Context: an optimization exercise on an open-source flow, tuned for small area. The choices shown serve that exercise and are no tape-out recipe.
RTL that was checked went through simulation tests only; none was proved equivalent to the original.
The series may have gaps, and a smaller design here may also do less where the tests do not look.
Only the layout flow was run in run 2; the RTL was not checked for function there.

`design.v`:
```
module fpga2(
    input clk,
    input rst,      
    input volUP,      
    input volDOWN,    
    input candy,   
    input increase,  
    input decrease,  
    input open,  
    input mute,        
    input play,       
    input mode,  
    output audio_mclk,  
    output audio_lrck,  
    output audio_sck,   
    output audio_sdin,  
    output reg IA,  
    output reg IB,   
    output reg IIA,  
    output reg IIB,  
    output wire [3:0] DIGIT,  
    output wire [6:0] DISPLAY  
); 
wire curcandy;
reg [3:0] curcandy_num, next_candy_num;  
wire volUP_db, volUP_pulse, volDOWN_db, volDOWN_pulse, increase_db, increase_pulse, decrease_db, decrease_pulse, rst_db, rst_pulse;
debounce db_volup(.clk(clk), .pb(volUP), .pb_debounced(volUP_db));
one_pulse op_volup(.clk(clk), .pb_in(volUP_db), .pb_out(volUP_pulse));
debounce db_voldown(.clk(clk), .pb(volDOWN), .pb_debounced(volDOWN_db));
one_pulse op_voldown(.clk(clk), .pb_in(volDOWN_db), .pb_out(volDOWN_pulse));
debounce db_inc(.clk(clk), .pb(increase), .pb_debounced(increase_db));
one_pulse op_inc(.clk(clk), .pb_in(increase_db), .pb_out(increase_pulse));
debounce db_dec(.clk(clk), .pb(decrease), .pb_debounced(decrease_db));
one_pulse op_dec(.clk(clk), .pb_in(decrease_db), .pb_out(decrease_pulse));
debounce db_rst(.clk(clk), .pb(rst), .pb_debounced(rst_db));
one_pulse op_rst(.clk(clk), .pb_in(rst_db), .pb_out(rst_pulse));
music_top mt(.clk(clk), .rst(rst_pulse), ._candy(curcandy), ._play(play), ._mute(mute), ._volUP(volUP_pulse), ._volDOWN(volDOWN_pulse),
 .audio_mclk(audio_mclk), .audio_lrck(audio_lrck), .audio_sck(audio_sck), .audio_sdin(audio_sdin));
assign curcandy = candy;  
always@(posedge clk or posedge rst) begin
    if(rst) begin
        curcandy_num  <= 4'd0; 
    end else begin
        curcandy_num <= next_candy_num;
    end
end
always@(*) begin
    if(increase_pulse && !decrease_pulse) begin
        if(curcandy_num == 4'd9)
            next_candy_num = curcandy_num;
        else 
            next_candy_num = curcandy_num + 1'b1;
    end
    else if(!increase_pulse && decrease_pulse) begin
        if(curcandy_num == 4'd0)
            next_candy_num = curcandy_num;
        else 
            next_candy_num = curcandy_num - 1'b1;
    end else begin
        next_candy_num = curcandy_num;
    end
end
reg [23:0] count, next_count;  
wire [23:0] counter;
reg [3:0] sec, next_sec;
assign counter = (curcandy == 0) ? 24'd332031 : 24'd269531;  
always@(posedge clk or posedge rst_pulse) begin
    if(rst_pulse) begin
        count <= 24'b0; 
        sec <= 4'd0; 
    end else begin
        count <= next_count;
        sec <= next_sec; 
    end
end
always@(*) begin
    if(open) begin
        if(count == counter) begin
            next_count = 24'd0;
            next_sec = sec + 4'd1; 
        end else begin
            if(sec <= curcandy_num) begin
                next_count = count + 24'd1;
                next_sec = sec; 
            end else begin
                next_count = count;
                next_sec = sec;
            end 
        end
    end else begin
        next_count = 24'd0;  
        next_sec = 4'd0;
    end
end
reg next_IA, next_IB; 
reg next_IIA, next_IIB; 
always@(posedge clk or posedge rst_pulse) begin
    if(rst_pulse) begin
        IA  <= 1'b0; 
        IB  <= 1'b0; 
    end else begin
        IA <= next_IA;
        IB <= next_IB;
    end
end
always@(*) begin
    if(open) begin
        if(sec < curcandy_num && curcandy == 0) begin
            next_IA = 1'b1;
            next_IB = 1'b0;
        end else begin
            next_IA = 1'b0;
            next_IB = 1'b0;
        end
    end else begin
        next_IA = 1'b0;
        next_IB = 1'b0;
    end
end
always@(posedge clk or posedge rst_pulse) begin
    if(rst_pulse) begin
        IIA  <= 1'b0; 
        IIB  <= 1'b0; 
    end else begin
        IIA <= next_IIA;
        IIB <= next_IIB;
    end
end
always@(*) begin
    if(open) begin
        if(sec < curcandy_num && curcandy == 1) begin
            next_IIA = 1'b1;
            next_IIB = 1'b0;
        end else begin
            next_IIA = 1'b0;
            next_IIB = 1'b0;
        end
    end else begin
        next_IIA = 1'b0;
        next_IIB = 1'b0;
    end
end
SevenSegment sg0(.clk(clk), .rst(rst_pulse), .nums({{3'd0, curcandy}, 4'd0, 4'd0, curcandy_num}), .display(DISPLAY), .digit(DIGIT));
endmodule
module SevenSegment(
	output reg [6:0] display,
	output reg [3:0] digit,
	input wire [15:0] nums,  
	input wire rst,
	input wire clk
    );
    reg [15:0] clk_divider;
    reg [3:0] display_num;
    always @ (posedge clk, posedge rst) begin
    	if (rst) begin
    		clk_divider <= 15'b0;
    	end else begin
    		clk_divider <= clk_divider + 15'b1;
    	end
    end
    wire scan_tick = (clk_divider[7:0] == 8'h7F);
    always @ (posedge clk, posedge rst) begin
    	if (rst) begin
    		display_num <= 4'b0000;
    		digit <= 4'b1111;
    	end else if (scan_tick) begin
    		case (digit)
    			4'b1110 : begin
    					display_num <= 4'd10;
    					digit <= 4'b1101;
    				end
    			4'b1101 : begin
						display_num <= 4'd10; 
						digit <= 4'b1011;
					end
    			4'b1011 : begin
						display_num <= nums[15:12]; 
						digit <= 4'b0111;
					end
    			4'b0111 : begin
						display_num <= nums[3:0]; 
						digit <= 4'b1110;
					end
    			default : begin
						display_num <= 4'd10; 
						digit <= 4'b1110;
					end				
    		endcase
    	end
    end
    always @ (*) begin
    	case (display_num)
    		0 : display = 7'b1000000;	 
			1 : display = 7'b1111001;    
			2 : display = 7'b0100100;    
			3 : display = 7'b0110000;    
			4 : display = 7'b0011001;    
			5 : display = 7'b0010010;    
			6 : display = 7'b0000010;    
			7 : display = 7'b1111000;    
			8 : display = 7'b0000000;    
			9 : display = 7'b0010000;	 
			10: display = 7'b011_1111;   
			default : display = 7'b1111111;  
    	endcase
    end
endmodule
module debounce (
	input wire clk,
	input wire pb, 
	output wire pb_debounced 
);
	reg [3:0] shift_reg; 
	always @(posedge clk) begin
		shift_reg[3:1] <= shift_reg[2:0];
		shift_reg[0] <= pb;
	end
	assign pb_debounced = ((shift_reg == 4'b1111) ? 1'b1 : 1'b0);
endmodule
module one_pulse (
    input wire clk,
    input wire pb_in,
    output reg pb_out
);
	reg pb_in_delay;
	always @(posedge clk) begin
		if (pb_in == 1'b1 && pb_in_delay == 1'b0) begin
			pb_out <= 1'b1;
		end else begin
			pb_out <= 1'b0;
		end
	end
	always @(posedge clk) begin
		pb_in_delay <= pb_in;
	end
endmodule
module music_control (
	input clk, 
	input reset, 
	input tick,  
	input _play,  
	output reg [11:0] ibeat
);
	parameter LEN = 4095;  
    reg [11:0] next_ibeat;
	always @(posedge clk, posedge reset) begin
		if (reset) begin
			ibeat <= 0;
		end else if (tick) begin
            ibeat <= next_ibeat;
		end
	end
    always @(*) begin
        if(_play) begin
            next_ibeat = (ibeat + 1 < LEN) ? (ibeat + 1) : 0;
        end else begin
            next_ibeat = 0;
        end
    end
endmodule
module note_gen(
    input clk,  
    input rst,  
    input [3:0] volume, 
    input [21:0] note_div_left,  
    input [21:0] note_div_right,
    output reg [15:0] audio_left,
    output reg [15:0] audio_right
    );
    reg [13:0] clk_cnt_next, clk_cnt;  
    reg [13:0] clk_cnt_next_2, clk_cnt_2;
    reg b_clk, b_clk_next;
    reg c_clk, c_clk_next;
    always @(posedge clk or posedge rst)
        if (rst == 1'b1)
            begin
                clk_cnt <= 14'd0;
                clk_cnt_2 <= 14'd0;
                b_clk <= 1'b0;
                c_clk <= 1'b0;
            end
        else
            begin
                clk_cnt <= clk_cnt_next;
                clk_cnt_2 <= clk_cnt_next_2;
                b_clk <= b_clk_next;
                c_clk <= c_clk_next;
            end
    always @(*)
        if ({8'd0, clk_cnt} == note_div_left)
            begin
                clk_cnt_next = 14'd0;
                b_clk_next = ~b_clk;
            end
        else
            begin
                clk_cnt_next = clk_cnt + 1'b1;
                b_clk_next = b_clk;
            end
    always @(*)
        if ({8'd0, clk_cnt_2} == note_div_right)
            begin
                clk_cnt_next_2 = 14'd0;
                c_clk_next = ~c_clk;
            end
        else
            begin
                clk_cnt_next_2 = clk_cnt_2 + 1'b1;
                c_clk_next = c_clk;
            end
    always@(*) begin
        if(note_div_left == 22'd1) begin
            audio_left = 16'h0000;
        end else begin
            if(b_clk == 1'b0) begin
                case(volume)
                    0: audio_left = 16'h0000;
                    1: audio_left = 16'hFFC0;
                    2: audio_left = 16'hFF00;
                    3: audio_left = 16'hFC00;
                    4: audio_left = 16'hF000;
                    5: audio_left = 16'hC000;
                    default: audio_left = 16'h0000;
                endcase
            end else begin
                case(volume)
                    0: audio_left = 16'h0000;
                    1: audio_left = 16'h0040;
                    2: audio_left = 16'h0100;
                    3: audio_left = 16'h0400;
                    4: audio_left = 16'h1000;
                    5: audio_left = 16'h4000;
                    default: audio_left = 16'h0000;
                endcase
            end
        end
    end
    always@(*) begin
        if(note_div_right == 22'd1) begin
            audio_right = 16'h0000;
        end else begin
            if(c_clk == 1'b0) begin
                case(volume)
                    0: audio_right = 16'h0000;
                    1: audio_right = 16'hFFC0;
                    2: audio_right = 16'hFF00;
                    3: audio_right = 16'hFC00;
                    4: audio_right = 16'hF000;
                    5: audio_right = 16'hC000;
                    default: audio_right = 16'h0000;
                endcase
            end else begin
                case(volume)
                    0: audio_right = 16'h0000;
                    1: audio_right = 16'h0040;
                    2: audio_right = 16'h0100;
                    3: audio_right = 16'h0400;
                    4: audio_right = 16'h1000;
                    5: audio_right = 16'h4000;
                    default: audio_right = 16'h0000;
                endcase
            end
        end
    end
endmodule
module clock_divider #(parameter n = 270) (
    input wire  clk,
    input wire  rst,
    output wire clk_div,
    output wire tick  
);
    reg [n-1:0] num;
    wire [n-1:0] next_num;
    always @(posedge clk, posedge rst) begin
        if (rst) num <= 0;
        else num <= next_num;
    end
    assign next_num = num + 1;
    assign clk_div = num[n-1];
    assign tick = (num == {1'b0, {(n-1){1'b1}}});
endmodule
module onepulse(
    input signal, 
    input clk, 
    output reg op
    );
    reg delay;
    always @(posedge clk) begin
        if((signal == 1) & (delay == 0)) op <= 1;
        else op <= 0; 
        delay <= signal;
    end
endmodule
module music_top(
    input clk,
    input rst,         
    input _play,       
    input _mute,       
    input _candy,       
    input _volUP,      
    input _volDOWN,    
    output audio_mclk,  
    output audio_lrck,  
    output audio_sck,   
    output audio_sdin  
    );        
    wire [15:0] audio_in_left, audio_in_right;
    wire [11:0] ibeatNum;                
    wire [31:0] freqL, freqR, freqL0, freqR0, freqL1, freqR1;            
    wire [21:0] freq_outL, freq_outR;     
    wire [3:0] volume;
    reg [3:0] cur_vol, next_vol;
    wire clkDiv22, beat_tick;
    clock_divider #(.n(14)) clock_22(.clk(clk), .rst(rst), .clk_div(clkDiv22), .tick(beat_tick));     
    music_control #(.LEN(512)) demoCtrl_00 ( 
        .clk(clk),
        .reset(rst),
        .tick(beat_tick),
        ._play(_play), 
        .ibeat(ibeatNum)
    );
    wire music_en; 
    assign music_en = (_play ? 1 : 0);  
    music_example0 music_00 (
        .ibeatNum(ibeatNum),
        .en(music_en),
        .toneL(freqL0),
        .toneR(freqR0)
    );
    music_example1 music_01 (
        .ibeatNum(ibeatNum),
        .en(music_en),
        .toneL(freqL1),
        .toneR(freqR1)
    );
    assign freqL = (_candy) ? freqL1 : freqL0; 
    assign freqR = (_candy) ? freqR1 : freqR0;
    assign freq_outL = 195312 / freqL;  
    assign freq_outR = 195312 / freqR;
    note_gen noteGen_00(
        .clk(clk), 
        .rst(rst), 
        .volume(volume),
        .note_div_left(freq_outL), 
        .note_div_right(freq_outR), 
        .audio_left(audio_in_left),      
        .audio_right(audio_in_right)     
    );
    speaker_control sc(
        .clk(clk), 
        .rst(rst), 
        .audio_in_left(audio_in_left),       
        .audio_in_right(audio_in_right),     
        .audio_mclk(audio_mclk),             
        .audio_lrck(audio_lrck),             
        .audio_sck(audio_sck),               
        .audio_sdin(audio_sdin)              
    );
    assign volume = (_mute) ? 4'd0 : cur_vol;  
    always@(posedge clk or posedge rst) begin
        if(rst) begin
            cur_vol <= 4'd3;
        end else begin
            cur_vol <= next_vol;
        end
    end
    always@(*) begin
            if(_volUP && !_volDOWN) begin
                if(cur_vol == 4'd5)
                    next_vol = cur_vol;
                else 
                    next_vol = cur_vol + 1'b1;
            end
            else if(!_volUP && _volDOWN) begin
                if(cur_vol == 4'd0)
                    next_vol = cur_vol;
                else 
                    next_vol = cur_vol - 1'b1;
            end else begin
                next_vol = cur_vol;
            end
    end
endmodule
module music_example0 (
	input [11:0] ibeatNum,
	input en,
	output reg [31:0] toneL,
    output reg [31:0] toneR
);
    always @(*) begin
        if(en == 1) begin
            case(ibeatNum)
                12'd0: toneR = 32'd740;      12'd1: toneR = 32'd740; 
                12'd2: toneR = 32'd740;      12'd3: toneR = 32'd740;
                12'd4: toneR = 32'd740;      12'd5: toneR = 32'd740;
                12'd6: toneR = 32'd740;      12'd7: toneR = 32'd740;
                12'd8: toneR = 32'd740;      12'd9: toneR = 32'd740; 
                12'd10: toneR = 32'd740;     12'd11: toneR = 32'd740;
                12'd12: toneR = 32'd740;     12'd13: toneR = 32'd740;
                12'd14: toneR = 32'd740;     12'd15: toneR = 32'd740; 
                12'd16: toneR = 32'd740;     12'd17: toneR = 32'd740;
                12'd18: toneR = 32'd740;     12'd19: toneR = 32'd740;
                12'd20: toneR = 32'd740;     12'd21: toneR = 32'd740;
                12'd22: toneR = 32'd740;     12'd23: toneR = 32'd195312;
                12'd24: toneR = 32'd588;     12'd25: toneR = 32'd588;
                12'd26: toneR = 32'd588;     12'd27: toneR = 32'd588;
                12'd28: toneR = 32'd588;     12'd29: toneR = 32'd588;
                12'd30: toneR = 32'd588;     12'd31: toneR = 32'd588;
                12'd32: toneR = 32'd588;     12'd33: toneR = 32'd588; 
                12'd34: toneR = 32'd588;     12'd35: toneR = 32'd588;
                12'd36: toneR = 32'd588;     12'd37: toneR = 32'd588;
                12'd38: toneR = 32'd588;     12'd39: toneR = 32'd588;
                12'd40: toneR = 32'd588;     12'd41: toneR = 32'd588;  
                12'd42: toneR = 32'd588;     12'd43: toneR = 32'd588;
                12'd44: toneR = 32'd588;     12'd45: toneR = 32'd588;
                12'd46: toneR = 32'd588;     12'd47: toneR = 32'd588; 
                12'd48: toneR = 32'd195312;     12'd49: toneR = 32'd195312;  
                12'd50: toneR = 32'd195312;     12'd51: toneR = 32'd195312;
                12'd52: toneR = 32'd195312;     12'd53: toneR = 32'd195312;
                12'd54: toneR = 32'd195312;     12'd55: toneR = 32'd195312;
                12'd56: toneR = 32'd588;     12'd57: toneR = 32'd588;
                12'd58: toneR = 32'd588;     12'd59: toneR = 32'd588;
                12'd60: toneR = 32'd660;     12'd61: toneR = 32'd660;
                12'd62: toneR = 32'd660;     12'd63: toneR = 32'd660;
                12'd64: toneR = 32'd698;     12'd65: toneR = 32'd698; 
                12'd66: toneR = 32'd698;     12'd67: toneR = 32'd698;
                12'd68: toneR = 32'd698;     12'd69: toneR = 32'd698;
                12'd70: toneR = 32'd698;     12'd71: toneR = 32'd698;
                12'd72: toneR = 32'd698;     12'd73: toneR = 32'd698; 
                12'd74: toneR = 32'd698;     12'd75: toneR = 32'd698;
                12'd76: toneR = 32'd660;     12'd77: toneR = 32'd660;
                12'd78: toneR = 32'd660;     12'd79: toneR = 32'd660;
                12'd80: toneR = 32'd660;     12'd81: toneR = 32'd660; 
                12'd82: toneR = 32'd660;     12'd83: toneR = 32'd660;
                12'd84: toneR = 32'd660;     12'd85: toneR = 32'd660;
                12'd86: toneR = 32'd660;     12'd87: toneR = 32'd660;
                12'd88: toneR = 32'd588;     12'd89: toneR = 32'd588; 
                12'd90: toneR = 32'd588;     12'd91: toneR = 32'd588;
                12'd92: toneR = 32'd588;     12'd93: toneR = 32'd588;
                12'd94: toneR = 32'd588;     12'd95: toneR = 32'd588;
                12'd96: toneR = 32'd554;     12'd97: toneR = 32'd554;  
                12'd98: toneR = 32'd554;     12'd99: toneR = 32'd554;
                12'd100: toneR = 32'd554;    12'd101: toneR = 32'd554;
                12'd102: toneR = 32'd554;    12'd103: toneR = 32'd554;  
                12'd104: toneR = 32'd554;    12'd105: toneR = 32'd554;  
                12'd106: toneR = 32'd554;    12'd107: toneR = 32'd554;
                12'd108: toneR = 32'd588;    12'd109: toneR = 32'd588;
                12'd110: toneR = 32'd588;    12'd111: toneR = 32'd588;  
                12'd112: toneR = 32'd588;    12'd113: toneR = 32'd588;  
                12'd114: toneR = 32'd588;    12'd115: toneR = 32'd588;
                12'd116: toneR = 32'd588;    12'd117: toneR = 32'd588;
                12'd118: toneR = 32'd588;    12'd119: toneR = 32'd588;
                12'd120: toneR = 32'd660;    12'd121: toneR = 32'd660;
                12'd122: toneR = 32'd660;    12'd123: toneR = 32'd660;
                12'd124: toneR = 32'd660;    12'd125: toneR = 32'd660;
                12'd126: toneR = 32'd660;    12'd127: toneR = 32'd660;
                12'd128: toneR = 32'd740;     12'd129: toneR = 32'd740;  
                12'd130: toneR = 32'd740;     12'd131: toneR = 32'd740;
                12'd132: toneR = 32'd740;     12'd133: toneR = 32'd740;
                12'd134: toneR = 32'd740;     12'd135: toneR = 32'd740;
                12'd136: toneR = 32'd740;     12'd137: toneR = 32'd740;  
                12'd138: toneR = 32'd740;     12'd139: toneR = 32'd740;
                12'd140: toneR = 32'd740;     12'd141: toneR = 32'd740;
                12'd142: toneR = 32'd740;     12'd143: toneR = 32'd195312;
                12'd144: toneR = 32'd740;     12'd145: toneR = 32'd740;  
                12'd146: toneR = 32'd740;     12'd147: toneR = 32'd740;
                12'd148: toneR = 32'd740;     12'd149: toneR = 32'd740;
                12'd150: toneR = 32'd740;     12'd151: toneR = 32'd740;
                12'd152: toneR = 32'd988;     12'd153: toneR = 32'd988;  
                12'd154: toneR = 32'd988;     12'd155: toneR = 32'd988;
                12'd156: toneR = 32'd988;     12'd157: toneR = 32'd988;
                12'd158: toneR = 32'd988;     12'd159: toneR = 32'd988;
                12'd160: toneR = 32'd988;    12'd161: toneR = 32'd988;  
                12'd162: toneR = 32'd988;    12'd163: toneR = 32'd988;
                12'd164: toneR = 32'd988;    12'd165: toneR = 32'd988;
                12'd166: toneR = 32'd988;    12'd167: toneR = 32'd988;  
                12'd168: toneR = 32'd988;    12'd169: toneR = 32'd988;  
                12'd170: toneR = 32'd988;    12'd171: toneR = 32'd988;
                12'd172: toneR = 32'd988;    12'd173: toneR = 32'd988;
                12'd174: toneR = 32'd988;    12'd175: toneR = 32'd195312;  
                12'd176: toneR = 32'd494;    12'd177: toneR = 32'd494;  
                12'd178: toneR = 32'd494;    12'd179: toneR = 32'd494;
                12'd180: toneR = 32'd494;    12'd181: toneR = 32'd494;
                12'd182: toneR = 32'd494;    12'd183: toneR = 32'd494;
                12'd184: toneR = 32'd554;    12'd185: toneR = 32'd554;
                12'd186: toneR = 32'd554;    12'd187: toneR = 32'd554;
                12'd188: toneR = 32'd554;    12'd189: toneR = 32'd554;
                12'd190: toneR = 32'd554;    12'd191: toneR = 32'd554;
                12'd192: toneR = 32'd588;     12'd193: toneR = 32'd588;  
                12'd194: toneR = 32'd588;     12'd195: toneR = 32'd588;
                12'd196: toneR = 32'd588;     12'd197: toneR = 32'd588;
                12'd198: toneR = 32'd588;     12'd199: toneR = 32'd588;
                12'd200: toneR = 32'd588;     12'd201: toneR = 32'd588;  
                12'd202: toneR = 32'd588;     12'd203: toneR = 32'd588;
                12'd204: toneR = 32'd660;     12'd205: toneR = 32'd660;
                12'd206: toneR = 32'd660;     12'd207: toneR = 32'd660;
                12'd208: toneR = 32'd660;     12'd209: toneR = 32'd660;  
                12'd210: toneR = 32'd660;     12'd211: toneR = 32'd660;
                12'd212: toneR = 32'd660;     12'd213: toneR = 32'd660;
                12'd214: toneR = 32'd660;     12'd215: toneR = 32'd660;
                12'd216: toneR = 32'd588;     12'd217: toneR = 32'd588;  
                12'd218: toneR = 32'd588;     12'd219: toneR = 32'd588;
                12'd220: toneR = 32'd588;     12'd221: toneR = 32'd588;
                12'd222: toneR = 32'd588;     12'd223: toneR = 32'd588;
                12'd224: toneR = 32'd554;    12'd225: toneR = 32'd554;  
                12'd226: toneR = 32'd554;    12'd227: toneR = 32'd554;
                12'd228: toneR = 32'd554;    12'd229: toneR = 32'd554;
                12'd230: toneR = 32'd554;    12'd231: toneR = 32'd554;  
                12'd232: toneR = 32'd554;    12'd233: toneR = 32'd554;  
                12'd234: toneR = 32'd554;    12'd235: toneR = 32'd554;
                12'd236: toneR = 32'd880;    12'd237: toneR = 32'd880;
                12'd238: toneR = 32'd880;    12'd239: toneR = 32'd880;  
                12'd240: toneR = 32'd880;    12'd241: toneR = 32'd880;  
                12'd242: toneR = 32'd880;    12'd243: toneR = 32'd880;
                12'd244: toneR = 32'd880;    12'd245: toneR = 32'd880;
                12'd246: toneR = 32'd880;    12'd247: toneR = 32'd880;
                12'd248: toneR = 32'd784;    12'd249: toneR = 32'd784;
                12'd250: toneR = 32'd784;    12'd251: toneR = 32'd784;
                12'd252: toneR = 32'd784;    12'd253: toneR = 32'd784;
                12'd254: toneR = 32'd784;    12'd255: toneR = 32'd784;
                12'd256: toneR = 32'd740;     12'd257: toneR = 32'd740;  
                12'd258: toneR = 32'd740;     12'd259: toneR = 32'd740;
                12'd260: toneR = 32'd740;     12'd261: toneR = 32'd740;
                12'd262: toneR = 32'd740;     12'd263: toneR = 32'd740;
                12'd264: toneR = 32'd740;     12'd265: toneR = 32'd740;  
                12'd266: toneR = 32'd740;     12'd267: toneR = 32'd740;
                12'd268: toneR = 32'd740;     12'd269: toneR = 32'd740;
                12'd270: toneR = 32'd740;     12'd271: toneR = 32'd740;
                12'd272: toneR = 32'd740;     12'd273: toneR = 32'd740;  
                12'd274: toneR = 32'd740;     12'd275: toneR = 32'd740;
                12'd276: toneR = 32'd740;     12'd277: toneR = 32'd740;
                12'd278: toneR = 32'd740;     12'd279: toneR = 32'd740;
                12'd280: toneR = 32'd588;     12'd281: toneR = 32'd588;  
                12'd282: toneR = 32'd588;     12'd283: toneR = 32'd588;
                12'd284: toneR = 32'd588;     12'd285: toneR = 32'd588;
                12'd286: toneR = 32'd588;     12'd287: toneR = 32'd588;
                12'd288: toneR = 32'd588;    12'd289: toneR = 32'd588;  
                12'd290: toneR = 32'd588;    12'd291: toneR = 32'd588;
                12'd292: toneR = 32'd588;    12'd293: toneR = 32'd588;
                12'd294: toneR = 32'd588;    12'd295: toneR = 32'd588;  
                12'd296: toneR = 32'd588;    12'd297: toneR = 32'd588;  
                12'd298: toneR = 32'd588;    12'd299: toneR = 32'd588;
                12'd300: toneR = 32'd588;    12'd301: toneR = 32'd588;
                12'd302: toneR = 32'd588;    12'd303: toneR = 32'd588;  
                12'd304: toneR = 32'd195312;    12'd305: toneR = 32'd195312;  
                12'd306: toneR = 32'd195312;    12'd307: toneR = 32'd195312;
                12'd308: toneR = 32'd195312;    12'd309: toneR = 32'd195312;
                12'd310: toneR = 32'd195312;    12'd311: toneR = 32'd195312;
                12'd312: toneR = 32'd588;    12'd313: toneR = 32'd588;
                12'd314: toneR = 32'd588;    12'd315: toneR = 32'd588;
                12'd316: toneR = 32'd660;    12'd317: toneR = 32'd660;
                12'd318: toneR = 32'd660;    12'd319: toneR = 32'd660;
                12'd320: toneR = 32'd698;     12'd321: toneR = 32'd698;  
                12'd322: toneR = 32'd698;     12'd323: toneR = 32'd698;
                12'd324: toneR = 32'd698;     12'd325: toneR = 32'd698;
                12'd326: toneR = 32'd698;     12'd327: toneR = 32'd698;
                12'd328: toneR = 32'd698;     12'd329: toneR = 32'd698;  
                12'd330: toneR = 32'd698;     12'd331: toneR = 32'd698;
                12'd332: toneR = 32'd660;     12'd333: toneR = 32'd660;
                12'd334: toneR = 32'd660;     12'd335: toneR = 32'd660;
                12'd336: toneR = 32'd660;     12'd337: toneR = 32'd660;  
                12'd338: toneR = 32'd660;     12'd339: toneR = 32'd660;
                12'd340: toneR = 32'd660;     12'd341: toneR = 32'd660;
                12'd342: toneR = 32'd660;     12'd343: toneR = 32'd660;
                12'd344: toneR = 32'd588;     12'd345: toneR = 32'd588;  
                12'd346: toneR = 32'd588;     12'd347: toneR = 32'd588;
                12'd348: toneR = 32'd588;     12'd349: toneR = 32'd588;
                12'd350: toneR = 32'd588;     12'd351: toneR = 32'd588;
                12'd352: toneR = 32'd554;    12'd353: toneR = 32'd554;  
                12'd354: toneR = 32'd554;    12'd355: toneR = 32'd554;
                12'd356: toneR = 32'd554;    12'd357: toneR = 32'd554;
                12'd358: toneR = 32'd554;    12'd359: toneR = 32'd554;  
                12'd360: toneR = 32'd554;    12'd361: toneR = 32'd554;  
                12'd362: toneR = 32'd554;    12'd363: toneR = 32'd554;
                12'd364: toneR = 32'd588;    12'd365: toneR = 32'd588;
                12'd366: toneR = 32'd588;    12'd367: toneR = 32'd588;  
                12'd368: toneR = 32'd588;    12'd369: toneR = 32'd588;  
                12'd370: toneR = 32'd588;    12'd371: toneR = 32'd588;
                12'd372: toneR = 32'd588;    12'd373: toneR = 32'd588;
                12'd374: toneR = 32'd588;    12'd375: toneR = 32'd588;
                12'd376: toneR = 32'd660;    12'd377: toneR = 32'd660;
                12'd378: toneR = 32'd660;    12'd379: toneR = 32'd660;
                12'd380: toneR = 32'd660;    12'd381: toneR = 32'd660;
                12'd382: toneR = 32'd660;    12'd383: toneR = 32'd660;
                12'd384: toneR = 32'd740;     12'd385: toneR = 32'd740;  
                12'd386: toneR = 32'd740;     12'd387: toneR = 32'd740;
                12'd388: toneR = 32'd740;     12'd389: toneR = 32'd740;
                12'd390: toneR = 32'd740;     12'd391: toneR = 32'd740;
                12'd392: toneR = 32'd740;     12'd393: toneR = 32'd740;  
                12'd394: toneR = 32'd740;     12'd395: toneR = 32'd740;
                12'd396: toneR = 32'd740;     12'd397: toneR = 32'd740;
                12'd398: toneR = 32'd740;     12'd399: toneR = 32'd195312;
                12'd400: toneR = 32'd740;     12'd401: toneR = 32'd740;  
                12'd402: toneR = 32'd740;     12'd403: toneR = 32'd740;
                12'd404: toneR = 32'd740;     12'd405: toneR = 32'd740;
                12'd406: toneR = 32'd740;     12'd407: toneR = 32'd740;
                12'd408: toneR = 32'd988;     12'd409: toneR = 32'd988;  
                12'd410: toneR = 32'd988;     12'd411: toneR = 32'd988;
                12'd412: toneR = 32'd988;     12'd413: toneR = 32'd988;
                12'd414: toneR = 32'd988;     12'd415: toneR = 32'd988;
                12'd416: toneR = 32'd988;    12'd417: toneR = 32'd988;  
                12'd418: toneR = 32'd988;    12'd419: toneR = 32'd988;
                12'd420: toneR = 32'd988;    12'd421: toneR = 32'd988;
                12'd422: toneR = 32'd988;    12'd423: toneR = 32'd988;  
                12'd424: toneR = 32'd988;    12'd425: toneR = 32'd988;  
                12'd426: toneR = 32'd988;    12'd427: toneR = 32'd988;
                12'd428: toneR = 32'd988;    12'd429: toneR = 32'd988;
                12'd430: toneR = 32'd988;    12'd431: toneR = 32'd195312;  
                12'd432: toneR = 32'd988;    12'd433: toneR = 32'd988;  
                12'd434: toneR = 32'd988;    12'd435: toneR = 32'd988;
                12'd436: toneR = 32'd988;    12'd437: toneR = 32'd988;
                12'd438: toneR = 32'd988;    12'd439: toneR = 32'd988;
                12'd440: toneR = 32'd1108;    12'd441: toneR = 32'd1108;
                12'd442: toneR = 32'd1108;    12'd443: toneR = 32'd1108;
                12'd444: toneR = 32'd1108;    12'd445: toneR = 32'd1108;
                12'd446: toneR = 32'd1108;    12'd447: toneR = 32'd1108;
                12'd448: toneR = 32'd1176;     12'd449: toneR = 32'd1176;  
                12'd450: toneR = 32'd1176;     12'd451: toneR = 32'd1176;
                12'd452: toneR = 32'd1176;     12'd453: toneR = 32'd1176;
                12'd454: toneR = 32'd1176;     12'd455: toneR = 32'd1176;
                12'd456: toneR = 32'd1176;     12'd457: toneR = 32'd1176;  
                12'd458: toneR = 32'd1176;     12'd459: toneR = 32'd1176;
                12'd460: toneR = 32'd784;     12'd461: toneR = 32'd784;
                12'd462: toneR = 32'd784;     12'd463: toneR = 32'd784;
                12'd464: toneR = 32'd784;     12'd465: toneR = 32'd784;  
                12'd466: toneR = 32'd784;     12'd467: toneR = 32'd784;
                12'd468: toneR = 32'd784;     12'd469: toneR = 32'd784;
                12'd470: toneR = 32'd784;     12'd471: toneR = 32'd784;
                12'd472: toneR = 32'd740;     12'd473: toneR = 32'd740;  
                12'd474: toneR = 32'd740;     12'd475: toneR = 32'd740;
                12'd476: toneR = 32'd740;     12'd477: toneR = 32'd740;
                12'd478: toneR = 32'd740;     12'd479: toneR = 32'd195312;
                12'd480: toneR = 32'd698;    12'd481: toneR = 32'd698;  
                12'd482: toneR = 32'd698;    12'd483: toneR = 32'd698;
                12'd484: toneR = 32'd698;    12'd485: toneR = 32'd698;
                12'd486: toneR = 32'd698;    12'd487: toneR = 32'd698;  
                12'd488: toneR = 32'd698;    12'd489: toneR = 32'd698;  
                12'd490: toneR = 32'd698;    12'd491: toneR = 32'd698;
                12'd492: toneR = 32'd1176;    12'd493: toneR = 32'd1176;
                12'd494: toneR = 32'd1176;    12'd495: toneR = 32'd1176;  
                12'd496: toneR = 32'd1176;    12'd497: toneR = 32'd1176;  
                12'd498: toneR = 32'd1176;    12'd499: toneR = 32'd1176;
                12'd500: toneR = 32'd1176;    12'd501: toneR = 32'd1176;
                12'd502: toneR = 32'd1176;    12'd503: toneR = 32'd1176;
                12'd504: toneR = 32'd1320;    12'd505: toneR = 32'd1320;
                12'd506: toneR = 32'd1320;    12'd507: toneR = 32'd1320;
                12'd508: toneR = 32'd1320;    12'd509: toneR = 32'd1320;
                12'd510: toneR = 32'd1320;    12'd511: toneR = 32'd1320;
                default: toneR = 32'd195312;
            endcase
        end else begin
            toneR = 32'd195312;
        end
    end
    always @(*) begin
        if(en == 1)begin
            case(ibeatNum)
                12'd0: toneL = ((32'd494 >> 1) >> 1);  	12'd1: toneL = ((32'd494 >> 1) >> 1);  
                12'd2: toneL = ((32'd494 >> 1) >> 1);  	12'd3: toneL = ((32'd494 >> 1) >> 1);
                12'd4: toneL = ((32'd494 >> 1) >> 1);    12'd5: toneL = ((32'd494 >> 1) >> 1);
                12'd6: toneL = ((32'd494 >> 1) >> 1);  	12'd7: toneL = ((32'd494 >> 1) >> 1);
                12'd8: toneL = ((32'd494 >> 1) >> 1);	12'd9: toneL = ((32'd494 >> 1) >> 1);
                12'd10: toneL = ((32'd494 >> 1) >> 1);	12'd11: toneL = ((32'd494 >> 1) >> 1);
                12'd12: toneL = ((32'd494 >> 1) >> 1);	12'd13: toneL = ((32'd494 >> 1) >> 1);
                12'd14: toneL = ((32'd494 >> 1) >> 1);	12'd15: toneL = ((32'd494 >> 1) >> 1);
                12'd16: toneL = ((32'd494 >> 1) >> 1);	12'd17: toneL = ((32'd494 >> 1) >> 1);
                12'd18: toneL = ((32'd494 >> 1) >> 1);	12'd19: toneL = ((32'd494 >> 1) >> 1);
                12'd20: toneL = ((32'd494 >> 1) >> 1);	12'd21: toneL = ((32'd494 >> 1) >> 1);
                12'd22: toneL = ((32'd494 >> 1) >> 1);	12'd23: toneL = ((32'd494 >> 1) >> 1);
                12'd24: toneL = ((32'd415 >> 1) >> 1);	12'd25: toneL = ((32'd415 >> 1) >> 1);
                12'd26: toneL = ((32'd415 >> 1) >> 1);	12'd27: toneL = ((32'd415 >> 1) >> 1);
                12'd28: toneL = ((32'd415 >> 1) >> 1);	12'd29: toneL = ((32'd415 >> 1) >> 1);
                12'd30: toneL = ((32'd415 >> 1) >> 1);	12'd31: toneL = 32'd195312;
                12'd32: toneL = ((32'd415 >> 1) >> 1);	    12'd33: toneL = ((32'd415 >> 1) >> 1);  
                12'd34: toneL = ((32'd415 >> 1) >> 1);	    12'd35: toneL = ((32'd415 >> 1) >> 1);
                12'd36: toneL = ((32'd415 >> 1) >> 1);	    12'd37: toneL = ((32'd415 >> 1) >> 1);
                12'd38: toneL = ((32'd415 >> 1) >> 1);	    12'd39: toneL = ((32'd415 >> 1) >> 1);
                12'd40: toneL = ((32'd415 >> 1) >> 1);	    12'd41: toneL = ((32'd415 >> 1) >> 1);
                12'd42: toneL = ((32'd415 >> 1) >> 1);	    12'd43: toneL = ((32'd415 >> 1) >> 1);
                12'd44: toneL = ((32'd415 >> 1) >> 1);	    12'd45: toneL = ((32'd415 >> 1) >> 1);
                12'd46: toneL = ((32'd415 >> 1) >> 1);	    12'd47: toneL = ((32'd415 >> 1) >> 1);
                12'd48: toneL = ((32'd415 >> 1) >> 1);	    12'd49: toneL = ((32'd415 >> 1) >> 1);  
                12'd50: toneL = ((32'd415 >> 1) >> 1);	    12'd51: toneL = ((32'd415 >> 1) >> 1);
                12'd52: toneL = ((32'd415 >> 1) >> 1);	    12'd53: toneL = ((32'd415 >> 1) >> 1);
                12'd54: toneL = ((32'd415 >> 1) >> 1);	    12'd55: toneL = ((32'd415 >> 1) >> 1);
                12'd56: toneL = ((32'd415 >> 1) >> 1);	    12'd57: toneL = ((32'd415 >> 1) >> 1);
                12'd58: toneL = ((32'd415 >> 1) >> 1);	    12'd59: toneL = ((32'd415 >> 1) >> 1);
                12'd60: toneL = ((32'd415 >> 1) >> 1);	    12'd61: toneL = ((32'd415 >> 1) >> 1);
                12'd62: toneL = ((32'd415 >> 1) >> 1);	    12'd63: toneL = ((32'd415 >> 1) >> 1);
                12'd64: toneL = (32'd277 >> 1);	 12'd65: toneL = (32'd277 >> 1);  
                12'd66: toneL = (32'd277 >> 1);    12'd67: toneL = (32'd277 >> 1);
                12'd68: toneL = (32'd277 >> 1);	 12'd69: toneL = (32'd277 >> 1);
                12'd70: toneL = (32'd277 >> 1);	 12'd71: toneL = (32'd277 >> 1);
                12'd72: toneL = (32'd277 >> 1);	 12'd73: toneL = (32'd277 >> 1);
                12'd74: toneL = (32'd277 >> 1);	 12'd75: toneL = (32'd277 >> 1);
                12'd76: toneL = (32'd277 >> 1);	 12'd77: toneL = (32'd277 >> 1);
                12'd78: toneL = (32'd277 >> 1);	 12'd79: toneL = (32'd277 >> 1);
                12'd80: toneL = (32'd277 >> 1);	 12'd81: toneL = (32'd277 >> 1);
                12'd82: toneL = (32'd277 >> 1);    12'd83: toneL = (32'd277 >> 1);
                12'd84: toneL = (32'd277 >> 1);    12'd85: toneL = (32'd277 >> 1);
                12'd86: toneL = (32'd277 >> 1);    12'd87: toneL = (32'd277 >> 1);
                12'd88: toneL = (32'd277 >> 1);    12'd89: toneL = (32'd277 >> 1);
                12'd90: toneL = (32'd277 >> 1);    12'd91: toneL = (32'd277 >> 1);
                12'd92: toneL = (32'd277 >> 1);    12'd93: toneL = (32'd277 >> 1);
                12'd94: toneL = (32'd277 >> 1);    12'd95: toneL = (32'd277 >> 1);
                12'd96: toneL = ((32'd370 >> 1) >> 1);	    12'd97: toneL = ((32'd370 >> 1) >> 1);  
                12'd98: toneL = ((32'd370 >> 1) >> 1); 	    12'd99: toneL = ((32'd370 >> 1) >> 1);
                12'd100: toneL = ((32'd370 >> 1) >> 1);	    12'd101: toneL = ((32'd370 >> 1) >> 1);
                12'd102: toneL = ((32'd370 >> 1) >> 1);	    12'd103: toneL = ((32'd370 >> 1) >> 1);
                12'd104: toneL = ((32'd370 >> 1) >> 1);	    12'd105: toneL = ((32'd370 >> 1) >> 1);
                12'd106: toneL = ((32'd370 >> 1) >> 1);	    12'd107: toneL = ((32'd370 >> 1) >> 1);
                12'd108: toneL = ((32'd370 >> 1) >> 1);	    12'd109: toneL = ((32'd370 >> 1) >> 1);
                12'd110: toneL = ((32'd370 >> 1) >> 1);	    12'd111: toneL = ((32'd370 >> 1) >> 1);
                12'd112: toneL = ((32'd370 >> 1) >> 1);	    12'd113: toneL = ((32'd370 >> 1) >> 1);  
                12'd114: toneL = ((32'd370 >> 1) >> 1);	    12'd115: toneL = ((32'd370 >> 1) >> 1);
                12'd116: toneL = ((32'd370 >> 1) >> 1);	    12'd117: toneL = ((32'd370 >> 1) >> 1);
                12'd118: toneL = ((32'd370 >> 1) >> 1);	    12'd119: toneL = ((32'd370 >> 1) >> 1);
                12'd120: toneL = ((32'd370 >> 1) >> 1);	    12'd121: toneL = ((32'd370 >> 1) >> 1);
                12'd122: toneL = ((32'd370 >> 1) >> 1);	    12'd123: toneL = ((32'd370 >> 1) >> 1);
                12'd124: toneL = ((32'd370 >> 1) >> 1);	    12'd125: toneL = ((32'd370 >> 1) >> 1);
                12'd126: toneL = ((32'd370 >> 1) >> 1);	    12'd127: toneL = ((32'd370 >> 1) >> 1);
                12'd128: toneL = ((32'd494 >> 1) >> 1);     12'd129: toneL = ((32'd494 >> 1) >> 1);  
                12'd130: toneL = ((32'd494 >> 1) >> 1);     12'd131: toneL = ((32'd494 >> 1) >> 1);
                12'd132: toneL = ((32'd494 >> 1) >> 1);     12'd133: toneL = ((32'd494 >> 1) >> 1);
                12'd134: toneL = ((32'd494 >> 1) >> 1);     12'd135: toneL = ((32'd494 >> 1) >> 1);
                12'd136: toneL = ((32'd494 >> 1) >> 1);     12'd137: toneL = ((32'd494 >> 1) >> 1);  
                12'd138: toneL = ((32'd494 >> 1) >> 1);     12'd139: toneL = ((32'd494 >> 1) >> 1);
                12'd140: toneL = ((32'd494 >> 1) >> 1);     12'd141: toneL = ((32'd494 >> 1) >> 1);
                12'd142: toneL = ((32'd494 >> 1) >> 1);     12'd143: toneL = ((32'd494 >> 1) >> 1);
                12'd144: toneL = ((32'd494 >> 1) >> 1);     12'd145: toneL = ((32'd494 >> 1) >> 1);  
                12'd146: toneL = ((32'd494 >> 1) >> 1);     12'd147: toneL = ((32'd494 >> 1) >> 1);
                12'd148: toneL = ((32'd494 >> 1) >> 1);     12'd149: toneL = ((32'd494 >> 1) >> 1);
                12'd150: toneL = ((32'd494 >> 1) >> 1);     12'd151: toneL = ((32'd494 >> 1) >> 1);
                12'd152: toneL = ((32'd415 >> 1) >> 1);     12'd153: toneL = ((32'd415 >> 1) >> 1);  
                12'd154: toneL = ((32'd415 >> 1) >> 1);     12'd155: toneL = ((32'd415 >> 1) >> 1);
                12'd156: toneL = ((32'd415 >> 1) >> 1);     12'd157: toneL = ((32'd415 >> 1) >> 1);
                12'd158: toneL = ((32'd415 >> 1) >> 1);     12'd159: toneL = 32'd195312;
                12'd160: toneL = ((32'd415 >> 1) >> 1);    12'd161: toneL = ((32'd415 >> 1) >> 1);  
                12'd162: toneL = ((32'd415 >> 1) >> 1);    12'd163: toneL = ((32'd415 >> 1) >> 1);
                12'd164: toneL = ((32'd415 >> 1) >> 1);    12'd165: toneL = ((32'd415 >> 1) >> 1);
                12'd166: toneL = ((32'd415 >> 1) >> 1);    12'd167: toneL = ((32'd415 >> 1) >> 1);  
                12'd168: toneL = ((32'd415 >> 1) >> 1);    12'd169: toneL = ((32'd415 >> 1) >> 1);  
                12'd170: toneL = ((32'd415 >> 1) >> 1);    12'd171: toneL = ((32'd415 >> 1) >> 1);
                12'd172: toneL = ((32'd415 >> 1) >> 1);    12'd173: toneL = ((32'd415 >> 1) >> 1);
                12'd174: toneL = ((32'd415 >> 1) >> 1);    12'd175: toneL = ((32'd415 >> 1) >> 1);  
                12'd176: toneL = ((32'd415 >> 1) >> 1);    12'd177: toneL = ((32'd415 >> 1) >> 1);  
                12'd178: toneL = ((32'd415 >> 1) >> 1);    12'd179: toneL = ((32'd415 >> 1) >> 1);
                12'd180: toneL = ((32'd415 >> 1) >> 1);    12'd181: toneL = ((32'd415 >> 1) >> 1);
                12'd182: toneL = ((32'd415 >> 1) >> 1);    12'd183: toneL = ((32'd415 >> 1) >> 1);
                12'd184: toneL = ((32'd415 >> 1) >> 1);    12'd185: toneL = ((32'd415 >> 1) >> 1);
                12'd186: toneL = ((32'd415 >> 1) >> 1);    12'd187: toneL = ((32'd415 >> 1) >> 1);
                12'd188: toneL = ((32'd415 >> 1) >> 1);    12'd189: toneL = ((32'd415 >> 1) >> 1);
                12'd190: toneL = ((32'd415 >> 1) >> 1);    12'd191: toneL = ((32'd415 >> 1) >> 1);
                12'd192: toneL = (32'd277 >> 1);     12'd193: toneL = (32'd277 >> 1);  
                12'd194: toneL = (32'd277 >> 1);     12'd195: toneL = (32'd277 >> 1);
                12'd196: toneL = (32'd277 >> 1);     12'd197: toneL = (32'd277 >> 1);
                12'd198: toneL = (32'd277 >> 1);     12'd199: toneL = (32'd277 >> 1);
                12'd200: toneL = (32'd277 >> 1);     12'd201: toneL = (32'd277 >> 1);  
                12'd202: toneL = (32'd277 >> 1);     12'd203: toneL = (32'd277 >> 1);
                12'd204: toneL = (32'd277 >> 1);     12'd205: toneL = (32'd277 >> 1);
                12'd206: toneL = (32'd277 >> 1);     12'd207: toneL = (32'd277 >> 1);
                12'd208: toneL = (32'd277 >> 1);     12'd209: toneL = (32'd277 >> 1);  
                12'd210: toneL = (32'd277 >> 1);     12'd211: toneL = (32'd277 >> 1);
                12'd212: toneL = (32'd277 >> 1);     12'd213: toneL = (32'd277 >> 1);
                12'd214: toneL = (32'd277 >> 1);     12'd215: toneL = (32'd277 >> 1);
                12'd216: toneL = (32'd277 >> 1);     12'd217: toneL = (32'd277 >> 1);  
                12'd218: toneL = (32'd277 >> 1);     12'd219: toneL = (32'd277 >> 1);
                12'd220: toneL = (32'd277 >> 1);     12'd221: toneL = (32'd277 >> 1);
                12'd222: toneL = (32'd277 >> 1);     12'd223: toneL = (32'd277 >> 1);
                12'd224: toneL = ((32'd370 >> 1) >> 1);    12'd225: toneL = ((32'd370 >> 1) >> 1);  
                12'd226: toneL = ((32'd370 >> 1) >> 1);    12'd227: toneL = ((32'd370 >> 1) >> 1);
                12'd228: toneL = ((32'd370 >> 1) >> 1);    12'd229: toneL = ((32'd370 >> 1) >> 1);
                12'd230: toneL = ((32'd370 >> 1) >> 1);    12'd231: toneL = ((32'd370 >> 1) >> 1);  
                12'd232: toneL = ((32'd370 >> 1) >> 1);    12'd233: toneL = ((32'd370 >> 1) >> 1);  
                12'd234: toneL = ((32'd370 >> 1) >> 1);    12'd235: toneL = ((32'd370 >> 1) >> 1);
                12'd236: toneL = ((32'd370 >> 1) >> 1);    12'd237: toneL = ((32'd370 >> 1) >> 1);
                12'd238: toneL = ((32'd370 >> 1) >> 1);    12'd239: toneL = ((32'd370 >> 1) >> 1); 
                12'd240: toneL = ((32'd370 >> 1) >> 1);    12'd241: toneL = ((32'd370 >> 1) >> 1);  
                12'd242: toneL = ((32'd370 >> 1) >> 1);    12'd243: toneL = ((32'd370 >> 1) >> 1);
                12'd244: toneL = ((32'd370 >> 1) >> 1);    12'd245: toneL = ((32'd370 >> 1) >> 1);
                12'd246: toneL = ((32'd370 >> 1) >> 1);    12'd247: toneL = ((32'd370 >> 1) >> 1);
                12'd248: toneL = ((32'd370 >> 1) >> 1);    12'd249: toneL = ((32'd370 >> 1) >> 1);
                12'd250: toneL = ((32'd370 >> 1) >> 1);    12'd251: toneL = ((32'd370 >> 1) >> 1);
                12'd252: toneL = ((32'd370 >> 1) >> 1);    12'd253: toneL = ((32'd370 >> 1) >> 1);
                12'd254: toneL = ((32'd370 >> 1) >> 1);    12'd255: toneL = ((32'd370 >> 1) >> 1);
                12'd256: toneL = ((32'd494 >> 1) >> 1);     12'd257: toneL = ((32'd494 >> 1) >> 1);  
                12'd258: toneL = ((32'd494 >> 1) >> 1);     12'd259: toneL = ((32'd494 >> 1) >> 1);
                12'd260: toneL = ((32'd494 >> 1) >> 1);     12'd261: toneL = ((32'd494 >> 1) >> 1);
                12'd262: toneL = ((32'd494 >> 1) >> 1);     12'd263: toneL = ((32'd494 >> 1) >> 1);
                12'd264: toneL = ((32'd494 >> 1) >> 1);     12'd265: toneL = ((32'd494 >> 1) >> 1);  
                12'd266: toneL = ((32'd494 >> 1) >> 1);     12'd267: toneL = ((32'd494 >> 1) >> 1);
                12'd268: toneL = ((32'd494 >> 1) >> 1);     12'd269: toneL = ((32'd494 >> 1) >> 1);
                12'd270: toneL = ((32'd494 >> 1) >> 1);     12'd271: toneL = 32'd195312;
                12'd272: toneL = ((32'd494 >> 1) >> 1);     12'd273: toneL = ((32'd494 >> 1) >> 1);  
                12'd274: toneL = ((32'd494 >> 1) >> 1);     12'd275: toneL = ((32'd494 >> 1) >> 1);
                12'd276: toneL = ((32'd494 >> 1) >> 1);     12'd277: toneL = ((32'd494 >> 1) >> 1);
                12'd278: toneL = ((32'd494 >> 1) >> 1);     12'd279: toneL = ((32'd494 >> 1) >> 1);
                12'd280: toneL = ((32'd415 >> 1) >> 1);     12'd281: toneL = ((32'd415 >> 1) >> 1);  
                12'd282: toneL = ((32'd415 >> 1) >> 1);     12'd283: toneL = ((32'd415 >> 1) >> 1);
                12'd284: toneL = ((32'd415 >> 1) >> 1);     12'd285: toneL = ((32'd415 >> 1) >> 1);
                12'd286: toneL = ((32'd415 >> 1) >> 1);     12'd287: toneL = 32'd195312;
                12'd288: toneL = ((32'd415 >> 1) >> 1);    12'd289: toneL = ((32'd415 >> 1) >> 1);  
                12'd290: toneL = ((32'd415 >> 1) >> 1);    12'd291: toneL = ((32'd415 >> 1) >> 1);
                12'd292: toneL = ((32'd415 >> 1) >> 1);    12'd293: toneL = ((32'd415 >> 1) >> 1);
                12'd294: toneL = ((32'd415 >> 1) >> 1);    12'd295: toneL = ((32'd415 >> 1) >> 1);  
                12'd296: toneL = ((32'd415 >> 1) >> 1);    12'd297: toneL = ((32'd415 >> 1) >> 1);  
                12'd298: toneL = ((32'd415 >> 1) >> 1);    12'd299: toneL = ((32'd415 >> 1) >> 1);
                12'd300: toneL = ((32'd415 >> 1) >> 1);    12'd301: toneL = ((32'd415 >> 1) >> 1);
                12'd302: toneL = ((32'd415 >> 1) >> 1);    12'd303: toneL = 32'd195312;  
                12'd304: toneL = ((32'd415 >> 1) >> 1);    12'd305: toneL = ((32'd415 >> 1) >> 1);  
                12'd306: toneL = ((32'd415 >> 1) >> 1);    12'd307: toneL = ((32'd415 >> 1) >> 1);
                12'd308: toneL = ((32'd415 >> 1) >> 1);    12'd309: toneL = ((32'd415 >> 1) >> 1);
                12'd310: toneL = ((32'd415 >> 1) >> 1);    12'd311: toneL = ((32'd415 >> 1) >> 1);
                12'd312: toneL = ((32'd415 >> 1) >> 1);    12'd313: toneL = ((32'd415 >> 1) >> 1);
                12'd314: toneL = ((32'd415 >> 1) >> 1);    12'd315: toneL = ((32'd415 >> 1) >> 1);
                12'd316: toneL = ((32'd415 >> 1) >> 1);    12'd317: toneL = ((32'd415 >> 1) >> 1);
                12'd318: toneL = ((32'd415 >> 1) >> 1);    12'd319: toneL = ((32'd415 >> 1) >> 1);
                12'd320: toneL = (32'd277 >> 1);     12'd321: toneL = (32'd277 >> 1);  
                12'd322: toneL = (32'd277 >> 1);     12'd323: toneL = (32'd277 >> 1);
                12'd324: toneL = (32'd277 >> 1);     12'd325: toneL = (32'd277 >> 1);
                12'd326: toneL = (32'd277 >> 1);     12'd327: toneL = (32'd277 >> 1);
                12'd328: toneL = (32'd277 >> 1);     12'd329: toneL = (32'd277 >> 1);  
                12'd330: toneL = (32'd277 >> 1);     12'd331: toneL = (32'd277 >> 1);
                12'd332: toneL = (32'd277 >> 1);     12'd333: toneL = (32'd277 >> 1);
                12'd334: toneL = (32'd277 >> 1);     12'd335: toneL = 32'd195312;
                12'd336: toneL = (32'd277 >> 1);     12'd337: toneL = (32'd277 >> 1);  
                12'd338: toneL = (32'd277 >> 1);     12'd339: toneL = (32'd277 >> 1);
                12'd340: toneL = (32'd277 >> 1);     12'd341: toneL = (32'd277 >> 1);
                12'd342: toneL = (32'd277 >> 1);     12'd343: toneL = (32'd277 >> 1);
                12'd344: toneL = (32'd277 >> 1);     12'd345: toneL = (32'd277 >> 1);  
                12'd346: toneL = (32'd277 >> 1);     12'd347: toneL = (32'd277 >> 1);
                12'd348: toneL = (32'd277 >> 1);     12'd349: toneL = (32'd277 >> 1);
                12'd350: toneL = (32'd277 >> 1);     12'd351: toneL = 32'd195312;
                12'd352: toneL = ((32'd370 >> 1) >> 1);    12'd353: toneL = ((32'd370 >> 1) >> 1);  
                12'd354: toneL = ((32'd370 >> 1) >> 1);    12'd355: toneL = ((32'd370 >> 1) >> 1);
                12'd356: toneL = ((32'd370 >> 1) >> 1);    12'd357: toneL = ((32'd370 >> 1) >> 1);
                12'd358: toneL = ((32'd370 >> 1) >> 1);    12'd359: toneL = ((32'd370 >> 1) >> 1);  
                12'd360: toneL = ((32'd370 >> 1) >> 1);    12'd361: toneL = ((32'd370 >> 1) >> 1);  
                12'd362: toneL = ((32'd370 >> 1) >> 1);    12'd363: toneL = ((32'd370 >> 1) >> 1);
                12'd364: toneL = ((32'd370 >> 1) >> 1);    12'd365: toneL = ((32'd370 >> 1) >> 1);
                12'd366: toneL = ((32'd370 >> 1) >> 1);    12'd367: toneL = 32'd195312;  
                12'd368: toneL = ((32'd370 >> 1) >> 1);    12'd369: toneL = ((32'd370 >> 1) >> 1);  
                12'd370: toneL = ((32'd370 >> 1) >> 1);    12'd371: toneL = ((32'd370 >> 1) >> 1);
                12'd372: toneL = ((32'd370 >> 1) >> 1);    12'd373: toneL = ((32'd370 >> 1) >> 1);
                12'd374: toneL = ((32'd370 >> 1) >> 1);    12'd375: toneL = ((32'd370 >> 1) >> 1);
                12'd376: toneL = ((32'd370 >> 1) >> 1);    12'd377: toneL = ((32'd370 >> 1) >> 1);
                12'd378: toneL = ((32'd370 >> 1) >> 1);    12'd379: toneL = ((32'd370 >> 1) >> 1);
                12'd380: toneL = ((32'd370 >> 1) >> 1);    12'd381: toneL = ((32'd370 >> 1) >> 1);
                12'd382: toneL = ((32'd370 >> 1) >> 1);    12'd383: toneL = 32'd195312;
                12'd384: toneL = ((32'd494 >> 1) >> 1);     12'd385: toneL = ((32'd494 >> 1) >> 1);  
                12'd386: toneL = ((32'd494 >> 1) >> 1);     12'd387: toneL = ((32'd494 >> 1) >> 1);
                12'd388: toneL = ((32'd494 >> 1) >> 1);     12'd389: toneL = ((32'd494 >> 1) >> 1);
                12'd390: toneL = ((32'd494 >> 1) >> 1);     12'd391: toneL = ((32'd494 >> 1) >> 1);
                12'd392: toneL = ((32'd494 >> 1) >> 1);     12'd393: toneL = ((32'd494 >> 1) >> 1);  
                12'd394: toneL = ((32'd494 >> 1) >> 1);     12'd395: toneL = ((32'd494 >> 1) >> 1);
                12'd396: toneL = ((32'd494 >> 1) >> 1);     12'd397: toneL = ((32'd494 >> 1) >> 1);
                12'd398: toneL = ((32'd494 >> 1) >> 1);     12'd399: toneL = 32'd195312;
                12'd400: toneL = ((32'd494 >> 1) >> 1);     12'd401: toneL = ((32'd494 >> 1) >> 1);  
                12'd402: toneL = ((32'd494 >> 1) >> 1);     12'd403: toneL = ((32'd494 >> 1) >> 1);
                12'd404: toneL = ((32'd494 >> 1) >> 1);     12'd405: toneL = ((32'd494 >> 1) >> 1);
                12'd406: toneL = ((32'd494 >> 1) >> 1);     12'd407: toneL = 32'd195312;
                12'd408: toneL = ((32'd415 >> 1) >> 1);     12'd409: toneL = ((32'd415 >> 1) >> 1);  
                12'd410: toneL = ((32'd415 >> 1) >> 1);     12'd411: toneL = ((32'd415 >> 1) >> 1);
                12'd412: toneL = ((32'd415 >> 1) >> 1);     12'd413: toneL = ((32'd415 >> 1) >> 1);
                12'd414: toneL = ((32'd415 >> 1) >> 1);     12'd415: toneL = 32'd195312;
                12'd416: toneL = ((32'd415 >> 1) >> 1);    12'd417: toneL = ((32'd415 >> 1) >> 1);  
                12'd418: toneL = ((32'd415 >> 1) >> 1);    12'd419: toneL = ((32'd415 >> 1) >> 1);
                12'd420: toneL = ((32'd415 >> 1) >> 1);    12'd421: toneL = ((32'd415 >> 1) >> 1);
                12'd422: toneL = ((32'd415 >> 1) >> 1);    12'd423: toneL = ((32'd415 >> 1) >> 1);  
                12'd424: toneL = ((32'd415 >> 1) >> 1);    12'd425: toneL = ((32'd415 >> 1) >> 1);  
                12'd426: toneL = ((32'd415 >> 1) >> 1);    12'd427: toneL = ((32'd415 >> 1) >> 1);
                12'd428: toneL = ((32'd415 >> 1) >> 1);    12'd429: toneL = ((32'd415 >> 1) >> 1);
                12'd430: toneL = ((32'd415 >> 1) >> 1);    12'd431: toneL = 32'd195312;  
                12'd432: toneL = ((32'd415 >> 1) >> 1);    12'd433: toneL = ((32'd415 >> 1) >> 1);  
                12'd434: toneL = ((32'd415 >> 1) >> 1);    12'd435: toneL = ((32'd415 >> 1) >> 1);
                12'd436: toneL = ((32'd415 >> 1) >> 1);    12'd437: toneL = ((32'd415 >> 1) >> 1);
                12'd438: toneL = ((32'd415 >> 1) >> 1);    12'd439: toneL = ((32'd415 >> 1) >> 1);                
                12'd440: toneL = ((32'd415 >> 1) >> 1);    12'd441: toneL = ((32'd415 >> 1) >> 1);
                12'd442: toneL = ((32'd415 >> 1) >> 1);    12'd443: toneL = ((32'd415 >> 1) >> 1);
                12'd444: toneL = ((32'd415 >> 1) >> 1);    12'd445: toneL = ((32'd415 >> 1) >> 1);
                12'd446: toneL = ((32'd415 >> 1) >> 1);    12'd447: toneL = 32'd195312;
                12'd448: toneL = (32'd277 >> 1);     12'd449: toneL = (32'd277 >> 1);  
                12'd450: toneL = (32'd277 >> 1);     12'd451: toneL = (32'd277 >> 1);
                12'd452: toneL = (32'd277 >> 1);     12'd453: toneL = (32'd277 >> 1);
                12'd454: toneL = (32'd277 >> 1);     12'd455: toneL = (32'd277 >> 1);
                12'd456: toneL = (32'd277 >> 1);     12'd457: toneL = (32'd277 >> 1);  
                12'd458: toneL = (32'd277 >> 1);     12'd459: toneL = (32'd277 >> 1);
                12'd460: toneL = (32'd277 >> 1);     12'd461: toneL = (32'd277 >> 1);
                12'd462: toneL = (32'd277 >> 1);     12'd463: toneL = 32'd195312;
                12'd464: toneL = (32'd277 >> 1);     12'd465: toneL = (32'd277 >> 1);  
                12'd466: toneL = (32'd277 >> 1);     12'd467: toneL = (32'd277 >> 1);
                12'd468: toneL = (32'd277 >> 1);     12'd469: toneL = (32'd277 >> 1);
                12'd470: toneL = (32'd277 >> 1);     12'd471: toneL = (32'd277 >> 1);
                12'd472: toneL = (32'd277 >> 1);     12'd473: toneL = (32'd277 >> 1);  
                12'd474: toneL = (32'd277 >> 1);     12'd475: toneL = (32'd277 >> 1);
                12'd476: toneL = (32'd277 >> 1);     12'd477: toneL = (32'd277 >> 1);
                12'd478: toneL = (32'd277 >> 1);     12'd479: toneL = (32'd277 >> 1);
                12'd480: toneL = ((32'd370 >> 1) >> 1);    12'd481: toneL = ((32'd370 >> 1) >> 1);  
                12'd482: toneL = ((32'd370 >> 1) >> 1);    12'd483: toneL = ((32'd370 >> 1) >> 1);
                12'd484: toneL = ((32'd370 >> 1) >> 1);    12'd485: toneL = ((32'd370 >> 1) >> 1);
                12'd486: toneL = ((32'd370 >> 1) >> 1);    12'd487: toneL = ((32'd370 >> 1) >> 1);  
                12'd488: toneL = ((32'd370 >> 1) >> 1);    12'd489: toneL = ((32'd370 >> 1) >> 1);  
                12'd490: toneL = ((32'd370 >> 1) >> 1);    12'd491: toneL = ((32'd370 >> 1) >> 1);
                12'd492: toneL = ((32'd370 >> 1) >> 1);    12'd493: toneL = ((32'd370 >> 1) >> 1);
                12'd494: toneL = ((32'd370 >> 1) >> 1);    12'd495: toneL = 32'd195312; 
                12'd496: toneL = ((32'd466 >> 1) >> 1);    12'd497: toneL = ((32'd466 >> 1) >> 1);  
                12'd498: toneL = ((32'd466 >> 1) >> 1);    12'd499: toneL = ((32'd466 >> 1) >> 1);
                12'd500: toneL = ((32'd466 >> 1) >> 1);    12'd501: toneL = ((32'd466 >> 1) >> 1);
                12'd502: toneL = ((32'd466 >> 1) >> 1);    12'd503: toneL = ((32'd466 >> 1) >> 1);
                12'd504: toneL = ((32'd466 >> 1) >> 1);    12'd505: toneL = ((32'd466 >> 1) >> 1);
                12'd506: toneL = ((32'd466 >> 1) >> 1);    12'd507: toneL = ((32'd466 >> 1) >> 1);
                12'd508: toneL = ((32'd466 >> 1) >> 1);    12'd509: toneL = ((32'd466 >> 1) >> 1);
                12'd510: toneL = ((32'd466 >> 1) >> 1);    12'd511: toneL = ((32'd466 >> 1) >> 1);
                default : toneL = 32'd195312;
            endcase
        end
        else begin
            toneL = 32'd195312;
        end
    end
endmodule
module music_example1 (
	input [11:0] ibeatNum,
	input en,
	output reg [31:0] toneL,
    output reg [31:0] toneR
);
    always @* begin
        if(en == 1) begin
             case(ibeatNum)
                12'd0: toneR = 32'd988;      12'd1: toneR = 32'd988;
                12'd2: toneR = 32'd988;      12'd3: toneR = 32'd988;
                12'd4: toneR = 32'd988;      12'd5: toneR = 32'd988;
                12'd6: toneR = 32'd988;      12'd7: toneR = 32'd988;
                12'd8: toneR = 32'd988;      12'd9: toneR = 32'd988; 
                12'd10: toneR = 32'd988;     12'd11: toneR = 32'd988;  
                12'd12: toneR = 32'd932;     12'd13: toneR = 32'd932;
                12'd14: toneR = 32'd932;     12'd15: toneR = 32'd932;  
                12'd16: toneR = 32'd988;     12'd17: toneR = 32'd988;
                12'd18: toneR = 32'd988;     12'd19: toneR = 32'd988;
                12'd20: toneR = 32'd988;     12'd21: toneR = 32'd988;
                12'd22: toneR = 32'd988;     12'd23: toneR = 32'd988;                
                12'd24: toneR = 32'd988;     12'd25: toneR = 32'd988;
                12'd26: toneR = 32'd988;     12'd27: toneR = 32'd988;
                12'd28: toneR = 32'd988;     12'd29: toneR = 32'd988;
                12'd30: toneR = 32'd988;     12'd31: toneR = 32'd988;  
                12'd32: toneR = 32'd740;     12'd33: toneR = 32'd740; 
                12'd34: toneR = 32'd740;     12'd35: toneR = 32'd740;
                12'd36: toneR = 32'd740;     12'd37: toneR = 32'd740;
                12'd38: toneR = 32'd740;     12'd39: toneR = 32'd740;
                12'd40: toneR = 32'd740;     12'd41: toneR = 32'd740;
                12'd42: toneR = 32'd740;     12'd43: toneR = 32'd740;
                12'd44: toneR = 32'd740;     12'd45: toneR = 32'd740;
                12'd46: toneR = 32'd740;     12'd47: toneR = 32'd195312;  
                12'd48: toneR = 32'd740;     12'd49: toneR = 32'd740;
                12'd50: toneR = 32'd740;     12'd51: toneR = 32'd740;
                12'd52: toneR = 32'd740;     12'd53: toneR = 32'd740;
                12'd54: toneR = 32'd740;     12'd55: toneR = 32'd740;                
                12'd56: toneR = 32'd740;     12'd57: toneR = 32'd740;
                12'd58: toneR = 32'd740;     12'd59: toneR = 32'd740;  
                12'd60: toneR = 32'd988;     12'd61: toneR = 32'd988;
                12'd62: toneR = 32'd988;     12'd63: toneR = 32'd988;  
                12'd64: toneR = 32'd932;     12'd65: toneR = 32'd932; 
                12'd66: toneR = 32'd932;     12'd67: toneR = 32'd932;
                12'd68: toneR = 32'd932;     12'd69: toneR = 32'd932;
                12'd70: toneR = 32'd932;     12'd71: toneR = 32'd932;
                12'd72: toneR = 32'd932;     12'd73: toneR = 32'd932; 
                12'd74: toneR = 32'd932;     12'd75: toneR = 32'd932;  
                12'd76: toneR = 32'd830;     12'd77: toneR = 32'd830;
                12'd78: toneR = 32'd830;     12'd79: toneR = 32'd830;  
                12'd80: toneR = 32'd932;     12'd81: toneR = 32'd932; 
                12'd82: toneR = 32'd932;     12'd83: toneR = 32'd932;
                12'd84: toneR = 32'd932;     12'd85: toneR = 32'd932;
                12'd86: toneR = 32'd932;     12'd87: toneR = 32'd932;                
                12'd88: toneR = 32'd932;     12'd89: toneR = 32'd932; 
                12'd90: toneR = 32'd932;     12'd91: toneR = 32'd932;  
                12'd92: toneR = 32'd830;     12'd93: toneR = 32'd830;
                12'd94: toneR = 32'd830;     12'd95: toneR = 32'd830;  
                12'd96: toneR = 32'd784;     12'd97: toneR = 32'd784;
                12'd98: toneR = 32'd784;     12'd99: toneR = 32'd784;
                12'd100: toneR = 32'd784;    12'd101: toneR = 32'd784;
                12'd102: toneR = 32'd784;    12'd103: toneR = 32'd784; 
                12'd104: toneR = 32'd784;    12'd105: toneR = 32'd784;
                12'd106: toneR = 32'd784;    12'd107: toneR = 32'd784;                
                12'd108: toneR = 32'd784;    12'd109: toneR = 32'd784;
                12'd110: toneR = 32'd784;    12'd111: toneR = 32'd784;  
                12'd112: toneR = 32'd830;    12'd113: toneR = 32'd830;
                12'd114: toneR = 32'd830;    12'd115: toneR = 32'd830;
                12'd116: toneR = 32'd830;    12'd117: toneR = 32'd830;
                12'd118: toneR = 32'd830;    12'd119: toneR = 32'd830;                
                12'd120: toneR = 32'd830;    12'd121: toneR = 32'd830;
                12'd122: toneR = 32'd830;    12'd123: toneR = 32'd830;
                12'd124: toneR = 32'd830;    12'd125: toneR = 32'd830;
                12'd126: toneR = 32'd830;    12'd127: toneR = 32'd830;  
                12'd128: toneR = 32'd988;     12'd129: toneR = 32'd988;
                12'd130: toneR = 32'd988;     12'd131: toneR = 32'd988;
                12'd132: toneR = 32'd988;     12'd133: toneR = 32'd988;
                12'd134: toneR = 32'd988;     12'd135: toneR = 32'd988;
                12'd136: toneR = 32'd988;     12'd137: toneR = 32'd988;
                12'd138: toneR = 32'd988;     12'd139: toneR = 32'd988;  
                12'd140: toneR = 32'd932;     12'd141: toneR = 32'd932;
                12'd142: toneR = 32'd932;     12'd143: toneR = 32'd932;  
                12'd144: toneR = 32'd988;     12'd145: toneR = 32'd988; 
                12'd146: toneR = 32'd988;     12'd147: toneR = 32'd988;
                12'd148: toneR = 32'd988;     12'd149: toneR = 32'd988;
                12'd150: toneR = 32'd988;     12'd151: toneR = 32'd988;  
                12'd152: toneR = 32'd988;     12'd153: toneR = 32'd988;
                12'd154: toneR = 32'd988;     12'd155: toneR = 32'd988;
                12'd156: toneR = 32'd932;     12'd157: toneR = 32'd932;
                12'd158: toneR = 32'd932;     12'd159: toneR = 32'd932;  
                12'd160: toneR = 32'd830;    12'd161: toneR = 32'd830;
                12'd162: toneR = 32'd830;    12'd163: toneR = 32'd830;
                12'd164: toneR = 32'd830;    12'd165: toneR = 32'd830;
                12'd166: toneR = 32'd830;    12'd167: toneR = 32'd830;
                12'd168: toneR = 32'd830;    12'd169: toneR = 32'd830;
                12'd170: toneR = 32'd830;    12'd171: toneR = 32'd830;
                12'd172: toneR = 32'd830;    12'd173: toneR = 32'd830;
                12'd174: toneR = 32'd830;    12'd175: toneR = 32'd830;
                12'd176: toneR = 32'd830;    12'd177: toneR = 32'd830;
                12'd178: toneR = 32'd830;    12'd179: toneR = 32'd830;
                12'd180: toneR = 32'd830;    12'd181: toneR = 32'd830;
                12'd182: toneR = 32'd830;    12'd183: toneR = 32'd830;                
                12'd184: toneR = 32'd830;    12'd185: toneR = 32'd830;
                12'd186: toneR = 32'd830;    12'd187: toneR = 32'd830;  
                12'd188: toneR = 32'd932;    12'd189: toneR = 32'd932;
                12'd190: toneR = 32'd932;    12'd191: toneR = 32'd932;  
                12'd192: toneR = 32'd988;     12'd193: toneR = 32'd988;
                12'd194: toneR = 32'd988;     12'd195: toneR = 32'd988;
                12'd196: toneR = 32'd988;     12'd197: toneR = 32'd988;
                12'd198: toneR = 32'd988;     12'd199: toneR = 32'd988;
                12'd200: toneR = 32'd988;     12'd201: toneR = 32'd988;
                12'd202: toneR = 32'd988;     12'd203: toneR = 32'd988;  
                12'd204: toneR = 32'd932;     12'd205: toneR = 32'd932;
                12'd206: toneR = 32'd932;     12'd207: toneR = 32'd932;  
                12'd208: toneR = 32'd988;     12'd209: toneR = 32'd988;
                12'd210: toneR = 32'd988;     12'd211: toneR = 32'd988;
                12'd212: toneR = 32'd988;     12'd213: toneR = 32'd988;
                12'd214: toneR = 32'd988;     12'd215: toneR = 32'd988;                
                12'd216: toneR = 32'd988;     12'd217: toneR = 32'd988;
                12'd218: toneR = 32'd988;     12'd219: toneR = 32'd988;  
                12'd220: toneR = 32'd932;     12'd221: toneR = 32'd932;
                12'd222: toneR = 32'd932;     12'd223: toneR = 32'd932;  
                12'd224: toneR = 32'd830;    12'd225: toneR = 32'd830;
                12'd226: toneR = 32'd830;    12'd227: toneR = 32'd830;
                12'd228: toneR = 32'd830;    12'd229: toneR = 32'd830;
                12'd230: toneR = 32'd830;    12'd231: toneR = 32'd830;
                12'd232: toneR = 32'd830;    12'd233: toneR = 32'd830;
                12'd234: toneR = 32'd830;    12'd235: toneR = 32'd830;                
                12'd236: toneR = 32'd830;    12'd237: toneR = 32'd830;
                12'd238: toneR = 32'd830;    12'd239: toneR = 32'd830;
                12'd240: toneR = 32'd830;    12'd241: toneR = 32'd830;
                12'd242: toneR = 32'd830;    12'd243: toneR = 32'd830;
                12'd244: toneR = 32'd830;    12'd245: toneR = 32'd830;
                12'd246: toneR = 32'd830;    12'd247: toneR = 32'd830;                
                12'd248: toneR = 32'd830;    12'd249: toneR = 32'd830;
                12'd250: toneR = 32'd830;    12'd251: toneR = 32'd830;  
                12'd252: toneR = 32'd932;    12'd253: toneR = 32'd932;
                12'd254: toneR = 32'd932;    12'd255: toneR = 32'd932;  
                12'd256: toneR = 32'd988;     12'd257: toneR = 32'd988;
                12'd258: toneR = 32'd988;     12'd259: toneR = 32'd988;
                12'd260: toneR = 32'd988;     12'd261: toneR = 32'd988;
                12'd262: toneR = 32'd988;     12'd263: toneR = 32'd988;
                12'd264: toneR = 32'd988;     12'd265: toneR = 32'd988;
                12'd266: toneR = 32'd988;     12'd267: toneR = 32'd988;
                12'd268: toneR = 32'd988;     12'd269: toneR = 32'd988;
                12'd270: toneR = 32'd988;     12'd271: toneR = 32'd988;  
                12'd272: toneR = 32'd740;     12'd273: toneR = 32'd740;
                12'd274: toneR = 32'd740;     12'd275: toneR = 32'd740;
                12'd276: toneR = 32'd740;     12'd277: toneR = 32'd740;
                12'd278: toneR = 32'd740;     12'd279: toneR = 32'd740;                
                12'd280: toneR = 32'd740;     12'd281: toneR = 32'd740;
                12'd282: toneR = 32'd740;     12'd283: toneR = 32'd740;
                12'd284: toneR = 32'd740;     12'd285: toneR = 32'd740;
                12'd286: toneR = 32'd740;     12'd287: toneR = 32'd740;  
                12'd288: toneR = 32'd988;    12'd289: toneR = 32'd988;
                12'd290: toneR = 32'd988;    12'd291: toneR = 32'd988;
                12'd292: toneR = 32'd988;    12'd293: toneR = 32'd988;
                12'd294: toneR = 32'd988;    12'd295: toneR = 32'd988;
                12'd296: toneR = 32'd988;    12'd297: toneR = 32'd988;
                12'd298: toneR = 32'd988;    12'd299: toneR = 32'd988;
                12'd300: toneR = 32'd988;    12'd301: toneR = 32'd988;
                12'd302: toneR = 32'd988;    12'd303: toneR = 32'd988;  
                12'd304: toneR = 32'd1108;    12'd305: toneR = 32'd1108;
                12'd306: toneR = 32'd1108;    12'd307: toneR = 32'd1108;
                12'd308: toneR = 32'd1108;    12'd309: toneR = 32'd1108;
                12'd310: toneR = 32'd1108;    12'd311: toneR = 32'd1108;                
                12'd312: toneR = 32'd1108;    12'd313: toneR = 32'd1108;
                12'd314: toneR = 32'd1108;    12'd315: toneR = 32'd1108;                
                12'd316: toneR = 32'd1108;    12'd317: toneR = 32'd1108;
                12'd318: toneR = 32'd1108;    12'd319: toneR = 32'd1108;  
                12'd320: toneR = 32'd932;     12'd321: toneR = 32'd932;
                12'd322: toneR = 32'd932;     12'd323: toneR = 32'd932;
                12'd324: toneR = 32'd932;     12'd325: toneR = 32'd932;
                12'd326: toneR = 32'd932;     12'd327: toneR = 32'd932;
                12'd328: toneR = 32'd932;     12'd329: toneR = 32'd932;
                12'd330: toneR = 32'd932;     12'd331: toneR = 32'd932;                
                12'd332: toneR = 32'd932;     12'd333: toneR = 32'd932;
                12'd334: toneR = 32'd932;     12'd335: toneR = 32'd932;  
                12'd336: toneR = 32'd830;     12'd337: toneR = 32'd830;
                12'd338: toneR = 32'd830;     12'd339: toneR = 32'd830;
                12'd340: toneR = 32'd830;     12'd341: toneR = 32'd830;
                12'd342: toneR = 32'd830;     12'd343: toneR = 32'd830;                
                12'd344: toneR = 32'd830;     12'd345: toneR = 32'd830;
                12'd346: toneR = 32'd830;     12'd347: toneR = 32'd830;
                12'd348: toneR = 32'd830;     12'd349: toneR = 32'd830;
                12'd350: toneR = 32'd830;     12'd351: toneR = 32'd830;  
                12'd352: toneR = 32'd784;    12'd353: toneR = 32'd784;
                12'd354: toneR = 32'd784;    12'd355: toneR = 32'd784;
                12'd356: toneR = 32'd784;    12'd357: toneR = 32'd784;
                12'd358: toneR = 32'd784;    12'd359: toneR = 32'd784;
                12'd360: toneR = 32'd784;    12'd361: toneR = 32'd784;
                12'd362: toneR = 32'd784;    12'd363: toneR = 32'd784;                
                12'd364: toneR = 32'd784;    12'd365: toneR = 32'd784;
                12'd366: toneR = 32'd784;    12'd367: toneR = 32'd784;  
                12'd368: toneR = 32'd932;    12'd369: toneR = 32'd932;
                12'd370: toneR = 32'd932;    12'd371: toneR = 32'd932;
                12'd372: toneR = 32'd932;    12'd373: toneR = 32'd932;
                12'd374: toneR = 32'd932;    12'd375: toneR = 32'd932;                
                12'd376: toneR = 32'd932;    12'd377: toneR = 32'd932;
                12'd378: toneR = 32'd932;    12'd379: toneR = 32'd932;
                12'd380: toneR = 32'd932;    12'd381: toneR = 32'd932;
                12'd382: toneR = 32'd932;    12'd383: toneR = 32'd932;  
                12'd384: toneR = 32'd830;     12'd385: toneR = 32'd830;
                12'd386: toneR = 32'd830;     12'd387: toneR = 32'd830;
                12'd388: toneR = 32'd830;     12'd389: toneR = 32'd830;
                12'd390: toneR = 32'd830;     12'd391: toneR = 32'd830;
                12'd392: toneR = 32'd830;     12'd393: toneR = 32'd830;
                12'd394: toneR = 32'd830;     12'd395: toneR = 32'd830;
                12'd396: toneR = 32'd830;     12'd397: toneR = 32'd830;
                12'd398: toneR = 32'd830;     12'd399: toneR = 32'd830;                
                12'd400: toneR = 32'd830;     12'd401: toneR = 32'd830;
                12'd402: toneR = 32'd830;     12'd403: toneR = 32'd830;
                12'd404: toneR = 32'd830;     12'd405: toneR = 32'd830;
                12'd406: toneR = 32'd830;     12'd407: toneR = 32'd830;                
                12'd408: toneR = 32'd830;     12'd409: toneR = 32'd830;
                12'd410: toneR = 32'd830;     12'd411: toneR = 32'd830;
                12'd412: toneR = 32'd830;     12'd413: toneR = 32'd830;
                12'd414: toneR = 32'd830;     12'd415: toneR = 32'd830;  
                12'd416: toneR = 32'd195312;    12'd417: toneR = 32'd195312;
                12'd418: toneR = 32'd195312;    12'd419: toneR = 32'd195312;
                12'd420: toneR = 32'd195312;    12'd421: toneR = 32'd195312;
                12'd422: toneR = 32'd195312;    12'd423: toneR = 32'd195312;
                12'd424: toneR = 32'd195312;    12'd425: toneR = 32'd195312;
                12'd426: toneR = 32'd195312;    12'd427: toneR = 32'd195312;
                12'd428: toneR = 32'd195312;    12'd429: toneR = 32'd195312;
                12'd430: toneR = 32'd195312;    12'd431: toneR = 32'd195312;
                12'd432: toneR = 32'd195312;    12'd433: toneR = 32'd195312;
                12'd434: toneR = 32'd195312;    12'd435: toneR = 32'd195312;
                12'd436: toneR = 32'd195312;    12'd437: toneR = 32'd195312;
                12'd438: toneR = 32'd195312;    12'd439: toneR = 32'd195312;                
                12'd440: toneR = 32'd195312;    12'd441: toneR = 32'd195312;
                12'd442: toneR = 32'd195312;    12'd443: toneR = 32'd195312;
                12'd444: toneR = 32'd195312;    12'd445: toneR = 32'd195312;
                12'd446: toneR = 32'd195312;    12'd447: toneR = 32'd195312;  
                12'd448: toneR = 32'd660;     12'd449: toneR = 32'd660;
                12'd450: toneR = 32'd660;     12'd451: toneR = 32'd660;
                12'd452: toneR = 32'd660;     12'd453: toneR = 32'd660;
                12'd454: toneR = 32'd660;     12'd455: toneR = 32'd660;
                12'd456: toneR = 32'd660;     12'd457: toneR = 32'd660;
                12'd458: toneR = 32'd660;     12'd459: toneR = 32'd660;                
                12'd460: toneR = 32'd660;     12'd461: toneR = 32'd660;
                12'd462: toneR = 32'd660;     12'd463: toneR = 32'd660;  
                12'd464: toneR = 32'd622;     12'd465: toneR = 32'd622;
                12'd466: toneR = 32'd622;     12'd467: toneR = 32'd622;
                12'd468: toneR = 32'd622;     12'd469: toneR = 32'd622;
                12'd470: toneR = 32'd622;     12'd471: toneR = 32'd622;                
                12'd472: toneR = 32'd622;     12'd473: toneR = 32'd622;
                12'd474: toneR = 32'd622;     12'd475: toneR = 32'd622;
                12'd476: toneR = 32'd622;     12'd477: toneR = 32'd622;
                12'd478: toneR = 32'd622;     12'd479: toneR = 32'd622;  
                12'd480: toneR = 32'd554;    12'd481: toneR = 32'd554;
                12'd482: toneR = 32'd554;    12'd483: toneR = 32'd554;
                12'd484: toneR = 32'd554;    12'd485: toneR = 32'd554;
                12'd486: toneR = 32'd554;    12'd487: toneR = 32'd554;
                12'd488: toneR = 32'd554;    12'd489: toneR = 32'd554;
                12'd490: toneR = 32'd554;    12'd491: toneR = 32'd554;                
                12'd492: toneR = 32'd554;    12'd493: toneR = 32'd554;
                12'd494: toneR = 32'd554;    12'd495: toneR = 32'd554;  
                12'd496: toneR = 32'd494;    12'd497: toneR = 32'd494;
                12'd498: toneR = 32'd494;    12'd499: toneR = 32'd494;
                12'd500: toneR = 32'd494;    12'd501: toneR = 32'd494;
                12'd502: toneR = 32'd494;    12'd503: toneR = 32'd494;                
                12'd504: toneR = 32'd494;    12'd505: toneR = 32'd494;
                12'd506: toneR = 32'd494;    12'd507: toneR = 32'd494;
                12'd508: toneR = 32'd494;    12'd509: toneR = 32'd494;
                12'd510: toneR = 32'd494;    12'd511: toneR = 32'd195312;  
                default: toneR = 32'd195312;
            endcase
        end else begin
            toneR = 32'd195312;
        end
    end
    always @(*) begin
        if(en == 1)begin
            case(ibeatNum)
                12'd0: toneL = ((32'd494 >> 1) >> 1);  	12'd1: toneL = ((32'd494 >> 1) >> 1);
                12'd2: toneL = ((32'd494 >> 1) >> 1);  	12'd3: toneL = ((32'd494 >> 1) >> 1);
                12'd4: toneL = ((32'd494 >> 1) >> 1);	12'd5: toneL = ((32'd494 >> 1) >> 1);
                12'd6: toneL = ((32'd494 >> 1) >> 1);  	12'd7: toneL = ((32'd494 >> 1) >> 1);
                12'd8: toneL = ((32'd494 >> 1) >> 1);	12'd9: toneL = ((32'd494 >> 1) >> 1);
                12'd10: toneL = ((32'd494 >> 1) >> 1);	12'd11: toneL = ((32'd494 >> 1) >> 1);  
                12'd12: toneL = (32'd370 >> 1);	12'd13: toneL = (32'd370 >> 1);
                12'd14: toneL = (32'd370 >> 1);	12'd15: toneL = (32'd370 >> 1);  
                12'd16: toneL = (32'd311 >> 1);	12'd17: toneL = (32'd311 >> 1);
                12'd18: toneL = (32'd311 >> 1);	12'd19: toneL = (32'd311 >> 1);
                12'd20: toneL = (32'd311 >> 1);	12'd21: toneL = (32'd311 >> 1);
                12'd22: toneL = (32'd311 >> 1);	12'd23: toneL = (32'd311 >> 1);                
                12'd24: toneL = (32'd311 >> 1);	12'd25: toneL = (32'd311 >> 1);
                12'd26: toneL = (32'd311 >> 1);	12'd27: toneL = (32'd311 >> 1);  
                12'd28: toneL = (32'd370 >> 1);	12'd29: toneL = (32'd370 >> 1);
                12'd30: toneL = (32'd370 >> 1);	12'd31: toneL = (32'd370 >> 1);  
                12'd32: toneL = ((32'd494 >> 1) >> 1);	    12'd33: toneL = ((32'd494 >> 1) >> 1);
                12'd34: toneL = ((32'd494 >> 1) >> 1);	    12'd35: toneL = ((32'd494 >> 1) >> 1);
                12'd36: toneL = ((32'd494 >> 1) >> 1);	    12'd37: toneL = ((32'd494 >> 1) >> 1);
                12'd38: toneL = ((32'd494 >> 1) >> 1);	    12'd39: toneL = ((32'd494 >> 1) >> 1);
                12'd40: toneL = ((32'd494 >> 1) >> 1);	    12'd41: toneL = ((32'd494 >> 1) >> 1);
                12'd42: toneL = ((32'd494 >> 1) >> 1);	    12'd43: toneL = ((32'd494 >> 1) >> 1);  
                12'd44: toneL = (32'd370 >> 1);	    12'd45: toneL = (32'd370 >> 1);
                12'd46: toneL = (32'd370 >> 1);	    12'd47: toneL = (32'd370 >> 1);  
                12'd48: toneL = (32'd311 >> 1);	    12'd49: toneL = (32'd311 >> 1);
                12'd50: toneL = (32'd311 >> 1);	    12'd51: toneL = (32'd311 >> 1);
                12'd52: toneL = (32'd311 >> 1);	    12'd53: toneL = (32'd311 >> 1);
                12'd54: toneL = (32'd311 >> 1);	    12'd55: toneL = (32'd311 >> 1);
                12'd56: toneL = (32'd311 >> 1);	    12'd57: toneL = (32'd311 >> 1);
                12'd58: toneL = (32'd311 >> 1);	    12'd59: toneL = (32'd311 >> 1);  
                12'd60: toneL = (32'd370 >> 1);	    12'd61: toneL = (32'd370 >> 1);
                12'd62: toneL = (32'd370 >> 1);	    12'd63: toneL = (32'd370 >> 1);  
                12'd64: toneL = ((32'd466 >> 1) >> 1);	 12'd65: toneL = ((32'd466 >> 1) >> 1);
                12'd66: toneL = ((32'd466 >> 1) >> 1);   12'd67: toneL = ((32'd466 >> 1) >> 1);
                12'd68: toneL = ((32'd466 >> 1) >> 1);	 12'd69: toneL = ((32'd466 >> 1) >> 1);
                12'd70: toneL = ((32'd466 >> 1) >> 1);	 12'd71: toneL = ((32'd466 >> 1) >> 1);
                12'd72: toneL = ((32'd466 >> 1) >> 1);	 12'd73: toneL = ((32'd466 >> 1) >> 1);
                12'd74: toneL = ((32'd466 >> 1) >> 1);	 12'd75: toneL = ((32'd466 >> 1) >> 1);  
                12'd76: toneL = (32'd392 >> 1);	 12'd77: toneL = (32'd392 >> 1);
                12'd78: toneL = (32'd392 >> 1);	 12'd79: toneL = (32'd392 >> 1);  
                12'd80: toneL = (32'd311 >> 1);	 12'd81: toneL = (32'd311 >> 1);
                12'd82: toneL = (32'd311 >> 1);    12'd83: toneL = (32'd311 >> 1);
                12'd84: toneL = (32'd311 >> 1);    12'd85: toneL = (32'd311 >> 1);
                12'd86: toneL = (32'd311 >> 1);    12'd87: toneL = (32'd311 >> 1);
                12'd88: toneL = (32'd311 >> 1);    12'd89: toneL = (32'd311 >> 1);
                12'd90: toneL = (32'd311 >> 1);    12'd91: toneL = (32'd311 >> 1);  
                12'd92: toneL = (32'd392 >> 1);    12'd93: toneL = (32'd392 >> 1);
                12'd94: toneL = (32'd392 >> 1);    12'd95: toneL = (32'd392 >> 1);  
                12'd96: toneL = ((32'd466 >> 1) >> 1);	    12'd97: toneL = ((32'd466 >> 1) >> 1);
                12'd98: toneL = ((32'd466 >> 1) >> 1); 	    12'd99: toneL = ((32'd466 >> 1) >> 1);
                12'd100: toneL = ((32'd466 >> 1) >> 1);	    12'd101: toneL = ((32'd466 >> 1) >> 1);
                12'd102: toneL = ((32'd466 >> 1) >> 1);	    12'd103: toneL = ((32'd466 >> 1) >> 1);
                12'd104: toneL = ((32'd466 >> 1) >> 1);	    12'd105: toneL = ((32'd466 >> 1) >> 1);
                12'd106: toneL = ((32'd466 >> 1) >> 1);	    12'd107: toneL = ((32'd466 >> 1) >> 1);  
                12'd108: toneL = (32'd392 >> 1);	    12'd109: toneL = (32'd392 >> 1);
                12'd110: toneL = (32'd392 >> 1);	    12'd111: toneL = (32'd392 >> 1);  
                12'd112: toneL = (32'd311 >> 1);	    12'd113: toneL = (32'd311 >> 1);
                12'd114: toneL = (32'd311 >> 1);	    12'd115: toneL = (32'd311 >> 1);
                12'd116: toneL = (32'd311 >> 1);	    12'd117: toneL = (32'd311 >> 1);
                12'd118: toneL = (32'd311 >> 1);	    12'd119: toneL = (32'd311 >> 1);
                12'd120: toneL = (32'd311 >> 1);	    12'd121: toneL = (32'd311 >> 1);
                12'd122: toneL = (32'd311 >> 1);	    12'd123: toneL = (32'd311 >> 1);  
                12'd124: toneL = (32'd392 >> 1);	    12'd125: toneL = (32'd392 >> 1);                
                12'd126: toneL = (32'd392 >> 1);	    12'd127: toneL = (32'd392 >> 1);  
                12'd128: toneL = ((32'd415 >> 1) >> 1);     12'd129: toneL = ((32'd415 >> 1) >> 1);
                12'd130: toneL = ((32'd415 >> 1) >> 1);     12'd131: toneL = ((32'd415 >> 1) >> 1);
                12'd132: toneL = ((32'd415 >> 1) >> 1);     12'd133: toneL = ((32'd415 >> 1) >> 1);
                12'd134: toneL = ((32'd415 >> 1) >> 1);     12'd135: toneL = ((32'd415 >> 1) >> 1);
                12'd136: toneL = ((32'd415 >> 1) >> 1);     12'd137: toneL = ((32'd415 >> 1) >> 1);
                12'd138: toneL = ((32'd415 >> 1) >> 1);     12'd139: toneL = ((32'd415 >> 1) >> 1);  
                12'd140: toneL = (32'd311 >> 1);     12'd141: toneL = (32'd311 >> 1);
                12'd142: toneL = (32'd311 >> 1);     12'd143: toneL = (32'd311 >> 1);  
                12'd144: toneL = ((32'd494 >> 1) >> 1);     12'd145: toneL = ((32'd494 >> 1) >> 1);
                12'd146: toneL = ((32'd494 >> 1) >> 1);     12'd147: toneL = ((32'd494 >> 1) >> 1);
                12'd148: toneL = ((32'd494 >> 1) >> 1);     12'd149: toneL = ((32'd494 >> 1) >> 1);
                12'd150: toneL = ((32'd494 >> 1) >> 1);     12'd151: toneL = ((32'd494 >> 1) >> 1);                
                12'd152: toneL = ((32'd494 >> 1) >> 1);     12'd153: toneL = ((32'd494 >> 1) >> 1);
                12'd154: toneL = ((32'd494 >> 1) >> 1);     12'd155: toneL = ((32'd494 >> 1) >> 1);  
                12'd156: toneL = (32'd311 >> 1);     12'd157: toneL = (32'd311 >> 1);
                12'd158: toneL = (32'd311 >> 1);     12'd159: toneL = (32'd311 >> 1);  
                12'd160: toneL = ((32'd415 >> 1) >> 1);    12'd161: toneL = ((32'd415 >> 1) >> 1);
                12'd162: toneL = ((32'd415 >> 1) >> 1);    12'd163: toneL = ((32'd415 >> 1) >> 1);
                12'd164: toneL = ((32'd415 >> 1) >> 1);    12'd165: toneL = ((32'd415 >> 1) >> 1);
                12'd166: toneL = ((32'd415 >> 1) >> 1);    12'd167: toneL = ((32'd415 >> 1) >> 1);
                12'd168: toneL = ((32'd415 >> 1) >> 1);    12'd169: toneL = ((32'd415 >> 1) >> 1);
                12'd170: toneL = ((32'd415 >> 1) >> 1);    12'd171: toneL = ((32'd415 >> 1) >> 1);  
                12'd172: toneL = (32'd311 >> 1);    12'd173: toneL = (32'd311 >> 1);
                12'd174: toneL = (32'd311 >> 1);    12'd175: toneL = (32'd311 >> 1);  
                12'd176: toneL = ((32'd494 >> 1) >> 1);    12'd177: toneL = ((32'd494 >> 1) >> 1);
                12'd178: toneL = ((32'd494 >> 1) >> 1);    12'd179: toneL = ((32'd494 >> 1) >> 1);
                12'd180: toneL = ((32'd494 >> 1) >> 1);    12'd181: toneL = ((32'd494 >> 1) >> 1);
                12'd182: toneL = ((32'd494 >> 1) >> 1);    12'd183: toneL = ((32'd494 >> 1) >> 1);
                12'd184: toneL = ((32'd494 >> 1) >> 1);    12'd185: toneL = ((32'd494 >> 1) >> 1);
                12'd186: toneL = ((32'd494 >> 1) >> 1);    12'd187: toneL = ((32'd494 >> 1) >> 1);  
                12'd188: toneL = (32'd311 >> 1);    12'd189: toneL = (32'd311 >> 1);
                12'd190: toneL = (32'd311 >> 1);    12'd191: toneL = (32'd311 >> 1);  
                12'd192: toneL = ((32'd330 >> 1) >> 1);     12'd193: toneL = ((32'd330 >> 1) >> 1);
                12'd194: toneL = ((32'd330 >> 1) >> 1);     12'd195: toneL = ((32'd330 >> 1) >> 1);
                12'd196: toneL = ((32'd330 >> 1) >> 1);     12'd197: toneL = ((32'd330 >> 1) >> 1);
                12'd198: toneL = ((32'd330 >> 1) >> 1);     12'd199: toneL = ((32'd330 >> 1) >> 1);
                12'd200: toneL = ((32'd330 >> 1) >> 1);     12'd201: toneL = ((32'd330 >> 1) >> 1);
                12'd202: toneL = ((32'd330 >> 1) >> 1);     12'd203: toneL = ((32'd330 >> 1) >> 1);  
                12'd204: toneL = ((32'd494 >> 1) >> 1);     12'd205: toneL = ((32'd494 >> 1) >> 1);
                12'd206: toneL = ((32'd494 >> 1) >> 1);     12'd207: toneL = ((32'd494 >> 1) >> 1);  
                12'd208: toneL = ((32'd415 >> 1) >> 1);     12'd209: toneL = ((32'd415 >> 1) >> 1);
                12'd210: toneL = ((32'd415 >> 1) >> 1);     12'd211: toneL = ((32'd415 >> 1) >> 1);
                12'd212: toneL = ((32'd415 >> 1) >> 1);     12'd213: toneL = ((32'd415 >> 1) >> 1);
                12'd214: toneL = ((32'd415 >> 1) >> 1);     12'd215: toneL = ((32'd415 >> 1) >> 1);
                12'd216: toneL = ((32'd415 >> 1) >> 1);     12'd217: toneL = ((32'd415 >> 1) >> 1);
                12'd218: toneL = ((32'd415 >> 1) >> 1);     12'd219: toneL = ((32'd415 >> 1) >> 1);  
                12'd220: toneL = ((32'd494 >> 1) >> 1);     12'd221: toneL = ((32'd494 >> 1) >> 1);
                12'd222: toneL = ((32'd494 >> 1) >> 1);     12'd223: toneL = ((32'd494 >> 1) >> 1);  
                12'd224: toneL = ((32'd330 >> 1) >> 1);    12'd225: toneL = ((32'd330 >> 1) >> 1);
                12'd226: toneL = ((32'd330 >> 1) >> 1);    12'd227: toneL = ((32'd330 >> 1) >> 1);
                12'd228: toneL = ((32'd330 >> 1) >> 1);    12'd229: toneL = ((32'd330 >> 1) >> 1);
                12'd230: toneL = ((32'd330 >> 1) >> 1);    12'd231: toneL = ((32'd330 >> 1) >> 1);
                12'd232: toneL = ((32'd330 >> 1) >> 1);    12'd233: toneL = ((32'd330 >> 1) >> 1);
                12'd234: toneL = ((32'd330 >> 1) >> 1);    12'd235: toneL = ((32'd330 >> 1) >> 1);  
                12'd236: toneL = ((32'd494 >> 1) >> 1);    12'd237: toneL = ((32'd494 >> 1) >> 1);
                12'd238: toneL = ((32'd494 >> 1) >> 1);    12'd239: toneL = ((32'd494 >> 1) >> 1);  
                12'd240: toneL = ((32'd415 >> 1) >> 1);    12'd241: toneL = ((32'd415 >> 1) >> 1);
                12'd242: toneL = ((32'd415 >> 1) >> 1);    12'd243: toneL = ((32'd415 >> 1) >> 1);
                12'd244: toneL = ((32'd415 >> 1) >> 1);    12'd245: toneL = ((32'd415 >> 1) >> 1);
                12'd246: toneL = ((32'd415 >> 1) >> 1);    12'd247: toneL = ((32'd415 >> 1) >> 1);
                12'd248: toneL = ((32'd415 >> 1) >> 1);    12'd249: toneL = ((32'd415 >> 1) >> 1);
                12'd250: toneL = ((32'd415 >> 1) >> 1);    12'd251: toneL = ((32'd415 >> 1) >> 1);  
                12'd252: toneL = ((32'd494 >> 1) >> 1);    12'd253: toneL = ((32'd494 >> 1) >> 1);
                12'd254: toneL = ((32'd494 >> 1) >> 1);    12'd255: toneL = ((32'd494 >> 1) >> 1);  
                12'd256: toneL = ((32'd494 >> 1) >> 1);     12'd257: toneL = ((32'd494 >> 1) >> 1);
                12'd258: toneL = ((32'd494 >> 1) >> 1);     12'd259: toneL = ((32'd494 >> 1) >> 1);
                12'd260: toneL = ((32'd494 >> 1) >> 1);     12'd261: toneL = ((32'd494 >> 1) >> 1);
                12'd262: toneL = ((32'd494 >> 1) >> 1);     12'd263: toneL = ((32'd494 >> 1) >> 1);
                12'd264: toneL = ((32'd494 >> 1) >> 1);     12'd265: toneL = ((32'd494 >> 1) >> 1);
                12'd266: toneL = ((32'd494 >> 1) >> 1);     12'd267: toneL = ((32'd494 >> 1) >> 1);  
                12'd268: toneL = (32'd370 >> 1);     12'd269: toneL = (32'd370 >> 1);
                12'd270: toneL = (32'd370 >> 1);     12'd271: toneL = (32'd370 >> 1);  
                12'd272: toneL = (32'd311 >> 1);     12'd273: toneL = (32'd311 >> 1);
                12'd274: toneL = (32'd311 >> 1);     12'd275: toneL = (32'd311 >> 1);
                12'd276: toneL = (32'd311 >> 1);     12'd277: toneL = (32'd311 >> 1);
                12'd278: toneL = (32'd311 >> 1);     12'd279: toneL = (32'd311 >> 1);                
                12'd280: toneL = (32'd311 >> 1);     12'd281: toneL = (32'd311 >> 1);
                12'd282: toneL = (32'd311 >> 1);     12'd283: toneL = (32'd311 >> 1);  
                12'd284: toneL = (32'd370 >> 1);     12'd285: toneL = (32'd370 >> 1);
                12'd286: toneL = (32'd370 >> 1);     12'd287: toneL = (32'd370 >> 1);  
                12'd288: toneL = ((32'd494 >> 1) >> 1);    12'd289: toneL = ((32'd494 >> 1) >> 1);
                12'd290: toneL = ((32'd494 >> 1) >> 1);    12'd291: toneL = ((32'd494 >> 1) >> 1);
                12'd292: toneL = ((32'd494 >> 1) >> 1);    12'd293: toneL = ((32'd494 >> 1) >> 1);
                12'd294: toneL = ((32'd494 >> 1) >> 1);    12'd295: toneL = ((32'd494 >> 1) >> 1);
                12'd296: toneL = ((32'd494 >> 1) >> 1);    12'd297: toneL = ((32'd494 >> 1) >> 1);
                12'd298: toneL = ((32'd494 >> 1) >> 1);    12'd299: toneL = ((32'd494 >> 1) >> 1);  
                12'd300: toneL = (32'd370 >> 1);    12'd301: toneL = (32'd370 >> 1);
                12'd302: toneL = (32'd370 >> 1);    12'd303: toneL = (32'd370 >> 1);  
                12'd304: toneL = (32'd311 >> 1);    12'd305: toneL = (32'd311 >> 1);
                12'd306: toneL = (32'd311 >> 1);    12'd307: toneL = (32'd311 >> 1);
                12'd308: toneL = (32'd311 >> 1);    12'd309: toneL = (32'd311 >> 1);
                12'd310: toneL = (32'd311 >> 1);    12'd311: toneL = (32'd311 >> 1);
                12'd312: toneL = (32'd311 >> 1);    12'd313: toneL = (32'd311 >> 1);
                12'd314: toneL = (32'd311 >> 1);    12'd315: toneL = (32'd311 >> 1);  
                12'd316: toneL = (32'd370 >> 1);    12'd317: toneL = (32'd370 >> 1);
                12'd318: toneL = (32'd370 >> 1);    12'd319: toneL = (32'd370 >> 1);  
                12'd320: toneL = ((32'd466 >> 1) >> 1);     12'd321: toneL = ((32'd466 >> 1) >> 1);
                12'd322: toneL = ((32'd466 >> 1) >> 1);     12'd323: toneL = ((32'd466 >> 1) >> 1);
                12'd324: toneL = ((32'd466 >> 1) >> 1);     12'd325: toneL = ((32'd466 >> 1) >> 1);
                12'd326: toneL = ((32'd466 >> 1) >> 1);     12'd327: toneL = ((32'd466 >> 1) >> 1);
                12'd328: toneL = ((32'd466 >> 1) >> 1);     12'd329: toneL = ((32'd466 >> 1) >> 1);
                12'd330: toneL = ((32'd466 >> 1) >> 1);     12'd331: toneL = ((32'd466 >> 1) >> 1);  
                12'd332: toneL = (32'd392 >> 1);     12'd333: toneL = (32'd392 >> 1);
                12'd334: toneL = (32'd392 >> 1);     12'd335: toneL = (32'd392 >> 1);  
                12'd336: toneL = (32'd311 >> 1);     12'd337: toneL = (32'd311 >> 1);
                12'd338: toneL = (32'd311 >> 1);     12'd339: toneL = (32'd311 >> 1);
                12'd340: toneL = (32'd311 >> 1);     12'd341: toneL = (32'd311 >> 1);
                12'd342: toneL = (32'd311 >> 1);     12'd343: toneL = (32'd311 >> 1);
                12'd344: toneL = (32'd311 >> 1);     12'd345: toneL = (32'd311 >> 1);
                12'd346: toneL = (32'd311 >> 1);     12'd347: toneL = (32'd311 >> 1);  
                12'd348: toneL = (32'd392 >> 1);     12'd349: toneL = (32'd392 >> 1);
                12'd350: toneL = (32'd392 >> 1);     12'd351: toneL = (32'd392 >> 1);  
                12'd352: toneL = ((32'd466 >> 1) >> 1);    12'd353: toneL = ((32'd466 >> 1) >> 1);
                12'd354: toneL = ((32'd466 >> 1) >> 1);    12'd355: toneL = ((32'd466 >> 1) >> 1);
                12'd356: toneL = ((32'd466 >> 1) >> 1);    12'd357: toneL = ((32'd466 >> 1) >> 1);
                12'd358: toneL = ((32'd466 >> 1) >> 1);    12'd359: toneL = ((32'd466 >> 1) >> 1);
                12'd360: toneL = ((32'd466 >> 1) >> 1);    12'd361: toneL = ((32'd466 >> 1) >> 1);
                12'd362: toneL = ((32'd466 >> 1) >> 1);    12'd363: toneL = ((32'd466 >> 1) >> 1);  
                12'd364: toneL = (32'd392 >> 1);    12'd365: toneL = (32'd392 >> 1);
                12'd366: toneL = (32'd392 >> 1);    12'd367: toneL = (32'd392 >> 1);  
                12'd368: toneL = (32'd311 >> 1);    12'd369: toneL = (32'd311 >> 1);
                12'd370: toneL = (32'd311 >> 1);    12'd371: toneL = (32'd311 >> 1);
                12'd372: toneL = (32'd311 >> 1);    12'd373: toneL = (32'd311 >> 1);
                12'd374: toneL = (32'd311 >> 1);    12'd375: toneL = (32'd311 >> 1);
                12'd376: toneL = (32'd311 >> 1);    12'd377: toneL = (32'd311 >> 1);
                12'd378: toneL = (32'd311 >> 1);    12'd379: toneL = (32'd311 >> 1);  
                12'd380: toneL = (32'd392 >> 1);    12'd381: toneL = (32'd392 >> 1);
                12'd382: toneL = (32'd392 >> 1);    12'd383: toneL = (32'd392 >> 1);  
                12'd384: toneL = ((32'd415 >> 1) >> 1);     12'd385: toneL = ((32'd415 >> 1) >> 1);
                12'd386: toneL = ((32'd415 >> 1) >> 1);     12'd387: toneL = ((32'd415 >> 1) >> 1);
                12'd388: toneL = ((32'd415 >> 1) >> 1);     12'd389: toneL = ((32'd415 >> 1) >> 1);
                12'd390: toneL = ((32'd415 >> 1) >> 1);     12'd391: toneL = ((32'd415 >> 1) >> 1);
                12'd392: toneL = ((32'd415 >> 1) >> 1);     12'd393: toneL = ((32'd415 >> 1) >> 1);
                12'd394: toneL = ((32'd415 >> 1) >> 1);     12'd395: toneL = ((32'd415 >> 1) >> 1);  
                12'd396: toneL = (32'd311 >> 1);     12'd397: toneL = (32'd311 >> 1);
                12'd398: toneL = (32'd311 >> 1);     12'd399: toneL = (32'd311 >> 1);  
                12'd400: toneL = ((32'd494 >> 1) >> 1);     12'd401: toneL = ((32'd494 >> 1) >> 1);
                12'd402: toneL = ((32'd494 >> 1) >> 1);     12'd403: toneL = ((32'd494 >> 1) >> 1);
                12'd404: toneL = ((32'd494 >> 1) >> 1);     12'd405: toneL = ((32'd494 >> 1) >> 1);
                12'd406: toneL = ((32'd494 >> 1) >> 1);     12'd407: toneL = ((32'd494 >> 1) >> 1);                
                12'd408: toneL = ((32'd494 >> 1) >> 1);     12'd409: toneL = ((32'd494 >> 1) >> 1);
                12'd410: toneL = ((32'd494 >> 1) >> 1);     12'd411: toneL = ((32'd494 >> 1) >> 1);  
                12'd412: toneL = (32'd311 >> 1);     12'd413: toneL = (32'd311 >> 1);
                12'd414: toneL = (32'd311 >> 1);     12'd415: toneL = (32'd311 >> 1);  
                12'd416: toneL = ((32'd415 >> 1) >> 1);    12'd417: toneL = ((32'd415 >> 1) >> 1);
                12'd418: toneL = ((32'd415 >> 1) >> 1);    12'd419: toneL = ((32'd415 >> 1) >> 1);
                12'd420: toneL = ((32'd415 >> 1) >> 1);    12'd421: toneL = ((32'd415 >> 1) >> 1);
                12'd422: toneL = ((32'd415 >> 1) >> 1);    12'd423: toneL = ((32'd415 >> 1) >> 1);
                12'd424: toneL = ((32'd415 >> 1) >> 1);    12'd425: toneL = ((32'd415 >> 1) >> 1);
                12'd426: toneL = ((32'd415 >> 1) >> 1);    12'd427: toneL = ((32'd415 >> 1) >> 1);  
                12'd428: toneL = (32'd311 >> 1);    12'd429: toneL = (32'd311 >> 1);
                12'd430: toneL = (32'd311 >> 1);    12'd431: toneL = (32'd311 >> 1);  
                12'd432: toneL = ((32'd494 >> 1) >> 1);    12'd433: toneL = ((32'd494 >> 1) >> 1);
                12'd434: toneL = ((32'd494 >> 1) >> 1);    12'd435: toneL = ((32'd494 >> 1) >> 1);
                12'd436: toneL = ((32'd494 >> 1) >> 1);    12'd437: toneL = ((32'd494 >> 1) >> 1);
                12'd438: toneL = ((32'd494 >> 1) >> 1);    12'd439: toneL = ((32'd494 >> 1) >> 1);                
                12'd440: toneL = ((32'd494 >> 1) >> 1);    12'd441: toneL = ((32'd494 >> 1) >> 1);
                12'd442: toneL = ((32'd494 >> 1) >> 1);    12'd443: toneL = ((32'd494 >> 1) >> 1);  
                12'd444: toneL = (32'd311 >> 1);    12'd445: toneL = (32'd311 >> 1);
                12'd446: toneL = (32'd311 >> 1);    12'd447: toneL = (32'd311 >> 1);  
                12'd448: toneL = ((32'd330 >> 1) >> 1);     12'd449: toneL = ((32'd330 >> 1) >> 1);
                12'd450: toneL = ((32'd330 >> 1) >> 1);     12'd451: toneL = ((32'd330 >> 1) >> 1);
                12'd452: toneL = ((32'd330 >> 1) >> 1);     12'd453: toneL = ((32'd330 >> 1) >> 1);
                12'd454: toneL = ((32'd330 >> 1) >> 1);     12'd455: toneL = ((32'd330 >> 1) >> 1);
                12'd456: toneL = ((32'd330 >> 1) >> 1);     12'd457: toneL = ((32'd330 >> 1) >> 1);
                12'd458: toneL = ((32'd330 >> 1) >> 1);     12'd459: toneL = ((32'd330 >> 1) >> 1);
                12'd460: toneL = ((32'd330 >> 1) >> 1);     12'd461: toneL = ((32'd330 >> 1) >> 1);
                12'd462: toneL = ((32'd330 >> 1) >> 1);     12'd463: toneL = ((32'd330 >> 1) >> 1);  
                12'd464: toneL = ((32'd415 >> 1) >> 1);     12'd465: toneL = ((32'd415 >> 1) >> 1);
                12'd466: toneL = ((32'd415 >> 1) >> 1);     12'd467: toneL = ((32'd415 >> 1) >> 1);
                12'd468: toneL = ((32'd415 >> 1) >> 1);     12'd469: toneL = ((32'd415 >> 1) >> 1);
                12'd470: toneL = ((32'd415 >> 1) >> 1);     12'd471: toneL = ((32'd415 >> 1) >> 1);
                12'd472: toneL = ((32'd415 >> 1) >> 1);     12'd473: toneL = ((32'd415 >> 1) >> 1);
                12'd474: toneL = ((32'd415 >> 1) >> 1);     12'd475: toneL = ((32'd415 >> 1) >> 1);
                12'd476: toneL = ((32'd415 >> 1) >> 1);     12'd477: toneL = ((32'd415 >> 1) >> 1);
                12'd478: toneL = ((32'd415 >> 1) >> 1);     12'd479: toneL = ((32'd415 >> 1) >> 1);  
                12'd480: toneL = ((32'd494 >> 1) >> 1);    12'd481: toneL = ((32'd494 >> 1) >> 1);
                12'd482: toneL = ((32'd494 >> 1) >> 1);    12'd483: toneL = ((32'd494 >> 1) >> 1);
                12'd484: toneL = ((32'd494 >> 1) >> 1);    12'd485: toneL = ((32'd494 >> 1) >> 1);
                12'd486: toneL = ((32'd494 >> 1) >> 1);    12'd487: toneL = ((32'd494 >> 1) >> 1);
                12'd488: toneL = ((32'd494 >> 1) >> 1);    12'd489: toneL = ((32'd494 >> 1) >> 1);
                12'd490: toneL = ((32'd494 >> 1) >> 1);    12'd491: toneL = ((32'd494 >> 1) >> 1);
                12'd492: toneL = ((32'd494 >> 1) >> 1);    12'd493: toneL = ((32'd494 >> 1) >> 1);
                12'd494: toneL = ((32'd494 >> 1) >> 1);    12'd495: toneL = ((32'd494 >> 1) >> 1);  
                12'd496: toneL = (32'd330 >> 1);    12'd497: toneL = (32'd330 >> 1);
                12'd498: toneL = (32'd330 >> 1);    12'd499: toneL = (32'd330 >> 1);
                12'd500: toneL = (32'd330 >> 1);    12'd501: toneL = (32'd330 >> 1);
                12'd502: toneL = (32'd330 >> 1);    12'd503: toneL = (32'd330 >> 1);
                12'd504: toneL = (32'd330 >> 1);    12'd505: toneL = (32'd330 >> 1);
                12'd506: toneL = (32'd330 >> 1);    12'd507: toneL = (32'd330 >> 1);
                12'd508: toneL = (32'd330 >> 1);    12'd509: toneL = (32'd330 >> 1);
                12'd510: toneL = (32'd330 >> 1);    12'd511: toneL = (32'd330 >> 1);  
                default : toneL = 32'd195312;
            endcase
        end
        else begin
            toneL = 32'd195312;
        end
    end
endmodule
module speaker_control(
    input clk,   
    input rst,   
    input [15:0] audio_in_left,  
    input [15:0] audio_in_right,  
    output audio_mclk,  
    output audio_lrck,  
    output audio_sck,  
    output reg audio_sdin  
    ); 
    wire [8:0] clk_cnt_next;
    reg [8:0] clk_cnt;
    reg [15:0] audio_left, audio_right;
    assign clk_cnt_next = clk_cnt + 1'b1;
    always @(posedge clk or posedge rst)
        if (rst == 1'b1)
            clk_cnt <= 9'd0;
        else
            clk_cnt <= clk_cnt_next;
    assign audio_mclk = clk_cnt[1];  
    assign audio_lrck = clk_cnt[8];  
    assign audio_sck = 1'b1;  
    always @(posedge clk or posedge rst)
        if (rst == 1'b1)
            begin
                audio_left <= 16'd0;
                audio_right <= 16'd0;
            end
        else if (clk_cnt == 9'd255)
            begin
                audio_left <= audio_in_left;
                audio_right <= audio_in_right;
            end
    always @*
        case (clk_cnt[8:4])
            5'b00000: audio_sdin = audio_right[0];
            5'b00001: audio_sdin = audio_left[15];
            5'b00010: audio_sdin = audio_left[14];
            5'b00011: audio_sdin = audio_left[13];
            5'b00100: audio_sdin = audio_left[12];
            5'b00101: audio_sdin = audio_left[11];
            5'b00110: audio_sdin = audio_left[10];
            5'b00111: audio_sdin = audio_left[9];
            5'b01000: audio_sdin = audio_left[8];
            5'b01001: audio_sdin = audio_left[7];
            5'b01010: audio_sdin = audio_left[6];
            5'b01011: audio_sdin = audio_left[5];
            5'b01100: audio_sdin = audio_left[4];
            5'b01101: audio_sdin = audio_left[3];
            5'b01110: audio_sdin = audio_left[2];
            5'b01111: audio_sdin = audio_left[1];
            5'b10000: audio_sdin = audio_left[0];
            5'b10001: audio_sdin = audio_right[15];
            5'b10010: audio_sdin = audio_right[14];
            5'b10011: audio_sdin = audio_right[13];
            5'b10100: audio_sdin = audio_right[12];
            5'b10101: audio_sdin = audio_right[11];
            5'b10110: audio_sdin = audio_right[10];
            5'b10111: audio_sdin = audio_right[9];
            5'b11000: audio_sdin = audio_right[8];
            5'b11001: audio_sdin = audio_right[7];
            5'b11010: audio_sdin = audio_right[6];
            5'b11011: audio_sdin = audio_right[5];
            5'b11100: audio_sdin = audio_right[4];
            5'b11101: audio_sdin = audio_right[3];
            5'b11110: audio_sdin = audio_right[2];
            5'b11111: audio_sdin = audio_right[1];
            default: audio_sdin = 1'b0;
        endcase
endmodule
```
`run.sh`:
```
#!/bin/bash
# synth_recipe.tcl (not shown) runs the flow's synth.tcl, then flattens the netlist and writes it again
# the make line also repeats each setting of config.mk as NAME=value (left out here)
make -C /OpenROAD-flow-scripts/flow DESIGN_CONFIG=/design/flow/config.mk WORK_HOME=/design/flow/orfs CLKGATE_MAP_FILE= SYNTH_SCRIPT=/design/flow/synth_recipe.tcl finish
```
`config.mk`:
```
export PLATFORM = sky130hd
export DESIGN_NAME = fpga2
export DESIGN_NICKNAME = fpga2
export VERILOG_FILES = /design/flow/design.v
export SDC_FILE = /design/flow/constraint.sdc
export NUM_CORES = 4
export LEC_CHECK = 0
export CAP_MARGIN = 20
export CORE_MARGIN = 2
export CORE_UTILIZATION = 40
export SLEW_MARGIN = 20
export SYNTH_MEMORY_MAX_BITS = 65536
```
`constraint.sdc`:
```
create_clock -name core_clock -period 150.0 [get_ports {clk}]
set_input_delay 30.0000 -clock core_clock [delete_from_list [all_inputs] [get_ports {clk}]]
set_output_delay 30.0000 -clock core_clock [all_outputs]
set_load 0.01 [all_outputs]
```
### Final layout, run 1

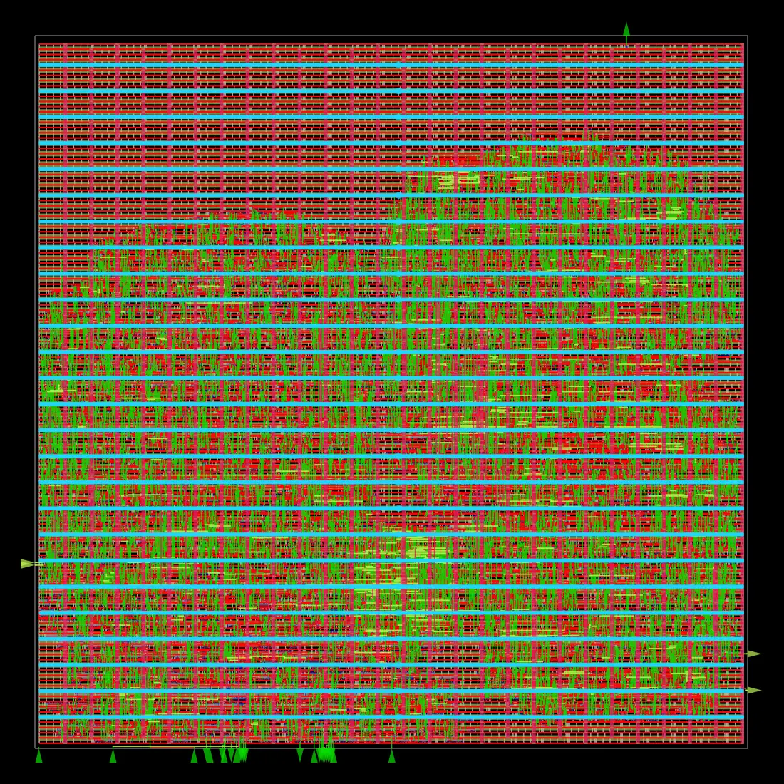
non-filler cells, final: 9276
Total Routed Length: 153000 µm
Die W: 372 µm

### PDN straps and rails, run 1

Pins as bars on the die edge. Tap cells in grey.
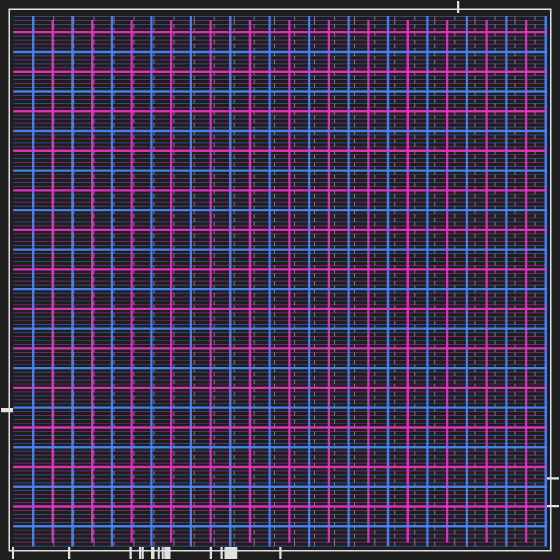
Key: blue = VSS; magenta = VDD
1768 tap cells. 135 met1 rails follow the rows. 27 straps on met4.
Core ar.: 134000 µm²
Die H: 372 µm

### Ports around the boundary, run 1

Pins as bars across the die edge, other pins in grey.
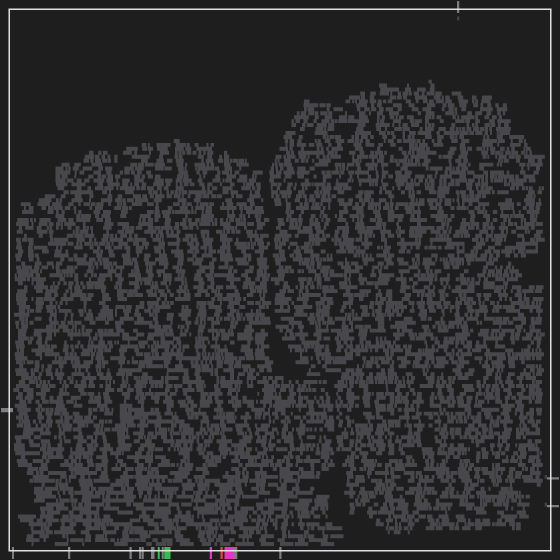
Key: magenta = DISPLAY [pins 7, direction output, edge south]; red = open [pins 1, direction input, edge south]; green = DIGIT [pins 4, direction output, edge south]
All pins by edge: 25 south, 2 east, 2 west, 1 north.
Buffers on Ports: 25

### Clock network drawn from the DEF, run 1

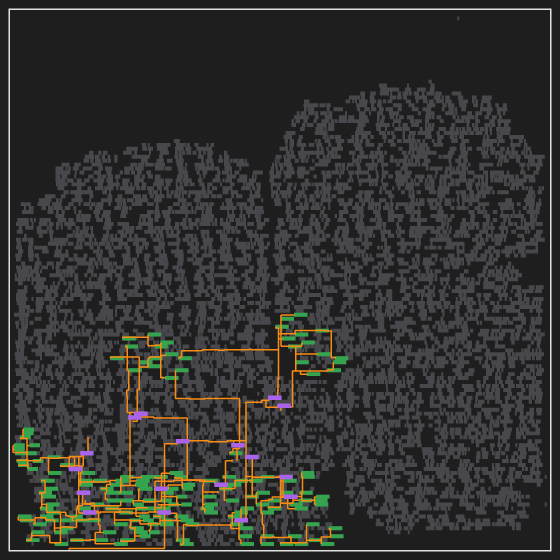
Key: purple = clock-net drivers [count 17]; orange = clock wires [length 2800 µm]; green = flip-flops [count 169]
There are 18 routed clock nets.
clock insertion delay at the later pin of the skew report: 0.46 ns
Max Clock Skew: 0.0183 ns

==> run 1: through the flow <==
stage	utilization	area [µm²]	worst slack, ns	hold slack [ns]	instances
3_5_place_dp	0.421	56300	26.37	0.332	9244
5_1_grt	0.426	57000	16.48	0.351	9276
4_1_cts	0.426	57000	26.37	0.342	9276
2_1_floorplan	-	54100	30.94	0.324	7606
6_report	0.426	57000	26.10	0.298	9276
3_3_place_gp	0.421	56300	27.88	0.328	9244
==> run 1: worst max-delay path by stage <==
stage              from                     endpoint  slack [ns]  cells after the start
floorplan         candy  mt.noteGen_00.clk_cnt_2[10]       30.94                    522
global placement  candy          mt.noteGen_00.c_clk       27.88                    495
==> run 1: logic make-up after synthesis <==
logic type	after synthesis	share of synthesized area
compound gates	2536	0.316
flops	169	0.0756
buf+inv	601	0.0439
simple gates	2759	0.257
fa+ha+maj	711	0.165
other cells	2	0.000139
mux	247	0.0502
xor+xnor	569	0.0923
==> run 1: metal layers <==
| layer | vias to the layer above | share of wire | wire [µm] | global-route usage |
|---|---|---|---|---|
| met5 | - | 0 | 0 | 0 |
| met4 | 0 | 0.021 | 3140 | 0.0477 |
| met3 | 177 | 0.033 | 4990 | 0.0135 |
| met2 | 1045 | 0.47 | 72100 | 0.378 |
| met1 | 25854 | 0.48 | 72800 | 0.285 |
| li1 | 28045 | - | - | - |
==> run 1: layout by cell type (no fill, tap or decap), types with 27 or more instances in the layout <==
| cell type | n |
|---|---|
| o21a_1 | 205 |
| ha_1 | 708 |
| dfrtp_1 | 133 |
| nor2b_1 | 93 |
| o2111ai_1 | 27 |
| and2_1 | 143 |
| a211o_1 | 30 |
| and3_1 | 105 |
| a211oi_1 | 84 |
| dfxtp_1 | 30 |
| a31oi_1 | 73 |
| a21boi_0 | 41 |
| o21ai_1 | 41 |
| a21oi_1 | 589 |
| a21o_1 | 277 |
| nand2b_1 | 218 |
| o21ai_0 | 509 |
| nand4_1 | 65 |
| xnor2_1 | 367 |
| mux2i_1 | 83 |
| o31ai_1 | 174 |
| xor2_1 | 201 |
| o211ai_1 | 62 |
| buf_4 | 86 |
| nand3_1 | 194 |
| nor3_1 | 244 |
| nor4_1 | 40 |
| or2_2 | 40 |
| inv_1 | 353 |
| nor2_1 | 757 |
| or3_1 | 85 |
| nand2_1 | 591 |
| mux2_2 | 156 |
==> run 1: final cells by class <==
cell class / instances / area (µm²) / area share
clock buffers: 18 / 450 / 0.00791
clock inverters: 14 / 183 / 0.00321
inverters: 360 / 1360 / 0.0239
multi-input cells: 6836 / 47800 / 0.839
flip-flops and latches: 169 / 4090 / 0.0717
well taps: 1768 / 2210 / 0.0388
repair buffers: 111 / 896 / 0.0157
==> out/qor.csv, run 1 <==
metric;value;unit
largest_reg_flops;24;
grt_pass1_vias;52155;
synth-async-reset-ratio;0.822;
max_stage_delay;0.87;ns
num_antenna_cells;0;
gp_congestion;0.936;
num_io_pins;30;
via_per_inst;5.94;
initial_core_util;0.404;
synth_top_area_frac;0.164;
grt.total_usage;0.215;
cts_tree;done;
clkTransAtPathRegs;0.08;ns
htree_levels;4;
synth-main-ff-cell;dfrtp_1;
timing.fmax;0.00807;GHz
post_cts_buffers;0;
crit_end;mt.noteGen_00.c_clk;
setup_violations;0;
cts.sinks;169;
yosysWarningCount;11;
cts-hold-fix-buffers;0;
ys_top_cells_by_area;ha_1, dfrtp_1, xnor2_1, a21oi_1, nor2_1;
antenna_left;0;
hpwlAfterDp;119000;µm
regMostFlops;count;
setup.worst_path.start;candy;
status;timing/DRC/antenna clean;
critical_path_buf_inv_count;29;
cts_root_buf;clkbuf_16;
crit_family;compound AO/OA/AOI/OAI gates;
crit_top_cell;o21ai_0;
### The worst timing path, run 1

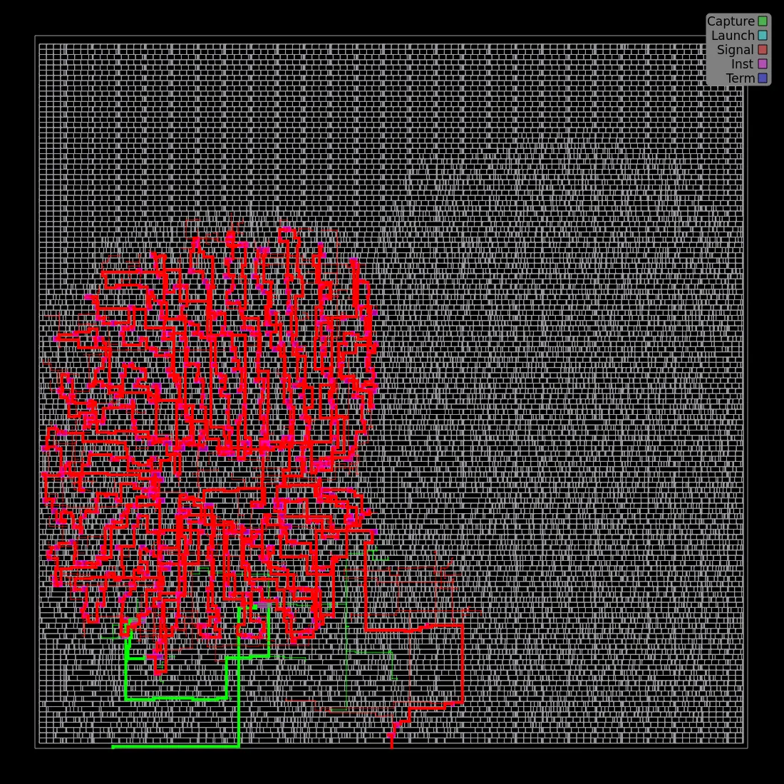

## Run 2: files that changed since run 1, shown whole
==> design.v <==
module fpga2(
    input clk,
    input rst,
    input volUP,
    input volDOWN,
    input candy,
    input increase,
    input decrease,
    input open,
    input mute,
    input play,
    input mode,
    output audio_mclk,
    output audio_lrck,
    output audio_sck,
    output audio_sdin,
    output reg IA,
    output IB,
    output reg IIA,
    output IIB,
    output [3:0] DIGIT,
    output [6:0] DISPLAY
);
    function [2:0] btn_next(input [2:0] s, input b);
        if (b)
            btn_next = (s == 3'd0 || s == 3'd7) ? 3'd1 : (s == 3'd6) ? 3'd6 : s + 3'd1;
        else
            btn_next = (s == 3'd4) ? 3'd7 : 3'd0;
    endfunction
    reg [2:0] up_s, dn_s, inc_s, dec_s;
    always @(posedge clk) begin
        up_s  <= btn_next(up_s, volUP);
        dn_s  <= btn_next(dn_s, volDOWN);
        inc_s <= btn_next(inc_s, increase);
        dec_s <= btn_next(dec_s, decrease);
    end
    wire volUP_pulse    = (up_s  == 3'd5) | (up_s  == 3'd7);
    wire volDOWN_pulse  = (dn_s  == 3'd5) | (dn_s  == 3'd7);
    wire increase_pulse = (inc_s == 3'd5) | (inc_s == 3'd7);
    wire decrease_pulse = (dec_s == 3'd5) | (dec_s == 3'd7);
    reg [2:0] rst_s;
    reg rst_pulse;
    always @(posedge clk) begin
        rst_s <= !rst ? 3'd0 : (rst_s >= 3'd5) ? 3'd5 : rst_s + 3'd1;
        rst_pulse <= (rst_s == 3'd4);
    end
    reg [3:0] curcandy_num;
    always @(posedge clk or posedge rst) begin
        if (rst)
            curcandy_num <= 4'd0;
        else if (increase_pulse && !decrease_pulse && curcandy_num != 4'd9)
            curcandy_num <= curcandy_num + 4'd1;
        else if (!increase_pulse && decrease_pulse && curcandy_num != 4'd0)
            curcandy_num <= curcandy_num - 4'd1;
    end
    reg [23:0] count;
    reg [3:0] sec;
    wire [23:0] counter = candy ? 24'd269531 : 24'd332031;
    wire count_hit = (count == counter);
    always @(posedge clk) begin
        if (rst_pulse || !open) begin
            count <= 24'd0;
            sec <= 4'd0;
        end else if (count_hit) begin
            count <= 24'd0;
            sec <= sec + 4'd1;
        end else if (sec <= curcandy_num) begin
            count <= count + 24'd1;
        end
    end
    wire motor_on = open && (sec < curcandy_num);
    always @(posedge clk or posedge rst_pulse) begin
        if (rst_pulse) begin
            IA <= 1'b0;
            IIA <= 1'b0;
        end else begin
            IA <= motor_on && !candy;
            IIA <= motor_on && candy;
        end
    end
    assign IB = 1'b0;
    assign IIB = 1'b0;
    reg [13:0] cnt;
    always @(posedge clk or posedge rst_pulse) begin
        if (rst_pulse)
            cnt <= 14'd0;
        else
            cnt <= cnt + 14'd1;
    end
    wire beat_tick = (cnt == 14'h1FFF);
    wire scan_tick = (cnt[7:0] == 8'h7F);
    wire load_tick = (cnt[8:0] == 9'd255);
    reg scan_on;                  
    reg [3:0] display_num;
    wire [2:0] dpos3 = cnt[9:7] - 3'd1;
    wire [1:0] dpos = dpos3[2:1];
    always @(posedge clk or posedge rst_pulse) begin
        if (rst_pulse)
            scan_on <= 1'b0;
        else if (scan_tick)
            scan_on <= 1'b1;
    end
    always @(posedge clk) begin
        if (scan_tick) begin
            if (!scan_on)
                display_num <= 4'd10;
            else if (dpos == 2'd2)
                display_num <= {3'd0, candy};
            else if (dpos == 2'd3)
                display_num <= curcandy_num;
        end
    end
    assign DIGIT = !scan_on ? 4'b1111 :
                   (dpos == 2'd0) ? 4'b1110 :
                   (dpos == 2'd1) ? 4'b1101 :
                   (dpos == 2'd2) ? 4'b1011 : 4'b0111;
    wire [3:0] shown = !scan_on ? 4'd0 :
                       (dpos == 2'd1 || dpos == 2'd2) ? 4'd10 : display_num;
    reg [6:0] seg;
    always @(*) begin
        case (shown)
            4'd0: seg = 7'b1000000;
            4'd1: seg = 7'b1111001;
            4'd2: seg = 7'b0100100;
            4'd3: seg = 7'b0110000;
            4'd4: seg = 7'b0011001;
            4'd5: seg = 7'b0010010;
            4'd6: seg = 7'b0000010;
            4'd7: seg = 7'b1111000;
            4'd8: seg = 7'b0000000;
            4'd9: seg = 7'b0010000;
            4'd10: seg = 7'b0111111;
            default: seg = 7'b1111111;
        endcase
    end
    assign DISPLAY = seg;
    reg [8:0] ibeat;
    always @(posedge clk) begin
        if (rst_pulse)
            ibeat <= 9'd0;
        else if (beat_tick)
            ibeat <= play ? ibeat + 9'd1 : 9'd0;
    end
    reg [3:0] romL, romR;
    always @(*) begin
        case ({candy, ibeat})
            10'd0: romL = 4'd6;
            10'd1: romL = 4'd6;
            10'd2: romL = 4'd6;
            10'd3: romL = 4'd6;
            10'd4: romL = 4'd6;
            10'd5: romL = 4'd6;
            10'd6: romL = 4'd6;
            10'd7: romL = 4'd6;
            10'd8: romL = 4'd6;
            10'd9: romL = 4'd6;
            10'd10: romL = 4'd6;
            10'd11: romL = 4'd6;
            10'd12: romL = 4'd6;
            10'd13: romL = 4'd6;
            10'd14: romL = 4'd6;
            10'd15: romL = 4'd6;
            10'd16: romL = 4'd6;
            10'd17: romL = 4'd6;
            10'd18: romL = 4'd6;
            10'd19: romL = 4'd6;
            10'd20: romL = 4'd6;
            10'd21: romL = 4'd6;
            10'd22: romL = 4'd6;
            10'd23: romL = 4'd6;
            10'd24: romL = 4'd8;
            10'd25: romL = 4'd8;
            10'd26: romL = 4'd8;
            10'd27: romL = 4'd8;
            10'd28: romL = 4'd8;
            10'd29: romL = 4'd8;
            10'd30: romL = 4'd8;
            10'd31: romL = 4'd0;
            10'd32: romL = 4'd8;
            10'd33: romL = 4'd8;
            10'd34: romL = 4'd8;
            10'd35: romL = 4'd8;
            10'd36: romL = 4'd8;
            10'd37: romL = 4'd8;
            10'd38: romL = 4'd8;
            10'd39: romL = 4'd8;
            10'd40: romL = 4'd8;
            10'd41: romL = 4'd8;
            10'd42: romL = 4'd8;
            10'd43: romL = 4'd8;
            10'd44: romL = 4'd8;
            10'd45: romL = 4'd8;
            10'd46: romL = 4'd8;
            10'd47: romL = 4'd8;
            10'd48: romL = 4'd8;
            10'd49: romL = 4'd8;
            10'd50: romL = 4'd8;
            10'd51: romL = 4'd8;
            10'd52: romL = 4'd8;
            10'd53: romL = 4'd8;
            10'd54: romL = 4'd8;
            10'd55: romL = 4'd8;
            10'd56: romL = 4'd8;
            10'd57: romL = 4'd8;
            10'd58: romL = 4'd8;
            10'd59: romL = 4'd8;
            10'd60: romL = 4'd8;
            10'd61: romL = 4'd8;
            10'd62: romL = 4'd8;
            10'd63: romL = 4'd8;
            10'd64: romL = 4'd5;
            10'd65: romL = 4'd5;
            10'd66: romL = 4'd5;
            10'd67: romL = 4'd5;
            10'd68: romL = 4'd5;
            10'd69: romL = 4'd5;
            10'd70: romL = 4'd5;
            10'd71: romL = 4'd5;
            10'd72: romL = 4'd5;
            10'd73: romL = 4'd5;
            10'd74: romL = 4'd5;
            10'd75: romL = 4'd5;
            10'd76: romL = 4'd5;
            10'd77: romL = 4'd5;
            10'd78: romL = 4'd5;
            10'd79: romL = 4'd5;
            10'd80: romL = 4'd5;
            10'd81: romL = 4'd5;
            10'd82: romL = 4'd5;
            10'd83: romL = 4'd5;
            10'd84: romL = 4'd5;
            10'd85: romL = 4'd5;
            10'd86: romL = 4'd5;
            10'd87: romL = 4'd5;
            10'd88: romL = 4'd5;
            10'd89: romL = 4'd5;
            10'd90: romL = 4'd5;
            10'd91: romL = 4'd5;
            10'd92: romL = 4'd5;
            10'd93: romL = 4'd5;
            10'd94: romL = 4'd5;
            10'd95: romL = 4'd5;
            10'd96: romL = 4'd9;
            10'd97: romL = 4'd9;
            10'd98: romL = 4'd9;
            10'd99: romL = 4'd9;
            10'd100: romL = 4'd9;
            10'd101: romL = 4'd9;
            10'd102: romL = 4'd9;
            10'd103: romL = 4'd9;
            10'd104: romL = 4'd9;
            10'd105: romL = 4'd9;
            10'd106: romL = 4'd9;
            10'd107: romL = 4'd9;
            10'd108: romL = 4'd9;
            10'd109: romL = 4'd9;
            10'd110: romL = 4'd9;
            10'd111: romL = 4'd9;
            10'd112: romL = 4'd9;
            10'd113: romL = 4'd9;
            10'd114: romL = 4'd9;
            10'd115: romL = 4'd9;
            10'd116: romL = 4'd9;
            10'd117: romL = 4'd9;
            10'd118: romL = 4'd9;
            10'd119: romL = 4'd9;
            10'd120: romL = 4'd9;
            10'd121: romL = 4'd9;
            10'd122: romL = 4'd9;
            10'd123: romL = 4'd9;
            10'd124: romL = 4'd9;
            10'd125: romL = 4'd9;
            10'd126: romL = 4'd9;
            10'd127: romL = 4'd9;
            10'd128: romL = 4'd6;
            10'd129: romL = 4'd6;
            10'd130: romL = 4'd6;
            10'd131: romL = 4'd6;
            10'd132: romL = 4'd6;
            10'd133: romL = 4'd6;
            10'd134: romL = 4'd6;
            10'd135: romL = 4'd6;
            10'd136: romL = 4'd6;
            10'd137: romL = 4'd6;
            10'd138: romL = 4'd6;
            10'd139: romL = 4'd6;
            10'd140: romL = 4'd6;
            10'd141: romL = 4'd6;
            10'd142: romL = 4'd6;
            10'd143: romL = 4'd6;
            10'd144: romL = 4'd6;
            10'd145: romL = 4'd6;
            10'd146: romL = 4'd6;
            10'd147: romL = 4'd6;
            10'd148: romL = 4'd6;
            10'd149: romL = 4'd6;
            10'd150: romL = 4'd6;
            10'd151: romL = 4'd6;
            10'd152: romL = 4'd8;
            10'd153: romL = 4'd8;
            10'd154: romL = 4'd8;
            10'd155: romL = 4'd8;
            10'd156: romL = 4'd8;
            10'd157: romL = 4'd8;
            10'd158: romL = 4'd8;
            10'd159: romL = 4'd0;
            10'd160: romL = 4'd8;
            10'd161: romL = 4'd8;
            10'd162: romL = 4'd8;
            10'd163: romL = 4'd8;
            10'd164: romL = 4'd8;
            10'd165: romL = 4'd8;
            10'd166: romL = 4'd8;
            10'd167: romL = 4'd8;
            10'd168: romL = 4'd8;
            10'd169: romL = 4'd8;
            10'd170: romL = 4'd8;
            10'd171: romL = 4'd8;
            10'd172: romL = 4'd8;
            10'd173: romL = 4'd8;
            10'd174: romL = 4'd8;
            10'd175: romL = 4'd8;
            10'd176: romL = 4'd8;
            10'd177: romL = 4'd8;
            10'd178: romL = 4'd8;
            10'd179: romL = 4'd8;
            10'd180: romL = 4'd8;
            10'd181: romL = 4'd8;
            10'd182: romL = 4'd8;
            10'd183: romL = 4'd8;
            10'd184: romL = 4'd8;
            10'd185: romL = 4'd8;
            10'd186: romL = 4'd8;
            10'd187: romL = 4'd8;
            10'd188: romL = 4'd8;
            10'd189: romL = 4'd8;
            10'd190: romL = 4'd8;
            10'd191: romL = 4'd8;
            10'd192: romL = 4'd5;
            10'd193: romL = 4'd5;
            10'd194: romL = 4'd5;
            10'd195: romL = 4'd5;
            10'd196: romL = 4'd5;
            10'd197: romL = 4'd5;
            10'd198: romL = 4'd5;
            10'd199: romL = 4'd5;
            10'd200: romL = 4'd5;
            10'd201: romL = 4'd5;
            10'd202: romL = 4'd5;
            10'd203: romL = 4'd5;
            10'd204: romL = 4'd5;
            10'd205: romL = 4'd5;
            10'd206: romL = 4'd5;
            10'd207: romL = 4'd5;
            10'd208: romL = 4'd5;
            10'd209: romL = 4'd5;
            10'd210: romL = 4'd5;
            10'd211: romL = 4'd5;
            10'd212: romL = 4'd5;
            10'd213: romL = 4'd5;
            10'd214: romL = 4'd5;
            10'd215: romL = 4'd5;
            10'd216: romL = 4'd5;
            10'd217: romL = 4'd5;
            10'd218: romL = 4'd5;
            10'd219: romL = 4'd5;
            10'd220: romL = 4'd5;
            10'd221: romL = 4'd5;
            10'd222: romL = 4'd5;
            10'd223: romL = 4'd5;
            10'd224: romL = 4'd9;
            10'd225: romL = 4'd9;
            10'd226: romL = 4'd9;
            10'd227: romL = 4'd9;
            10'd228: romL = 4'd9;
            10'd229: romL = 4'd9;
            10'd230: romL = 4'd9;
            10'd231: romL = 4'd9;
            10'd232: romL = 4'd9;
            10'd233: romL = 4'd9;
            10'd234: romL = 4'd9;
            10'd235: romL = 4'd9;
            10'd236: romL = 4'd9;
            10'd237: romL = 4'd9;
            10'd238: romL = 4'd9;
            10'd239: romL = 4'd9;
            10'd240: romL = 4'd9;
            10'd241: romL = 4'd9;
            10'd242: romL = 4'd9;
            10'd243: romL = 4'd9;
            10'd244: romL = 4'd9;
            10'd245: romL = 4'd9;
            10'd246: romL = 4'd9;
            10'd247: romL = 4'd9;
            10'd248: romL = 4'd9;
            10'd249: romL = 4'd9;
            10'd250: romL = 4'd9;
            10'd251: romL = 4'd9;
            10'd252: romL = 4'd9;
            10'd253: romL = 4'd9;
            10'd254: romL = 4'd9;
            10'd255: romL = 4'd9;
            10'd256: romL = 4'd6;
            10'd257: romL = 4'd6;
            10'd258: romL = 4'd6;
            10'd259: romL = 4'd6;
            10'd260: romL = 4'd6;
            10'd261: romL = 4'd6;
            10'd262: romL = 4'd6;
            10'd263: romL = 4'd6;
            10'd264: romL = 4'd6;
            10'd265: romL = 4'd6;
            10'd266: romL = 4'd6;
            10'd267: romL = 4'd6;
            10'd268: romL = 4'd6;
            10'd269: romL = 4'd6;
            10'd270: romL = 4'd6;
            10'd271: romL = 4'd0;
            10'd272: romL = 4'd6;
            10'd273: romL = 4'd6;
            10'd274: romL = 4'd6;
            10'd275: romL = 4'd6;
            10'd276: romL = 4'd6;
            10'd277: romL = 4'd6;
            10'd278: romL = 4'd6;
            10'd279: romL = 4'd6;
            10'd280: romL = 4'd8;
            10'd281: romL = 4'd8;
            10'd282: romL = 4'd8;
            10'd283: romL = 4'd8;
            10'd284: romL = 4'd8;
            10'd285: romL = 4'd8;
            10'd286: romL = 4'd8;
            10'd287: romL = 4'd0;
            10'd288: romL = 4'd8;
            10'd289: romL = 4'd8;
            10'd290: romL = 4'd8;
            10'd291: romL = 4'd8;
            10'd292: romL = 4'd8;
            10'd293: romL = 4'd8;
            10'd294: romL = 4'd8;
            10'd295: romL = 4'd8;
            10'd296: romL = 4'd8;
            10'd297: romL = 4'd8;
            10'd298: romL = 4'd8;
            10'd299: romL = 4'd8;
            10'd300: romL = 4'd8;
            10'd301: romL = 4'd8;
            10'd302: romL = 4'd8;
            10'd303: romL = 4'd0;
            10'd304: romL = 4'd8;
            10'd305: romL = 4'd8;
            10'd306: romL = 4'd8;
            10'd307: romL = 4'd8;
            10'd308: romL = 4'd8;
            10'd309: romL = 4'd8;
            10'd310: romL = 4'd8;
            10'd311: romL = 4'd8;
            10'd312: romL = 4'd8;
            10'd313: romL = 4'd8;
            10'd314: romL = 4'd8;
            10'd315: romL = 4'd8;
            10'd316: romL = 4'd8;
            10'd317: romL = 4'd8;
            10'd318: romL = 4'd8;
            10'd319: romL = 4'd8;
            10'd320: romL = 4'd5;
            10'd321: romL = 4'd5;
            10'd322: romL = 4'd5;
            10'd323: romL = 4'd5;
            10'd324: romL = 4'd5;
            10'd325: romL = 4'd5;
            10'd326: romL = 4'd5;
            10'd327: romL = 4'd5;
            10'd328: romL = 4'd5;
            10'd329: romL = 4'd5;
            10'd330: romL = 4'd5;
            10'd331: romL = 4'd5;
            10'd332: romL = 4'd5;
            10'd333: romL = 4'd5;
            10'd334: romL = 4'd5;
            10'd335: romL = 4'd0;
            10'd336: romL = 4'd5;
            10'd337: romL = 4'd5;
            10'd338: romL = 4'd5;
            10'd339: romL = 4'd5;
            10'd340: romL = 4'd5;
            10'd341: romL = 4'd5;
            10'd342: romL = 4'd5;
            10'd343: romL = 4'd5;
            10'd344: romL = 4'd5;
            10'd345: romL = 4'd5;
            10'd346: romL = 4'd5;
            10'd347: romL = 4'd5;
            10'd348: romL = 4'd5;
            10'd349: romL = 4'd5;
            10'd350: romL = 4'd5;
            10'd351: romL = 4'd0;
            10'd352: romL = 4'd9;
            10'd353: romL = 4'd9;
            10'd354: romL = 4'd9;
            10'd355: romL = 4'd9;
            10'd356: romL = 4'd9;
            10'd357: romL = 4'd9;
            10'd358: romL = 4'd9;
            10'd359: romL = 4'd9;
            10'd360: romL = 4'd9;
            10'd361: romL = 4'd9;
            10'd362: romL = 4'd9;
            10'd363: romL = 4'd9;
            10'd364: romL = 4'd9;
            10'd365: romL = 4'd9;
            10'd366: romL = 4'd9;
            10'd367: romL = 4'd0;
            10'd368: romL = 4'd9;
            10'd369: romL = 4'd9;
            10'd370: romL = 4'd9;
            10'd371: romL = 4'd9;
            10'd372: romL = 4'd9;
            10'd373: romL = 4'd9;
            10'd374: romL = 4'd9;
            10'd375: romL = 4'd9;
            10'd376: romL = 4'd9;
            10'd377: romL = 4'd9;
            10'd378: romL = 4'd9;
            10'd379: romL = 4'd9;
            10'd380: romL = 4'd9;
            10'd381: romL = 4'd9;
            10'd382: romL = 4'd9;
            10'd383: romL = 4'd0;
            10'd384: romL = 4'd6;
            10'd385: romL = 4'd6;
            10'd386: romL = 4'd6;
            10'd387: romL = 4'd6;
            10'd388: romL = 4'd6;
            10'd389: romL = 4'd6;
            10'd390: romL = 4'd6;
            10'd391: romL = 4'd6;
            10'd392: romL = 4'd6;
            10'd393: romL = 4'd6;
            10'd394: romL = 4'd6;
            10'd395: romL = 4'd6;
            10'd396: romL = 4'd6;
            10'd397: romL = 4'd6;
            10'd398: romL = 4'd6;
            10'd399: romL = 4'd0;
            10'd400: romL = 4'd6;
            10'd401: romL = 4'd6;
            10'd402: romL = 4'd6;
            10'd403: romL = 4'd6;
            10'd404: romL = 4'd6;
            10'd405: romL = 4'd6;
            10'd406: romL = 4'd6;
            10'd407: romL = 4'd0;
            10'd408: romL = 4'd8;
            10'd409: romL = 4'd8;
            10'd410: romL = 4'd8;
            10'd411: romL = 4'd8;
            10'd412: romL = 4'd8;
            10'd413: romL = 4'd8;
            10'd414: romL = 4'd8;
            10'd415: romL = 4'd0;
            10'd416: romL = 4'd8;
            10'd417: romL = 4'd8;
            10'd418: romL = 4'd8;
            10'd419: romL = 4'd8;
            10'd420: romL = 4'd8;
            10'd421: romL = 4'd8;
            10'd422: romL = 4'd8;
            10'd423: romL = 4'd8;
            10'd424: romL = 4'd8;
            10'd425: romL = 4'd8;
            10'd426: romL = 4'd8;
            10'd427: romL = 4'd8;
            10'd428: romL = 4'd8;
            10'd429: romL = 4'd8;
            10'd430: romL = 4'd8;
            10'd431: romL = 4'd0;
            10'd432: romL = 4'd8;
            10'd433: romL = 4'd8;
            10'd434: romL = 4'd8;
            10'd435: romL = 4'd8;
            10'd436: romL = 4'd8;
            10'd437: romL = 4'd8;
            10'd438: romL = 4'd8;
            10'd439: romL = 4'd8;
            10'd440: romL = 4'd8;
            10'd441: romL = 4'd8;
            10'd442: romL = 4'd8;
            10'd443: romL = 4'd8;
            10'd444: romL = 4'd8;
            10'd445: romL = 4'd8;
            10'd446: romL = 4'd8;
            10'd447: romL = 4'd0;
            10'd448: romL = 4'd5;
            10'd449: romL = 4'd5;
            10'd450: romL = 4'd5;
            10'd451: romL = 4'd5;
            10'd452: romL = 4'd5;
            10'd453: romL = 4'd5;
            10'd454: romL = 4'd5;
            10'd455: romL = 4'd5;
            10'd456: romL = 4'd5;
            10'd457: romL = 4'd5;
            10'd458: romL = 4'd5;
            10'd459: romL = 4'd5;
            10'd460: romL = 4'd5;
            10'd461: romL = 4'd5;
            10'd462: romL = 4'd5;
            10'd463: romL = 4'd0;
            10'd464: romL = 4'd5;
            10'd465: romL = 4'd5;
            10'd466: romL = 4'd5;
            10'd467: romL = 4'd5;
            10'd468: romL = 4'd5;
            10'd469: romL = 4'd5;
            10'd470: romL = 4'd5;
            10'd471: romL = 4'd5;
            10'd472: romL = 4'd5;
            10'd473: romL = 4'd5;
            10'd474: romL = 4'd5;
            10'd475: romL = 4'd5;
            10'd476: romL = 4'd5;
            10'd477: romL = 4'd5;
            10'd478: romL = 4'd5;
            10'd479: romL = 4'd5;
            10'd480: romL = 4'd9;
            10'd481: romL = 4'd9;
            10'd482: romL = 4'd9;
            10'd483: romL = 4'd9;
            10'd484: romL = 4'd9;
            10'd485: romL = 4'd9;
            10'd486: romL = 4'd9;
            10'd487: romL = 4'd9;
            10'd488: romL = 4'd9;
            10'd489: romL = 4'd9;
            10'd490: romL = 4'd9;
            10'd491: romL = 4'd9;
            10'd492: romL = 4'd9;
            10'd493: romL = 4'd9;
            10'd494: romL = 4'd9;
            10'd495: romL = 4'd0;
            10'd496: romL = 4'd7;
            10'd497: romL = 4'd7;
            10'd498: romL = 4'd7;
            10'd499: romL = 4'd7;
            10'd500: romL = 4'd7;
            10'd501: romL = 4'd7;
            10'd502: romL = 4'd7;
            10'd503: romL = 4'd7;
            10'd504: romL = 4'd7;
            10'd505: romL = 4'd7;
            10'd506: romL = 4'd7;
            10'd507: romL = 4'd7;
            10'd508: romL = 4'd7;
            10'd509: romL = 4'd7;
            10'd510: romL = 4'd7;
            10'd511: romL = 4'd7;
            10'd512: romL = 4'd6;
            10'd513: romL = 4'd6;
            10'd514: romL = 4'd6;
            10'd515: romL = 4'd6;
            10'd516: romL = 4'd6;
            10'd517: romL = 4'd6;
            10'd518: romL = 4'd6;
            10'd519: romL = 4'd6;
            10'd520: romL = 4'd6;
            10'd521: romL = 4'd6;
            10'd522: romL = 4'd6;
            10'd523: romL = 4'd6;
            10'd524: romL = 4'd2;
            10'd525: romL = 4'd2;
            10'd526: romL = 4'd2;
            10'd527: romL = 4'd2;
            10'd528: romL = 4'd4;
            10'd529: romL = 4'd4;
            10'd530: romL = 4'd4;
            10'd531: romL = 4'd4;
            10'd532: romL = 4'd4;
            10'd533: romL = 4'd4;
            10'd534: romL = 4'd4;
            10'd535: romL = 4'd4;
            10'd536: romL = 4'd4;
            10'd537: romL = 4'd4;
            10'd538: romL = 4'd4;
            10'd539: romL = 4'd4;
            10'd540: romL = 4'd2;
            10'd541: romL = 4'd2;
            10'd542: romL = 4'd2;
            10'd543: romL = 4'd2;
            10'd544: romL = 4'd6;
            10'd545: romL = 4'd6;
            10'd546: romL = 4'd6;
            10'd547: romL = 4'd6;
            10'd548: romL = 4'd6;
            10'd549: romL = 4'd6;
            10'd550: romL = 4'd6;
            10'd551: romL = 4'd6;
            10'd552: romL = 4'd6;
            10'd553: romL = 4'd6;
            10'd554: romL = 4'd6;
            10'd555: romL = 4'd6;
            10'd556: romL = 4'd2;
            10'd557: romL = 4'd2;
            10'd558: romL = 4'd2;
            10'd559: romL = 4'd2;
            10'd560: romL = 4'd4;
            10'd561: romL = 4'd4;
            10'd562: romL = 4'd4;
            10'd563: romL = 4'd4;
            10'd564: romL = 4'd4;
            10'd565: romL = 4'd4;
            10'd566: romL = 4'd4;
            10'd567: romL = 4'd4;
            10'd568: romL = 4'd4;
            10'd569: romL = 4'd4;
            10'd570: romL = 4'd4;
            10'd571: romL = 4'd4;
            10'd572: romL = 4'd2;
            10'd573: romL = 4'd2;
            10'd574: romL = 4'd2;
            10'd575: romL = 4'd2;
            10'd576: romL = 4'd7;
            10'd577: romL = 4'd7;
            10'd578: romL = 4'd7;
            10'd579: romL = 4'd7;
            10'd580: romL = 4'd7;
            10'd581: romL = 4'd7;
            10'd582: romL = 4'd7;
            10'd583: romL = 4'd7;
            10'd584: romL = 4'd7;
            10'd585: romL = 4'd7;
            10'd586: romL = 4'd7;
            10'd587: romL = 4'd7;
            10'd588: romL = 4'd1;
            10'd589: romL = 4'd1;
            10'd590: romL = 4'd1;
            10'd591: romL = 4'd1;
            10'd592: romL = 4'd4;
            10'd593: romL = 4'd4;
            10'd594: romL = 4'd4;
            10'd595: romL = 4'd4;
            10'd596: romL = 4'd4;
            10'd597: romL = 4'd4;
            10'd598: romL = 4'd4;
            10'd599: romL = 4'd4;
            10'd600: romL = 4'd4;
            10'd601: romL = 4'd4;
            10'd602: romL = 4'd4;
            10'd603: romL = 4'd4;
            10'd604: romL = 4'd1;
            10'd605: romL = 4'd1;
            10'd606: romL = 4'd1;
            10'd607: romL = 4'd1;
            10'd608: romL = 4'd7;
            10'd609: romL = 4'd7;
            10'd610: romL = 4'd7;
            10'd611: romL = 4'd7;
            10'd612: romL = 4'd7;
            10'd613: romL = 4'd7;
            10'd614: romL = 4'd7;
            10'd615: romL = 4'd7;
            10'd616: romL = 4'd7;
            10'd617: romL = 4'd7;
            10'd618: romL = 4'd7;
            10'd619: romL = 4'd7;
            10'd620: romL = 4'd1;
            10'd621: romL = 4'd1;
            10'd622: romL = 4'd1;
            10'd623: romL = 4'd1;
            10'd624: romL = 4'd4;
            10'd625: romL = 4'd4;
            10'd626: romL = 4'd4;
            10'd627: romL = 4'd4;
            10'd628: romL = 4'd4;
            10'd629: romL = 4'd4;
            10'd630: romL = 4'd4;
            10'd631: romL = 4'd4;
            10'd632: romL = 4'd4;
            10'd633: romL = 4'd4;
            10'd634: romL = 4'd4;
            10'd635: romL = 4'd4;
            10'd636: romL = 4'd1;
            10'd637: romL = 4'd1;
            10'd638: romL = 4'd1;
            10'd639: romL = 4'd1;
            10'd640: romL = 4'd8;
            10'd641: romL = 4'd8;
            10'd642: romL = 4'd8;
            10'd643: romL = 4'd8;
            10'd644: romL = 4'd8;
            10'd645: romL = 4'd8;
            10'd646: romL = 4'd8;
            10'd647: romL = 4'd8;
            10'd648: romL = 4'd8;
            10'd649: romL = 4'd8;
            10'd650: romL = 4'd8;
            10'd651: romL = 4'd8;
            10'd652: romL = 4'd4;
            10'd653: romL = 4'd4;
            10'd654: romL = 4'd4;
            10'd655: romL = 4'd4;
            10'd656: romL = 4'd6;
            10'd657: romL = 4'd6;
            10'd658: romL = 4'd6;
            10'd659: romL = 4'd6;
            10'd660: romL = 4'd6;
            10'd661: romL = 4'd6;
            10'd662: romL = 4'd6;
            10'd663: romL = 4'd6;
            10'd664: romL = 4'd6;
            10'd665: romL = 4'd6;
            10'd666: romL = 4'd6;
            10'd667: romL = 4'd6;
            10'd668: romL = 4'd4;
            10'd669: romL = 4'd4;
            10'd670: romL = 4'd4;
            10'd671: romL = 4'd4;
            10'd672: romL = 4'd8;
            10'd673: romL = 4'd8;
            10'd674: romL = 4'd8;
            10'd675: romL = 4'd8;
            10'd676: romL = 4'd8;
            10'd677: romL = 4'd8;
            10'd678: romL = 4'd8;
            10'd679: romL = 4'd8;
            10'd680: romL = 4'd8;
            10'd681: romL = 4'd8;
            10'd682: romL = 4'd8;
            10'd683: romL = 4'd8;
            10'd684: romL = 4'd4;
            10'd685: romL = 4'd4;
            10'd686: romL = 4'd4;
            10'd687: romL = 4'd4;
            10'd688: romL = 4'd6;
            10'd689: romL = 4'd6;
            10'd690: romL = 4'd6;
            10'd691: romL = 4'd6;
            10'd692: romL = 4'd6;
            10'd693: romL = 4'd6;
            10'd694: romL = 4'd6;
            10'd695: romL = 4'd6;
            10'd696: romL = 4'd6;
            10'd697: romL = 4'd6;
            10'd698: romL = 4'd6;
            10'd699: romL = 4'd6;
            10'd700: romL = 4'd4;
            10'd701: romL = 4'd4;
            10'd702: romL = 4'd4;
            10'd703: romL = 4'd4;
            10'd704: romL = 4'd10;
            10'd705: romL = 4'd10;
            10'd706: romL = 4'd10;
            10'd707: romL = 4'd10;
            10'd708: romL = 4'd10;
            10'd709: romL = 4'd10;
            10'd710: romL = 4'd10;
            10'd711: romL = 4'd10;
            10'd712: romL = 4'd10;
            10'd713: romL = 4'd10;
            10'd714: romL = 4'd10;
            10'd715: romL = 4'd10;
            10'd716: romL = 4'd6;
            10'd717: romL = 4'd6;
            10'd718: romL = 4'd6;
            10'd719: romL = 4'd6;
            10'd720: romL = 4'd8;
            10'd721: romL = 4'd8;
            10'd722: romL = 4'd8;
            10'd723: romL = 4'd8;
            10'd724: romL = 4'd8;
            10'd725: romL = 4'd8;
            10'd726: romL = 4'd8;
            10'd727: romL = 4'd8;
            10'd728: romL = 4'd8;
            10'd729: romL = 4'd8;
            10'd730: romL = 4'd8;
            10'd731: romL = 4'd8;
            10'd732: romL = 4'd6;
            10'd733: romL = 4'd6;
            10'd734: romL = 4'd6;
            10'd735: romL = 4'd6;
            10'd736: romL = 4'd10;
            10'd737: romL = 4'd10;
            10'd738: romL = 4'd10;
            10'd739: romL = 4'd10;
            10'd740: romL = 4'd10;
            10'd741: romL = 4'd10;
            10'd742: romL = 4'd10;
            10'd743: romL = 4'd10;
            10'd744: romL = 4'd10;
            10'd745: romL = 4'd10;
            10'd746: romL = 4'd10;
            10'd747: romL = 4'd10;
            10'd748: romL = 4'd6;
            10'd749: romL = 4'd6;
            10'd750: romL = 4'd6;
            10'd751: romL = 4'd6;
            10'd752: romL = 4'd8;
            10'd753: romL = 4'd8;
            10'd754: romL = 4'd8;
            10'd755: romL = 4'd8;
            10'd756: romL = 4'd8;
            10'd757: romL = 4'd8;
            10'd758: romL = 4'd8;
            10'd759: romL = 4'd8;
            10'd760: romL = 4'd8;
            10'd761: romL = 4'd8;
            10'd762: romL = 4'd8;
            10'd763: romL = 4'd8;
            10'd764: romL = 4'd6;
            10'd765: romL = 4'd6;
            10'd766: romL = 4'd6;
            10'd767: romL = 4'd6;
            10'd768: romL = 4'd6;
            10'd769: romL = 4'd6;
            10'd770: romL = 4'd6;
            10'd771: romL = 4'd6;
            10'd772: romL = 4'd6;
            10'd773: romL = 4'd6;
            10'd774: romL = 4'd6;
            10'd775: romL = 4'd6;
            10'd776: romL = 4'd6;
            10'd777: romL = 4'd6;
            10'd778: romL = 4'd6;
            10'd779: romL = 4'd6;
            10'd780: romL = 4'd2;
            10'd781: romL = 4'd2;
            10'd782: romL = 4'd2;
            10'd783: romL = 4'd2;
            10'd784: romL = 4'd4;
            10'd785: romL = 4'd4;
            10'd786: romL = 4'd4;
            10'd787: romL = 4'd4;
            10'd788: romL = 4'd4;
            10'd789: romL = 4'd4;
            10'd790: romL = 4'd4;
            10'd791: romL = 4'd4;
            10'd792: romL = 4'd4;
            10'd793: romL = 4'd4;
            10'd794: romL = 4'd4;
            10'd795: romL = 4'd4;
            10'd796: romL = 4'd2;
            10'd797: romL = 4'd2;
            10'd798: romL = 4'd2;
            10'd799: romL = 4'd2;
            10'd800: romL = 4'd6;
            10'd801: romL = 4'd6;
            10'd802: romL = 4'd6;
            10'd803: romL = 4'd6;
            10'd804: romL = 4'd6;
            10'd805: romL = 4'd6;
            10'd806: romL = 4'd6;
            10'd807: romL = 4'd6;
            10'd808: romL = 4'd6;
            10'd809: romL = 4'd6;
            10'd810: romL = 4'd6;
            10'd811: romL = 4'd6;
            10'd812: romL = 4'd2;
            10'd813: romL = 4'd2;
            10'd814: romL = 4'd2;
            10'd815: romL = 4'd2;
            10'd816: romL = 4'd4;
            10'd817: romL = 4'd4;
            10'd818: romL = 4'd4;
            10'd819: romL = 4'd4;
            10'd820: romL = 4'd4;
            10'd821: romL = 4'd4;
            10'd822: romL = 4'd4;
            10'd823: romL = 4'd4;
            10'd824: romL = 4'd4;
            10'd825: romL = 4'd4;
            10'd826: romL = 4'd4;
            10'd827: romL = 4'd4;
            10'd828: romL = 4'd2;
            10'd829: romL = 4'd2;
            10'd830: romL = 4'd2;
            10'd831: romL = 4'd2;
            10'd832: romL = 4'd7;
            10'd833: romL = 4'd7;
            10'd834: romL = 4'd7;
            10'd835: romL = 4'd7;
            10'd836: romL = 4'd7;
            10'd837: romL = 4'd7;
            10'd838: romL = 4'd7;
            10'd839: romL = 4'd7;
            10'd840: romL = 4'd7;
            10'd841: romL = 4'd7;
            10'd842: romL = 4'd7;
            10'd843: romL = 4'd7;
            10'd844: romL = 4'd1;
            10'd845: romL = 4'd1;
            10'd846: romL = 4'd1;
            10'd847: romL = 4'd1;
            10'd848: romL = 4'd4;
            10'd849: romL = 4'd4;
            10'd850: romL = 4'd4;
            10'd851: romL = 4'd4;
            10'd852: romL = 4'd4;
            10'd853: romL = 4'd4;
            10'd854: romL = 4'd4;
            10'd855: romL = 4'd4;
            10'd856: romL = 4'd4;
            10'd857: romL = 4'd4;
            10'd858: romL = 4'd4;
            10'd859: romL = 4'd4;
            10'd860: romL = 4'd1;
            10'd861: romL = 4'd1;
            10'd862: romL = 4'd1;
            10'd863: romL = 4'd1;
            10'd864: romL = 4'd7;
            10'd865: romL = 4'd7;
            10'd866: romL = 4'd7;
            10'd867: romL = 4'd7;
            10'd868: romL = 4'd7;
            10'd869: romL = 4'd7;
            10'd870: romL = 4'd7;
            10'd871: romL = 4'd7;
            10'd872: romL = 4'd7;
            10'd873: romL = 4'd7;
            10'd874: romL = 4'd7;
            10'd875: romL = 4'd7;
            10'd876: romL = 4'd1;
            10'd877: romL = 4'd1;
            10'd878: romL = 4'd1;
            10'd879: romL = 4'd1;
            10'd880: romL = 4'd4;
            10'd881: romL = 4'd4;
            10'd882: romL = 4'd4;
            10'd883: romL = 4'd4;
            10'd884: romL = 4'd4;
            10'd885: romL = 4'd4;
            10'd886: romL = 4'd4;
            10'd887: romL = 4'd4;
            10'd888: romL = 4'd4;
            10'd889: romL = 4'd4;
            10'd890: romL = 4'd4;
            10'd891: romL = 4'd4;
            10'd892: romL = 4'd1;
            10'd893: romL = 4'd1;
            10'd894: romL = 4'd1;
            10'd895: romL = 4'd1;
            10'd896: romL = 4'd8;
            10'd897: romL = 4'd8;
            10'd898: romL = 4'd8;
            10'd899: romL = 4'd8;
            10'd900: romL = 4'd8;
            10'd901: romL = 4'd8;
            10'd902: romL = 4'd8;
            10'd903: romL = 4'd8;
            10'd904: romL = 4'd8;
            10'd905: romL = 4'd8;
            10'd906: romL = 4'd8;
            10'd907: romL = 4'd8;
            10'd908: romL = 4'd4;
            10'd909: romL = 4'd4;
            10'd910: romL = 4'd4;
            10'd911: romL = 4'd4;
            10'd912: romL = 4'd6;
            10'd913: romL = 4'd6;
            10'd914: romL = 4'd6;
            10'd915: romL = 4'd6;
            10'd916: romL = 4'd6;
            10'd917: romL = 4'd6;
            10'd918: romL = 4'd6;
            10'd919: romL = 4'd6;
            10'd920: romL = 4'd6;
            10'd921: romL = 4'd6;
            10'd922: romL = 4'd6;
            10'd923: romL = 4'd6;
            10'd924: romL = 4'd4;
            10'd925: romL = 4'd4;
            10'd926: romL = 4'd4;
            10'd927: romL = 4'd4;
            10'd928: romL = 4'd8;
            10'd929: romL = 4'd8;
            10'd930: romL = 4'd8;
            10'd931: romL = 4'd8;
            10'd932: romL = 4'd8;
            10'd933: romL = 4'd8;
            10'd934: romL = 4'd8;
            10'd935: romL = 4'd8;
            10'd936: romL = 4'd8;
            10'd937: romL = 4'd8;
            10'd938: romL = 4'd8;
            10'd939: romL = 4'd8;
            10'd940: romL = 4'd4;
            10'd941: romL = 4'd4;
            10'd942: romL = 4'd4;
            10'd943: romL = 4'd4;
            10'd944: romL = 4'd6;
            10'd945: romL = 4'd6;
            10'd946: romL = 4'd6;
            10'd947: romL = 4'd6;
            10'd948: romL = 4'd6;
            10'd949: romL = 4'd6;
            10'd950: romL = 4'd6;
            10'd951: romL = 4'd6;
            10'd952: romL = 4'd6;
            10'd953: romL = 4'd6;
            10'd954: romL = 4'd6;
            10'd955: romL = 4'd6;
            10'd956: romL = 4'd4;
            10'd957: romL = 4'd4;
            10'd958: romL = 4'd4;
            10'd959: romL = 4'd4;
            10'd960: romL = 4'd10;
            10'd961: romL = 4'd10;
            10'd962: romL = 4'd10;
            10'd963: romL = 4'd10;
            10'd964: romL = 4'd10;
            10'd965: romL = 4'd10;
            10'd966: romL = 4'd10;
            10'd967: romL = 4'd10;
            10'd968: romL = 4'd10;
            10'd969: romL = 4'd10;
            10'd970: romL = 4'd10;
            10'd971: romL = 4'd10;
            10'd972: romL = 4'd10;
            10'd973: romL = 4'd10;
            10'd974: romL = 4'd10;
            10'd975: romL = 4'd10;
            10'd976: romL = 4'd8;
            10'd977: romL = 4'd8;
            10'd978: romL = 4'd8;
            10'd979: romL = 4'd8;
            10'd980: romL = 4'd8;
            10'd981: romL = 4'd8;
            10'd982: romL = 4'd8;
            10'd983: romL = 4'd8;
            10'd984: romL = 4'd8;
            10'd985: romL = 4'd8;
            10'd986: romL = 4'd8;
            10'd987: romL = 4'd8;
            10'd988: romL = 4'd8;
            10'd989: romL = 4'd8;
            10'd990: romL = 4'd8;
            10'd991: romL = 4'd8;
            10'd992: romL = 4'd6;
            10'd993: romL = 4'd6;
            10'd994: romL = 4'd6;
            10'd995: romL = 4'd6;
            10'd996: romL = 4'd6;
            10'd997: romL = 4'd6;
            10'd998: romL = 4'd6;
            10'd999: romL = 4'd6;
            10'd1000: romL = 4'd6;
            10'd1001: romL = 4'd6;
            10'd1002: romL = 4'd6;
            10'd1003: romL = 4'd6;
            10'd1004: romL = 4'd6;
            10'd1005: romL = 4'd6;
            10'd1006: romL = 4'd6;
            10'd1007: romL = 4'd6;
            10'd1008: romL = 4'd3;
            10'd1009: romL = 4'd3;
            10'd1010: romL = 4'd3;
            10'd1011: romL = 4'd3;
            10'd1012: romL = 4'd3;
            10'd1013: romL = 4'd3;
            10'd1014: romL = 4'd3;
            10'd1015: romL = 4'd3;
            10'd1016: romL = 4'd3;
            10'd1017: romL = 4'd3;
            10'd1018: romL = 4'd3;
            10'd1019: romL = 4'd3;
            10'd1020: romL = 4'd3;
            10'd1021: romL = 4'd3;
            10'd1022: romL = 4'd3;
            10'd1023: romL = 4'd3;
            default: romL = 4'd0;
        endcase
    end
    always @(*) begin
        case ({candy, ibeat})
            10'd0: romR = 4'd9;
            10'd1: romR = 4'd9;
            10'd2: romR = 4'd9;
            10'd3: romR = 4'd9;
            10'd4: romR = 4'd9;
            10'd5: romR = 4'd9;
            10'd6: romR = 4'd9;
            10'd7: romR = 4'd9;
            10'd8: romR = 4'd9;
            10'd9: romR = 4'd9;
            10'd10: romR = 4'd9;
            10'd11: romR = 4'd9;
            10'd12: romR = 4'd9;
            10'd13: romR = 4'd9;
            10'd14: romR = 4'd9;
            10'd15: romR = 4'd9;
            10'd16: romR = 4'd9;
            10'd17: romR = 4'd9;
            10'd18: romR = 4'd9;
            10'd19: romR = 4'd9;
            10'd20: romR = 4'd9;
            10'd21: romR = 4'd9;
            10'd22: romR = 4'd9;
            10'd23: romR = 4'd0;
            10'd24: romR = 4'd13;
            10'd25: romR = 4'd13;
            10'd26: romR = 4'd13;
            10'd27: romR = 4'd13;
            10'd28: romR = 4'd13;
            10'd29: romR = 4'd13;
            10'd30: romR = 4'd13;
            10'd31: romR = 4'd13;
            10'd32: romR = 4'd13;
            10'd33: romR = 4'd13;
            10'd34: romR = 4'd13;
            10'd35: romR = 4'd13;
            10'd36: romR = 4'd13;
            10'd37: romR = 4'd13;
            10'd38: romR = 4'd13;
            10'd39: romR = 4'd13;
            10'd40: romR = 4'd13;
            10'd41: romR = 4'd13;
            10'd42: romR = 4'd13;
            10'd43: romR = 4'd13;
            10'd44: romR = 4'd13;
            10'd45: romR = 4'd13;
            10'd46: romR = 4'd13;
            10'd47: romR = 4'd13;
            10'd48: romR = 4'd0;
            10'd49: romR = 4'd0;
            10'd50: romR = 4'd0;
            10'd51: romR = 4'd0;
            10'd52: romR = 4'd0;
            10'd53: romR = 4'd0;
            10'd54: romR = 4'd0;
            10'd55: romR = 4'd0;
            10'd56: romR = 4'd13;
            10'd57: romR = 4'd13;
            10'd58: romR = 4'd13;
            10'd59: romR = 4'd13;
            10'd60: romR = 4'd11;
            10'd61: romR = 4'd11;
            10'd62: romR = 4'd11;
            10'd63: romR = 4'd11;
            10'd64: romR = 4'd10;
            10'd65: romR = 4'd10;
            10'd66: romR = 4'd10;
            10'd67: romR = 4'd10;
            10'd68: romR = 4'd10;
            10'd69: romR = 4'd10;
            10'd70: romR = 4'd10;
            10'd71: romR = 4'd10;
            10'd72: romR = 4'd10;
            10'd73: romR = 4'd10;
            10'd74: romR = 4'd10;
            10'd75: romR = 4'd10;
            10'd76: romR = 4'd11;
            10'd77: romR = 4'd11;
            10'd78: romR = 4'd11;
            10'd79: romR = 4'd11;
            10'd80: romR = 4'd11;
            10'd81: romR = 4'd11;
            10'd82: romR = 4'd11;
            10'd83: romR = 4'd11;
            10'd84: romR = 4'd11;
            10'd85: romR = 4'd11;
            10'd86: romR = 4'd11;
            10'd87: romR = 4'd11;
            10'd88: romR = 4'd13;
            10'd89: romR = 4'd13;
            10'd90: romR = 4'd13;
            10'd91: romR = 4'd13;
            10'd92: romR = 4'd13;
            10'd93: romR = 4'd13;
            10'd94: romR = 4'd13;
            10'd95: romR = 4'd13;
            10'd96: romR = 4'd14;
            10'd97: romR = 4'd14;
            10'd98: romR = 4'd14;
            10'd99: romR = 4'd14;
            10'd100: romR = 4'd14;
            10'd101: romR = 4'd14;
            10'd102: romR = 4'd14;
            10'd103: romR = 4'd14;
            10'd104: romR = 4'd14;
            10'd105: romR = 4'd14;
            10'd106: romR = 4'd14;
            10'd107: romR = 4'd14;
            10'd108: romR = 4'd13;
            10'd109: romR = 4'd13;
            10'd110: romR = 4'd13;
            10'd111: romR = 4'd13;
            10'd112: romR = 4'd13;
            10'd113: romR = 4'd13;
            10'd114: romR = 4'd13;
            10'd115: romR = 4'd13;
            10'd116: romR = 4'd13;
            10'd117: romR = 4'd13;
            10'd118: romR = 4'd13;
            10'd119: romR = 4'd13;
            10'd120: romR = 4'd11;
            10'd121: romR = 4'd11;
            10'd122: romR = 4'd11;
            10'd123: romR = 4'd11;
            10'd124: romR = 4'd11;
            10'd125: romR = 4'd11;
            10'd126: romR = 4'd11;
            10'd127: romR = 4'd11;
            10'd128: romR = 4'd9;
            10'd129: romR = 4'd9;
            10'd130: romR = 4'd9;
            10'd131: romR = 4'd9;
            10'd132: romR = 4'd9;
            10'd133: romR = 4'd9;
            10'd134: romR = 4'd9;
            10'd135: romR = 4'd9;
            10'd136: romR = 4'd9;
            10'd137: romR = 4'd9;
            10'd138: romR = 4'd9;
            10'd139: romR = 4'd9;
            10'd140: romR = 4'd9;
            10'd141: romR = 4'd9;
            10'd142: romR = 4'd9;
            10'd143: romR = 4'd0;
            10'd144: romR = 4'd9;
            10'd145: romR = 4'd9;
            10'd146: romR = 4'd9;
            10'd147: romR = 4'd9;
            10'd148: romR = 4'd9;
            10'd149: romR = 4'd9;
            10'd150: romR = 4'd9;
            10'd151: romR = 4'd9;
            10'd152: romR = 4'd4;
            10'd153: romR = 4'd4;
            10'd154: romR = 4'd4;
            10'd155: romR = 4'd4;
            10'd156: romR = 4'd4;
            10'd157: romR = 4'd4;
            10'd158: romR = 4'd4;
            10'd159: romR = 4'd4;
            10'd160: romR = 4'd4;
            10'd161: romR = 4'd4;
            10'd162: romR = 4'd4;
            10'd163: romR = 4'd4;
            10'd164: romR = 4'd4;
            10'd165: romR = 4'd4;
            10'd166: romR = 4'd4;
            10'd167: romR = 4'd4;
            10'd168: romR = 4'd4;
            10'd169: romR = 4'd4;
            10'd170: romR = 4'd4;
            10'd171: romR = 4'd4;
            10'd172: romR = 4'd4;
            10'd173: romR = 4'd4;
            10'd174: romR = 4'd4;
            10'd175: romR = 4'd0;
            10'd176: romR = 4'd15;
            10'd177: romR = 4'd15;
            10'd178: romR = 4'd15;
            10'd179: romR = 4'd15;
            10'd180: romR = 4'd15;
            10'd181: romR = 4'd15;
            10'd182: romR = 4'd15;
            10'd183: romR = 4'd15;
            10'd184: romR = 4'd14;
            10'd185: romR = 4'd14;
            10'd186: romR = 4'd14;
            10'd187: romR = 4'd14;
            10'd188: romR = 4'd14;
            10'd189: romR = 4'd14;
            10'd190: romR = 4'd14;
            10'd191: romR = 4'd14;
            10'd192: romR = 4'd13;
            10'd193: romR = 4'd13;
            10'd194: romR = 4'd13;
            10'd195: romR = 4'd13;
            10'd196: romR = 4'd13;
            10'd197: romR = 4'd13;
            10'd198: romR = 4'd13;
            10'd199: romR = 4'd13;
            10'd200: romR = 4'd13;
            10'd201: romR = 4'd13;
            10'd202: romR = 4'd13;
            10'd203: romR = 4'd13;
            10'd204: romR = 4'd11;
            10'd205: romR = 4'd11;
            10'd206: romR = 4'd11;
            10'd207: romR = 4'd11;
            10'd208: romR = 4'd11;
            10'd209: romR = 4'd11;
            10'd210: romR = 4'd11;
            10'd211: romR = 4'd11;
            10'd212: romR = 4'd11;
            10'd213: romR = 4'd11;
            10'd214: romR = 4'd11;
            10'd215: romR = 4'd11;
            10'd216: romR = 4'd13;
            10'd217: romR = 4'd13;
            10'd218: romR = 4'd13;
            10'd219: romR = 4'd13;
            10'd220: romR = 4'd13;
            10'd221: romR = 4'd13;
            10'd222: romR = 4'd13;
            10'd223: romR = 4'd13;
            10'd224: romR = 4'd14;
            10'd225: romR = 4'd14;
            10'd226: romR = 4'd14;
            10'd227: romR = 4'd14;
            10'd228: romR = 4'd14;
            10'd229: romR = 4'd14;
            10'd230: romR = 4'd14;
            10'd231: romR = 4'd14;
            10'd232: romR = 4'd14;
            10'd233: romR = 4'd14;
            10'd234: romR = 4'd14;
            10'd235: romR = 4'd14;
            10'd236: romR = 4'd6;
            10'd237: romR = 4'd6;
            10'd238: romR = 4'd6;
            10'd239: romR = 4'd6;
            10'd240: romR = 4'd6;
            10'd241: romR = 4'd6;
            10'd242: romR = 4'd6;
            10'd243: romR = 4'd6;
            10'd244: romR = 4'd6;
            10'd245: romR = 4'd6;
            10'd246: romR = 4'd6;
            10'd247: romR = 4'd6;
            10'd248: romR = 4'd8;
            10'd249: romR = 4'd8;
            10'd250: romR = 4'd8;
            10'd251: romR = 4'd8;
            10'd252: romR = 4'd8;
            10'd253: romR = 4'd8;
            10'd254: romR = 4'd8;
            10'd255: romR = 4'd8;
            10'd256: romR = 4'd9;
            10'd257: romR = 4'd9;
            10'd258: romR = 4'd9;
            10'd259: romR = 4'd9;
            10'd260: romR = 4'd9;
            10'd261: romR = 4'd9;
            10'd262: romR = 4'd9;
            10'd263: romR = 4'd9;
            10'd264: romR = 4'd9;
            10'd265: romR = 4'd9;
            10'd266: romR = 4'd9;
            10'd267: romR = 4'd9;
            10'd268: romR = 4'd9;
            10'd269: romR = 4'd9;
            10'd270: romR = 4'd9;
            10'd271: romR = 4'd9;
            10'd272: romR = 4'd9;
            10'd273: romR = 4'd9;
            10'd274: romR = 4'd9;
            10'd275: romR = 4'd9;
            10'd276: romR = 4'd9;
            10'd277: romR = 4'd9;
            10'd278: romR = 4'd9;
            10'd279: romR = 4'd9;
            10'd280: romR = 4'd13;
            10'd281: romR = 4'd13;
            10'd282: romR = 4'd13;
            10'd283: romR = 4'd13;
            10'd284: romR = 4'd13;
            10'd285: romR = 4'd13;
            10'd286: romR = 4'd13;
            10'd287: romR = 4'd13;
            10'd288: romR = 4'd13;
            10'd289: romR = 4'd13;
            10'd290: romR = 4'd13;
            10'd291: romR = 4'd13;
            10'd292: romR = 4'd13;
            10'd293: romR = 4'd13;
            10'd294: romR = 4'd13;
            10'd295: romR = 4'd13;
            10'd296: romR = 4'd13;
            10'd297: romR = 4'd13;
            10'd298: romR = 4'd13;
            10'd299: romR = 4'd13;
            10'd300: romR = 4'd13;
            10'd301: romR = 4'd13;
            10'd302: romR = 4'd13;
            10'd303: romR = 4'd13;
            10'd304: romR = 4'd0;
            10'd305: romR = 4'd0;
            10'd306: romR = 4'd0;
            10'd307: romR = 4'd0;
            10'd308: romR = 4'd0;
            10'd309: romR = 4'd0;
            10'd310: romR = 4'd0;
            10'd311: romR = 4'd0;
            10'd312: romR = 4'd13;
            10'd313: romR = 4'd13;
            10'd314: romR = 4'd13;
            10'd315: romR = 4'd13;
            10'd316: romR = 4'd11;
            10'd317: romR = 4'd11;
            10'd318: romR = 4'd11;
            10'd319: romR = 4'd11;
            10'd320: romR = 4'd10;
            10'd321: romR = 4'd10;
            10'd322: romR = 4'd10;
            10'd323: romR = 4'd10;
            10'd324: romR = 4'd10;
            10'd325: romR = 4'd10;
            10'd326: romR = 4'd10;
            10'd327: romR = 4'd10;
            10'd328: romR = 4'd10;
            10'd329: romR = 4'd10;
            10'd330: romR = 4'd10;
            10'd331: romR = 4'd10;
            10'd332: romR = 4'd11;
            10'd333: romR = 4'd11;
            10'd334: romR = 4'd11;
            10'd335: romR = 4'd11;
            10'd336: romR = 4'd11;
            10'd337: romR = 4'd11;
            10'd338: romR = 4'd11;
            10'd339: romR = 4'd11;
            10'd340: romR = 4'd11;
            10'd341: romR = 4'd11;
            10'd342: romR = 4'd11;
            10'd343: romR = 4'd11;
            10'd344: romR = 4'd13;
            10'd345: romR = 4'd13;
            10'd346: romR = 4'd13;
            10'd347: romR = 4'd13;
            10'd348: romR = 4'd13;
            10'd349: romR = 4'd13;
            10'd350: romR = 4'd13;
            10'd351: romR = 4'd13;
            10'd352: romR = 4'd14;
            10'd353: romR = 4'd14;
            10'd354: romR = 4'd14;
            10'd355: romR = 4'd14;
            10'd356: romR = 4'd14;
            10'd357: romR = 4'd14;
            10'd358: romR = 4'd14;
            10'd359: romR = 4'd14;
            10'd360: romR = 4'd14;
            10'd361: romR = 4'd14;
            10'd362: romR = 4'd14;
            10'd363: romR = 4'd14;
            10'd364: romR = 4'd13;
            10'd365: romR = 4'd13;
            10'd366: romR = 4'd13;
            10'd367: romR = 4'd13;
            10'd368: romR = 4'd13;
            10'd369: romR = 4'd13;
            10'd370: romR = 4'd13;
            10'd371: romR = 4'd13;
            10'd372: romR = 4'd13;
            10'd373: romR = 4'd13;
            10'd374: romR = 4'd13;
            10'd375: romR = 4'd13;
            10'd376: romR = 4'd11;
            10'd377: romR = 4'd11;
            10'd378: romR = 4'd11;
            10'd379: romR = 4'd11;
            10'd380: romR = 4'd11;
            10'd381: romR = 4'd11;
            10'd382: romR = 4'd11;
            10'd383: romR = 4'd11;
            10'd384: romR = 4'd9;
            10'd385: romR = 4'd9;
            10'd386: romR = 4'd9;
            10'd387: romR = 4'd9;
            10'd388: romR = 4'd9;
            10'd389: romR = 4'd9;
            10'd390: romR = 4'd9;
            10'd391: romR = 4'd9;
            10'd392: romR = 4'd9;
            10'd393: romR = 4'd9;
            10'd394: romR = 4'd9;
            10'd395: romR = 4'd9;
            10'd396: romR = 4'd9;
            10'd397: romR = 4'd9;
            10'd398: romR = 4'd9;
            10'd399: romR = 4'd0;
            10'd400: romR = 4'd9;
            10'd401: romR = 4'd9;
            10'd402: romR = 4'd9;
            10'd403: romR = 4'd9;
            10'd404: romR = 4'd9;
            10'd405: romR = 4'd9;
            10'd406: romR = 4'd9;
            10'd407: romR = 4'd9;
            10'd408: romR = 4'd4;
            10'd409: romR = 4'd4;
            10'd410: romR = 4'd4;
            10'd411: romR = 4'd4;
            10'd412: romR = 4'd4;
            10'd413: romR = 4'd4;
            10'd414: romR = 4'd4;
            10'd415: romR = 4'd4;
            10'd416: romR = 4'd4;
            10'd417: romR = 4'd4;
            10'd418: romR = 4'd4;
            10'd419: romR = 4'd4;
            10'd420: romR = 4'd4;
            10'd421: romR = 4'd4;
            10'd422: romR = 4'd4;
            10'd423: romR = 4'd4;
            10'd424: romR = 4'd4;
            10'd425: romR = 4'd4;
            10'd426: romR = 4'd4;
            10'd427: romR = 4'd4;
            10'd428: romR = 4'd4;
            10'd429: romR = 4'd4;
            10'd430: romR = 4'd4;
            10'd431: romR = 4'd0;
            10'd432: romR = 4'd4;
            10'd433: romR = 4'd4;
            10'd434: romR = 4'd4;
            10'd435: romR = 4'd4;
            10'd436: romR = 4'd4;
            10'd437: romR = 4'd4;
            10'd438: romR = 4'd4;
            10'd439: romR = 4'd4;
            10'd440: romR = 4'd3;
            10'd441: romR = 4'd3;
            10'd442: romR = 4'd3;
            10'd443: romR = 4'd3;
            10'd444: romR = 4'd3;
            10'd445: romR = 4'd3;
            10'd446: romR = 4'd3;
            10'd447: romR = 4'd3;
            10'd448: romR = 4'd2;
            10'd449: romR = 4'd2;
            10'd450: romR = 4'd2;
            10'd451: romR = 4'd2;
            10'd452: romR = 4'd2;
            10'd453: romR = 4'd2;
            10'd454: romR = 4'd2;
            10'd455: romR = 4'd2;
            10'd456: romR = 4'd2;
            10'd457: romR = 4'd2;
            10'd458: romR = 4'd2;
            10'd459: romR = 4'd2;
            10'd460: romR = 4'd8;
            10'd461: romR = 4'd8;
            10'd462: romR = 4'd8;
            10'd463: romR = 4'd8;
            10'd464: romR = 4'd8;
            10'd465: romR = 4'd8;
            10'd466: romR = 4'd8;
            10'd467: romR = 4'd8;
            10'd468: romR = 4'd8;
            10'd469: romR = 4'd8;
            10'd470: romR = 4'd8;
            10'd471: romR = 4'd8;
            10'd472: romR = 4'd9;
            10'd473: romR = 4'd9;
            10'd474: romR = 4'd9;
            10'd475: romR = 4'd9;
            10'd476: romR = 4'd9;
            10'd477: romR = 4'd9;
            10'd478: romR = 4'd9;
            10'd479: romR = 4'd0;
            10'd480: romR = 4'd10;
            10'd481: romR = 4'd10;
            10'd482: romR = 4'd10;
            10'd483: romR = 4'd10;
            10'd484: romR = 4'd10;
            10'd485: romR = 4'd10;
            10'd486: romR = 4'd10;
            10'd487: romR = 4'd10;
            10'd488: romR = 4'd10;
            10'd489: romR = 4'd10;
            10'd490: romR = 4'd10;
            10'd491: romR = 4'd10;
            10'd492: romR = 4'd2;
            10'd493: romR = 4'd2;
            10'd494: romR = 4'd2;
            10'd495: romR = 4'd2;
            10'd496: romR = 4'd2;
            10'd497: romR = 4'd2;
            10'd498: romR = 4'd2;
            10'd499: romR = 4'd2;
            10'd500: romR = 4'd2;
            10'd501: romR = 4'd2;
            10'd502: romR = 4'd2;
            10'd503: romR = 4'd2;
            10'd504: romR = 4'd1;
            10'd505: romR = 4'd1;
            10'd506: romR = 4'd1;
            10'd507: romR = 4'd1;
            10'd508: romR = 4'd1;
            10'd509: romR = 4'd1;
            10'd510: romR = 4'd1;
            10'd511: romR = 4'd1;
            10'd512: romR = 4'd4;
            10'd513: romR = 4'd4;
            10'd514: romR = 4'd4;
            10'd515: romR = 4'd4;
            10'd516: romR = 4'd4;
            10'd517: romR = 4'd4;
            10'd518: romR = 4'd4;
            10'd519: romR = 4'd4;
            10'd520: romR = 4'd4;
            10'd521: romR = 4'd4;
            10'd522: romR = 4'd4;
            10'd523: romR = 4'd4;
            10'd524: romR = 4'd5;
            10'd525: romR = 4'd5;
            10'd526: romR = 4'd5;
            10'd527: romR = 4'd5;
            10'd528: romR = 4'd4;
            10'd529: romR = 4'd4;
            10'd530: romR = 4'd4;
            10'd531: romR = 4'd4;
            10'd532: romR = 4'd4;
            10'd533: romR = 4'd4;
            10'd534: romR = 4'd4;
            10'd535: romR = 4'd4;
            10'd536: romR = 4'd4;
            10'd537: romR = 4'd4;
            10'd538: romR = 4'd4;
            10'd539: romR = 4'd4;
            10'd540: romR = 4'd4;
            10'd541: romR = 4'd4;
            10'd542: romR = 4'd4;
            10'd543: romR = 4'd4;
            10'd544: romR = 4'd9;
            10'd545: romR = 4'd9;
            10'd546: romR = 4'd9;
            10'd547: romR = 4'd9;
            10'd548: romR = 4'd9;
            10'd549: romR = 4'd9;
            10'd550: romR = 4'd9;
            10'd551: romR = 4'd9;
            10'd552: romR = 4'd9;
            10'd553: romR = 4'd9;
            10'd554: romR = 4'd9;
            10'd555: romR = 4'd9;
            10'd556: romR = 4'd9;
            10'd557: romR = 4'd9;
            10'd558: romR = 4'd9;
            10'd559: romR = 4'd0;
            10'd560: romR = 4'd9;
            10'd561: romR = 4'd9;
            10'd562: romR = 4'd9;
            10'd563: romR = 4'd9;
            10'd564: romR = 4'd9;
            10'd565: romR = 4'd9;
            10'd566: romR = 4'd9;
            10'd567: romR = 4'd9;
            10'd568: romR = 4'd9;
            10'd569: romR = 4'd9;
            10'd570: romR = 4'd9;
            10'd571: romR = 4'd9;
            10'd572: romR = 4'd4;
            10'd573: romR = 4'd4;
            10'd574: romR = 4'd4;
            10'd575: romR = 4'd4;
            10'd576: romR = 4'd5;
            10'd577: romR = 4'd5;
            10'd578: romR = 4'd5;
            10'd579: romR = 4'd5;
            10'd580: romR = 4'd5;
            10'd581: romR = 4'd5;
            10'd582: romR = 4'd5;
            10'd583: romR = 4'd5;
            10'd584: romR = 4'd5;
            10'd585: romR = 4'd5;
            10'd586: romR = 4'd5;
            10'd587: romR = 4'd5;
            10'd588: romR = 4'd7;
            10'd589: romR = 4'd7;
            10'd590: romR = 4'd7;
            10'd591: romR = 4'd7;
            10'd592: romR = 4'd5;
            10'd593: romR = 4'd5;
            10'd594: romR = 4'd5;
            10'd595: romR = 4'd5;
            10'd596: romR = 4'd5;
            10'd597: romR = 4'd5;
            10'd598: romR = 4'd5;
            10'd599: romR = 4'd5;
            10'd600: romR = 4'd5;
            10'd601: romR = 4'd5;
            10'd602: romR = 4'd5;
            10'd603: romR = 4'd5;
            10'd604: romR = 4'd7;
            10'd605: romR = 4'd7;
            10'd606: romR = 4'd7;
            10'd607: romR = 4'd7;
            10'd608: romR = 4'd8;
            10'd609: romR = 4'd8;
            10'd610: romR = 4'd8;
            10'd611: romR = 4'd8;
            10'd612: romR = 4'd8;
            10'd613: romR = 4'd8;
            10'd614: romR = 4'd8;
            10'd615: romR = 4'd8;
            10'd616: romR = 4'd8;
            10'd617: romR = 4'd8;
            10'd618: romR = 4'd8;
            10'd619: romR = 4'd8;
            10'd620: romR = 4'd8;
            10'd621: romR = 4'd8;
            10'd622: romR = 4'd8;
            10'd623: romR = 4'd8;
            10'd624: romR = 4'd7;
            10'd625: romR = 4'd7;
            10'd626: romR = 4'd7;
            10'd627: romR = 4'd7;
            10'd628: romR = 4'd7;
            10'd629: romR = 4'd7;
            10'd630: romR = 4'd7;
            10'd631: romR = 4'd7;
            10'd632: romR = 4'd7;
            10'd633: romR = 4'd7;
            10'd634: romR = 4'd7;
            10'd635: romR = 4'd7;
            10'd636: romR = 4'd7;
            10'd637: romR = 4'd7;
            10'd638: romR = 4'd7;
            10'd639: romR = 4'd7;
            10'd640: romR = 4'd4;
            10'd641: romR = 4'd4;
            10'd642: romR = 4'd4;
            10'd643: romR = 4'd4;
            10'd644: romR = 4'd4;
            10'd645: romR = 4'd4;
            10'd646: romR = 4'd4;
            10'd647: romR = 4'd4;
            10'd648: romR = 4'd4;
            10'd649: romR = 4'd4;
            10'd650: romR = 4'd4;
            10'd651: romR = 4'd4;
            10'd652: romR = 4'd5;
            10'd653: romR = 4'd5;
            10'd654: romR = 4'd5;
            10'd655: romR = 4'd5;
            10'd656: romR = 4'd4;
            10'd657: romR = 4'd4;
            10'd658: romR = 4'd4;
            10'd659: romR = 4'd4;
            10'd660: romR = 4'd4;
            10'd661: romR = 4'd4;
            10'd662: romR = 4'd4;
            10'd663: romR = 4'd4;
            10'd664: romR = 4'd4;
            10'd665: romR = 4'd4;
            10'd666: romR = 4'd4;
            10'd667: romR = 4'd4;
            10'd668: romR = 4'd5;
            10'd669: romR = 4'd5;
            10'd670: romR = 4'd5;
            10'd671: romR = 4'd5;
            10'd672: romR = 4'd7;
            10'd673: romR = 4'd7;
            10'd674: romR = 4'd7;
            10'd675: romR = 4'd7;
            10'd676: romR = 4'd7;
            10'd677: romR = 4'd7;
            10'd678: romR = 4'd7;
            10'd679: romR = 4'd7;
            10'd680: romR = 4'd7;
            10'd681: romR = 4'd7;
            10'd682: romR = 4'd7;
            10'd683: romR = 4'd7;
            10'd684: romR = 4'd7;
            10'd685: romR = 4'd7;
            10'd686: romR = 4'd7;
            10'd687: romR = 4'd7;
            10'd688: romR = 4'd7;
            10'd689: romR = 4'd7;
            10'd690: romR = 4'd7;
            10'd691: romR = 4'd7;
            10'd692: romR = 4'd7;
            10'd693: romR = 4'd7;
            10'd694: romR = 4'd7;
            10'd695: romR = 4'd7;
            10'd696: romR = 4'd7;
            10'd697: romR = 4'd7;
            10'd698: romR = 4'd7;
            10'd699: romR = 4'd7;
            10'd700: romR = 4'd5;
            10'd701: romR = 4'd5;
            10'd702: romR = 4'd5;
            10'd703: romR = 4'd5;
            10'd704: romR = 4'd4;
            10'd705: romR = 4'd4;
            10'd706: romR = 4'd4;
            10'd707: romR = 4'd4;
            10'd708: romR = 4'd4;
            10'd709: romR = 4'd4;
            10'd710: romR = 4'd4;
            10'd711: romR = 4'd4;
            10'd712: romR = 4'd4;
            10'd713: romR = 4'd4;
            10'd714: romR = 4'd4;
            10'd715: romR = 4'd4;
            10'd716: romR = 4'd5;
            10'd717: romR = 4'd5;
            10'd718: romR = 4'd5;
            10'd719: romR = 4'd5;
            10'd720: romR = 4'd4;
            10'd721: romR = 4'd4;
            10'd722: romR = 4'd4;
            10'd723: romR = 4'd4;
            10'd724: romR = 4'd4;
            10'd725: romR = 4'd4;
            10'd726: romR = 4'd4;
            10'd727: romR = 4'd4;
            10'd728: romR = 4'd4;
            10'd729: romR = 4'd4;
            10'd730: romR = 4'd4;
            10'd731: romR = 4'd4;
            10'd732: romR = 4'd5;
            10'd733: romR = 4'd5;
            10'd734: romR = 4'd5;
            10'd735: romR = 4'd5;
            10'd736: romR = 4'd7;
            10'd737: romR = 4'd7;
            10'd738: romR = 4'd7;
            10'd739: romR = 4'd7;
            10'd740: romR = 4'd7;
            10'd741: romR = 4'd7;
            10'd742: romR = 4'd7;
            10'd743: romR = 4'd7;
            10'd744: romR = 4'd7;
            10'd745: romR = 4'd7;
            10'd746: romR = 4'd7;
            10'd747: romR = 4'd7;
            10'd748: romR = 4'd7;
            10'd749: romR = 4'd7;
            10'd750: romR = 4'd7;
            10'd751: romR = 4'd7;
            10'd752: romR = 4'd7;
            10'd753: romR = 4'd7;
            10'd754: romR = 4'd7;
            10'd755: romR = 4'd7;
            10'd756: romR = 4'd7;
            10'd757: romR = 4'd7;
            10'd758: romR = 4'd7;
            10'd759: romR = 4'd7;
            10'd760: romR = 4'd7;
            10'd761: romR = 4'd7;
            10'd762: romR = 4'd7;
            10'd763: romR = 4'd7;
            10'd764: romR = 4'd5;
            10'd765: romR = 4'd5;
            10'd766: romR = 4'd5;
            10'd767: romR = 4'd5;
            10'd768: romR = 4'd4;
            10'd769: romR = 4'd4;
            10'd770: romR = 4'd4;
            10'd771: romR = 4'd4;
            10'd772: romR = 4'd4;
            10'd773: romR = 4'd4;
            10'd774: romR = 4'd4;
            10'd775: romR = 4'd4;
            10'd776: romR = 4'd4;
            10'd777: romR = 4'd4;
            10'd778: romR = 4'd4;
            10'd779: romR = 4'd4;
            10'd780: romR = 4'd4;
            10'd781: romR = 4'd4;
            10'd782: romR = 4'd4;
            10'd783: romR = 4'd4;
            10'd784: romR = 4'd9;
            10'd785: romR = 4'd9;
            10'd786: romR = 4'd9;
            10'd787: romR = 4'd9;
            10'd788: romR = 4'd9;
            10'd789: romR = 4'd9;
            10'd790: romR = 4'd9;
            10'd791: romR = 4'd9;
            10'd792: romR = 4'd9;
            10'd793: romR = 4'd9;
            10'd794: romR = 4'd9;
            10'd795: romR = 4'd9;
            10'd796: romR = 4'd9;
            10'd797: romR = 4'd9;
            10'd798: romR = 4'd9;
            10'd799: romR = 4'd9;
            10'd800: romR = 4'd4;
            10'd801: romR = 4'd4;
            10'd802: romR = 4'd4;
            10'd803: romR = 4'd4;
            10'd804: romR = 4'd4;
            10'd805: romR = 4'd4;
            10'd806: romR = 4'd4;
            10'd807: romR = 4'd4;
            10'd808: romR = 4'd4;
            10'd809: romR = 4'd4;
            10'd810: romR = 4'd4;
            10'd811: romR = 4'd4;
            10'd812: romR = 4'd4;
            10'd813: romR = 4'd4;
            10'd814: romR = 4'd4;
            10'd815: romR = 4'd4;
            10'd816: romR = 4'd3;
            10'd817: romR = 4'd3;
            10'd818: romR = 4'd3;
            10'd819: romR = 4'd3;
            10'd820: romR = 4'd3;
            10'd821: romR = 4'd3;
            10'd822: romR = 4'd3;
            10'd823: romR = 4'd3;
            10'd824: romR = 4'd3;
            10'd825: romR = 4'd3;
            10'd826: romR = 4'd3;
            10'd827: romR = 4'd3;
            10'd828: romR = 4'd3;
            10'd829: romR = 4'd3;
            10'd830: romR = 4'd3;
            10'd831: romR = 4'd3;
            10'd832: romR = 4'd5;
            10'd833: romR = 4'd5;
            10'd834: romR = 4'd5;
            10'd835: romR = 4'd5;
            10'd836: romR = 4'd5;
            10'd837: romR = 4'd5;
            10'd838: romR = 4'd5;
            10'd839: romR = 4'd5;
            10'd840: romR = 4'd5;
            10'd841: romR = 4'd5;
            10'd842: romR = 4'd5;
            10'd843: romR = 4'd5;
            10'd844: romR = 4'd5;
            10'd845: romR = 4'd5;
            10'd846: romR = 4'd5;
            10'd847: romR = 4'd5;
            10'd848: romR = 4'd7;
            10'd849: romR = 4'd7;
            10'd850: romR = 4'd7;
            10'd851: romR = 4'd7;
            10'd852: romR = 4'd7;
            10'd853: romR = 4'd7;
            10'd854: romR = 4'd7;
            10'd855: romR = 4'd7;
            10'd856: romR = 4'd7;
            10'd857: romR = 4'd7;
            10'd858: romR = 4'd7;
            10'd859: romR = 4'd7;
            10'd860: romR = 4'd7;
            10'd861: romR = 4'd7;
            10'd862: romR = 4'd7;
            10'd863: romR = 4'd7;
            10'd864: romR = 4'd8;
            10'd865: romR = 4'd8;
            10'd866: romR = 4'd8;
            10'd867: romR = 4'd8;
            10'd868: romR = 4'd8;
            10'd869: romR = 4'd8;
            10'd870: romR = 4'd8;
            10'd871: romR = 4'd8;
            10'd872: romR = 4'd8;
            10'd873: romR = 4'd8;
            10'd874: romR = 4'd8;
            10'd875: romR = 4'd8;
            10'd876: romR = 4'd8;
            10'd877: romR = 4'd8;
            10'd878: romR = 4'd8;
            10'd879: romR = 4'd8;
            10'd880: romR = 4'd5;
            10'd881: romR = 4'd5;
            10'd882: romR = 4'd5;
            10'd883: romR = 4'd5;
            10'd884: romR = 4'd5;
            10'd885: romR = 4'd5;
            10'd886: romR = 4'd5;
            10'd887: romR = 4'd5;
            10'd888: romR = 4'd5;
            10'd889: romR = 4'd5;
            10'd890: romR = 4'd5;
            10'd891: romR = 4'd5;
            10'd892: romR = 4'd5;
            10'd893: romR = 4'd5;
            10'd894: romR = 4'd5;
            10'd895: romR = 4'd5;
            10'd896: romR = 4'd7;
            10'd897: romR = 4'd7;
            10'd898: romR = 4'd7;
            10'd899: romR = 4'd7;
            10'd900: romR = 4'd7;
            10'd901: romR = 4'd7;
            10'd902: romR = 4'd7;
            10'd903: romR = 4'd7;
            10'd904: romR = 4'd7;
            10'd905: romR = 4'd7;
            10'd906: romR = 4'd7;
            10'd907: romR = 4'd7;
            10'd908: romR = 4'd7;
            10'd909: romR = 4'd7;
            10'd910: romR = 4'd7;
            10'd911: romR = 4'd7;
            10'd912: romR = 4'd7;
            10'd913: romR = 4'd7;
            10'd914: romR = 4'd7;
            10'd915: romR = 4'd7;
            10'd916: romR = 4'd7;
            10'd917: romR = 4'd7;
            10'd918: romR = 4'd7;
            10'd919: romR = 4'd7;
            10'd920: romR = 4'd7;
            10'd921: romR = 4'd7;
            10'd922: romR = 4'd7;
            10'd923: romR = 4'd7;
            10'd924: romR = 4'd7;
            10'd925: romR = 4'd7;
            10'd926: romR = 4'd7;
            10'd927: romR = 4'd7;
            10'd928: romR = 4'd0;
            10'd929: romR = 4'd0;
            10'd930: romR = 4'd0;
            10'd931: romR = 4'd0;
            10'd932: romR = 4'd0;
            10'd933: romR = 4'd0;
            10'd934: romR = 4'd0;
            10'd935: romR = 4'd0;
            10'd936: romR = 4'd0;
            10'd937: romR = 4'd0;
            10'd938: romR = 4'd0;
            10'd939: romR = 4'd0;
            10'd940: romR = 4'd0;
            10'd941: romR = 4'd0;
            10'd942: romR = 4'd0;
            10'd943: romR = 4'd0;
            10'd944: romR = 4'd0;
            10'd945: romR = 4'd0;
            10'd946: romR = 4'd0;
            10'd947: romR = 4'd0;
            10'd948: romR = 4'd0;
            10'd949: romR = 4'd0;
            10'd950: romR = 4'd0;
            10'd951: romR = 4'd0;
            10'd952: romR = 4'd0;
            10'd953: romR = 4'd0;
            10'd954: romR = 4'd0;
            10'd955: romR = 4'd0;
            10'd956: romR = 4'd0;
            10'd957: romR = 4'd0;
            10'd958: romR = 4'd0;
            10'd959: romR = 4'd0;
            10'd960: romR = 4'd11;
            10'd961: romR = 4'd11;
            10'd962: romR = 4'd11;
            10'd963: romR = 4'd11;
            10'd964: romR = 4'd11;
            10'd965: romR = 4'd11;
            10'd966: romR = 4'd11;
            10'd967: romR = 4'd11;
            10'd968: romR = 4'd11;
            10'd969: romR = 4'd11;
            10'd970: romR = 4'd11;
            10'd971: romR = 4'd11;
            10'd972: romR = 4'd11;
            10'd973: romR = 4'd11;
            10'd974: romR = 4'd11;
            10'd975: romR = 4'd11;
            10'd976: romR = 4'd12;
            10'd977: romR = 4'd12;
            10'd978: romR = 4'd12;
            10'd979: romR = 4'd12;
            10'd980: romR = 4'd12;
            10'd981: romR = 4'd12;
            10'd982: romR = 4'd12;
            10'd983: romR = 4'd12;
            10'd984: romR = 4'd12;
            10'd985: romR = 4'd12;
            10'd986: romR = 4'd12;
            10'd987: romR = 4'd12;
            10'd988: romR = 4'd12;
            10'd989: romR = 4'd12;
            10'd990: romR = 4'd12;
            10'd991: romR = 4'd12;
            10'd992: romR = 4'd14;
            10'd993: romR = 4'd14;
            10'd994: romR = 4'd14;
            10'd995: romR = 4'd14;
            10'd996: romR = 4'd14;
            10'd997: romR = 4'd14;
            10'd998: romR = 4'd14;
            10'd999: romR = 4'd14;
            10'd1000: romR = 4'd14;
            10'd1001: romR = 4'd14;
            10'd1002: romR = 4'd14;
            10'd1003: romR = 4'd14;
            10'd1004: romR = 4'd14;
            10'd1005: romR = 4'd14;
            10'd1006: romR = 4'd14;
            10'd1007: romR = 4'd14;
            10'd1008: romR = 4'd15;
            10'd1009: romR = 4'd15;
            10'd1010: romR = 4'd15;
            10'd1011: romR = 4'd15;
            10'd1012: romR = 4'd15;
            10'd1013: romR = 4'd15;
            10'd1014: romR = 4'd15;
            10'd1015: romR = 4'd15;
            10'd1016: romR = 4'd15;
            10'd1017: romR = 4'd15;
            10'd1018: romR = 4'd15;
            10'd1019: romR = 4'd15;
            10'd1020: romR = 4'd15;
            10'd1021: romR = 4'd15;
            10'd1022: romR = 4'd15;
            10'd1023: romR = 4'd0;
            default: romR = 4'd0;
        endcase
    end
    wire [3:0] idxL = play ? romL : 4'd0;
    wire [3:0] idxR = play ? romR : 4'd0;
    reg [11:0] divL, divR;
    always @(*) begin
        case (idxL)
            4'd0: divL = 12'd1;
            4'd1: divL = 12'd996;
            4'd2: divL = 12'd1055;
            4'd3: divL = 12'd1183;
            4'd4: divL = 12'd1260;
            4'd5: divL = 12'd1415;
            4'd6: divL = 12'd1587;
            4'd7: divL = 12'd1683;
            4'd8: divL = 12'd1896;
            4'd9: divL = 12'd2122;
            4'd10: divL = 12'd2381;
            default: divL = 12'd1;
        endcase
    end
    always @(*) begin
        case (idxR)
            4'd0: divR = 12'd1;
            4'd1: divR = 12'd147;
            4'd2: divR = 12'd166;
            4'd3: divR = 12'd176;
            4'd4: divR = 12'd197;
            4'd5: divR = 12'd209;
            4'd6: divR = 12'd221;
            4'd7: divR = 12'd235;
            4'd8: divR = 12'd249;
            4'd9: divR = 12'd263;
            4'd10: divR = 12'd279;
            4'd11: divR = 12'd295;
            4'd12: divR = 12'd314;
            4'd13: divR = 12'd332;
            4'd14: divR = 12'd352;
            4'd15: divR = 12'd395;
            default: divR = 12'd1;
        endcase
    end
    reg [2:0] cur_vol;
    always @(posedge clk) begin
        if (rst_pulse)
            cur_vol <= 3'd3;
        else if (volUP_pulse && !volDOWN_pulse && cur_vol != 3'd5)
            cur_vol <= cur_vol + 3'd1;
        else if (!volUP_pulse && volDOWN_pulse && cur_vol != 3'd0)
            cur_vol <= cur_vol - 3'd1;
    end
    reg [13:0] cntL, cntR;
    reg b_clk, c_clk;
    wire hitL = (cntL == {2'b00, divL});
    wire hitR = (cntR == {2'b00, divR});
    always @(posedge clk) begin
        if (rst_pulse) begin
            cntL <= 14'd0;
            cntR <= 14'd0;
            b_clk <= 1'b0;
            c_clk <= 1'b0;
        end else begin
            cntL <= hitL ? 14'd0 : cntL + 14'd1;
            cntR <= hitR ? 14'd0 : cntR + 14'd1;
            b_clk <= b_clk ^ hitL;
            c_clk <= c_clk ^ hitR;
        end
    end
    reg [2:0] s_vol;
    reg s_silL, s_silR, s_posL, s_posR;
    always @(posedge clk or posedge rst_pulse) begin
        if (rst_pulse)
            s_vol <= 3'd0;
        else if (load_tick)
            s_vol <= mute ? 3'd0 : cur_vol;
    end
    always @(posedge clk) begin
        if (load_tick) begin
            s_silL <= (idxL == 4'd0);
            s_silR <= (idxR == 4'd0);
            s_posL <= b_clk;
            s_posR <= c_clk;
        end
    end
    function [15:0] sample(input [2:0] v, input sil, input pos);
        reg [15:0] mag;
        begin
            case (v)
                3'd1: mag = 16'h0040;
                3'd2: mag = 16'h0100;
                3'd3: mag = 16'h0400;
                3'd4: mag = 16'h1000;
                3'd5: mag = 16'h4000;
                default: mag = 16'h0000;
            endcase
            if (sil)
                sample = 16'h0000;
            else
                sample = pos ? mag : -mag;
        end
    endfunction
    wire [15:0] audio_left = sample(s_vol, s_silL, s_posL);
    wire [15:0] audio_right = sample(s_vol, s_silR, s_posR);
    assign audio_mclk = cnt[1];
    assign audio_lrck = cnt[8];
    assign audio_sck = 1'b1;
    wire [4:0] slot = cnt[8:4];
    wire [3:0] bitpos = 4'd0 - slot[3:0];
    wire left_slot = (slot != 5'd0) && (slot <= 5'd16);
    assign audio_sdin = left_slot ? audio_left[bitpos] : audio_right[bitpos];
endmodule
==> config.mk <==
export PLATFORM = sky130hd
export DESIGN_NAME = fpga2
export DESIGN_NICKNAME = fpga2
export VERILOG_FILES = /design/flow/design.v
export SDC_FILE = /design/flow/constraint.sdc
export NUM_CORES = 4
export LEC_CHECK = 0
export ABC_AREA = 1
export CAP_MARGIN = 20
export CORE_MARGIN = 2
export CORE_UTILIZATION = 40
export SLEW_MARGIN = 20
export SYNTH_MEMORY_MAX_BITS = 65536
### The worst timing path, run 2

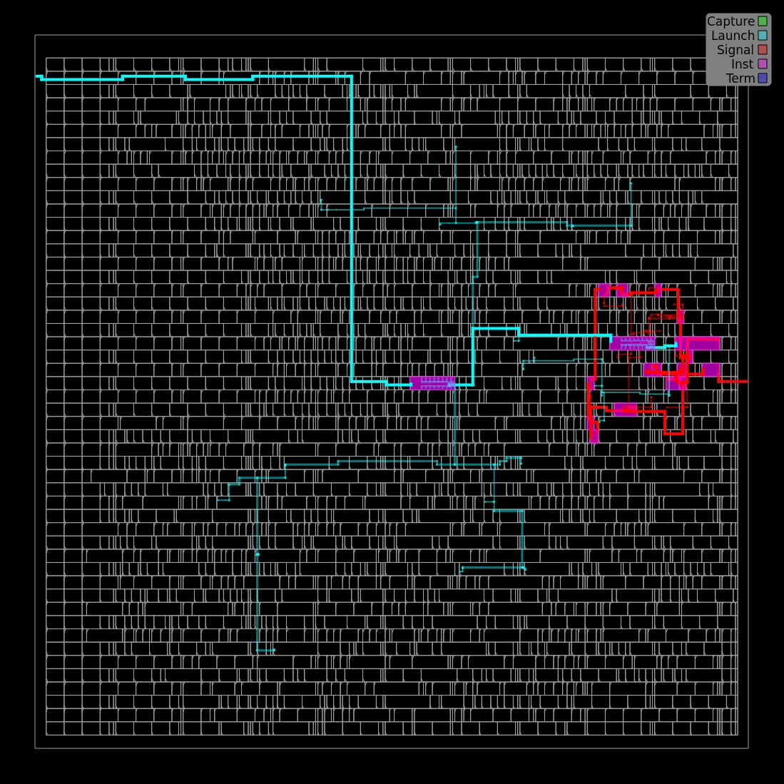
final worst slack: 116.37 ns
Fin Setup TNS: 0 ns
Tmin final: 33.63 ns
non-filler cells, final: 1491
post-layout util: 0.462

### Clock network drawn from the DEF, run 2

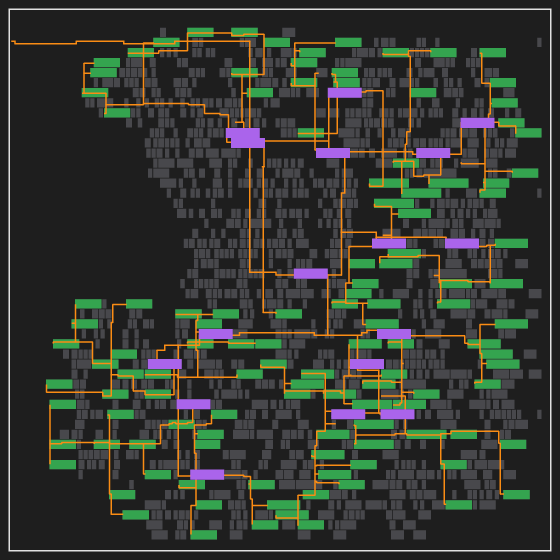
Key: orange = clock wires [length 1850 µm]; green = flip-flops [count 118]; purple = clock-net drivers [count 17]
Position of the flops: spread over the die. There are 18 routed clock nets.
Max Clock Skew: 0.0117 ns
clock insertion delay at the later pin of the skew report: 0.42 ns

### Port wiring, run 2

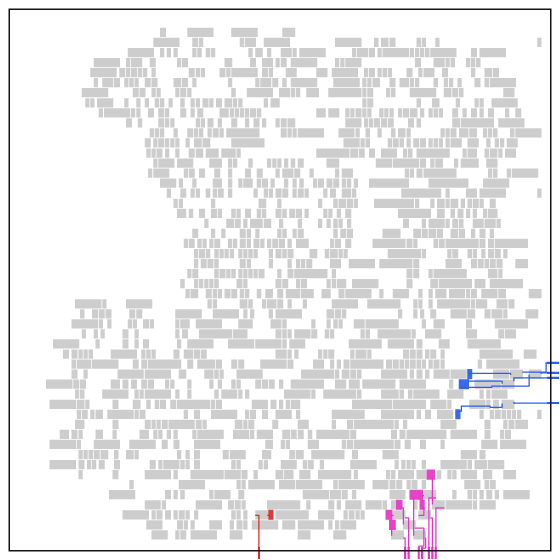
Key: blue = DIGIT [bits 4, direction output, edge east, end cells 4, wire 89.5 µm]; red = open [bits 1, direction input, edge south, end cells 1, wire 10.6 µm]; magenta = DISPLAY [bits 7, direction output, edge south, end cells 7, wire 94.6 µm]
Top Ports: 30

### Ports around the boundary, run 2

Pins as bars across the die edge, other pins in grey.
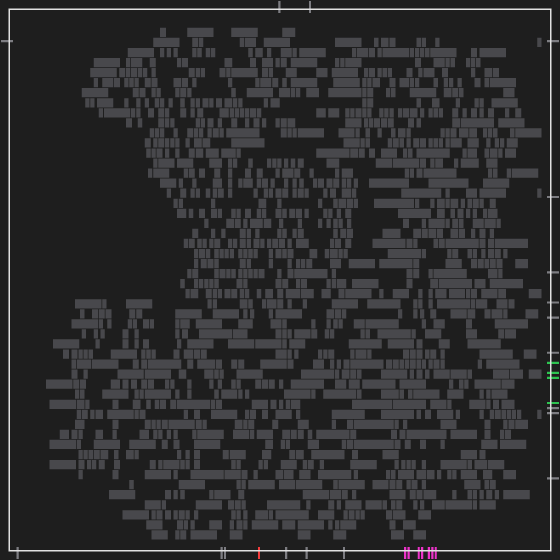
Key: red = open [pins 1, direction input, edge south]; green = DIGIT [pins 4, direction output, edge east]; magenta = DISPLAY [pins 7, direction output, edge south]
All pins by edge: 14 south, 13 east, 2 north, 1 west.
Die W: 146 µm
Die H: 146 µm

==> run 2 against run 1 <==
Worst setup slack better by 90 ns. Flip-flop and latch count is 51 lower. Still clean. Global-route usage is 4.2 points lower. Clock skew is 0.0067 ns lower. Largest cell class unchanged. First-iteration DRC count is 88% lower. Hold slack worse by 0.14 ns. Synthesized cell count is 84% lower.
==> out/qor.csv, run 2 <==
metric;value;unit
cp-end-kind;output pin;
io_buffers;25;
cts-hold-fix-buffers;0;
grt.total_usage;0.172;
synth-main-ff-cell;dfxtp_1;
hpwlAfterDp;13000;µm
synthCells;1193;
largest_reg_flops;24;
synth_cell_types;50;
cts_max_path_buffers;2;
drtPass1Iterations;5;
dieArea;21400;µm²
synth_edf_count;8;
ys_top_cells_by_area;dfxtp_1, nand2_1, ha_1, inv_1, dfrtp_1;
mostFrequentLayoutCells;nand2_1, inv_1, nor2_1;
post_cts_buffers;0;
num_antenna_cells;0;
setup_violations;0;
cp.arrival;3.63;ns
status;timing/DRC/antenna clean;
via_per_inst;4.92;
synth_top_area_frac;0.213;
placed_area;8500;µm²
timing.fmax;0.0297;GHz
clkTransAtPathRegs;0.05;ns
wl;17600;µm
regMostFlops;count;
ys_seq_elements;118;
drive_gt1_frac;0.0506;
layout_commonest_cell;nand2_1;
synth-async-reset-ratio;0.203;
yosysWarningCount;1;
cts_root_buf;clkbuf_16;
cts_tree;done;
crit_path_start_kind;flop;
design_area;9080;µm²
worstMarginPinSlew;0.788;ns
initial_core_util;0.411;
yosys.area.top_type;dfxtp_1;
grt_pass1_vias;6775;
cts.sinks;118;
drt_iter0_drc;433;
htree_levels;4;
antenna_left;0;
syn2layout_area_growth;12.3;%
coreArea;19700;µm²
wire_per_inst;11.8;µm
gp_congestion;0.895;
-- run 2: cell count changes in the layout (fill, tap and decap cells not counted), sizes merged, moves of 278 or more --
| cell | change |
|---|---|
| a21o | -278 |
| a21oi | -530 |
| ha | -651 |
| nand2 | -315 |
| nor2 | -627 |
| o21ai | -485 |
| xnor2 | -362 |
-- run 2: logic make-up after synthesis --
logic type               after synthesis  synth area share
AND/OR/NAND/NOR                      602             0.325
buffers and inverters                202             0.105
AO/OA/AOI/OAI                        171             0.117
flip-flops                           118             0.317
adder cells (fa/ha/maj)               59            0.0932
XOR/XNOR                              38            0.0412
other                                  2          0.000929
multiplexers                           1           0.00124
-- run 2: worst max-delay path, stage by stage, from the launching register on --
cell and delay, ns:
dfrtp_1 0.40, inv_1 0.27, ha_1 0.29, nand3_1 0.09, nand2_1 0.07, nand2_1 0.07
or2_2 0.30, o22ai_1 0.29, inv_1 0.14, nor2_1 0.15, inv_1 0.07, o21ai_0 0.12
o21ai_0 0.09, o21a_1 0.19, a21oi_1 0.12, clkdlybuf4s50_1 0.55
-- run 2: cell type report --
cell class	instances	area, µm²
Clock buffer	26	542
Clock inverter	5	35.0
Fill cell	2034	10600
Inverter	175	657
Multi-Input combinational cell	874	4680
Sequential cell	118	2560
Tap cell	265	332
Timing Repair Buffer	28	273
-- run 2: path summary, 6_finish.rpt --
check / from / to / slack (ns) / cells after the start
min: rst_pulse / IIA / 0.16 / 1
max reg2reg: ibeat[6] / cntR[13] / 146.08 / 20
max: cnt[4] / audio_sdin / 116.37 / 15
max in group asynchronous: rst / curcandy_num[3] / 119.99 / 2
min in group core_clock: count[23] / count[23] / 0.45 / 1
min reg2reg: rst_pulse / IIA / 0.16 / 1
-- run 2: stage by stage --
| stage | utilization | hold WS (ns) | instances | setup slack [ns] |
|---|---|---|---|---|
| finish | 0.462 | 0.161 | 1491 | 116.37 |
| global route | 0.462 | 0.192 | 1491 | 116.04 |
| CTS | 0.462 | 0.171 | 1491 | 116.35 |
| detailed placement | 0.433 | 0.165 | 1460 | 116.83 |
| global placement | 0.433 | 0.163 | 1460 | 116.84 |
| floorplan | - | 0.351 | 1194 | 117.50 |
-- run 2: layer usage --
layer,share of wire,global-route usage,routed length [µm]
met5,0,0,0
met4,0.019,0.0607,334
met3,0.046,0.0413,807
met2,0.44,0.272,7740
met1,0.50,0.232,8710
### Final layout, run 2

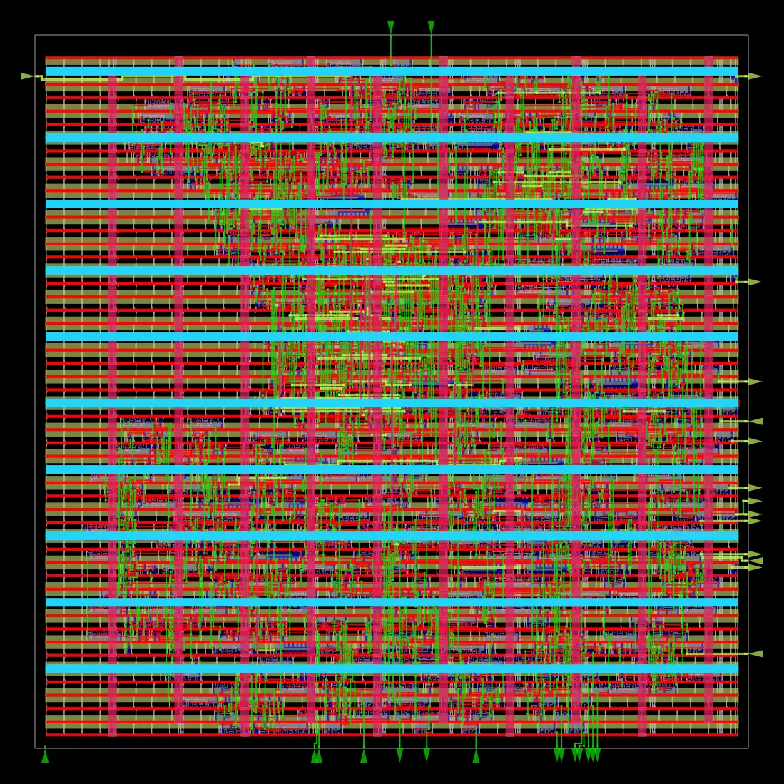

==> run 3, diff against run 2 <==
--- a/design.v
+++ b/design.v
@@ -23,2 +23,41 @@
 );
+    function [23:0] inc24(input [23:0] a, input ci);
+        integer i; reg c;
+        begin
+            c = ci;
+            for (i = 0; i < 24; i = i + 1) begin
+                inc24[i] = a[i] ^ c;
+                c = c & a[i];
+            end
+        end
+    endfunction
+    function [13:0] inc14(input [13:0] a);
+        integer i; reg c;
+        begin
+            c = 1'b1;
+            for (i = 0; i < 14; i = i + 1) begin
+                inc14[i] = a[i] ^ c;
+                c = c & a[i];
+            end
+        end
+    endfunction
+    function [8:0] inc9(input [8:0] a);
+        integer i; reg c;
+        begin
+            c = 1'b1;
+            for (i = 0; i < 9; i = i + 1) begin
+                inc9[i] = a[i] ^ c;
+                c = c & a[i];
+            end
+        end
+    endfunction
+    function lt4(input [3:0] a, input [3:0] b);
+        integer i; reg l;
+        begin
+            l = 1'b0;
+            for (i = 0; i < 4; i = i + 1)
+                l = (~a[i] & b[i]) | (~(a[i] ^ b[i]) & l);
+            lt4 = l;
+        end
+    endfunction
     function [2:0] btn_next(input [2:0] s, input b);
@@ -66,7 +105,7 @@
             sec <= sec + 4'd1;
-        end else if (sec <= curcandy_num) begin
-            count <= count + 24'd1;
+        end else begin
+            count <= inc24(count, !lt4(curcandy_num, sec));
         end
     end
-    wire motor_on = open && (sec < curcandy_num);
+    wire motor_on = open && lt4(sec, curcandy_num);
     always @(posedge clk or posedge rst_pulse) begin
@@ -87,3 +126,3 @@
         else
-            cnt <= cnt + 14'd1;
+            cnt <= inc14(cnt);
     end
@@ -141,3 +180,3 @@
         else if (beat_tick)
-            ibeat <= play ? ibeat + 9'd1 : 9'd0;
+            ibeat <= play ? inc9(ibeat) : 9'd0;
     end
@@ -2262,4 +2301,4 @@
         end else begin
-            cntL <= hitL ? 14'd0 : cntL + 14'd1;
-            cntR <= hitR ? 14'd0 : cntR + 14'd1;
+            cntL <= hitL ? 14'd0 : inc14(cntL);
+            cntR <= hitR ? 14'd0 : inc14(cntR);
             b_clk <= b_clk ^ hitL;
==> flow/run.sh (new file) <==
#!/bin/bash
# Own layout flow: the standard synthesis, then an area re-mapping of its
# combinational logic (flip-flops untouched), then the standard ORFS steps
# from floorplan to finish. Each tool's output goes to its own log here.
set -euo pipefail
W=$PWD
R=$W/orfs/results/sky130hd/fpga2/base
YOSYS=$(command -v yosys || echo /OpenROAD-flow-scripts/tools/install/yosys/bin/yosys)

bash standard.sh synth > log_synth_standard.txt 2>&1
cp $R/1_2_yosys.v $W/synth_standard.v

LIBF=$FLOW_HOME/platforms/sky130hd/lib/sky130_fd_sc_hd__tt_025C_1v80.lib \
IN_V=$W/synth_standard.v OUT_V=$W/synth_reopt.v \
ABC_SCRIPT=$W/flow/area.abc ABC_CONSTR=$W/flow/abc.constr \
  $YOSYS -c flow/reopt.tcl > log_reopt_yosys.txt 2>&1

cp $W/synth_reopt.v $R/1_2_yosys.v
rm -f $R/1_synth.odb $R/1_synth.sdc

bash standard.sh finish \
  "BUFFER_PORTS_ARGS=-buffer_cell sky130_fd_sc_hd__buf_1" \
  "CTS_ARGS=${FLOW_CTS_ARGS:--sink_clustering_enable -repair_clock_nets -dont_use_dummy_load -buf_list sky130_fd_sc_hd__clkbuf_4}" \
  > log_orfs_finish.txt 2>&1
==> flow/abc.constr (new file) <==
set_driving_cell sky130_fd_sc_hd__buf_1
set_load 5
==> flow/area.abc (new file) <==
strash
&get -n
&deepsyn -T 60 -S 1
&put
dch
amap
==> flow/reopt.tcl (new file) <==
# Re-maps the combinational logic of the standard synthesis netlist for area
# (ABC with an area-oriented script). Flip-flops (names and cell types) and
# tie cells are kept exactly as the standard synthesis made them.
set lib $::env(LIBF)
yosys read_liberty -ignore_miss_func $lib
yosys read_verilog $::env(IN_V)
yosys hierarchy -top $::env(FLOW_TOP)
yosys tee -o reopt_before.txt stat -liberty $lib
yosys blackbox sky130_fd_sc_hd__df* sky130_fd_sc_hd__edf* sky130_fd_sc_hd__sdf* sky130_fd_sc_hd__dl* sky130_fd_sc_hd__conb_1
yosys flatten
yosys opt -purge
yosys abc -liberty $lib -dont_use sky130_fd_sc_hd__probe_p_8 -dont_use sky130_fd_sc_hd__probec_p_8 -dont_use sky130_fd_sc_hd__lpflow_bleeder_1 -dont_use sky130_fd_sc_hd__lpflow_clkbufkapwr_1 -dont_use sky130_fd_sc_hd__lpflow_clkbufkapwr_16 -dont_use sky130_fd_sc_hd__lpflow_clkbufkapwr_2 -dont_use sky130_fd_sc_hd__lpflow_clkbufkapwr_4 -dont_use sky130_fd_sc_hd__lpflow_clkbufkapwr_8 -dont_use sky130_fd_sc_hd__lpflow_clkinvkapwr_1 -dont_use sky130_fd_sc_hd__lpflow_clkinvkapwr_16 -dont_use sky130_fd_sc_hd__lpflow_clkinvkapwr_2 -dont_use sky130_fd_sc_hd__lpflow_clkinvkapwr_4 -dont_use sky130_fd_sc_hd__lpflow_clkinvkapwr_8 -dont_use sky130_fd_sc_hd__lpflow_decapkapwr_12 -dont_use sky130_fd_sc_hd__lpflow_decapkapwr_3 -dont_use sky130_fd_sc_hd__lpflow_decapkapwr_4 -dont_use sky130_fd_sc_hd__lpflow_decapkapwr_6 -dont_use sky130_fd_sc_hd__lpflow_decapkapwr_8 -dont_use sky130_fd_sc_hd__lpflow_inputiso0n_1 -dont_use sky130_fd_sc_hd__lpflow_inputiso0p_1 -dont_use sky130_fd_sc_hd__lpflow_inputiso1n_1 -dont_use sky130_fd_sc_hd__lpflow_inputiso1p_1 -dont_use sky130_fd_sc_hd__lpflow_inputisolatch_1 -dont_use sky130_fd_sc_hd__lpflow_isobufsrc_1 -dont_use sky130_fd_sc_hd__lpflow_isobufsrc_16 -dont_use sky130_fd_sc_hd__lpflow_isobufsrc_2 -dont_use sky130_fd_sc_hd__lpflow_isobufsrc_4 -dont_use sky130_fd_sc_hd__lpflow_isobufsrc_8 -dont_use sky130_fd_sc_hd__lpflow_isobufsrckapwr_16 -dont_use sky130_fd_sc_hd__lpflow_lsbuf_lh_hl_isowell_tap_1 -dont_use sky130_fd_sc_hd__lpflow_lsbuf_lh_hl_isowell_tap_2 -dont_use sky130_fd_sc_hd__lpflow_lsbuf_lh_hl_isowell_tap_4 -dont_use sky130_fd_sc_hd__lpflow_lsbuf_lh_isowell_4 -dont_use sky130_fd_sc_hd__lpflow_lsbuf_lh_isowell_tap_1 -dont_use sky130_fd_sc_hd__lpflow_lsbuf_lh_isowell_tap_2 -dont_use sky130_fd_sc_hd__lpflow_lsbuf_lh_isowell_tap_4 -script $::env(ABC_SCRIPT) -constr $::env(ABC_CONSTR) -D 150000
yosys read_liberty -lib -overwrite -ignore_miss_func $lib
yosys opt_clean -purge
yosys splitnets
yosys opt_clean -purge
yosys hilomap -singleton -hicell sky130_fd_sc_hd__conb_1 HI -locell sky130_fd_sc_hd__conb_1 LO
yosys insbuf -buf sky130_fd_sc_hd__buf_4 A X
yosys tee -o reopt_after.txt stat -liberty $lib
yosys check -assert -mapped
yosys write_verilog -noattr -nohex -nodec $::env(OUT_V)
==> standard.sh (new file) <==
#!/bin/bash
# synth_recipe.tcl (not shown) runs the flow's synth.tcl, then flattens the netlist and writes it again
# the make line also repeats each setting of config.mk as NAME=value (left out here)
make -C /OpenROAD-flow-scripts/flow DESIGN_CONFIG=/design/flow/config.mk WORK_HOME=/design/flow/orfs CLKGATE_MAP_FILE= SYNTH_SCRIPT=/design/flow/synth_recipe.tcl "${@:-finish}"
removed: run.sh
### Final layout, run 3

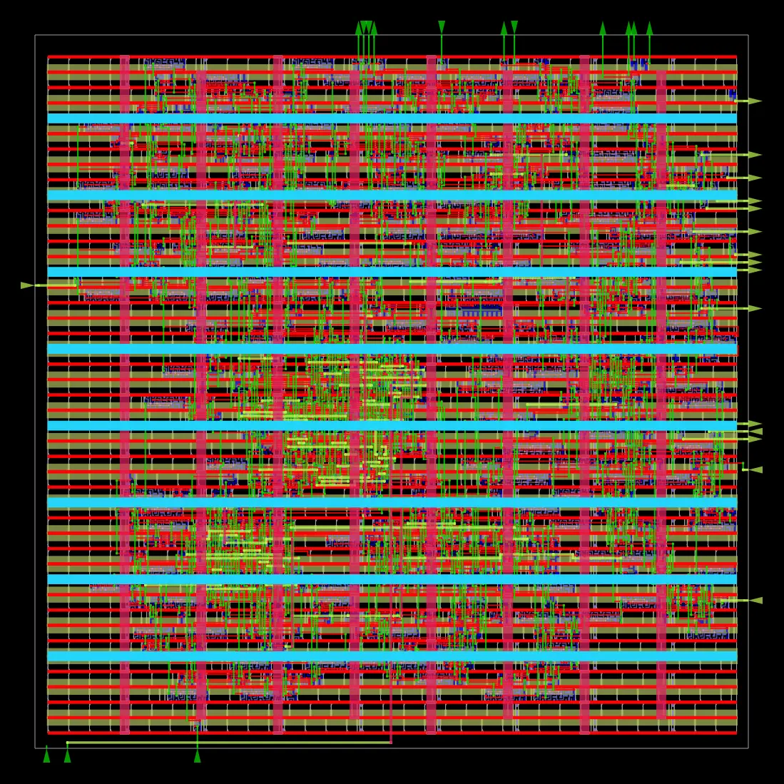
Total Routed Length: 12800 µm
Die H: 126 µm
die area: 15900 µm²
post-layout util: 0.437
Die W: 126 µm

### Clock network drawn from the DEF, run 3

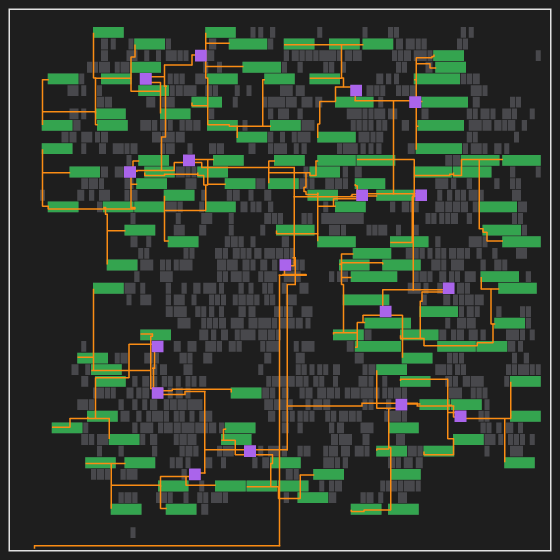
Key: purple = clock-net drivers [count 17]; green = flip-flops [count 118]; orange = clock wires [length 1550 µm]
There are 18 routed clock nets.
Max Clock Skew: 0.0300 ns
clock insertion delay at the later pin of the skew report: 0.54 ns

### Port wiring, run 3

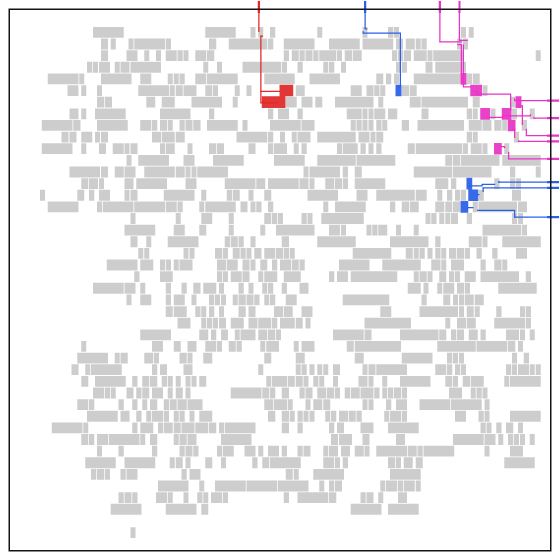
Key: magenta = DISPLAY [bits 7, direction output, edge 5 east, 2 north, end cells 7, wire 110 µm]; blue = DIGIT [bits 4, direction output, edge 3 east, 1 north, end cells 4, wire 80.3 µm]; red = open [bits 1, direction input, edge north, end cells 3, wire 29.9 µm]

### The worst timing path, run 3

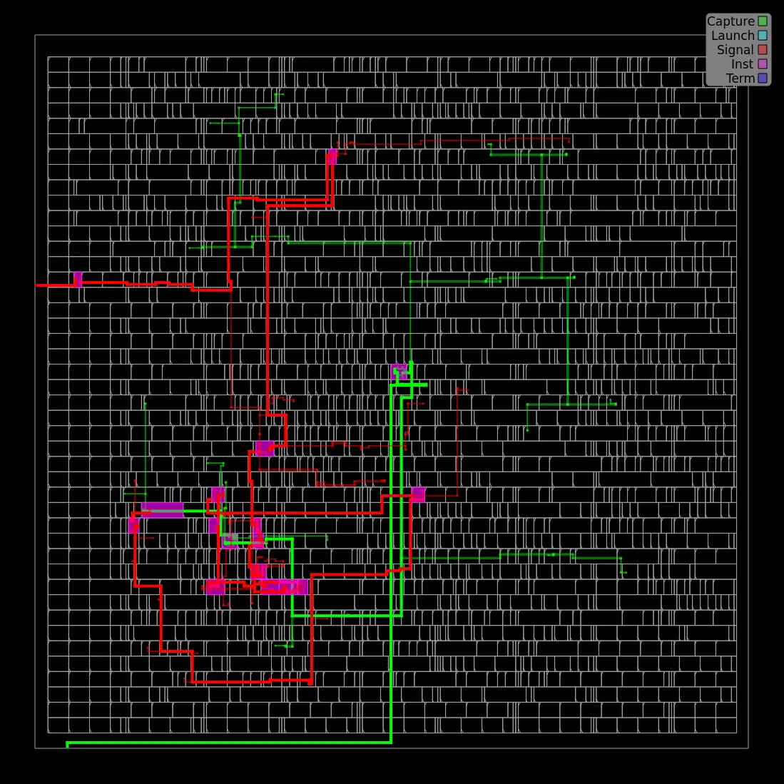
non-filler cells, final: 1030
final worst slack: 115.50 ns

==> run 3 against run 2 <==
Non-clock buffer count fell by 2. Hold slack improved by 0.064 ns. Wire length fell by 28%. First-iteration DRC count rose by 18%. Count of clock-buffer cells in the layout fell by 9. Fmax fell by 2.5%. Clock skew rose by 0.018 ns. Final cell count fell by 31%. Cell area fell by 30%. Die area fell by 25%. Core utilization fell by 2.5 points. Sequential share of layout area rose by 12 points. Critical endpoint is now cntL[2].
==> out/qor.csv, run 3 <==
metric;value;unit
clkTransAtPathRegs;0.10;ns
worstMarginPinSlew;1.01;ns
wire_per_inst;12.4;µm
grt_pass1_vias;4934;
max_stage_delay;0.88;ns
status;timing/DRC/antenna clean;
crit_path_start_kind;input port;
regMostFlops;count;
via_per_inst;5.33;
finalSetupTns;0;ns
num_io_pins;30;
cts.sinks;118;
initial_core_util;0.410;
cts-hold-fix-buffers;0;
cp.arrival;34.88;ns
drive_gt1_frac;0.0213;
setup.worst_path.start;candy;
cts_max_path_buffers;2;
coreArea;14600;µm²
crit_family;simple AND/OR/NAND/NOR gates;
dp_slack;115.01;ns
setup_violations;0;
timing.rr.start;ibeat[3];
layout_commonest_cell;nor2_1;
yosysWarningCount;1;
cp_cell_sequence;buf_1 > clkinv_1 > a2111oi_0 > nand2_1 > o21ai_0 > clkinv_1 > nor2_1 > o32ai_1 > nor3_1 > o221ai_1 > a2111oi_0 > o21ai_0 > nor4_1 > or2_0 > nor3_1;
place_inst;1011;
antenna_left;0;
r2r_setup_slack;143.30;ns
min_period;34.50;ns
htree_levels;4;
post_cts_buffers;0;
drt_iter0_drc;512;
io_buffers;25;
grt.total_usage;0.167;
worst_path_max_delay_cell;a2111oi_0;
mostFrequentLayoutCells;nor2_1, clkinv_1, dfxtp_1;
cp-end-kind;flop;
drtPass1Iterations;7;
gp_congestion;0.941;
cts_root_buf;clkbuf_4;
synthCells;813;
hold_ws;0.224;ns
[run 3: how the worst max path moves through the flow]
stage	to	slack (ns)	depth (start not counted)
finish	cntL[2]	115.50	15
global route	cntR[12]	114.95	19
floorplan	cntR[11]	116.41	19
global placement	cntL[2]	114.89	15
CTS	cntL[2]	115.56	15
detailed placement	cntR[12]	115.01	19
[run 3: cell type report]
type / instances / area (µm²)
diodes: 1 / 2.50
well taps: 184 / 230
multi-input cells: 573 / 2920
fillers: 1536 / 8210
clock buffers: 17 / 128
repair buffers: 26 / 121
inverters: 111 / 417
flip-flops and latches: 118 / 2560
[run 3: per-stage QoR]
stage	area, µm²
after floorplan	5980
after global placement	6220
after detailed placement	6220
after CTS	6350
after global routing	6380
final	6380
[run 3: routing by layer]
layer,share of wire,global-route usage,vias to the layer above
li1,-,-,2904
met1,0.49,0.222,2424
met2,0.43,0.252,145
met3,0.055,0.0548,18
met4,0.018,0.0627,0
met5,0,0,-
### PDN straps and rails, run 3

Pins as bars on the die edge. Tap cells in grey.
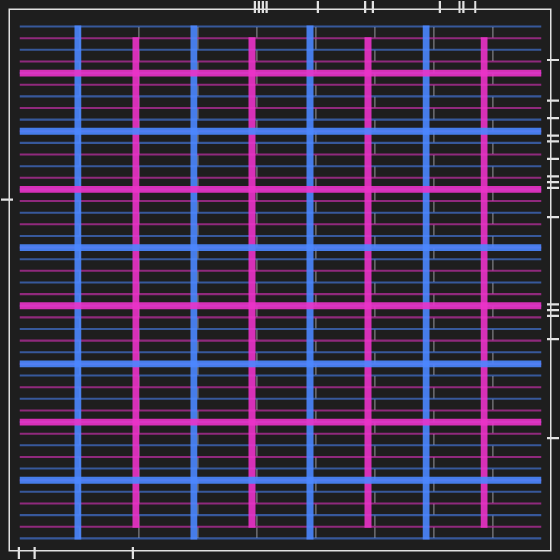

## Run 4: large edit since run 3, in outline
design.v: 2350 -> 2349 lines; modules unchanged: 0
  fpga2: edited, 2350 -> 2349 lines
==> flow/run.sh (replaced) <==
#!/bin/bash
# Own layout flow: the standard synthesis (unchanged), then an area
# re-mapping of its combinational logic with ABC (flip-flops untouched; a few
# randomised runs, the smallest kept, and proved equivalent to the standard
# netlist, else the standard netlist is used), then the standard ORFS steps
# from floorplan to finish with 1x port buffers and a clock tree of clkbuf_4
# without dummy loads. Each tool's output goes to its own log here.
set -euo pipefail
W=$PWD
R=$W/orfs/results/sky130hd/fpga2/base
YOSYS=$(command -v yosys || echo /OpenROAD-flow-scripts/tools/install/yosys/bin/yosys)
export LIBF=$FLOW_HOME/platforms/sky130hd/lib/sky130_fd_sc_hd__tt_025C_1v80.lib
export FLOW_TOP
DU=""
for c in $(sed -n '/DONT_USE_CELLS += /,/^#/p' $FLOW_HOME/platforms/sky130hd/config.mk | grep -o 'sky130_fd_sc_hd__[a-z0-9_]*'); do DU="$DU -dont_use $c"; done
export DONT_USE_ARGS="$DU"

bash standard.sh synth > log_synth_standard.txt 2>&1
cp $R/1_2_yosys.v $W/synth_standard.v

for S in 1 2 3 4; do
  printf 'strash\n&get -n\n&deepsyn -T 60 -S %s\n&put\ndch\namap\n' $S > $W/area_$S.abc
  ( IN_V=$W/synth_standard.v OUT_V=$W/synth_reopt_$S.v STAT_OUT=$W/reopt_stat_$S.txt \
    ABC_SCRIPT=$W/area_$S.abc ABC_CONSTR=$W/flow/abc.constr \
    timeout 900 $YOSYS -c flow/reopt.tcl > log_reopt_yosys_$S.txt 2>&1 || true ) &
done
wait

BEST=""; BA=""
for S in 1 2 3 4; do
  [ -s $W/synth_reopt_$S.v ] || continue
  A=$(grep "Chip area for module" $W/reopt_stat_$S.txt | awk '{print $NF}')
  if [ -z "$BA" ] || awk "BEGIN{exit !($A < $BA)}"; then BA=$A; BEST=$S; fi
done
echo "best reopt: $BEST area $BA" > reopt_choice.txt

if [ -n "$BEST" ] && GOLD_V=$W/synth_standard.v GATE_V=$W/synth_reopt_$BEST.v \
     timeout 900 $YOSYS -c flow/equiv.tcl > log_equiv_yosys.txt 2>&1; then
  echo "equivalence proved; using re-mapped netlist $BEST" >> reopt_choice.txt
  cp $W/synth_reopt_$BEST.v $R/1_2_yosys.v
  rm -f $R/1_synth.odb $R/1_synth.sdc
else
  echo "no proved re-mapped netlist; using the standard netlist" >> reopt_choice.txt
fi

bash standard.sh finish \
  "BUFFER_PORTS_ARGS=-buffer_cell sky130_fd_sc_hd__buf_1" \
  "CTS_ARGS=-sink_clustering_enable -repair_clock_nets -dont_use_dummy_load -buf_list sky130_fd_sc_hd__clkbuf_4" \
  > log_orfs_finish.txt 2>&1
==> flow/equiv.tcl (new file) <==
# Proves the re-mapped netlist equivalent to the standard synthesis netlist
# (registers matched by name; induction over the matched registers).
set lib $::env(LIBF)
yosys read_verilog $::env(GOLD_V)
yosys rename $::env(FLOW_TOP) gold
yosys read_verilog $::env(GATE_V)
yosys rename $::env(FLOW_TOP) gate
yosys read_liberty -ignore_miss_func $lib
yosys hierarchy -check
yosys flatten
yosys async2sync
yosys opt_clean
yosys equiv_make gold gate equiv
yosys hierarchy -top equiv
yosys equiv_simple -undef
yosys equiv_induct -undef
yosys equiv_status -assert
==> flow/reopt.tcl (replaced) <==
# Re-maps the combinational logic of the standard synthesis netlist for area
# (ABC with an area-oriented script). Flip-flops (names and cell types) and
# tie cells are kept exactly as the standard synthesis made them.
set lib $::env(LIBF)
yosys read_liberty -ignore_miss_func $lib
yosys read_verilog $::env(IN_V)
yosys hierarchy -top $::env(FLOW_TOP)
yosys blackbox sky130_fd_sc_hd__df* sky130_fd_sc_hd__edf* sky130_fd_sc_hd__conb_1
yosys flatten
yosys opt -purge
yosys abc -liberty $lib {*}$::env(DONT_USE_ARGS) -script $::env(ABC_SCRIPT) -constr $::env(ABC_CONSTR) -D 150000
yosys read_liberty -lib -overwrite -ignore_miss_func $lib
yosys opt_clean -purge
yosys splitnets
yosys opt_clean -purge
yosys hilomap -singleton -hicell sky130_fd_sc_hd__conb_1 HI -locell sky130_fd_sc_hd__conb_1 LO
yosys insbuf -buf sky130_fd_sc_hd__buf_4 A X
yosys tee -o $::env(STAT_OUT) stat -liberty $lib
yosys check -assert -mapped
yosys write_verilog -noattr -nohex -nodec $::env(OUT_V)
removed: flow/area.abc
### PDN straps and rails, run 4

Pins as bars on the die edge. Tap cells in grey.
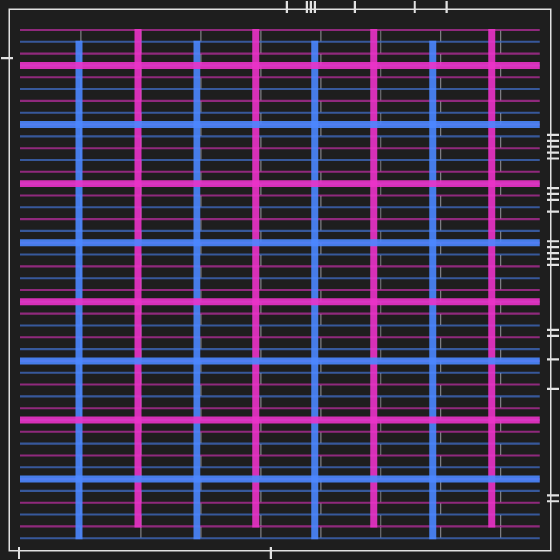
Key: blue = VSS; magenta = VDD
44 met1 rails follow the rows. 8 straps on met5. The core has 43 rows. 180 tap cells.
Die W: 124 µm
Core ar.: 14000 µm²

### Clock network drawn from the DEF, run 4

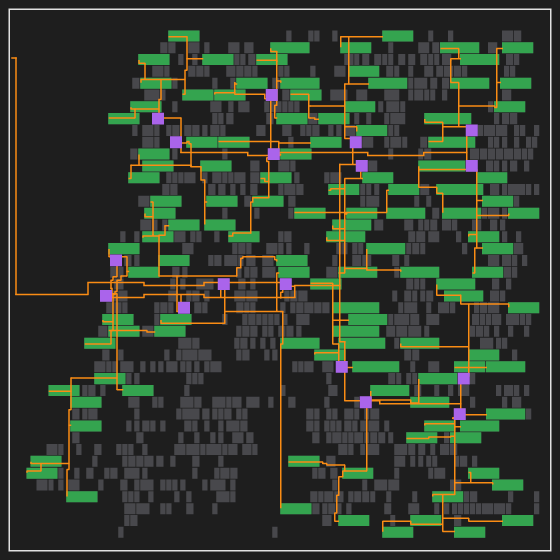
Key: green = flip-flops [count 118]; orange = clock wires [length 1480 µm]; purple = clock-net drivers [count 17]
Position of the flops: spread over the die. There are 18 routed clock nets.
clock insertion delay at the later pin of the skew report: 0.51 ns
Max Clock Skew: 0.0386 ns

==> run 4 against run 3 <==
Wire length is 0.74% higher. Non-clock buffer count stayed put. Die area is 3.1% lower. Count of clock-buffer cells in the layout stayed put. Highest routed layer unchanged. Via count is 4.3% lower. Final cell count is 5.0% lower. Critical path type unchanged. Still clean on timing, DRC and antenna. Worst setup slack better by 0.59 ns.
==> out/qor.csv, run 4 <==
metric;value;unit
grt_pass1_vias;4832;
status;timing/DRC/antenna clean;
via_per_inst;5.37;
cts_tree;done;
cts_root_buf;clkbuf_4;
initial_core_util;0.414;
io_buffers;25;
cts.sinks;118;
synthCells;766;
regMostFlops;count;
mostFrequentLayoutCells;nor2_1, clkinv_1, dfxtp_1;
antenna_left;0;
cp.arrival;34.24;ns
drtPass1Iterations;5;
finalSetupTns;0;ns
cts-hold-fix-buffers;0;
drive_gt1_frac;0.0226;
cp-end-kind;flop;
timing.fmax;0.0295;GHz
htree_levels;4;
clkTransAtPathRegs;0.12;ns
syn2layout_area_growth;6.40;%
cts_buffers;17;
hpwlAfterDp;9630;µm
crit_path_start_kind;input port;
gp_congestion;0.888;
design_area;6160;µm²
layout_commonest_cell;nor2_1;
yosysWarningCount;1;
post-route-util;0.440;
grt.total_usage;0.168;
largest_reg_flops;24;
setup_violations;0;
drt_iter0_drc;472;
worstMarginPinSlew;0.838;ns
placed_area;6030;µm²
min_period_over_period;0.226;
### Ports around the boundary, run 4

Pins as bars across the die edge, other pins in grey.
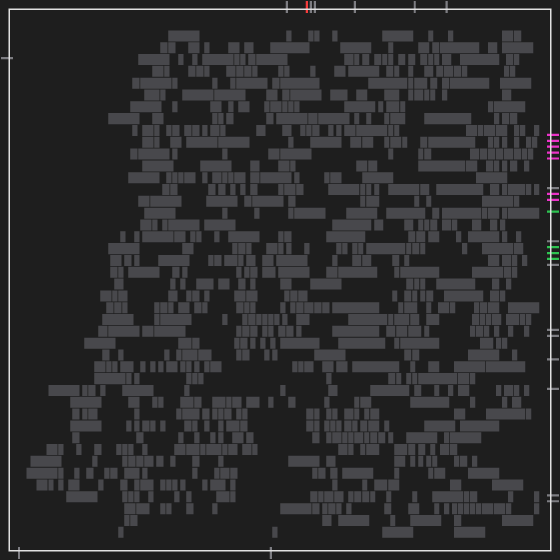
Key: red = open [pins 1, direction input, edge north]; magenta = DISPLAY [pins 7, direction output, edge east]; green = DIGIT [pins 4, direction output, edge east]
All pins by edge: 20 east, 7 north, 2 south, 1 west.
Die H: 124 µm

### Final layout, run 4

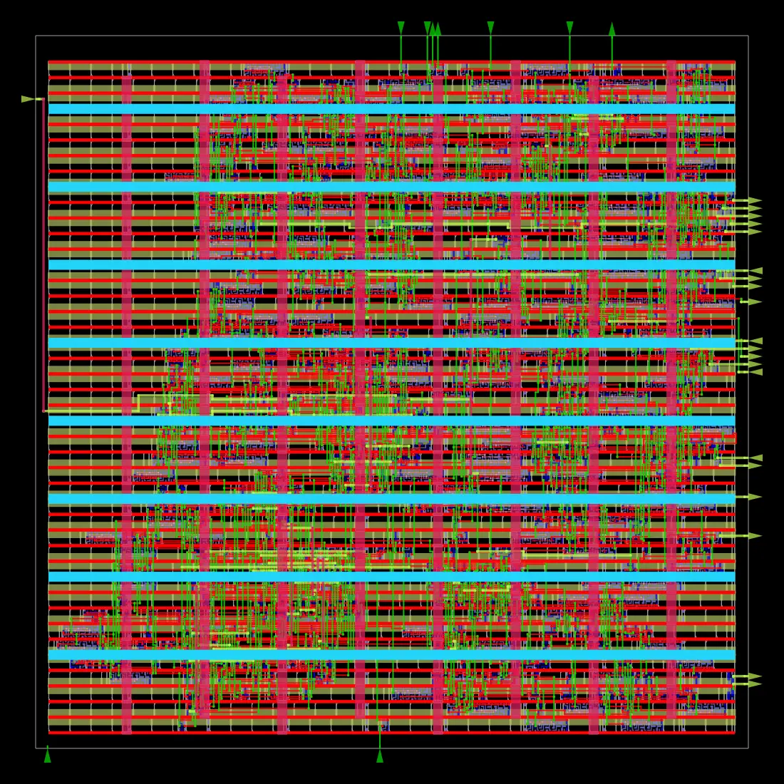
non-filler cells, final: 979
Total Routed Length: 12800 µm

-- run 4: critical path, stage by stage --
cell	delay [ns]
buf_1	0.43
nand2_1	0.25
a221o_1	0.33
o21ai_0	0.48
clkinv_1	0.22
nor2_1	0.27
nor2_1	0.10
o21ai_0	0.28
nand2_1	0.12
nand2_1	0.08
o21ai_0	0.07
a211oi_1	0.23
o2111ai_1	0.15
nor4_1	0.37
or2_0	0.69
nor3_1	0.15
-- run 4: routing by layer --
| metal | up-vias | GRT usage | wire (µm) |
|---|---|---|---|
| met2 | 121 | 0.261 | 5750 |
| li1 | 2724 | - | - |
| met5 | - | 0 | 0 |
| met3 | 19 | 0.0546 | 628 |
| met1 | 2389 | 0.218 | 6250 |
| met4 | 0 | 0.0601 | 219 |
-- run 4: layout make-up --
cell class              instances  area [µm²]
fillers                      1425        7830
multi-input cells             540        2770
well taps                     180         225
diodes                          1        2.50
inverters                      97         364
flip-flops and latches        118        2560
repair buffers                 26         101
clock buffers                  17         128
-- run 4: final timing paths --
| path | endpoint | depth (start not counted) | startpoint |
|---|---|---|---|
| hold reg to reg | cnt[2] | 2 | rst_pulse |
| setup / recovery | cntR[2] | 16 | candy |
| max in group asynchronous | curcandy_num[3] | 2 | rst |
| hold / removal | cnt[2] | 2 | rst_pulse |
| min in group core_clock | b_clk | 1 | b_clk |
| setup reg to reg | cntR[2] | 17 | ibeat[6] |
-- run 4: stage by stage --
stage	hold slack, ns	setup WS, ns	std cells
2_1_floorplan	0.240	117.11	767
3_3_place_gp	0.395	115.74	961
4_1_cts	0.416	116.15	978
5_1_grt	0.454	115.70	979
6_report	0.391	116.09	979
3_5_place_dp	0.429	115.60	961
### Port wiring, run 4

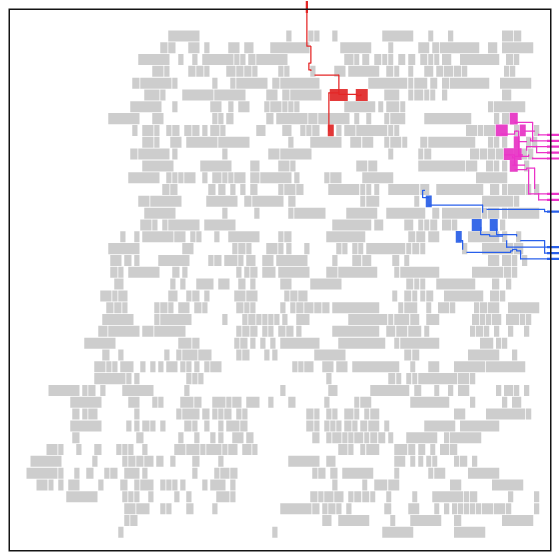

==> run 5, diff against run 4 <==
--- a/design.v
+++ b/design.v
@@ -2260,17 +2260,17 @@
     wire [3:0] idxR = play ? romR : 4'd11;
-    reg [11:0] divL, divR;
+    reg [13:0] imgL, imgR;
     always @(*) begin
         case (idxL)
-            4'd0: divL = 12'd1896;
-            4'd1: divL = 12'd996;
-            4'd2: divL = 12'd2381;
-            4'd4: divL = 12'd2122;
-            4'd5: divL = 12'd1260;
-            4'd6: divL = 12'd1415;
-            4'd8: divL = 12'd1;
-            4'd9: divL = 12'd1183;
-            4'd10: divL = 12'd1587;
-            4'd13: divL = 12'd1055;
-            4'd15: divL = 12'd1683;
-            default: divL = 12'd1;
+            4'd0: imgL = 14'h2911;  
+            4'd1: imgL = 14'h1cb0;  
+            4'd2: imgL = 14'h1db0;  
+            4'd4: imgL = 14'h2c4f;  
+            4'd5: imgL = 14'h0c18;  
+            4'd6: imgL = 14'h0cce;  
+            4'd8: imgL = 14'h0e84;  
+            4'd9: imgL = 14'h1ff7;  
+            4'd10: imgL = 14'h29b4;  
+            4'd13: imgL = 14'h25e4;  
+            4'd15: imgL = 14'h2d90;  
+            default: imgL = 14'h0e84;
         endcase
@@ -2279,29 +2279,37 @@
         case (idxR)
-            4'd0: divR = 12'd235;
-            4'd1: divR = 12'd314;
-            4'd2: divR = 12'd332;
-            4'd3: divR = 12'd249;
-            4'd4: divR = 12'd209;
-            4'd5: divR = 12'd395;
-            4'd6: divR = 12'd176;
-            4'd7: divR = 12'd197;
-            4'd8: divR = 12'd279;
-            4'd9: divR = 12'd166;
-            4'd10: divR = 12'd295;
-            4'd11: divR = 12'd1;
-            4'd12: divR = 12'd221;
-            4'd13: divR = 12'd147;
-            4'd14: divR = 12'd352;
-            4'd15: divR = 12'd263;
-            default: divR = 12'd1;
+            4'd0: imgR = 14'h3515;  
+            4'd1: imgR = 14'h1340;  
+            4'd2: imgR = 14'h1db3;  
+            4'd3: imgR = 14'h34d0;  
+            4'd4: imgR = 14'h1741;  
+            4'd5: imgR = 14'h37b9;  
+            4'd6: imgR = 14'h1873;  
+            4'd7: imgR = 14'h2ba9;  
+            4'd8: imgR = 14'h241c;  
+            4'd9: imgR = 14'h1636;  
+            4'd10: imgR = 14'h2989;  
+            4'd11: imgR = 14'h04d2;  
+            4'd12: imgR = 14'h1941;  
+            4'd13: imgR = 14'h3c21;  
+            4'd14: imgR = 14'h015a;  
+            4'd15: imgR = 14'h2cc5;  
+            default: imgR = 14'h04d2;
         endcase
     end
-    reg [2:0] cur_vol;
+    localparam [13:0] NS0_L = 14'h2742;
+    function [13:0] nstepL(input [13:0] s);
+        nstepL = {s[12:0], s[13] ^ s[1] ^ s[6] ^ s[8] ^ (s[12:0] == 13'd0)};
+    endfunction
+    localparam [13:0] NS0_R = 14'h0269;
+    function [13:0] nstepR(input [13:0] s);
+        nstepR = {s[12:0], s[13] ^ s[2] ^ s[7] ^ s[12] ^ (s[12:0] == 13'd0)};
+    endfunction
+    reg [2:0] vol_u;
     always @(posedge clk) begin
         if (rst_pulse)
-            cur_vol <= 3'd3;
-        else if (volUP_pulse && !volDOWN_pulse && cur_vol != 3'd5)
-            cur_vol <= cur_vol + 3'd1;
-        else if (!volUP_pulse && volDOWN_pulse && cur_vol != 3'd0)
-            cur_vol <= cur_vol - 3'd1;
+            vol_u <= 3'd3;
+        else if (volUP_pulse && !volDOWN_pulse)
+            vol_u <= (vol_u == 3'd0) ? 3'd5 : (vol_u == 3'd1) ? 3'd1 : vol_u - 3'd1;
+        else if (!volUP_pulse && volDOWN_pulse)
+            vol_u <= (vol_u == 3'd5) ? 3'd0 : (vol_u == 3'd0) ? 3'd0 : vol_u + 3'd1;
     end
@@ -2309,8 +2317,8 @@
     reg b_clk, c_clk;
-    wire hitL = (cntL == {2'b00, divL});
-    wire hitR = (cntR == {2'b00, divR});
+    wire hitL = (cntL == imgL);
+    wire hitR = (cntR == imgR);
     always @(posedge clk) begin
         if (rst_pulse) begin
-            cntL <= 14'd0;
-            cntR <= 14'd0;
+            cntL <= NS0_L;
+            cntR <= NS0_R;
             b_clk <= 1'b0;
@@ -2318,4 +2326,4 @@
         end else begin
-            cntL <= hitL ? 14'd0 : inc14(cntL);
-            cntR <= hitR ? 14'd0 : inc14(cntR);
+            cntL <= hitL ? NS0_L : nstepL(cntL);
+            cntR <= hitR ? NS0_R : nstepR(cntR);
             b_clk <= b_clk ^ hitL;
@@ -2330,3 +2338,3 @@
         else if (load_tick)
-            s_u <= (mute || cur_vol == 3'd0) ? 3'd0 : 3'd6 - cur_vol;
+            s_u <= mute ? 3'd0 : vol_u;
     end
--- a/flow/run.sh
+++ b/flow/run.sh
@@ -20,12 +20,14 @@
 
-for S in 1 2 3 4; do
-  printf 'strash\n&get -n\n&deepsyn -T 60 -S %s\n&put\ndch\namap\n' $S > $W/area_$S.abc
-  ( IN_V=$W/synth_standard.v OUT_V=$W/synth_reopt_$S.v STAT_OUT=$W/reopt_stat_$S.txt \
-    ABC_SCRIPT=$W/area_$S.abc ABC_CONSTR=$W/flow/abc.constr \
-    timeout 900 $YOSYS -c flow/reopt.tcl > log_reopt_yosys_$S.txt 2>&1 || true ) &
+for B in 0 4; do
+  for S in $((B+1)) $((B+2)) $((B+3)) $((B+4)); do
+    printf 'strash\n&get -n\n&deepsyn -T 60 -S %s\n&put\ndch\namap\n' $S > $W/area_$S.abc
+    ( IN_V=$W/synth_standard.v OUT_V=$W/synth_reopt_$S.v STAT_OUT=$W/reopt_stat_$S.txt \
+      ABC_SCRIPT=$W/area_$S.abc ABC_CONSTR=$W/flow/abc.constr \
+      timeout 900 $YOSYS -c flow/reopt.tcl > log_reopt_yosys_$S.txt 2>&1 || true ) &
+  done
+  wait
 done
-wait
 
 BEST=""; BA=""
-for S in 1 2 3 4; do
+for S in 1 2 3 4 5 6 7 8; do
   [ -s $W/synth_reopt_$S.v ] || continue
--- a/config.mk
+++ b/config.mk
@@ -10,3 +10,3 @@
 export CORE_MARGIN = 2
-export CORE_UTILIZATION = 40
+export CORE_UTILIZATION = 55
 export SLEW_MARGIN = 20
### Port wiring, run 5

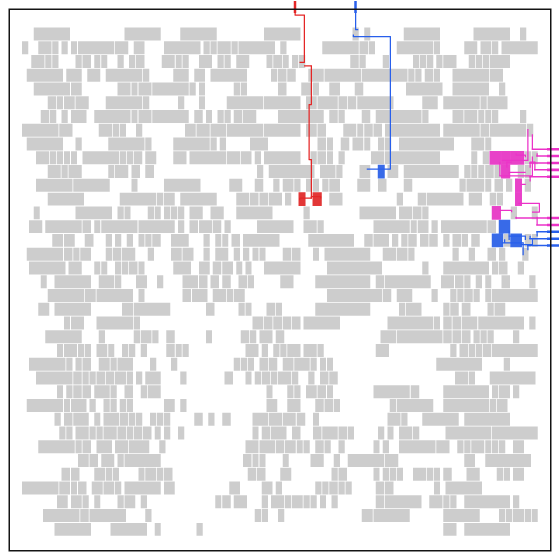

### Clock network drawn from the DEF, run 5

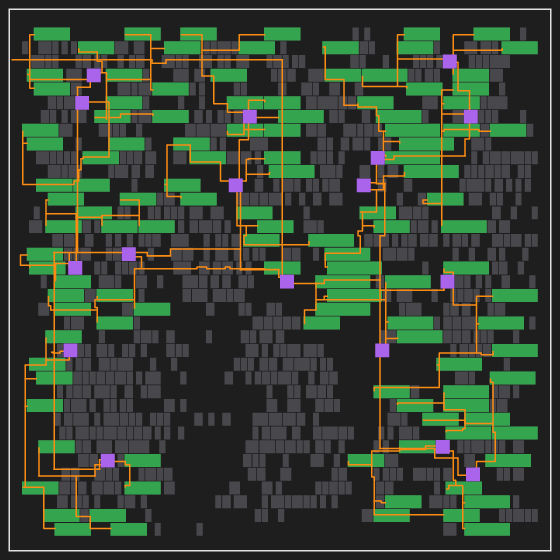
clock insertion delay at the later pin of the skew report: 0.54 ns
Max Clock Skew: 0.0323 ns

==> run 5 against run 4 <==
Still clean. Die area shrank 26%. Non-clock buffer count grew 1. Count of clock-buffer cells in the layout is the same. Register-to-register slack lost 0.24 ns. Core utilization grew 16 points. Cell area shrank 0.51%. Flip-flop and latch count is the same.
==> out/qor.csv, run 5 <==
metric;value;unit
cts_root_buf;clkbuf_4;
cts.sinks;118;
status;timing/DRC/antenna clean;
placed_area;6000;µm²
num_antenna_cells;0;
gp_congestion;0.946;
design_area;6130;µm²
grt_util_met3;0.0578;
worst_path_max_delay_cell;o32ai_1;
htree_levels;4;
grtUsageMet1;0.304;
min_period;33.79;ns
yosysWarningCount;1;
worstMarginPinSlew;0.940;ns
hpwlAfterDp;9620;µm
synthCells;767;
dp_slack;115.80;ns
grt-busiest-layer;met2;
largest_reg_flops;24;
regMostFlops;count;
num_io_pins;30;
hold_ws;0.371;ns
io_buffers;25;
clkTransAtPathRegs;0.10;ns
post_cts_buffers;0;
dieArea;11400;µm²
crit_path_start_kind;input port;
cp_cell_sequence;buf_1 > clkinv_1 > o21ai_0 > o32ai_1 > clkinv_1 > o22ai_1 > nor2_1 > nor3_1 > clkinv_1 > a21oi_1 > a21oi_1 > nor4_1 > o21ai_0 > nor4_1 > nor2_1 > clkinv_1 > or2_0;
via_per_inst;5.78;
syn2layout_area_growth;5.52;%
grt.total_usage;0.240;
cts_max_path_buffers;2;
cp-end-kind;flop;
finalSetupTns;0;ns
setup_violations;0;
grt_pass1_vias;4989;
layout_commonest_cell;nor2_1;
drtPass1Iterations;6;
cts_buffers;17;
wire_per_inst;13.6;µm
max_stage_delay;0.75;ns
cts-hold-fix-buffers;0;
cp.arrival;34.24;ns
drive_gt1_frac;0.0238;
place_inst;919;
drt_iter0_drc;410;
### Final layout, run 5

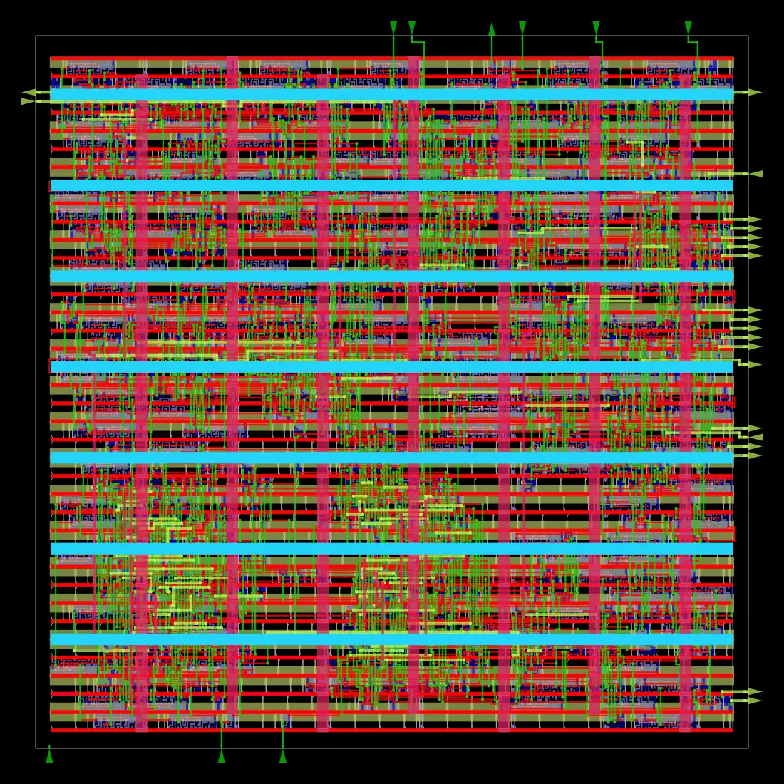
post-layout util: 0.596
non-filler cells, final: 936
Total Routed Length: 12800 µm

### PDN straps and rails, run 5

Pins as bars on the die edge. Tap cells in grey.
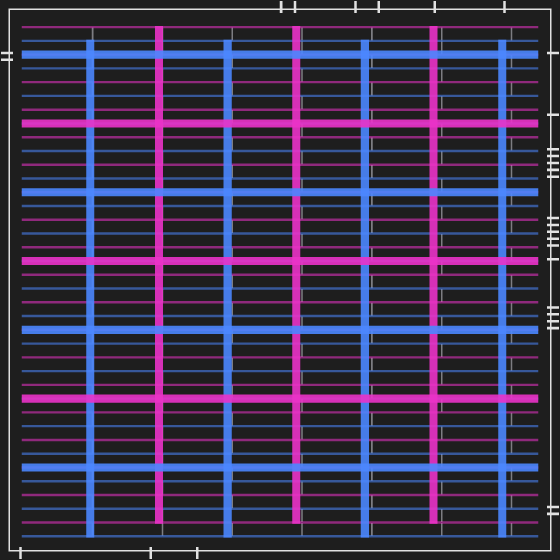
Key: magenta = VDD; blue = VSS
7 straps on met4. 38 met1 rails follow the rows.
Die W: 107 µm
Core ar.: 10300 µm²
Die H: 107 µm

==> run 5: layout make-up <==
cell class,instances,area (µm²)
Tap cell,136,170
Timing Repair Buffer,27,109
Multi-Input combinational cell,523,2730
Inverter,115,432
Fill cell,954,4150
Clock buffer,17,128
Sequential cell,118,2560
==> run 5: path summary, 6_finish.rpt <==
path | to | slack (ns) | from | depth (start not counted)
hold reg to reg | IIA | 0.37 | rst_pulse | 2
setup / recovery | cntR[9] | 116.21 | candy | 17
setup reg to reg | cntR[9] | 144.49 | ibeat[4] | 19
hold / removal | IIA | 0.37 | rst_pulse | 2
min in group core_clock | cntL[3] | 0.45 | cntL[2] | 2
max in group asynchronous | curcandy_num[3] | 120.49 | rst | 2
==> run 5: worst max-delay path: cells and delay by family <==
| kind | cells | cell delay [ns] |
|---|---|---|
| compound gates | 6 | 1.67 |
| simple gates | 6 | 1.49 |
| buf+inv | 5 | 1.09 |
==> run 5: per-layer routing <==
layer,vias to the layer above,share of wire
met4,0,0.026
met1,2467,0.46
li1,2725,-
met5,-,0
met2,181,0.45
met3,36,0.059
### The worst timing path, run 5

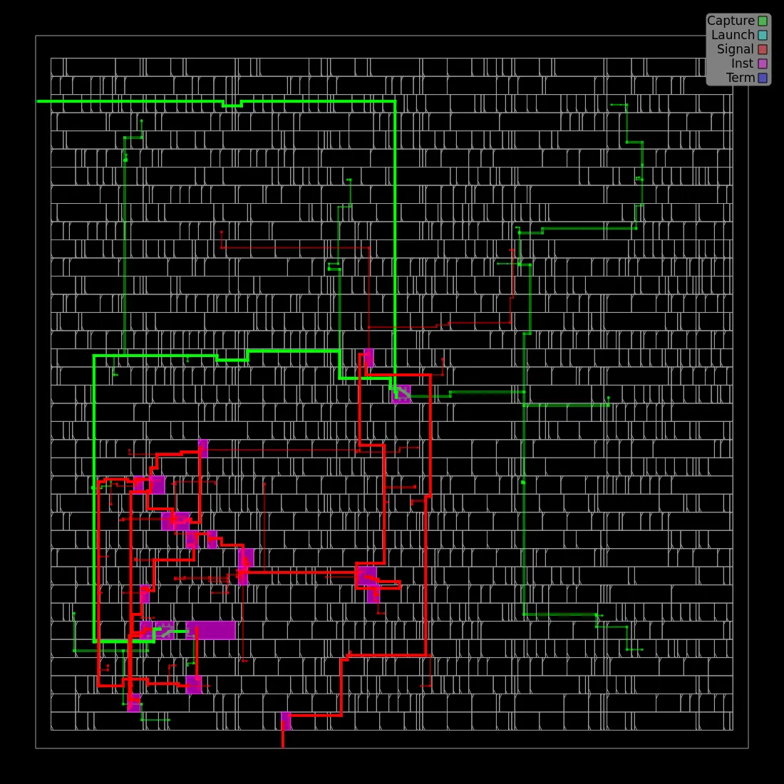

==> run 6, diff against run 5 <==
--- a/config.mk
+++ b/config.mk
@@ -10,3 +10,3 @@
 export CORE_MARGIN = 2
-export CORE_UTILIZATION = 55
+export CORE_UTILIZATION = 40
 export SLEW_MARGIN = 20
### The worst timing path, run 6

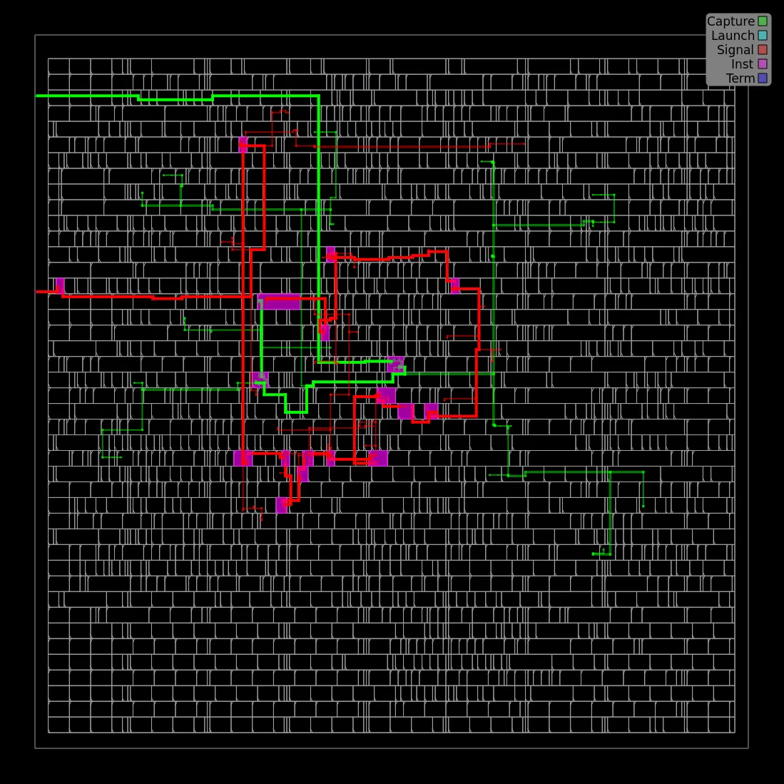
final worst slack: 115.78 ns
post-layout util: 0.439

### Final layout, run 6

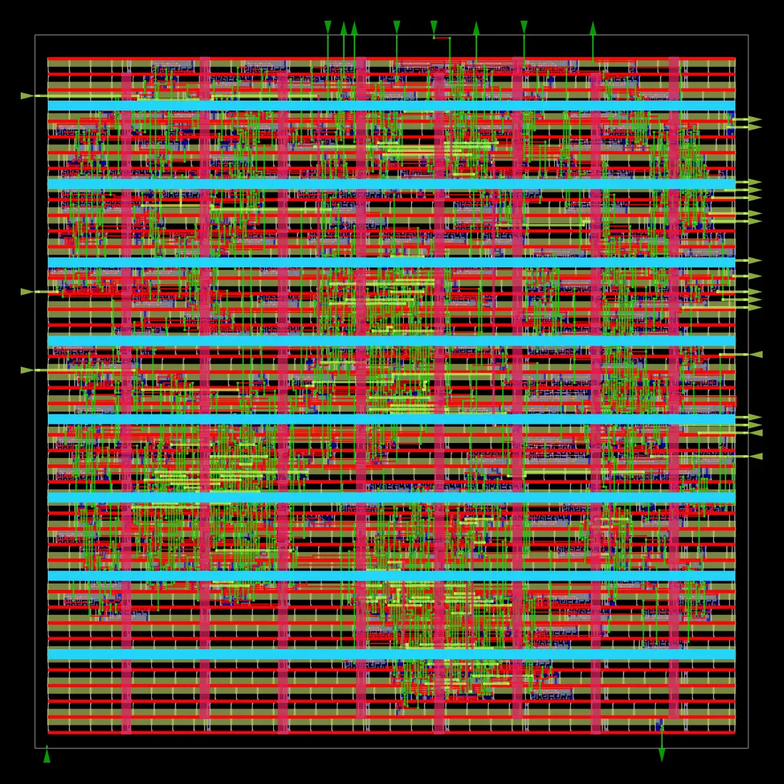
die area: 15300 µm²
Die W: 124 µm
Total Routed Length: 13800 µm
Final Instance Area: 6120 µm²

### PDN straps and rails, run 6

Pins as bars on the die edge. Tap cells in grey.
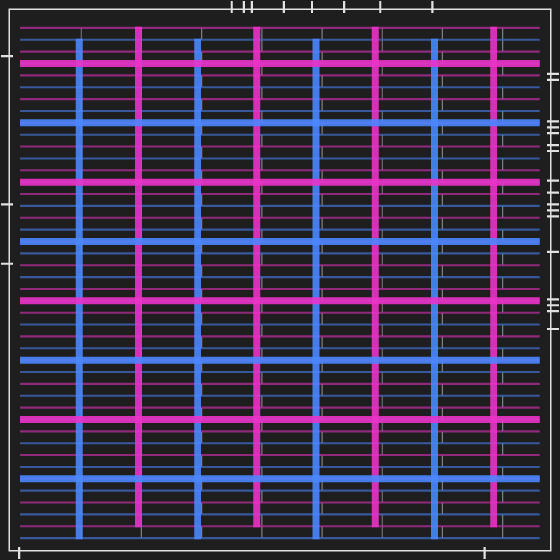
Key: blue = VSS; magenta = VDD
30 signal pins sit on the boundary. 180 tap cells. 8 straps on met4. 44 met1 rails follow the rows.
Core ar.: 13900 µm²
Die H: 124 µm

### Port wiring, run 6

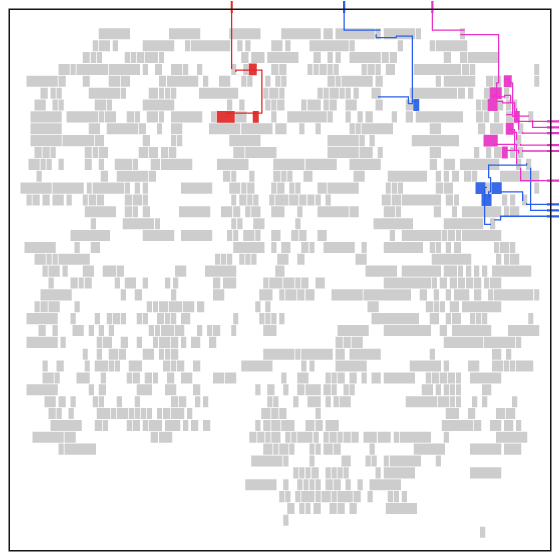

==> run 6 against run 5 <==
Count of clock-buffer cells in the layout is the same. Still clean. Flip-flop and latch count is the same. Largest cell class unchanged. Sequential share of layout area barely moved. Critical endpoint is now cntL[12]. Area after synthesis is 1.1% lower. Critical path type unchanged.
==> out/qor.csv, run 6 <==
metric;value;unit
cp.arrival;34.59;ns
grt_pass1_vias;4978;
fillers;1438;
regMostFlops;count;
timing.fmax;0.0292;GHz
wire_per_inst;14.1;µm
cts_buffers;17;
cts_root_buf;clkbuf_4;
largest_reg_flops;24;
num_io_pins;30;
antenna_left;0;
drive_gt1_frac;0.0251;
cts_tree;done;
cts.sinks;118;
via_per_inst;5.53;
initial_core_util;0.412;
layout_commonest_cell;nor2_1;
gp_congestion;0.941;
status;timing/DRC/antenna clean;
hpwlAfterDp;10400;µm
drt_iter0_drc;354;
clkTransAtPathRegs;0.10;ns
setup_violations;0;
clock_latency;0.51;ns
crit_path_start_kind;input port;
num_antenna_cells;0;
synthCells;763;
cts_max_path_buffers;2;
r2r_setup_slack;144.18;ns
grt.total_usage;0.184;
placed_area;5990;µm²
cts-hold-fix-buffers;0;
cp-end-kind;flop;
[run 6: metrics by stage]
stage | setup slack, ns | hold WS, ns | instances
2_1_floorplan | 116.76 | 0.303 | 764
3_3_place_gp | 115.35 | 0.428 | 960
3_5_place_dp | 115.31 | 0.444 | 960
4_1_cts | 115.86 | 0.444 | 977
5_1_grt | 115.38 | 0.465 | 977
6_report | 115.78 | 0.400 | 977
[run 6: final timing paths]
| kind | from | to | depth (start not counted) |
|---|---|---|---|
| max | candy | cntL[12] | 15 |
| min | rst_pulse | cnt[10] | 2 |
| max reg2reg | ibeat[5] | cntR[8] | 19 |
| min reg2reg | rst_pulse | cnt[10] | 2 |
| max in group asynchronous | rst | curcandy_num[0] | 2 |
| min in group core_clock | cntR[9] | cntR[10] | 2 |
[run 6: layer usage]
| layer | vias up | wire length, µm | track usage |
|---|---|---|---|
| met3 | 21 | 863 | 0.0444 |
| met1 | 2483 | 6400 | 0.237 |
| met5 | - | 0 | 0 |
| li1 | 2721 | - | - |
| met4 | 0 | 181 | 0.0739 |
| met2 | 177 | 6310 | 0.297 |
[run 6: layout make-up]
class	count	area [µm²]	share of cell area
flip-flops and latches	118	2560	0.419
inverters	112	420	0.0687
well taps	180	225	0.0368
multi-input cells	522	2670	0.436
clock buffers	17	128	0.0208
repair buffers	28	116	0.0190
[run 6: worst max-delay path: stages]
cell      delay, ns
buf_1          0.24
clkinv_1       0.33
a311oi_1       0.54
nand2_1        0.12
o21ai_0        0.17
a21oi_1        0.07
o21ai_0        0.54
nor2_1         0.20
o32ai_1        0.20
o221ai_1       0.17
or4_1          0.52
nor4_1         0.79
clkinv_1       0.36
nand2_1        0.27
nor2_1         0.07

-- re-timing with driven ports --
The flow's constraints put no driver on any port. The routed layouts listed below were extracted and timed again, unchanged, in two steps.
Step 1, drivers: a clkbuf_16 drives clk and a buf_2 each remaining input, both assumed.
Step 2 adds t to the input delays and takes it off the output delays; t is the mean of the earliest and latest rising clock arrival at the registers after step 1. Input paths then give back, and output paths get back, about the clock's delay inside the block.
a / b / c = ideal ports / drivers / drivers and shift; a / b = the first two.
run | t (ns) | slack for setup (ns) | worst register clock-pin slew, ns
run 1 | 0.497 | 26.096 / 26.116 / 25.619 | 0.08 / 0.08
run 2 | 0.461 | 116.369 / 116.322 / 116.783 | 0.06 / 0.06
run 3 | 0.566 | 115.499 / 115.511 / 114.946 | 0.10 / 0.10
run 4 | 0.522 | 116.092 / 116.103 / 115.581 | 0.12 / 0.12
run 5 | 0.552 | 116.210 / 116.224 / 115.672 | 0.10 / 0.10
run 6 | 0.531 | 115.776 / 115.790 / 115.259 | 0.11 / 0.11
After both steps setup and hold are still met in every run listed. The setup slack of run 3, which loses most, moves by +0.012 ns with the drivers and by -0.553 ns with both steps.
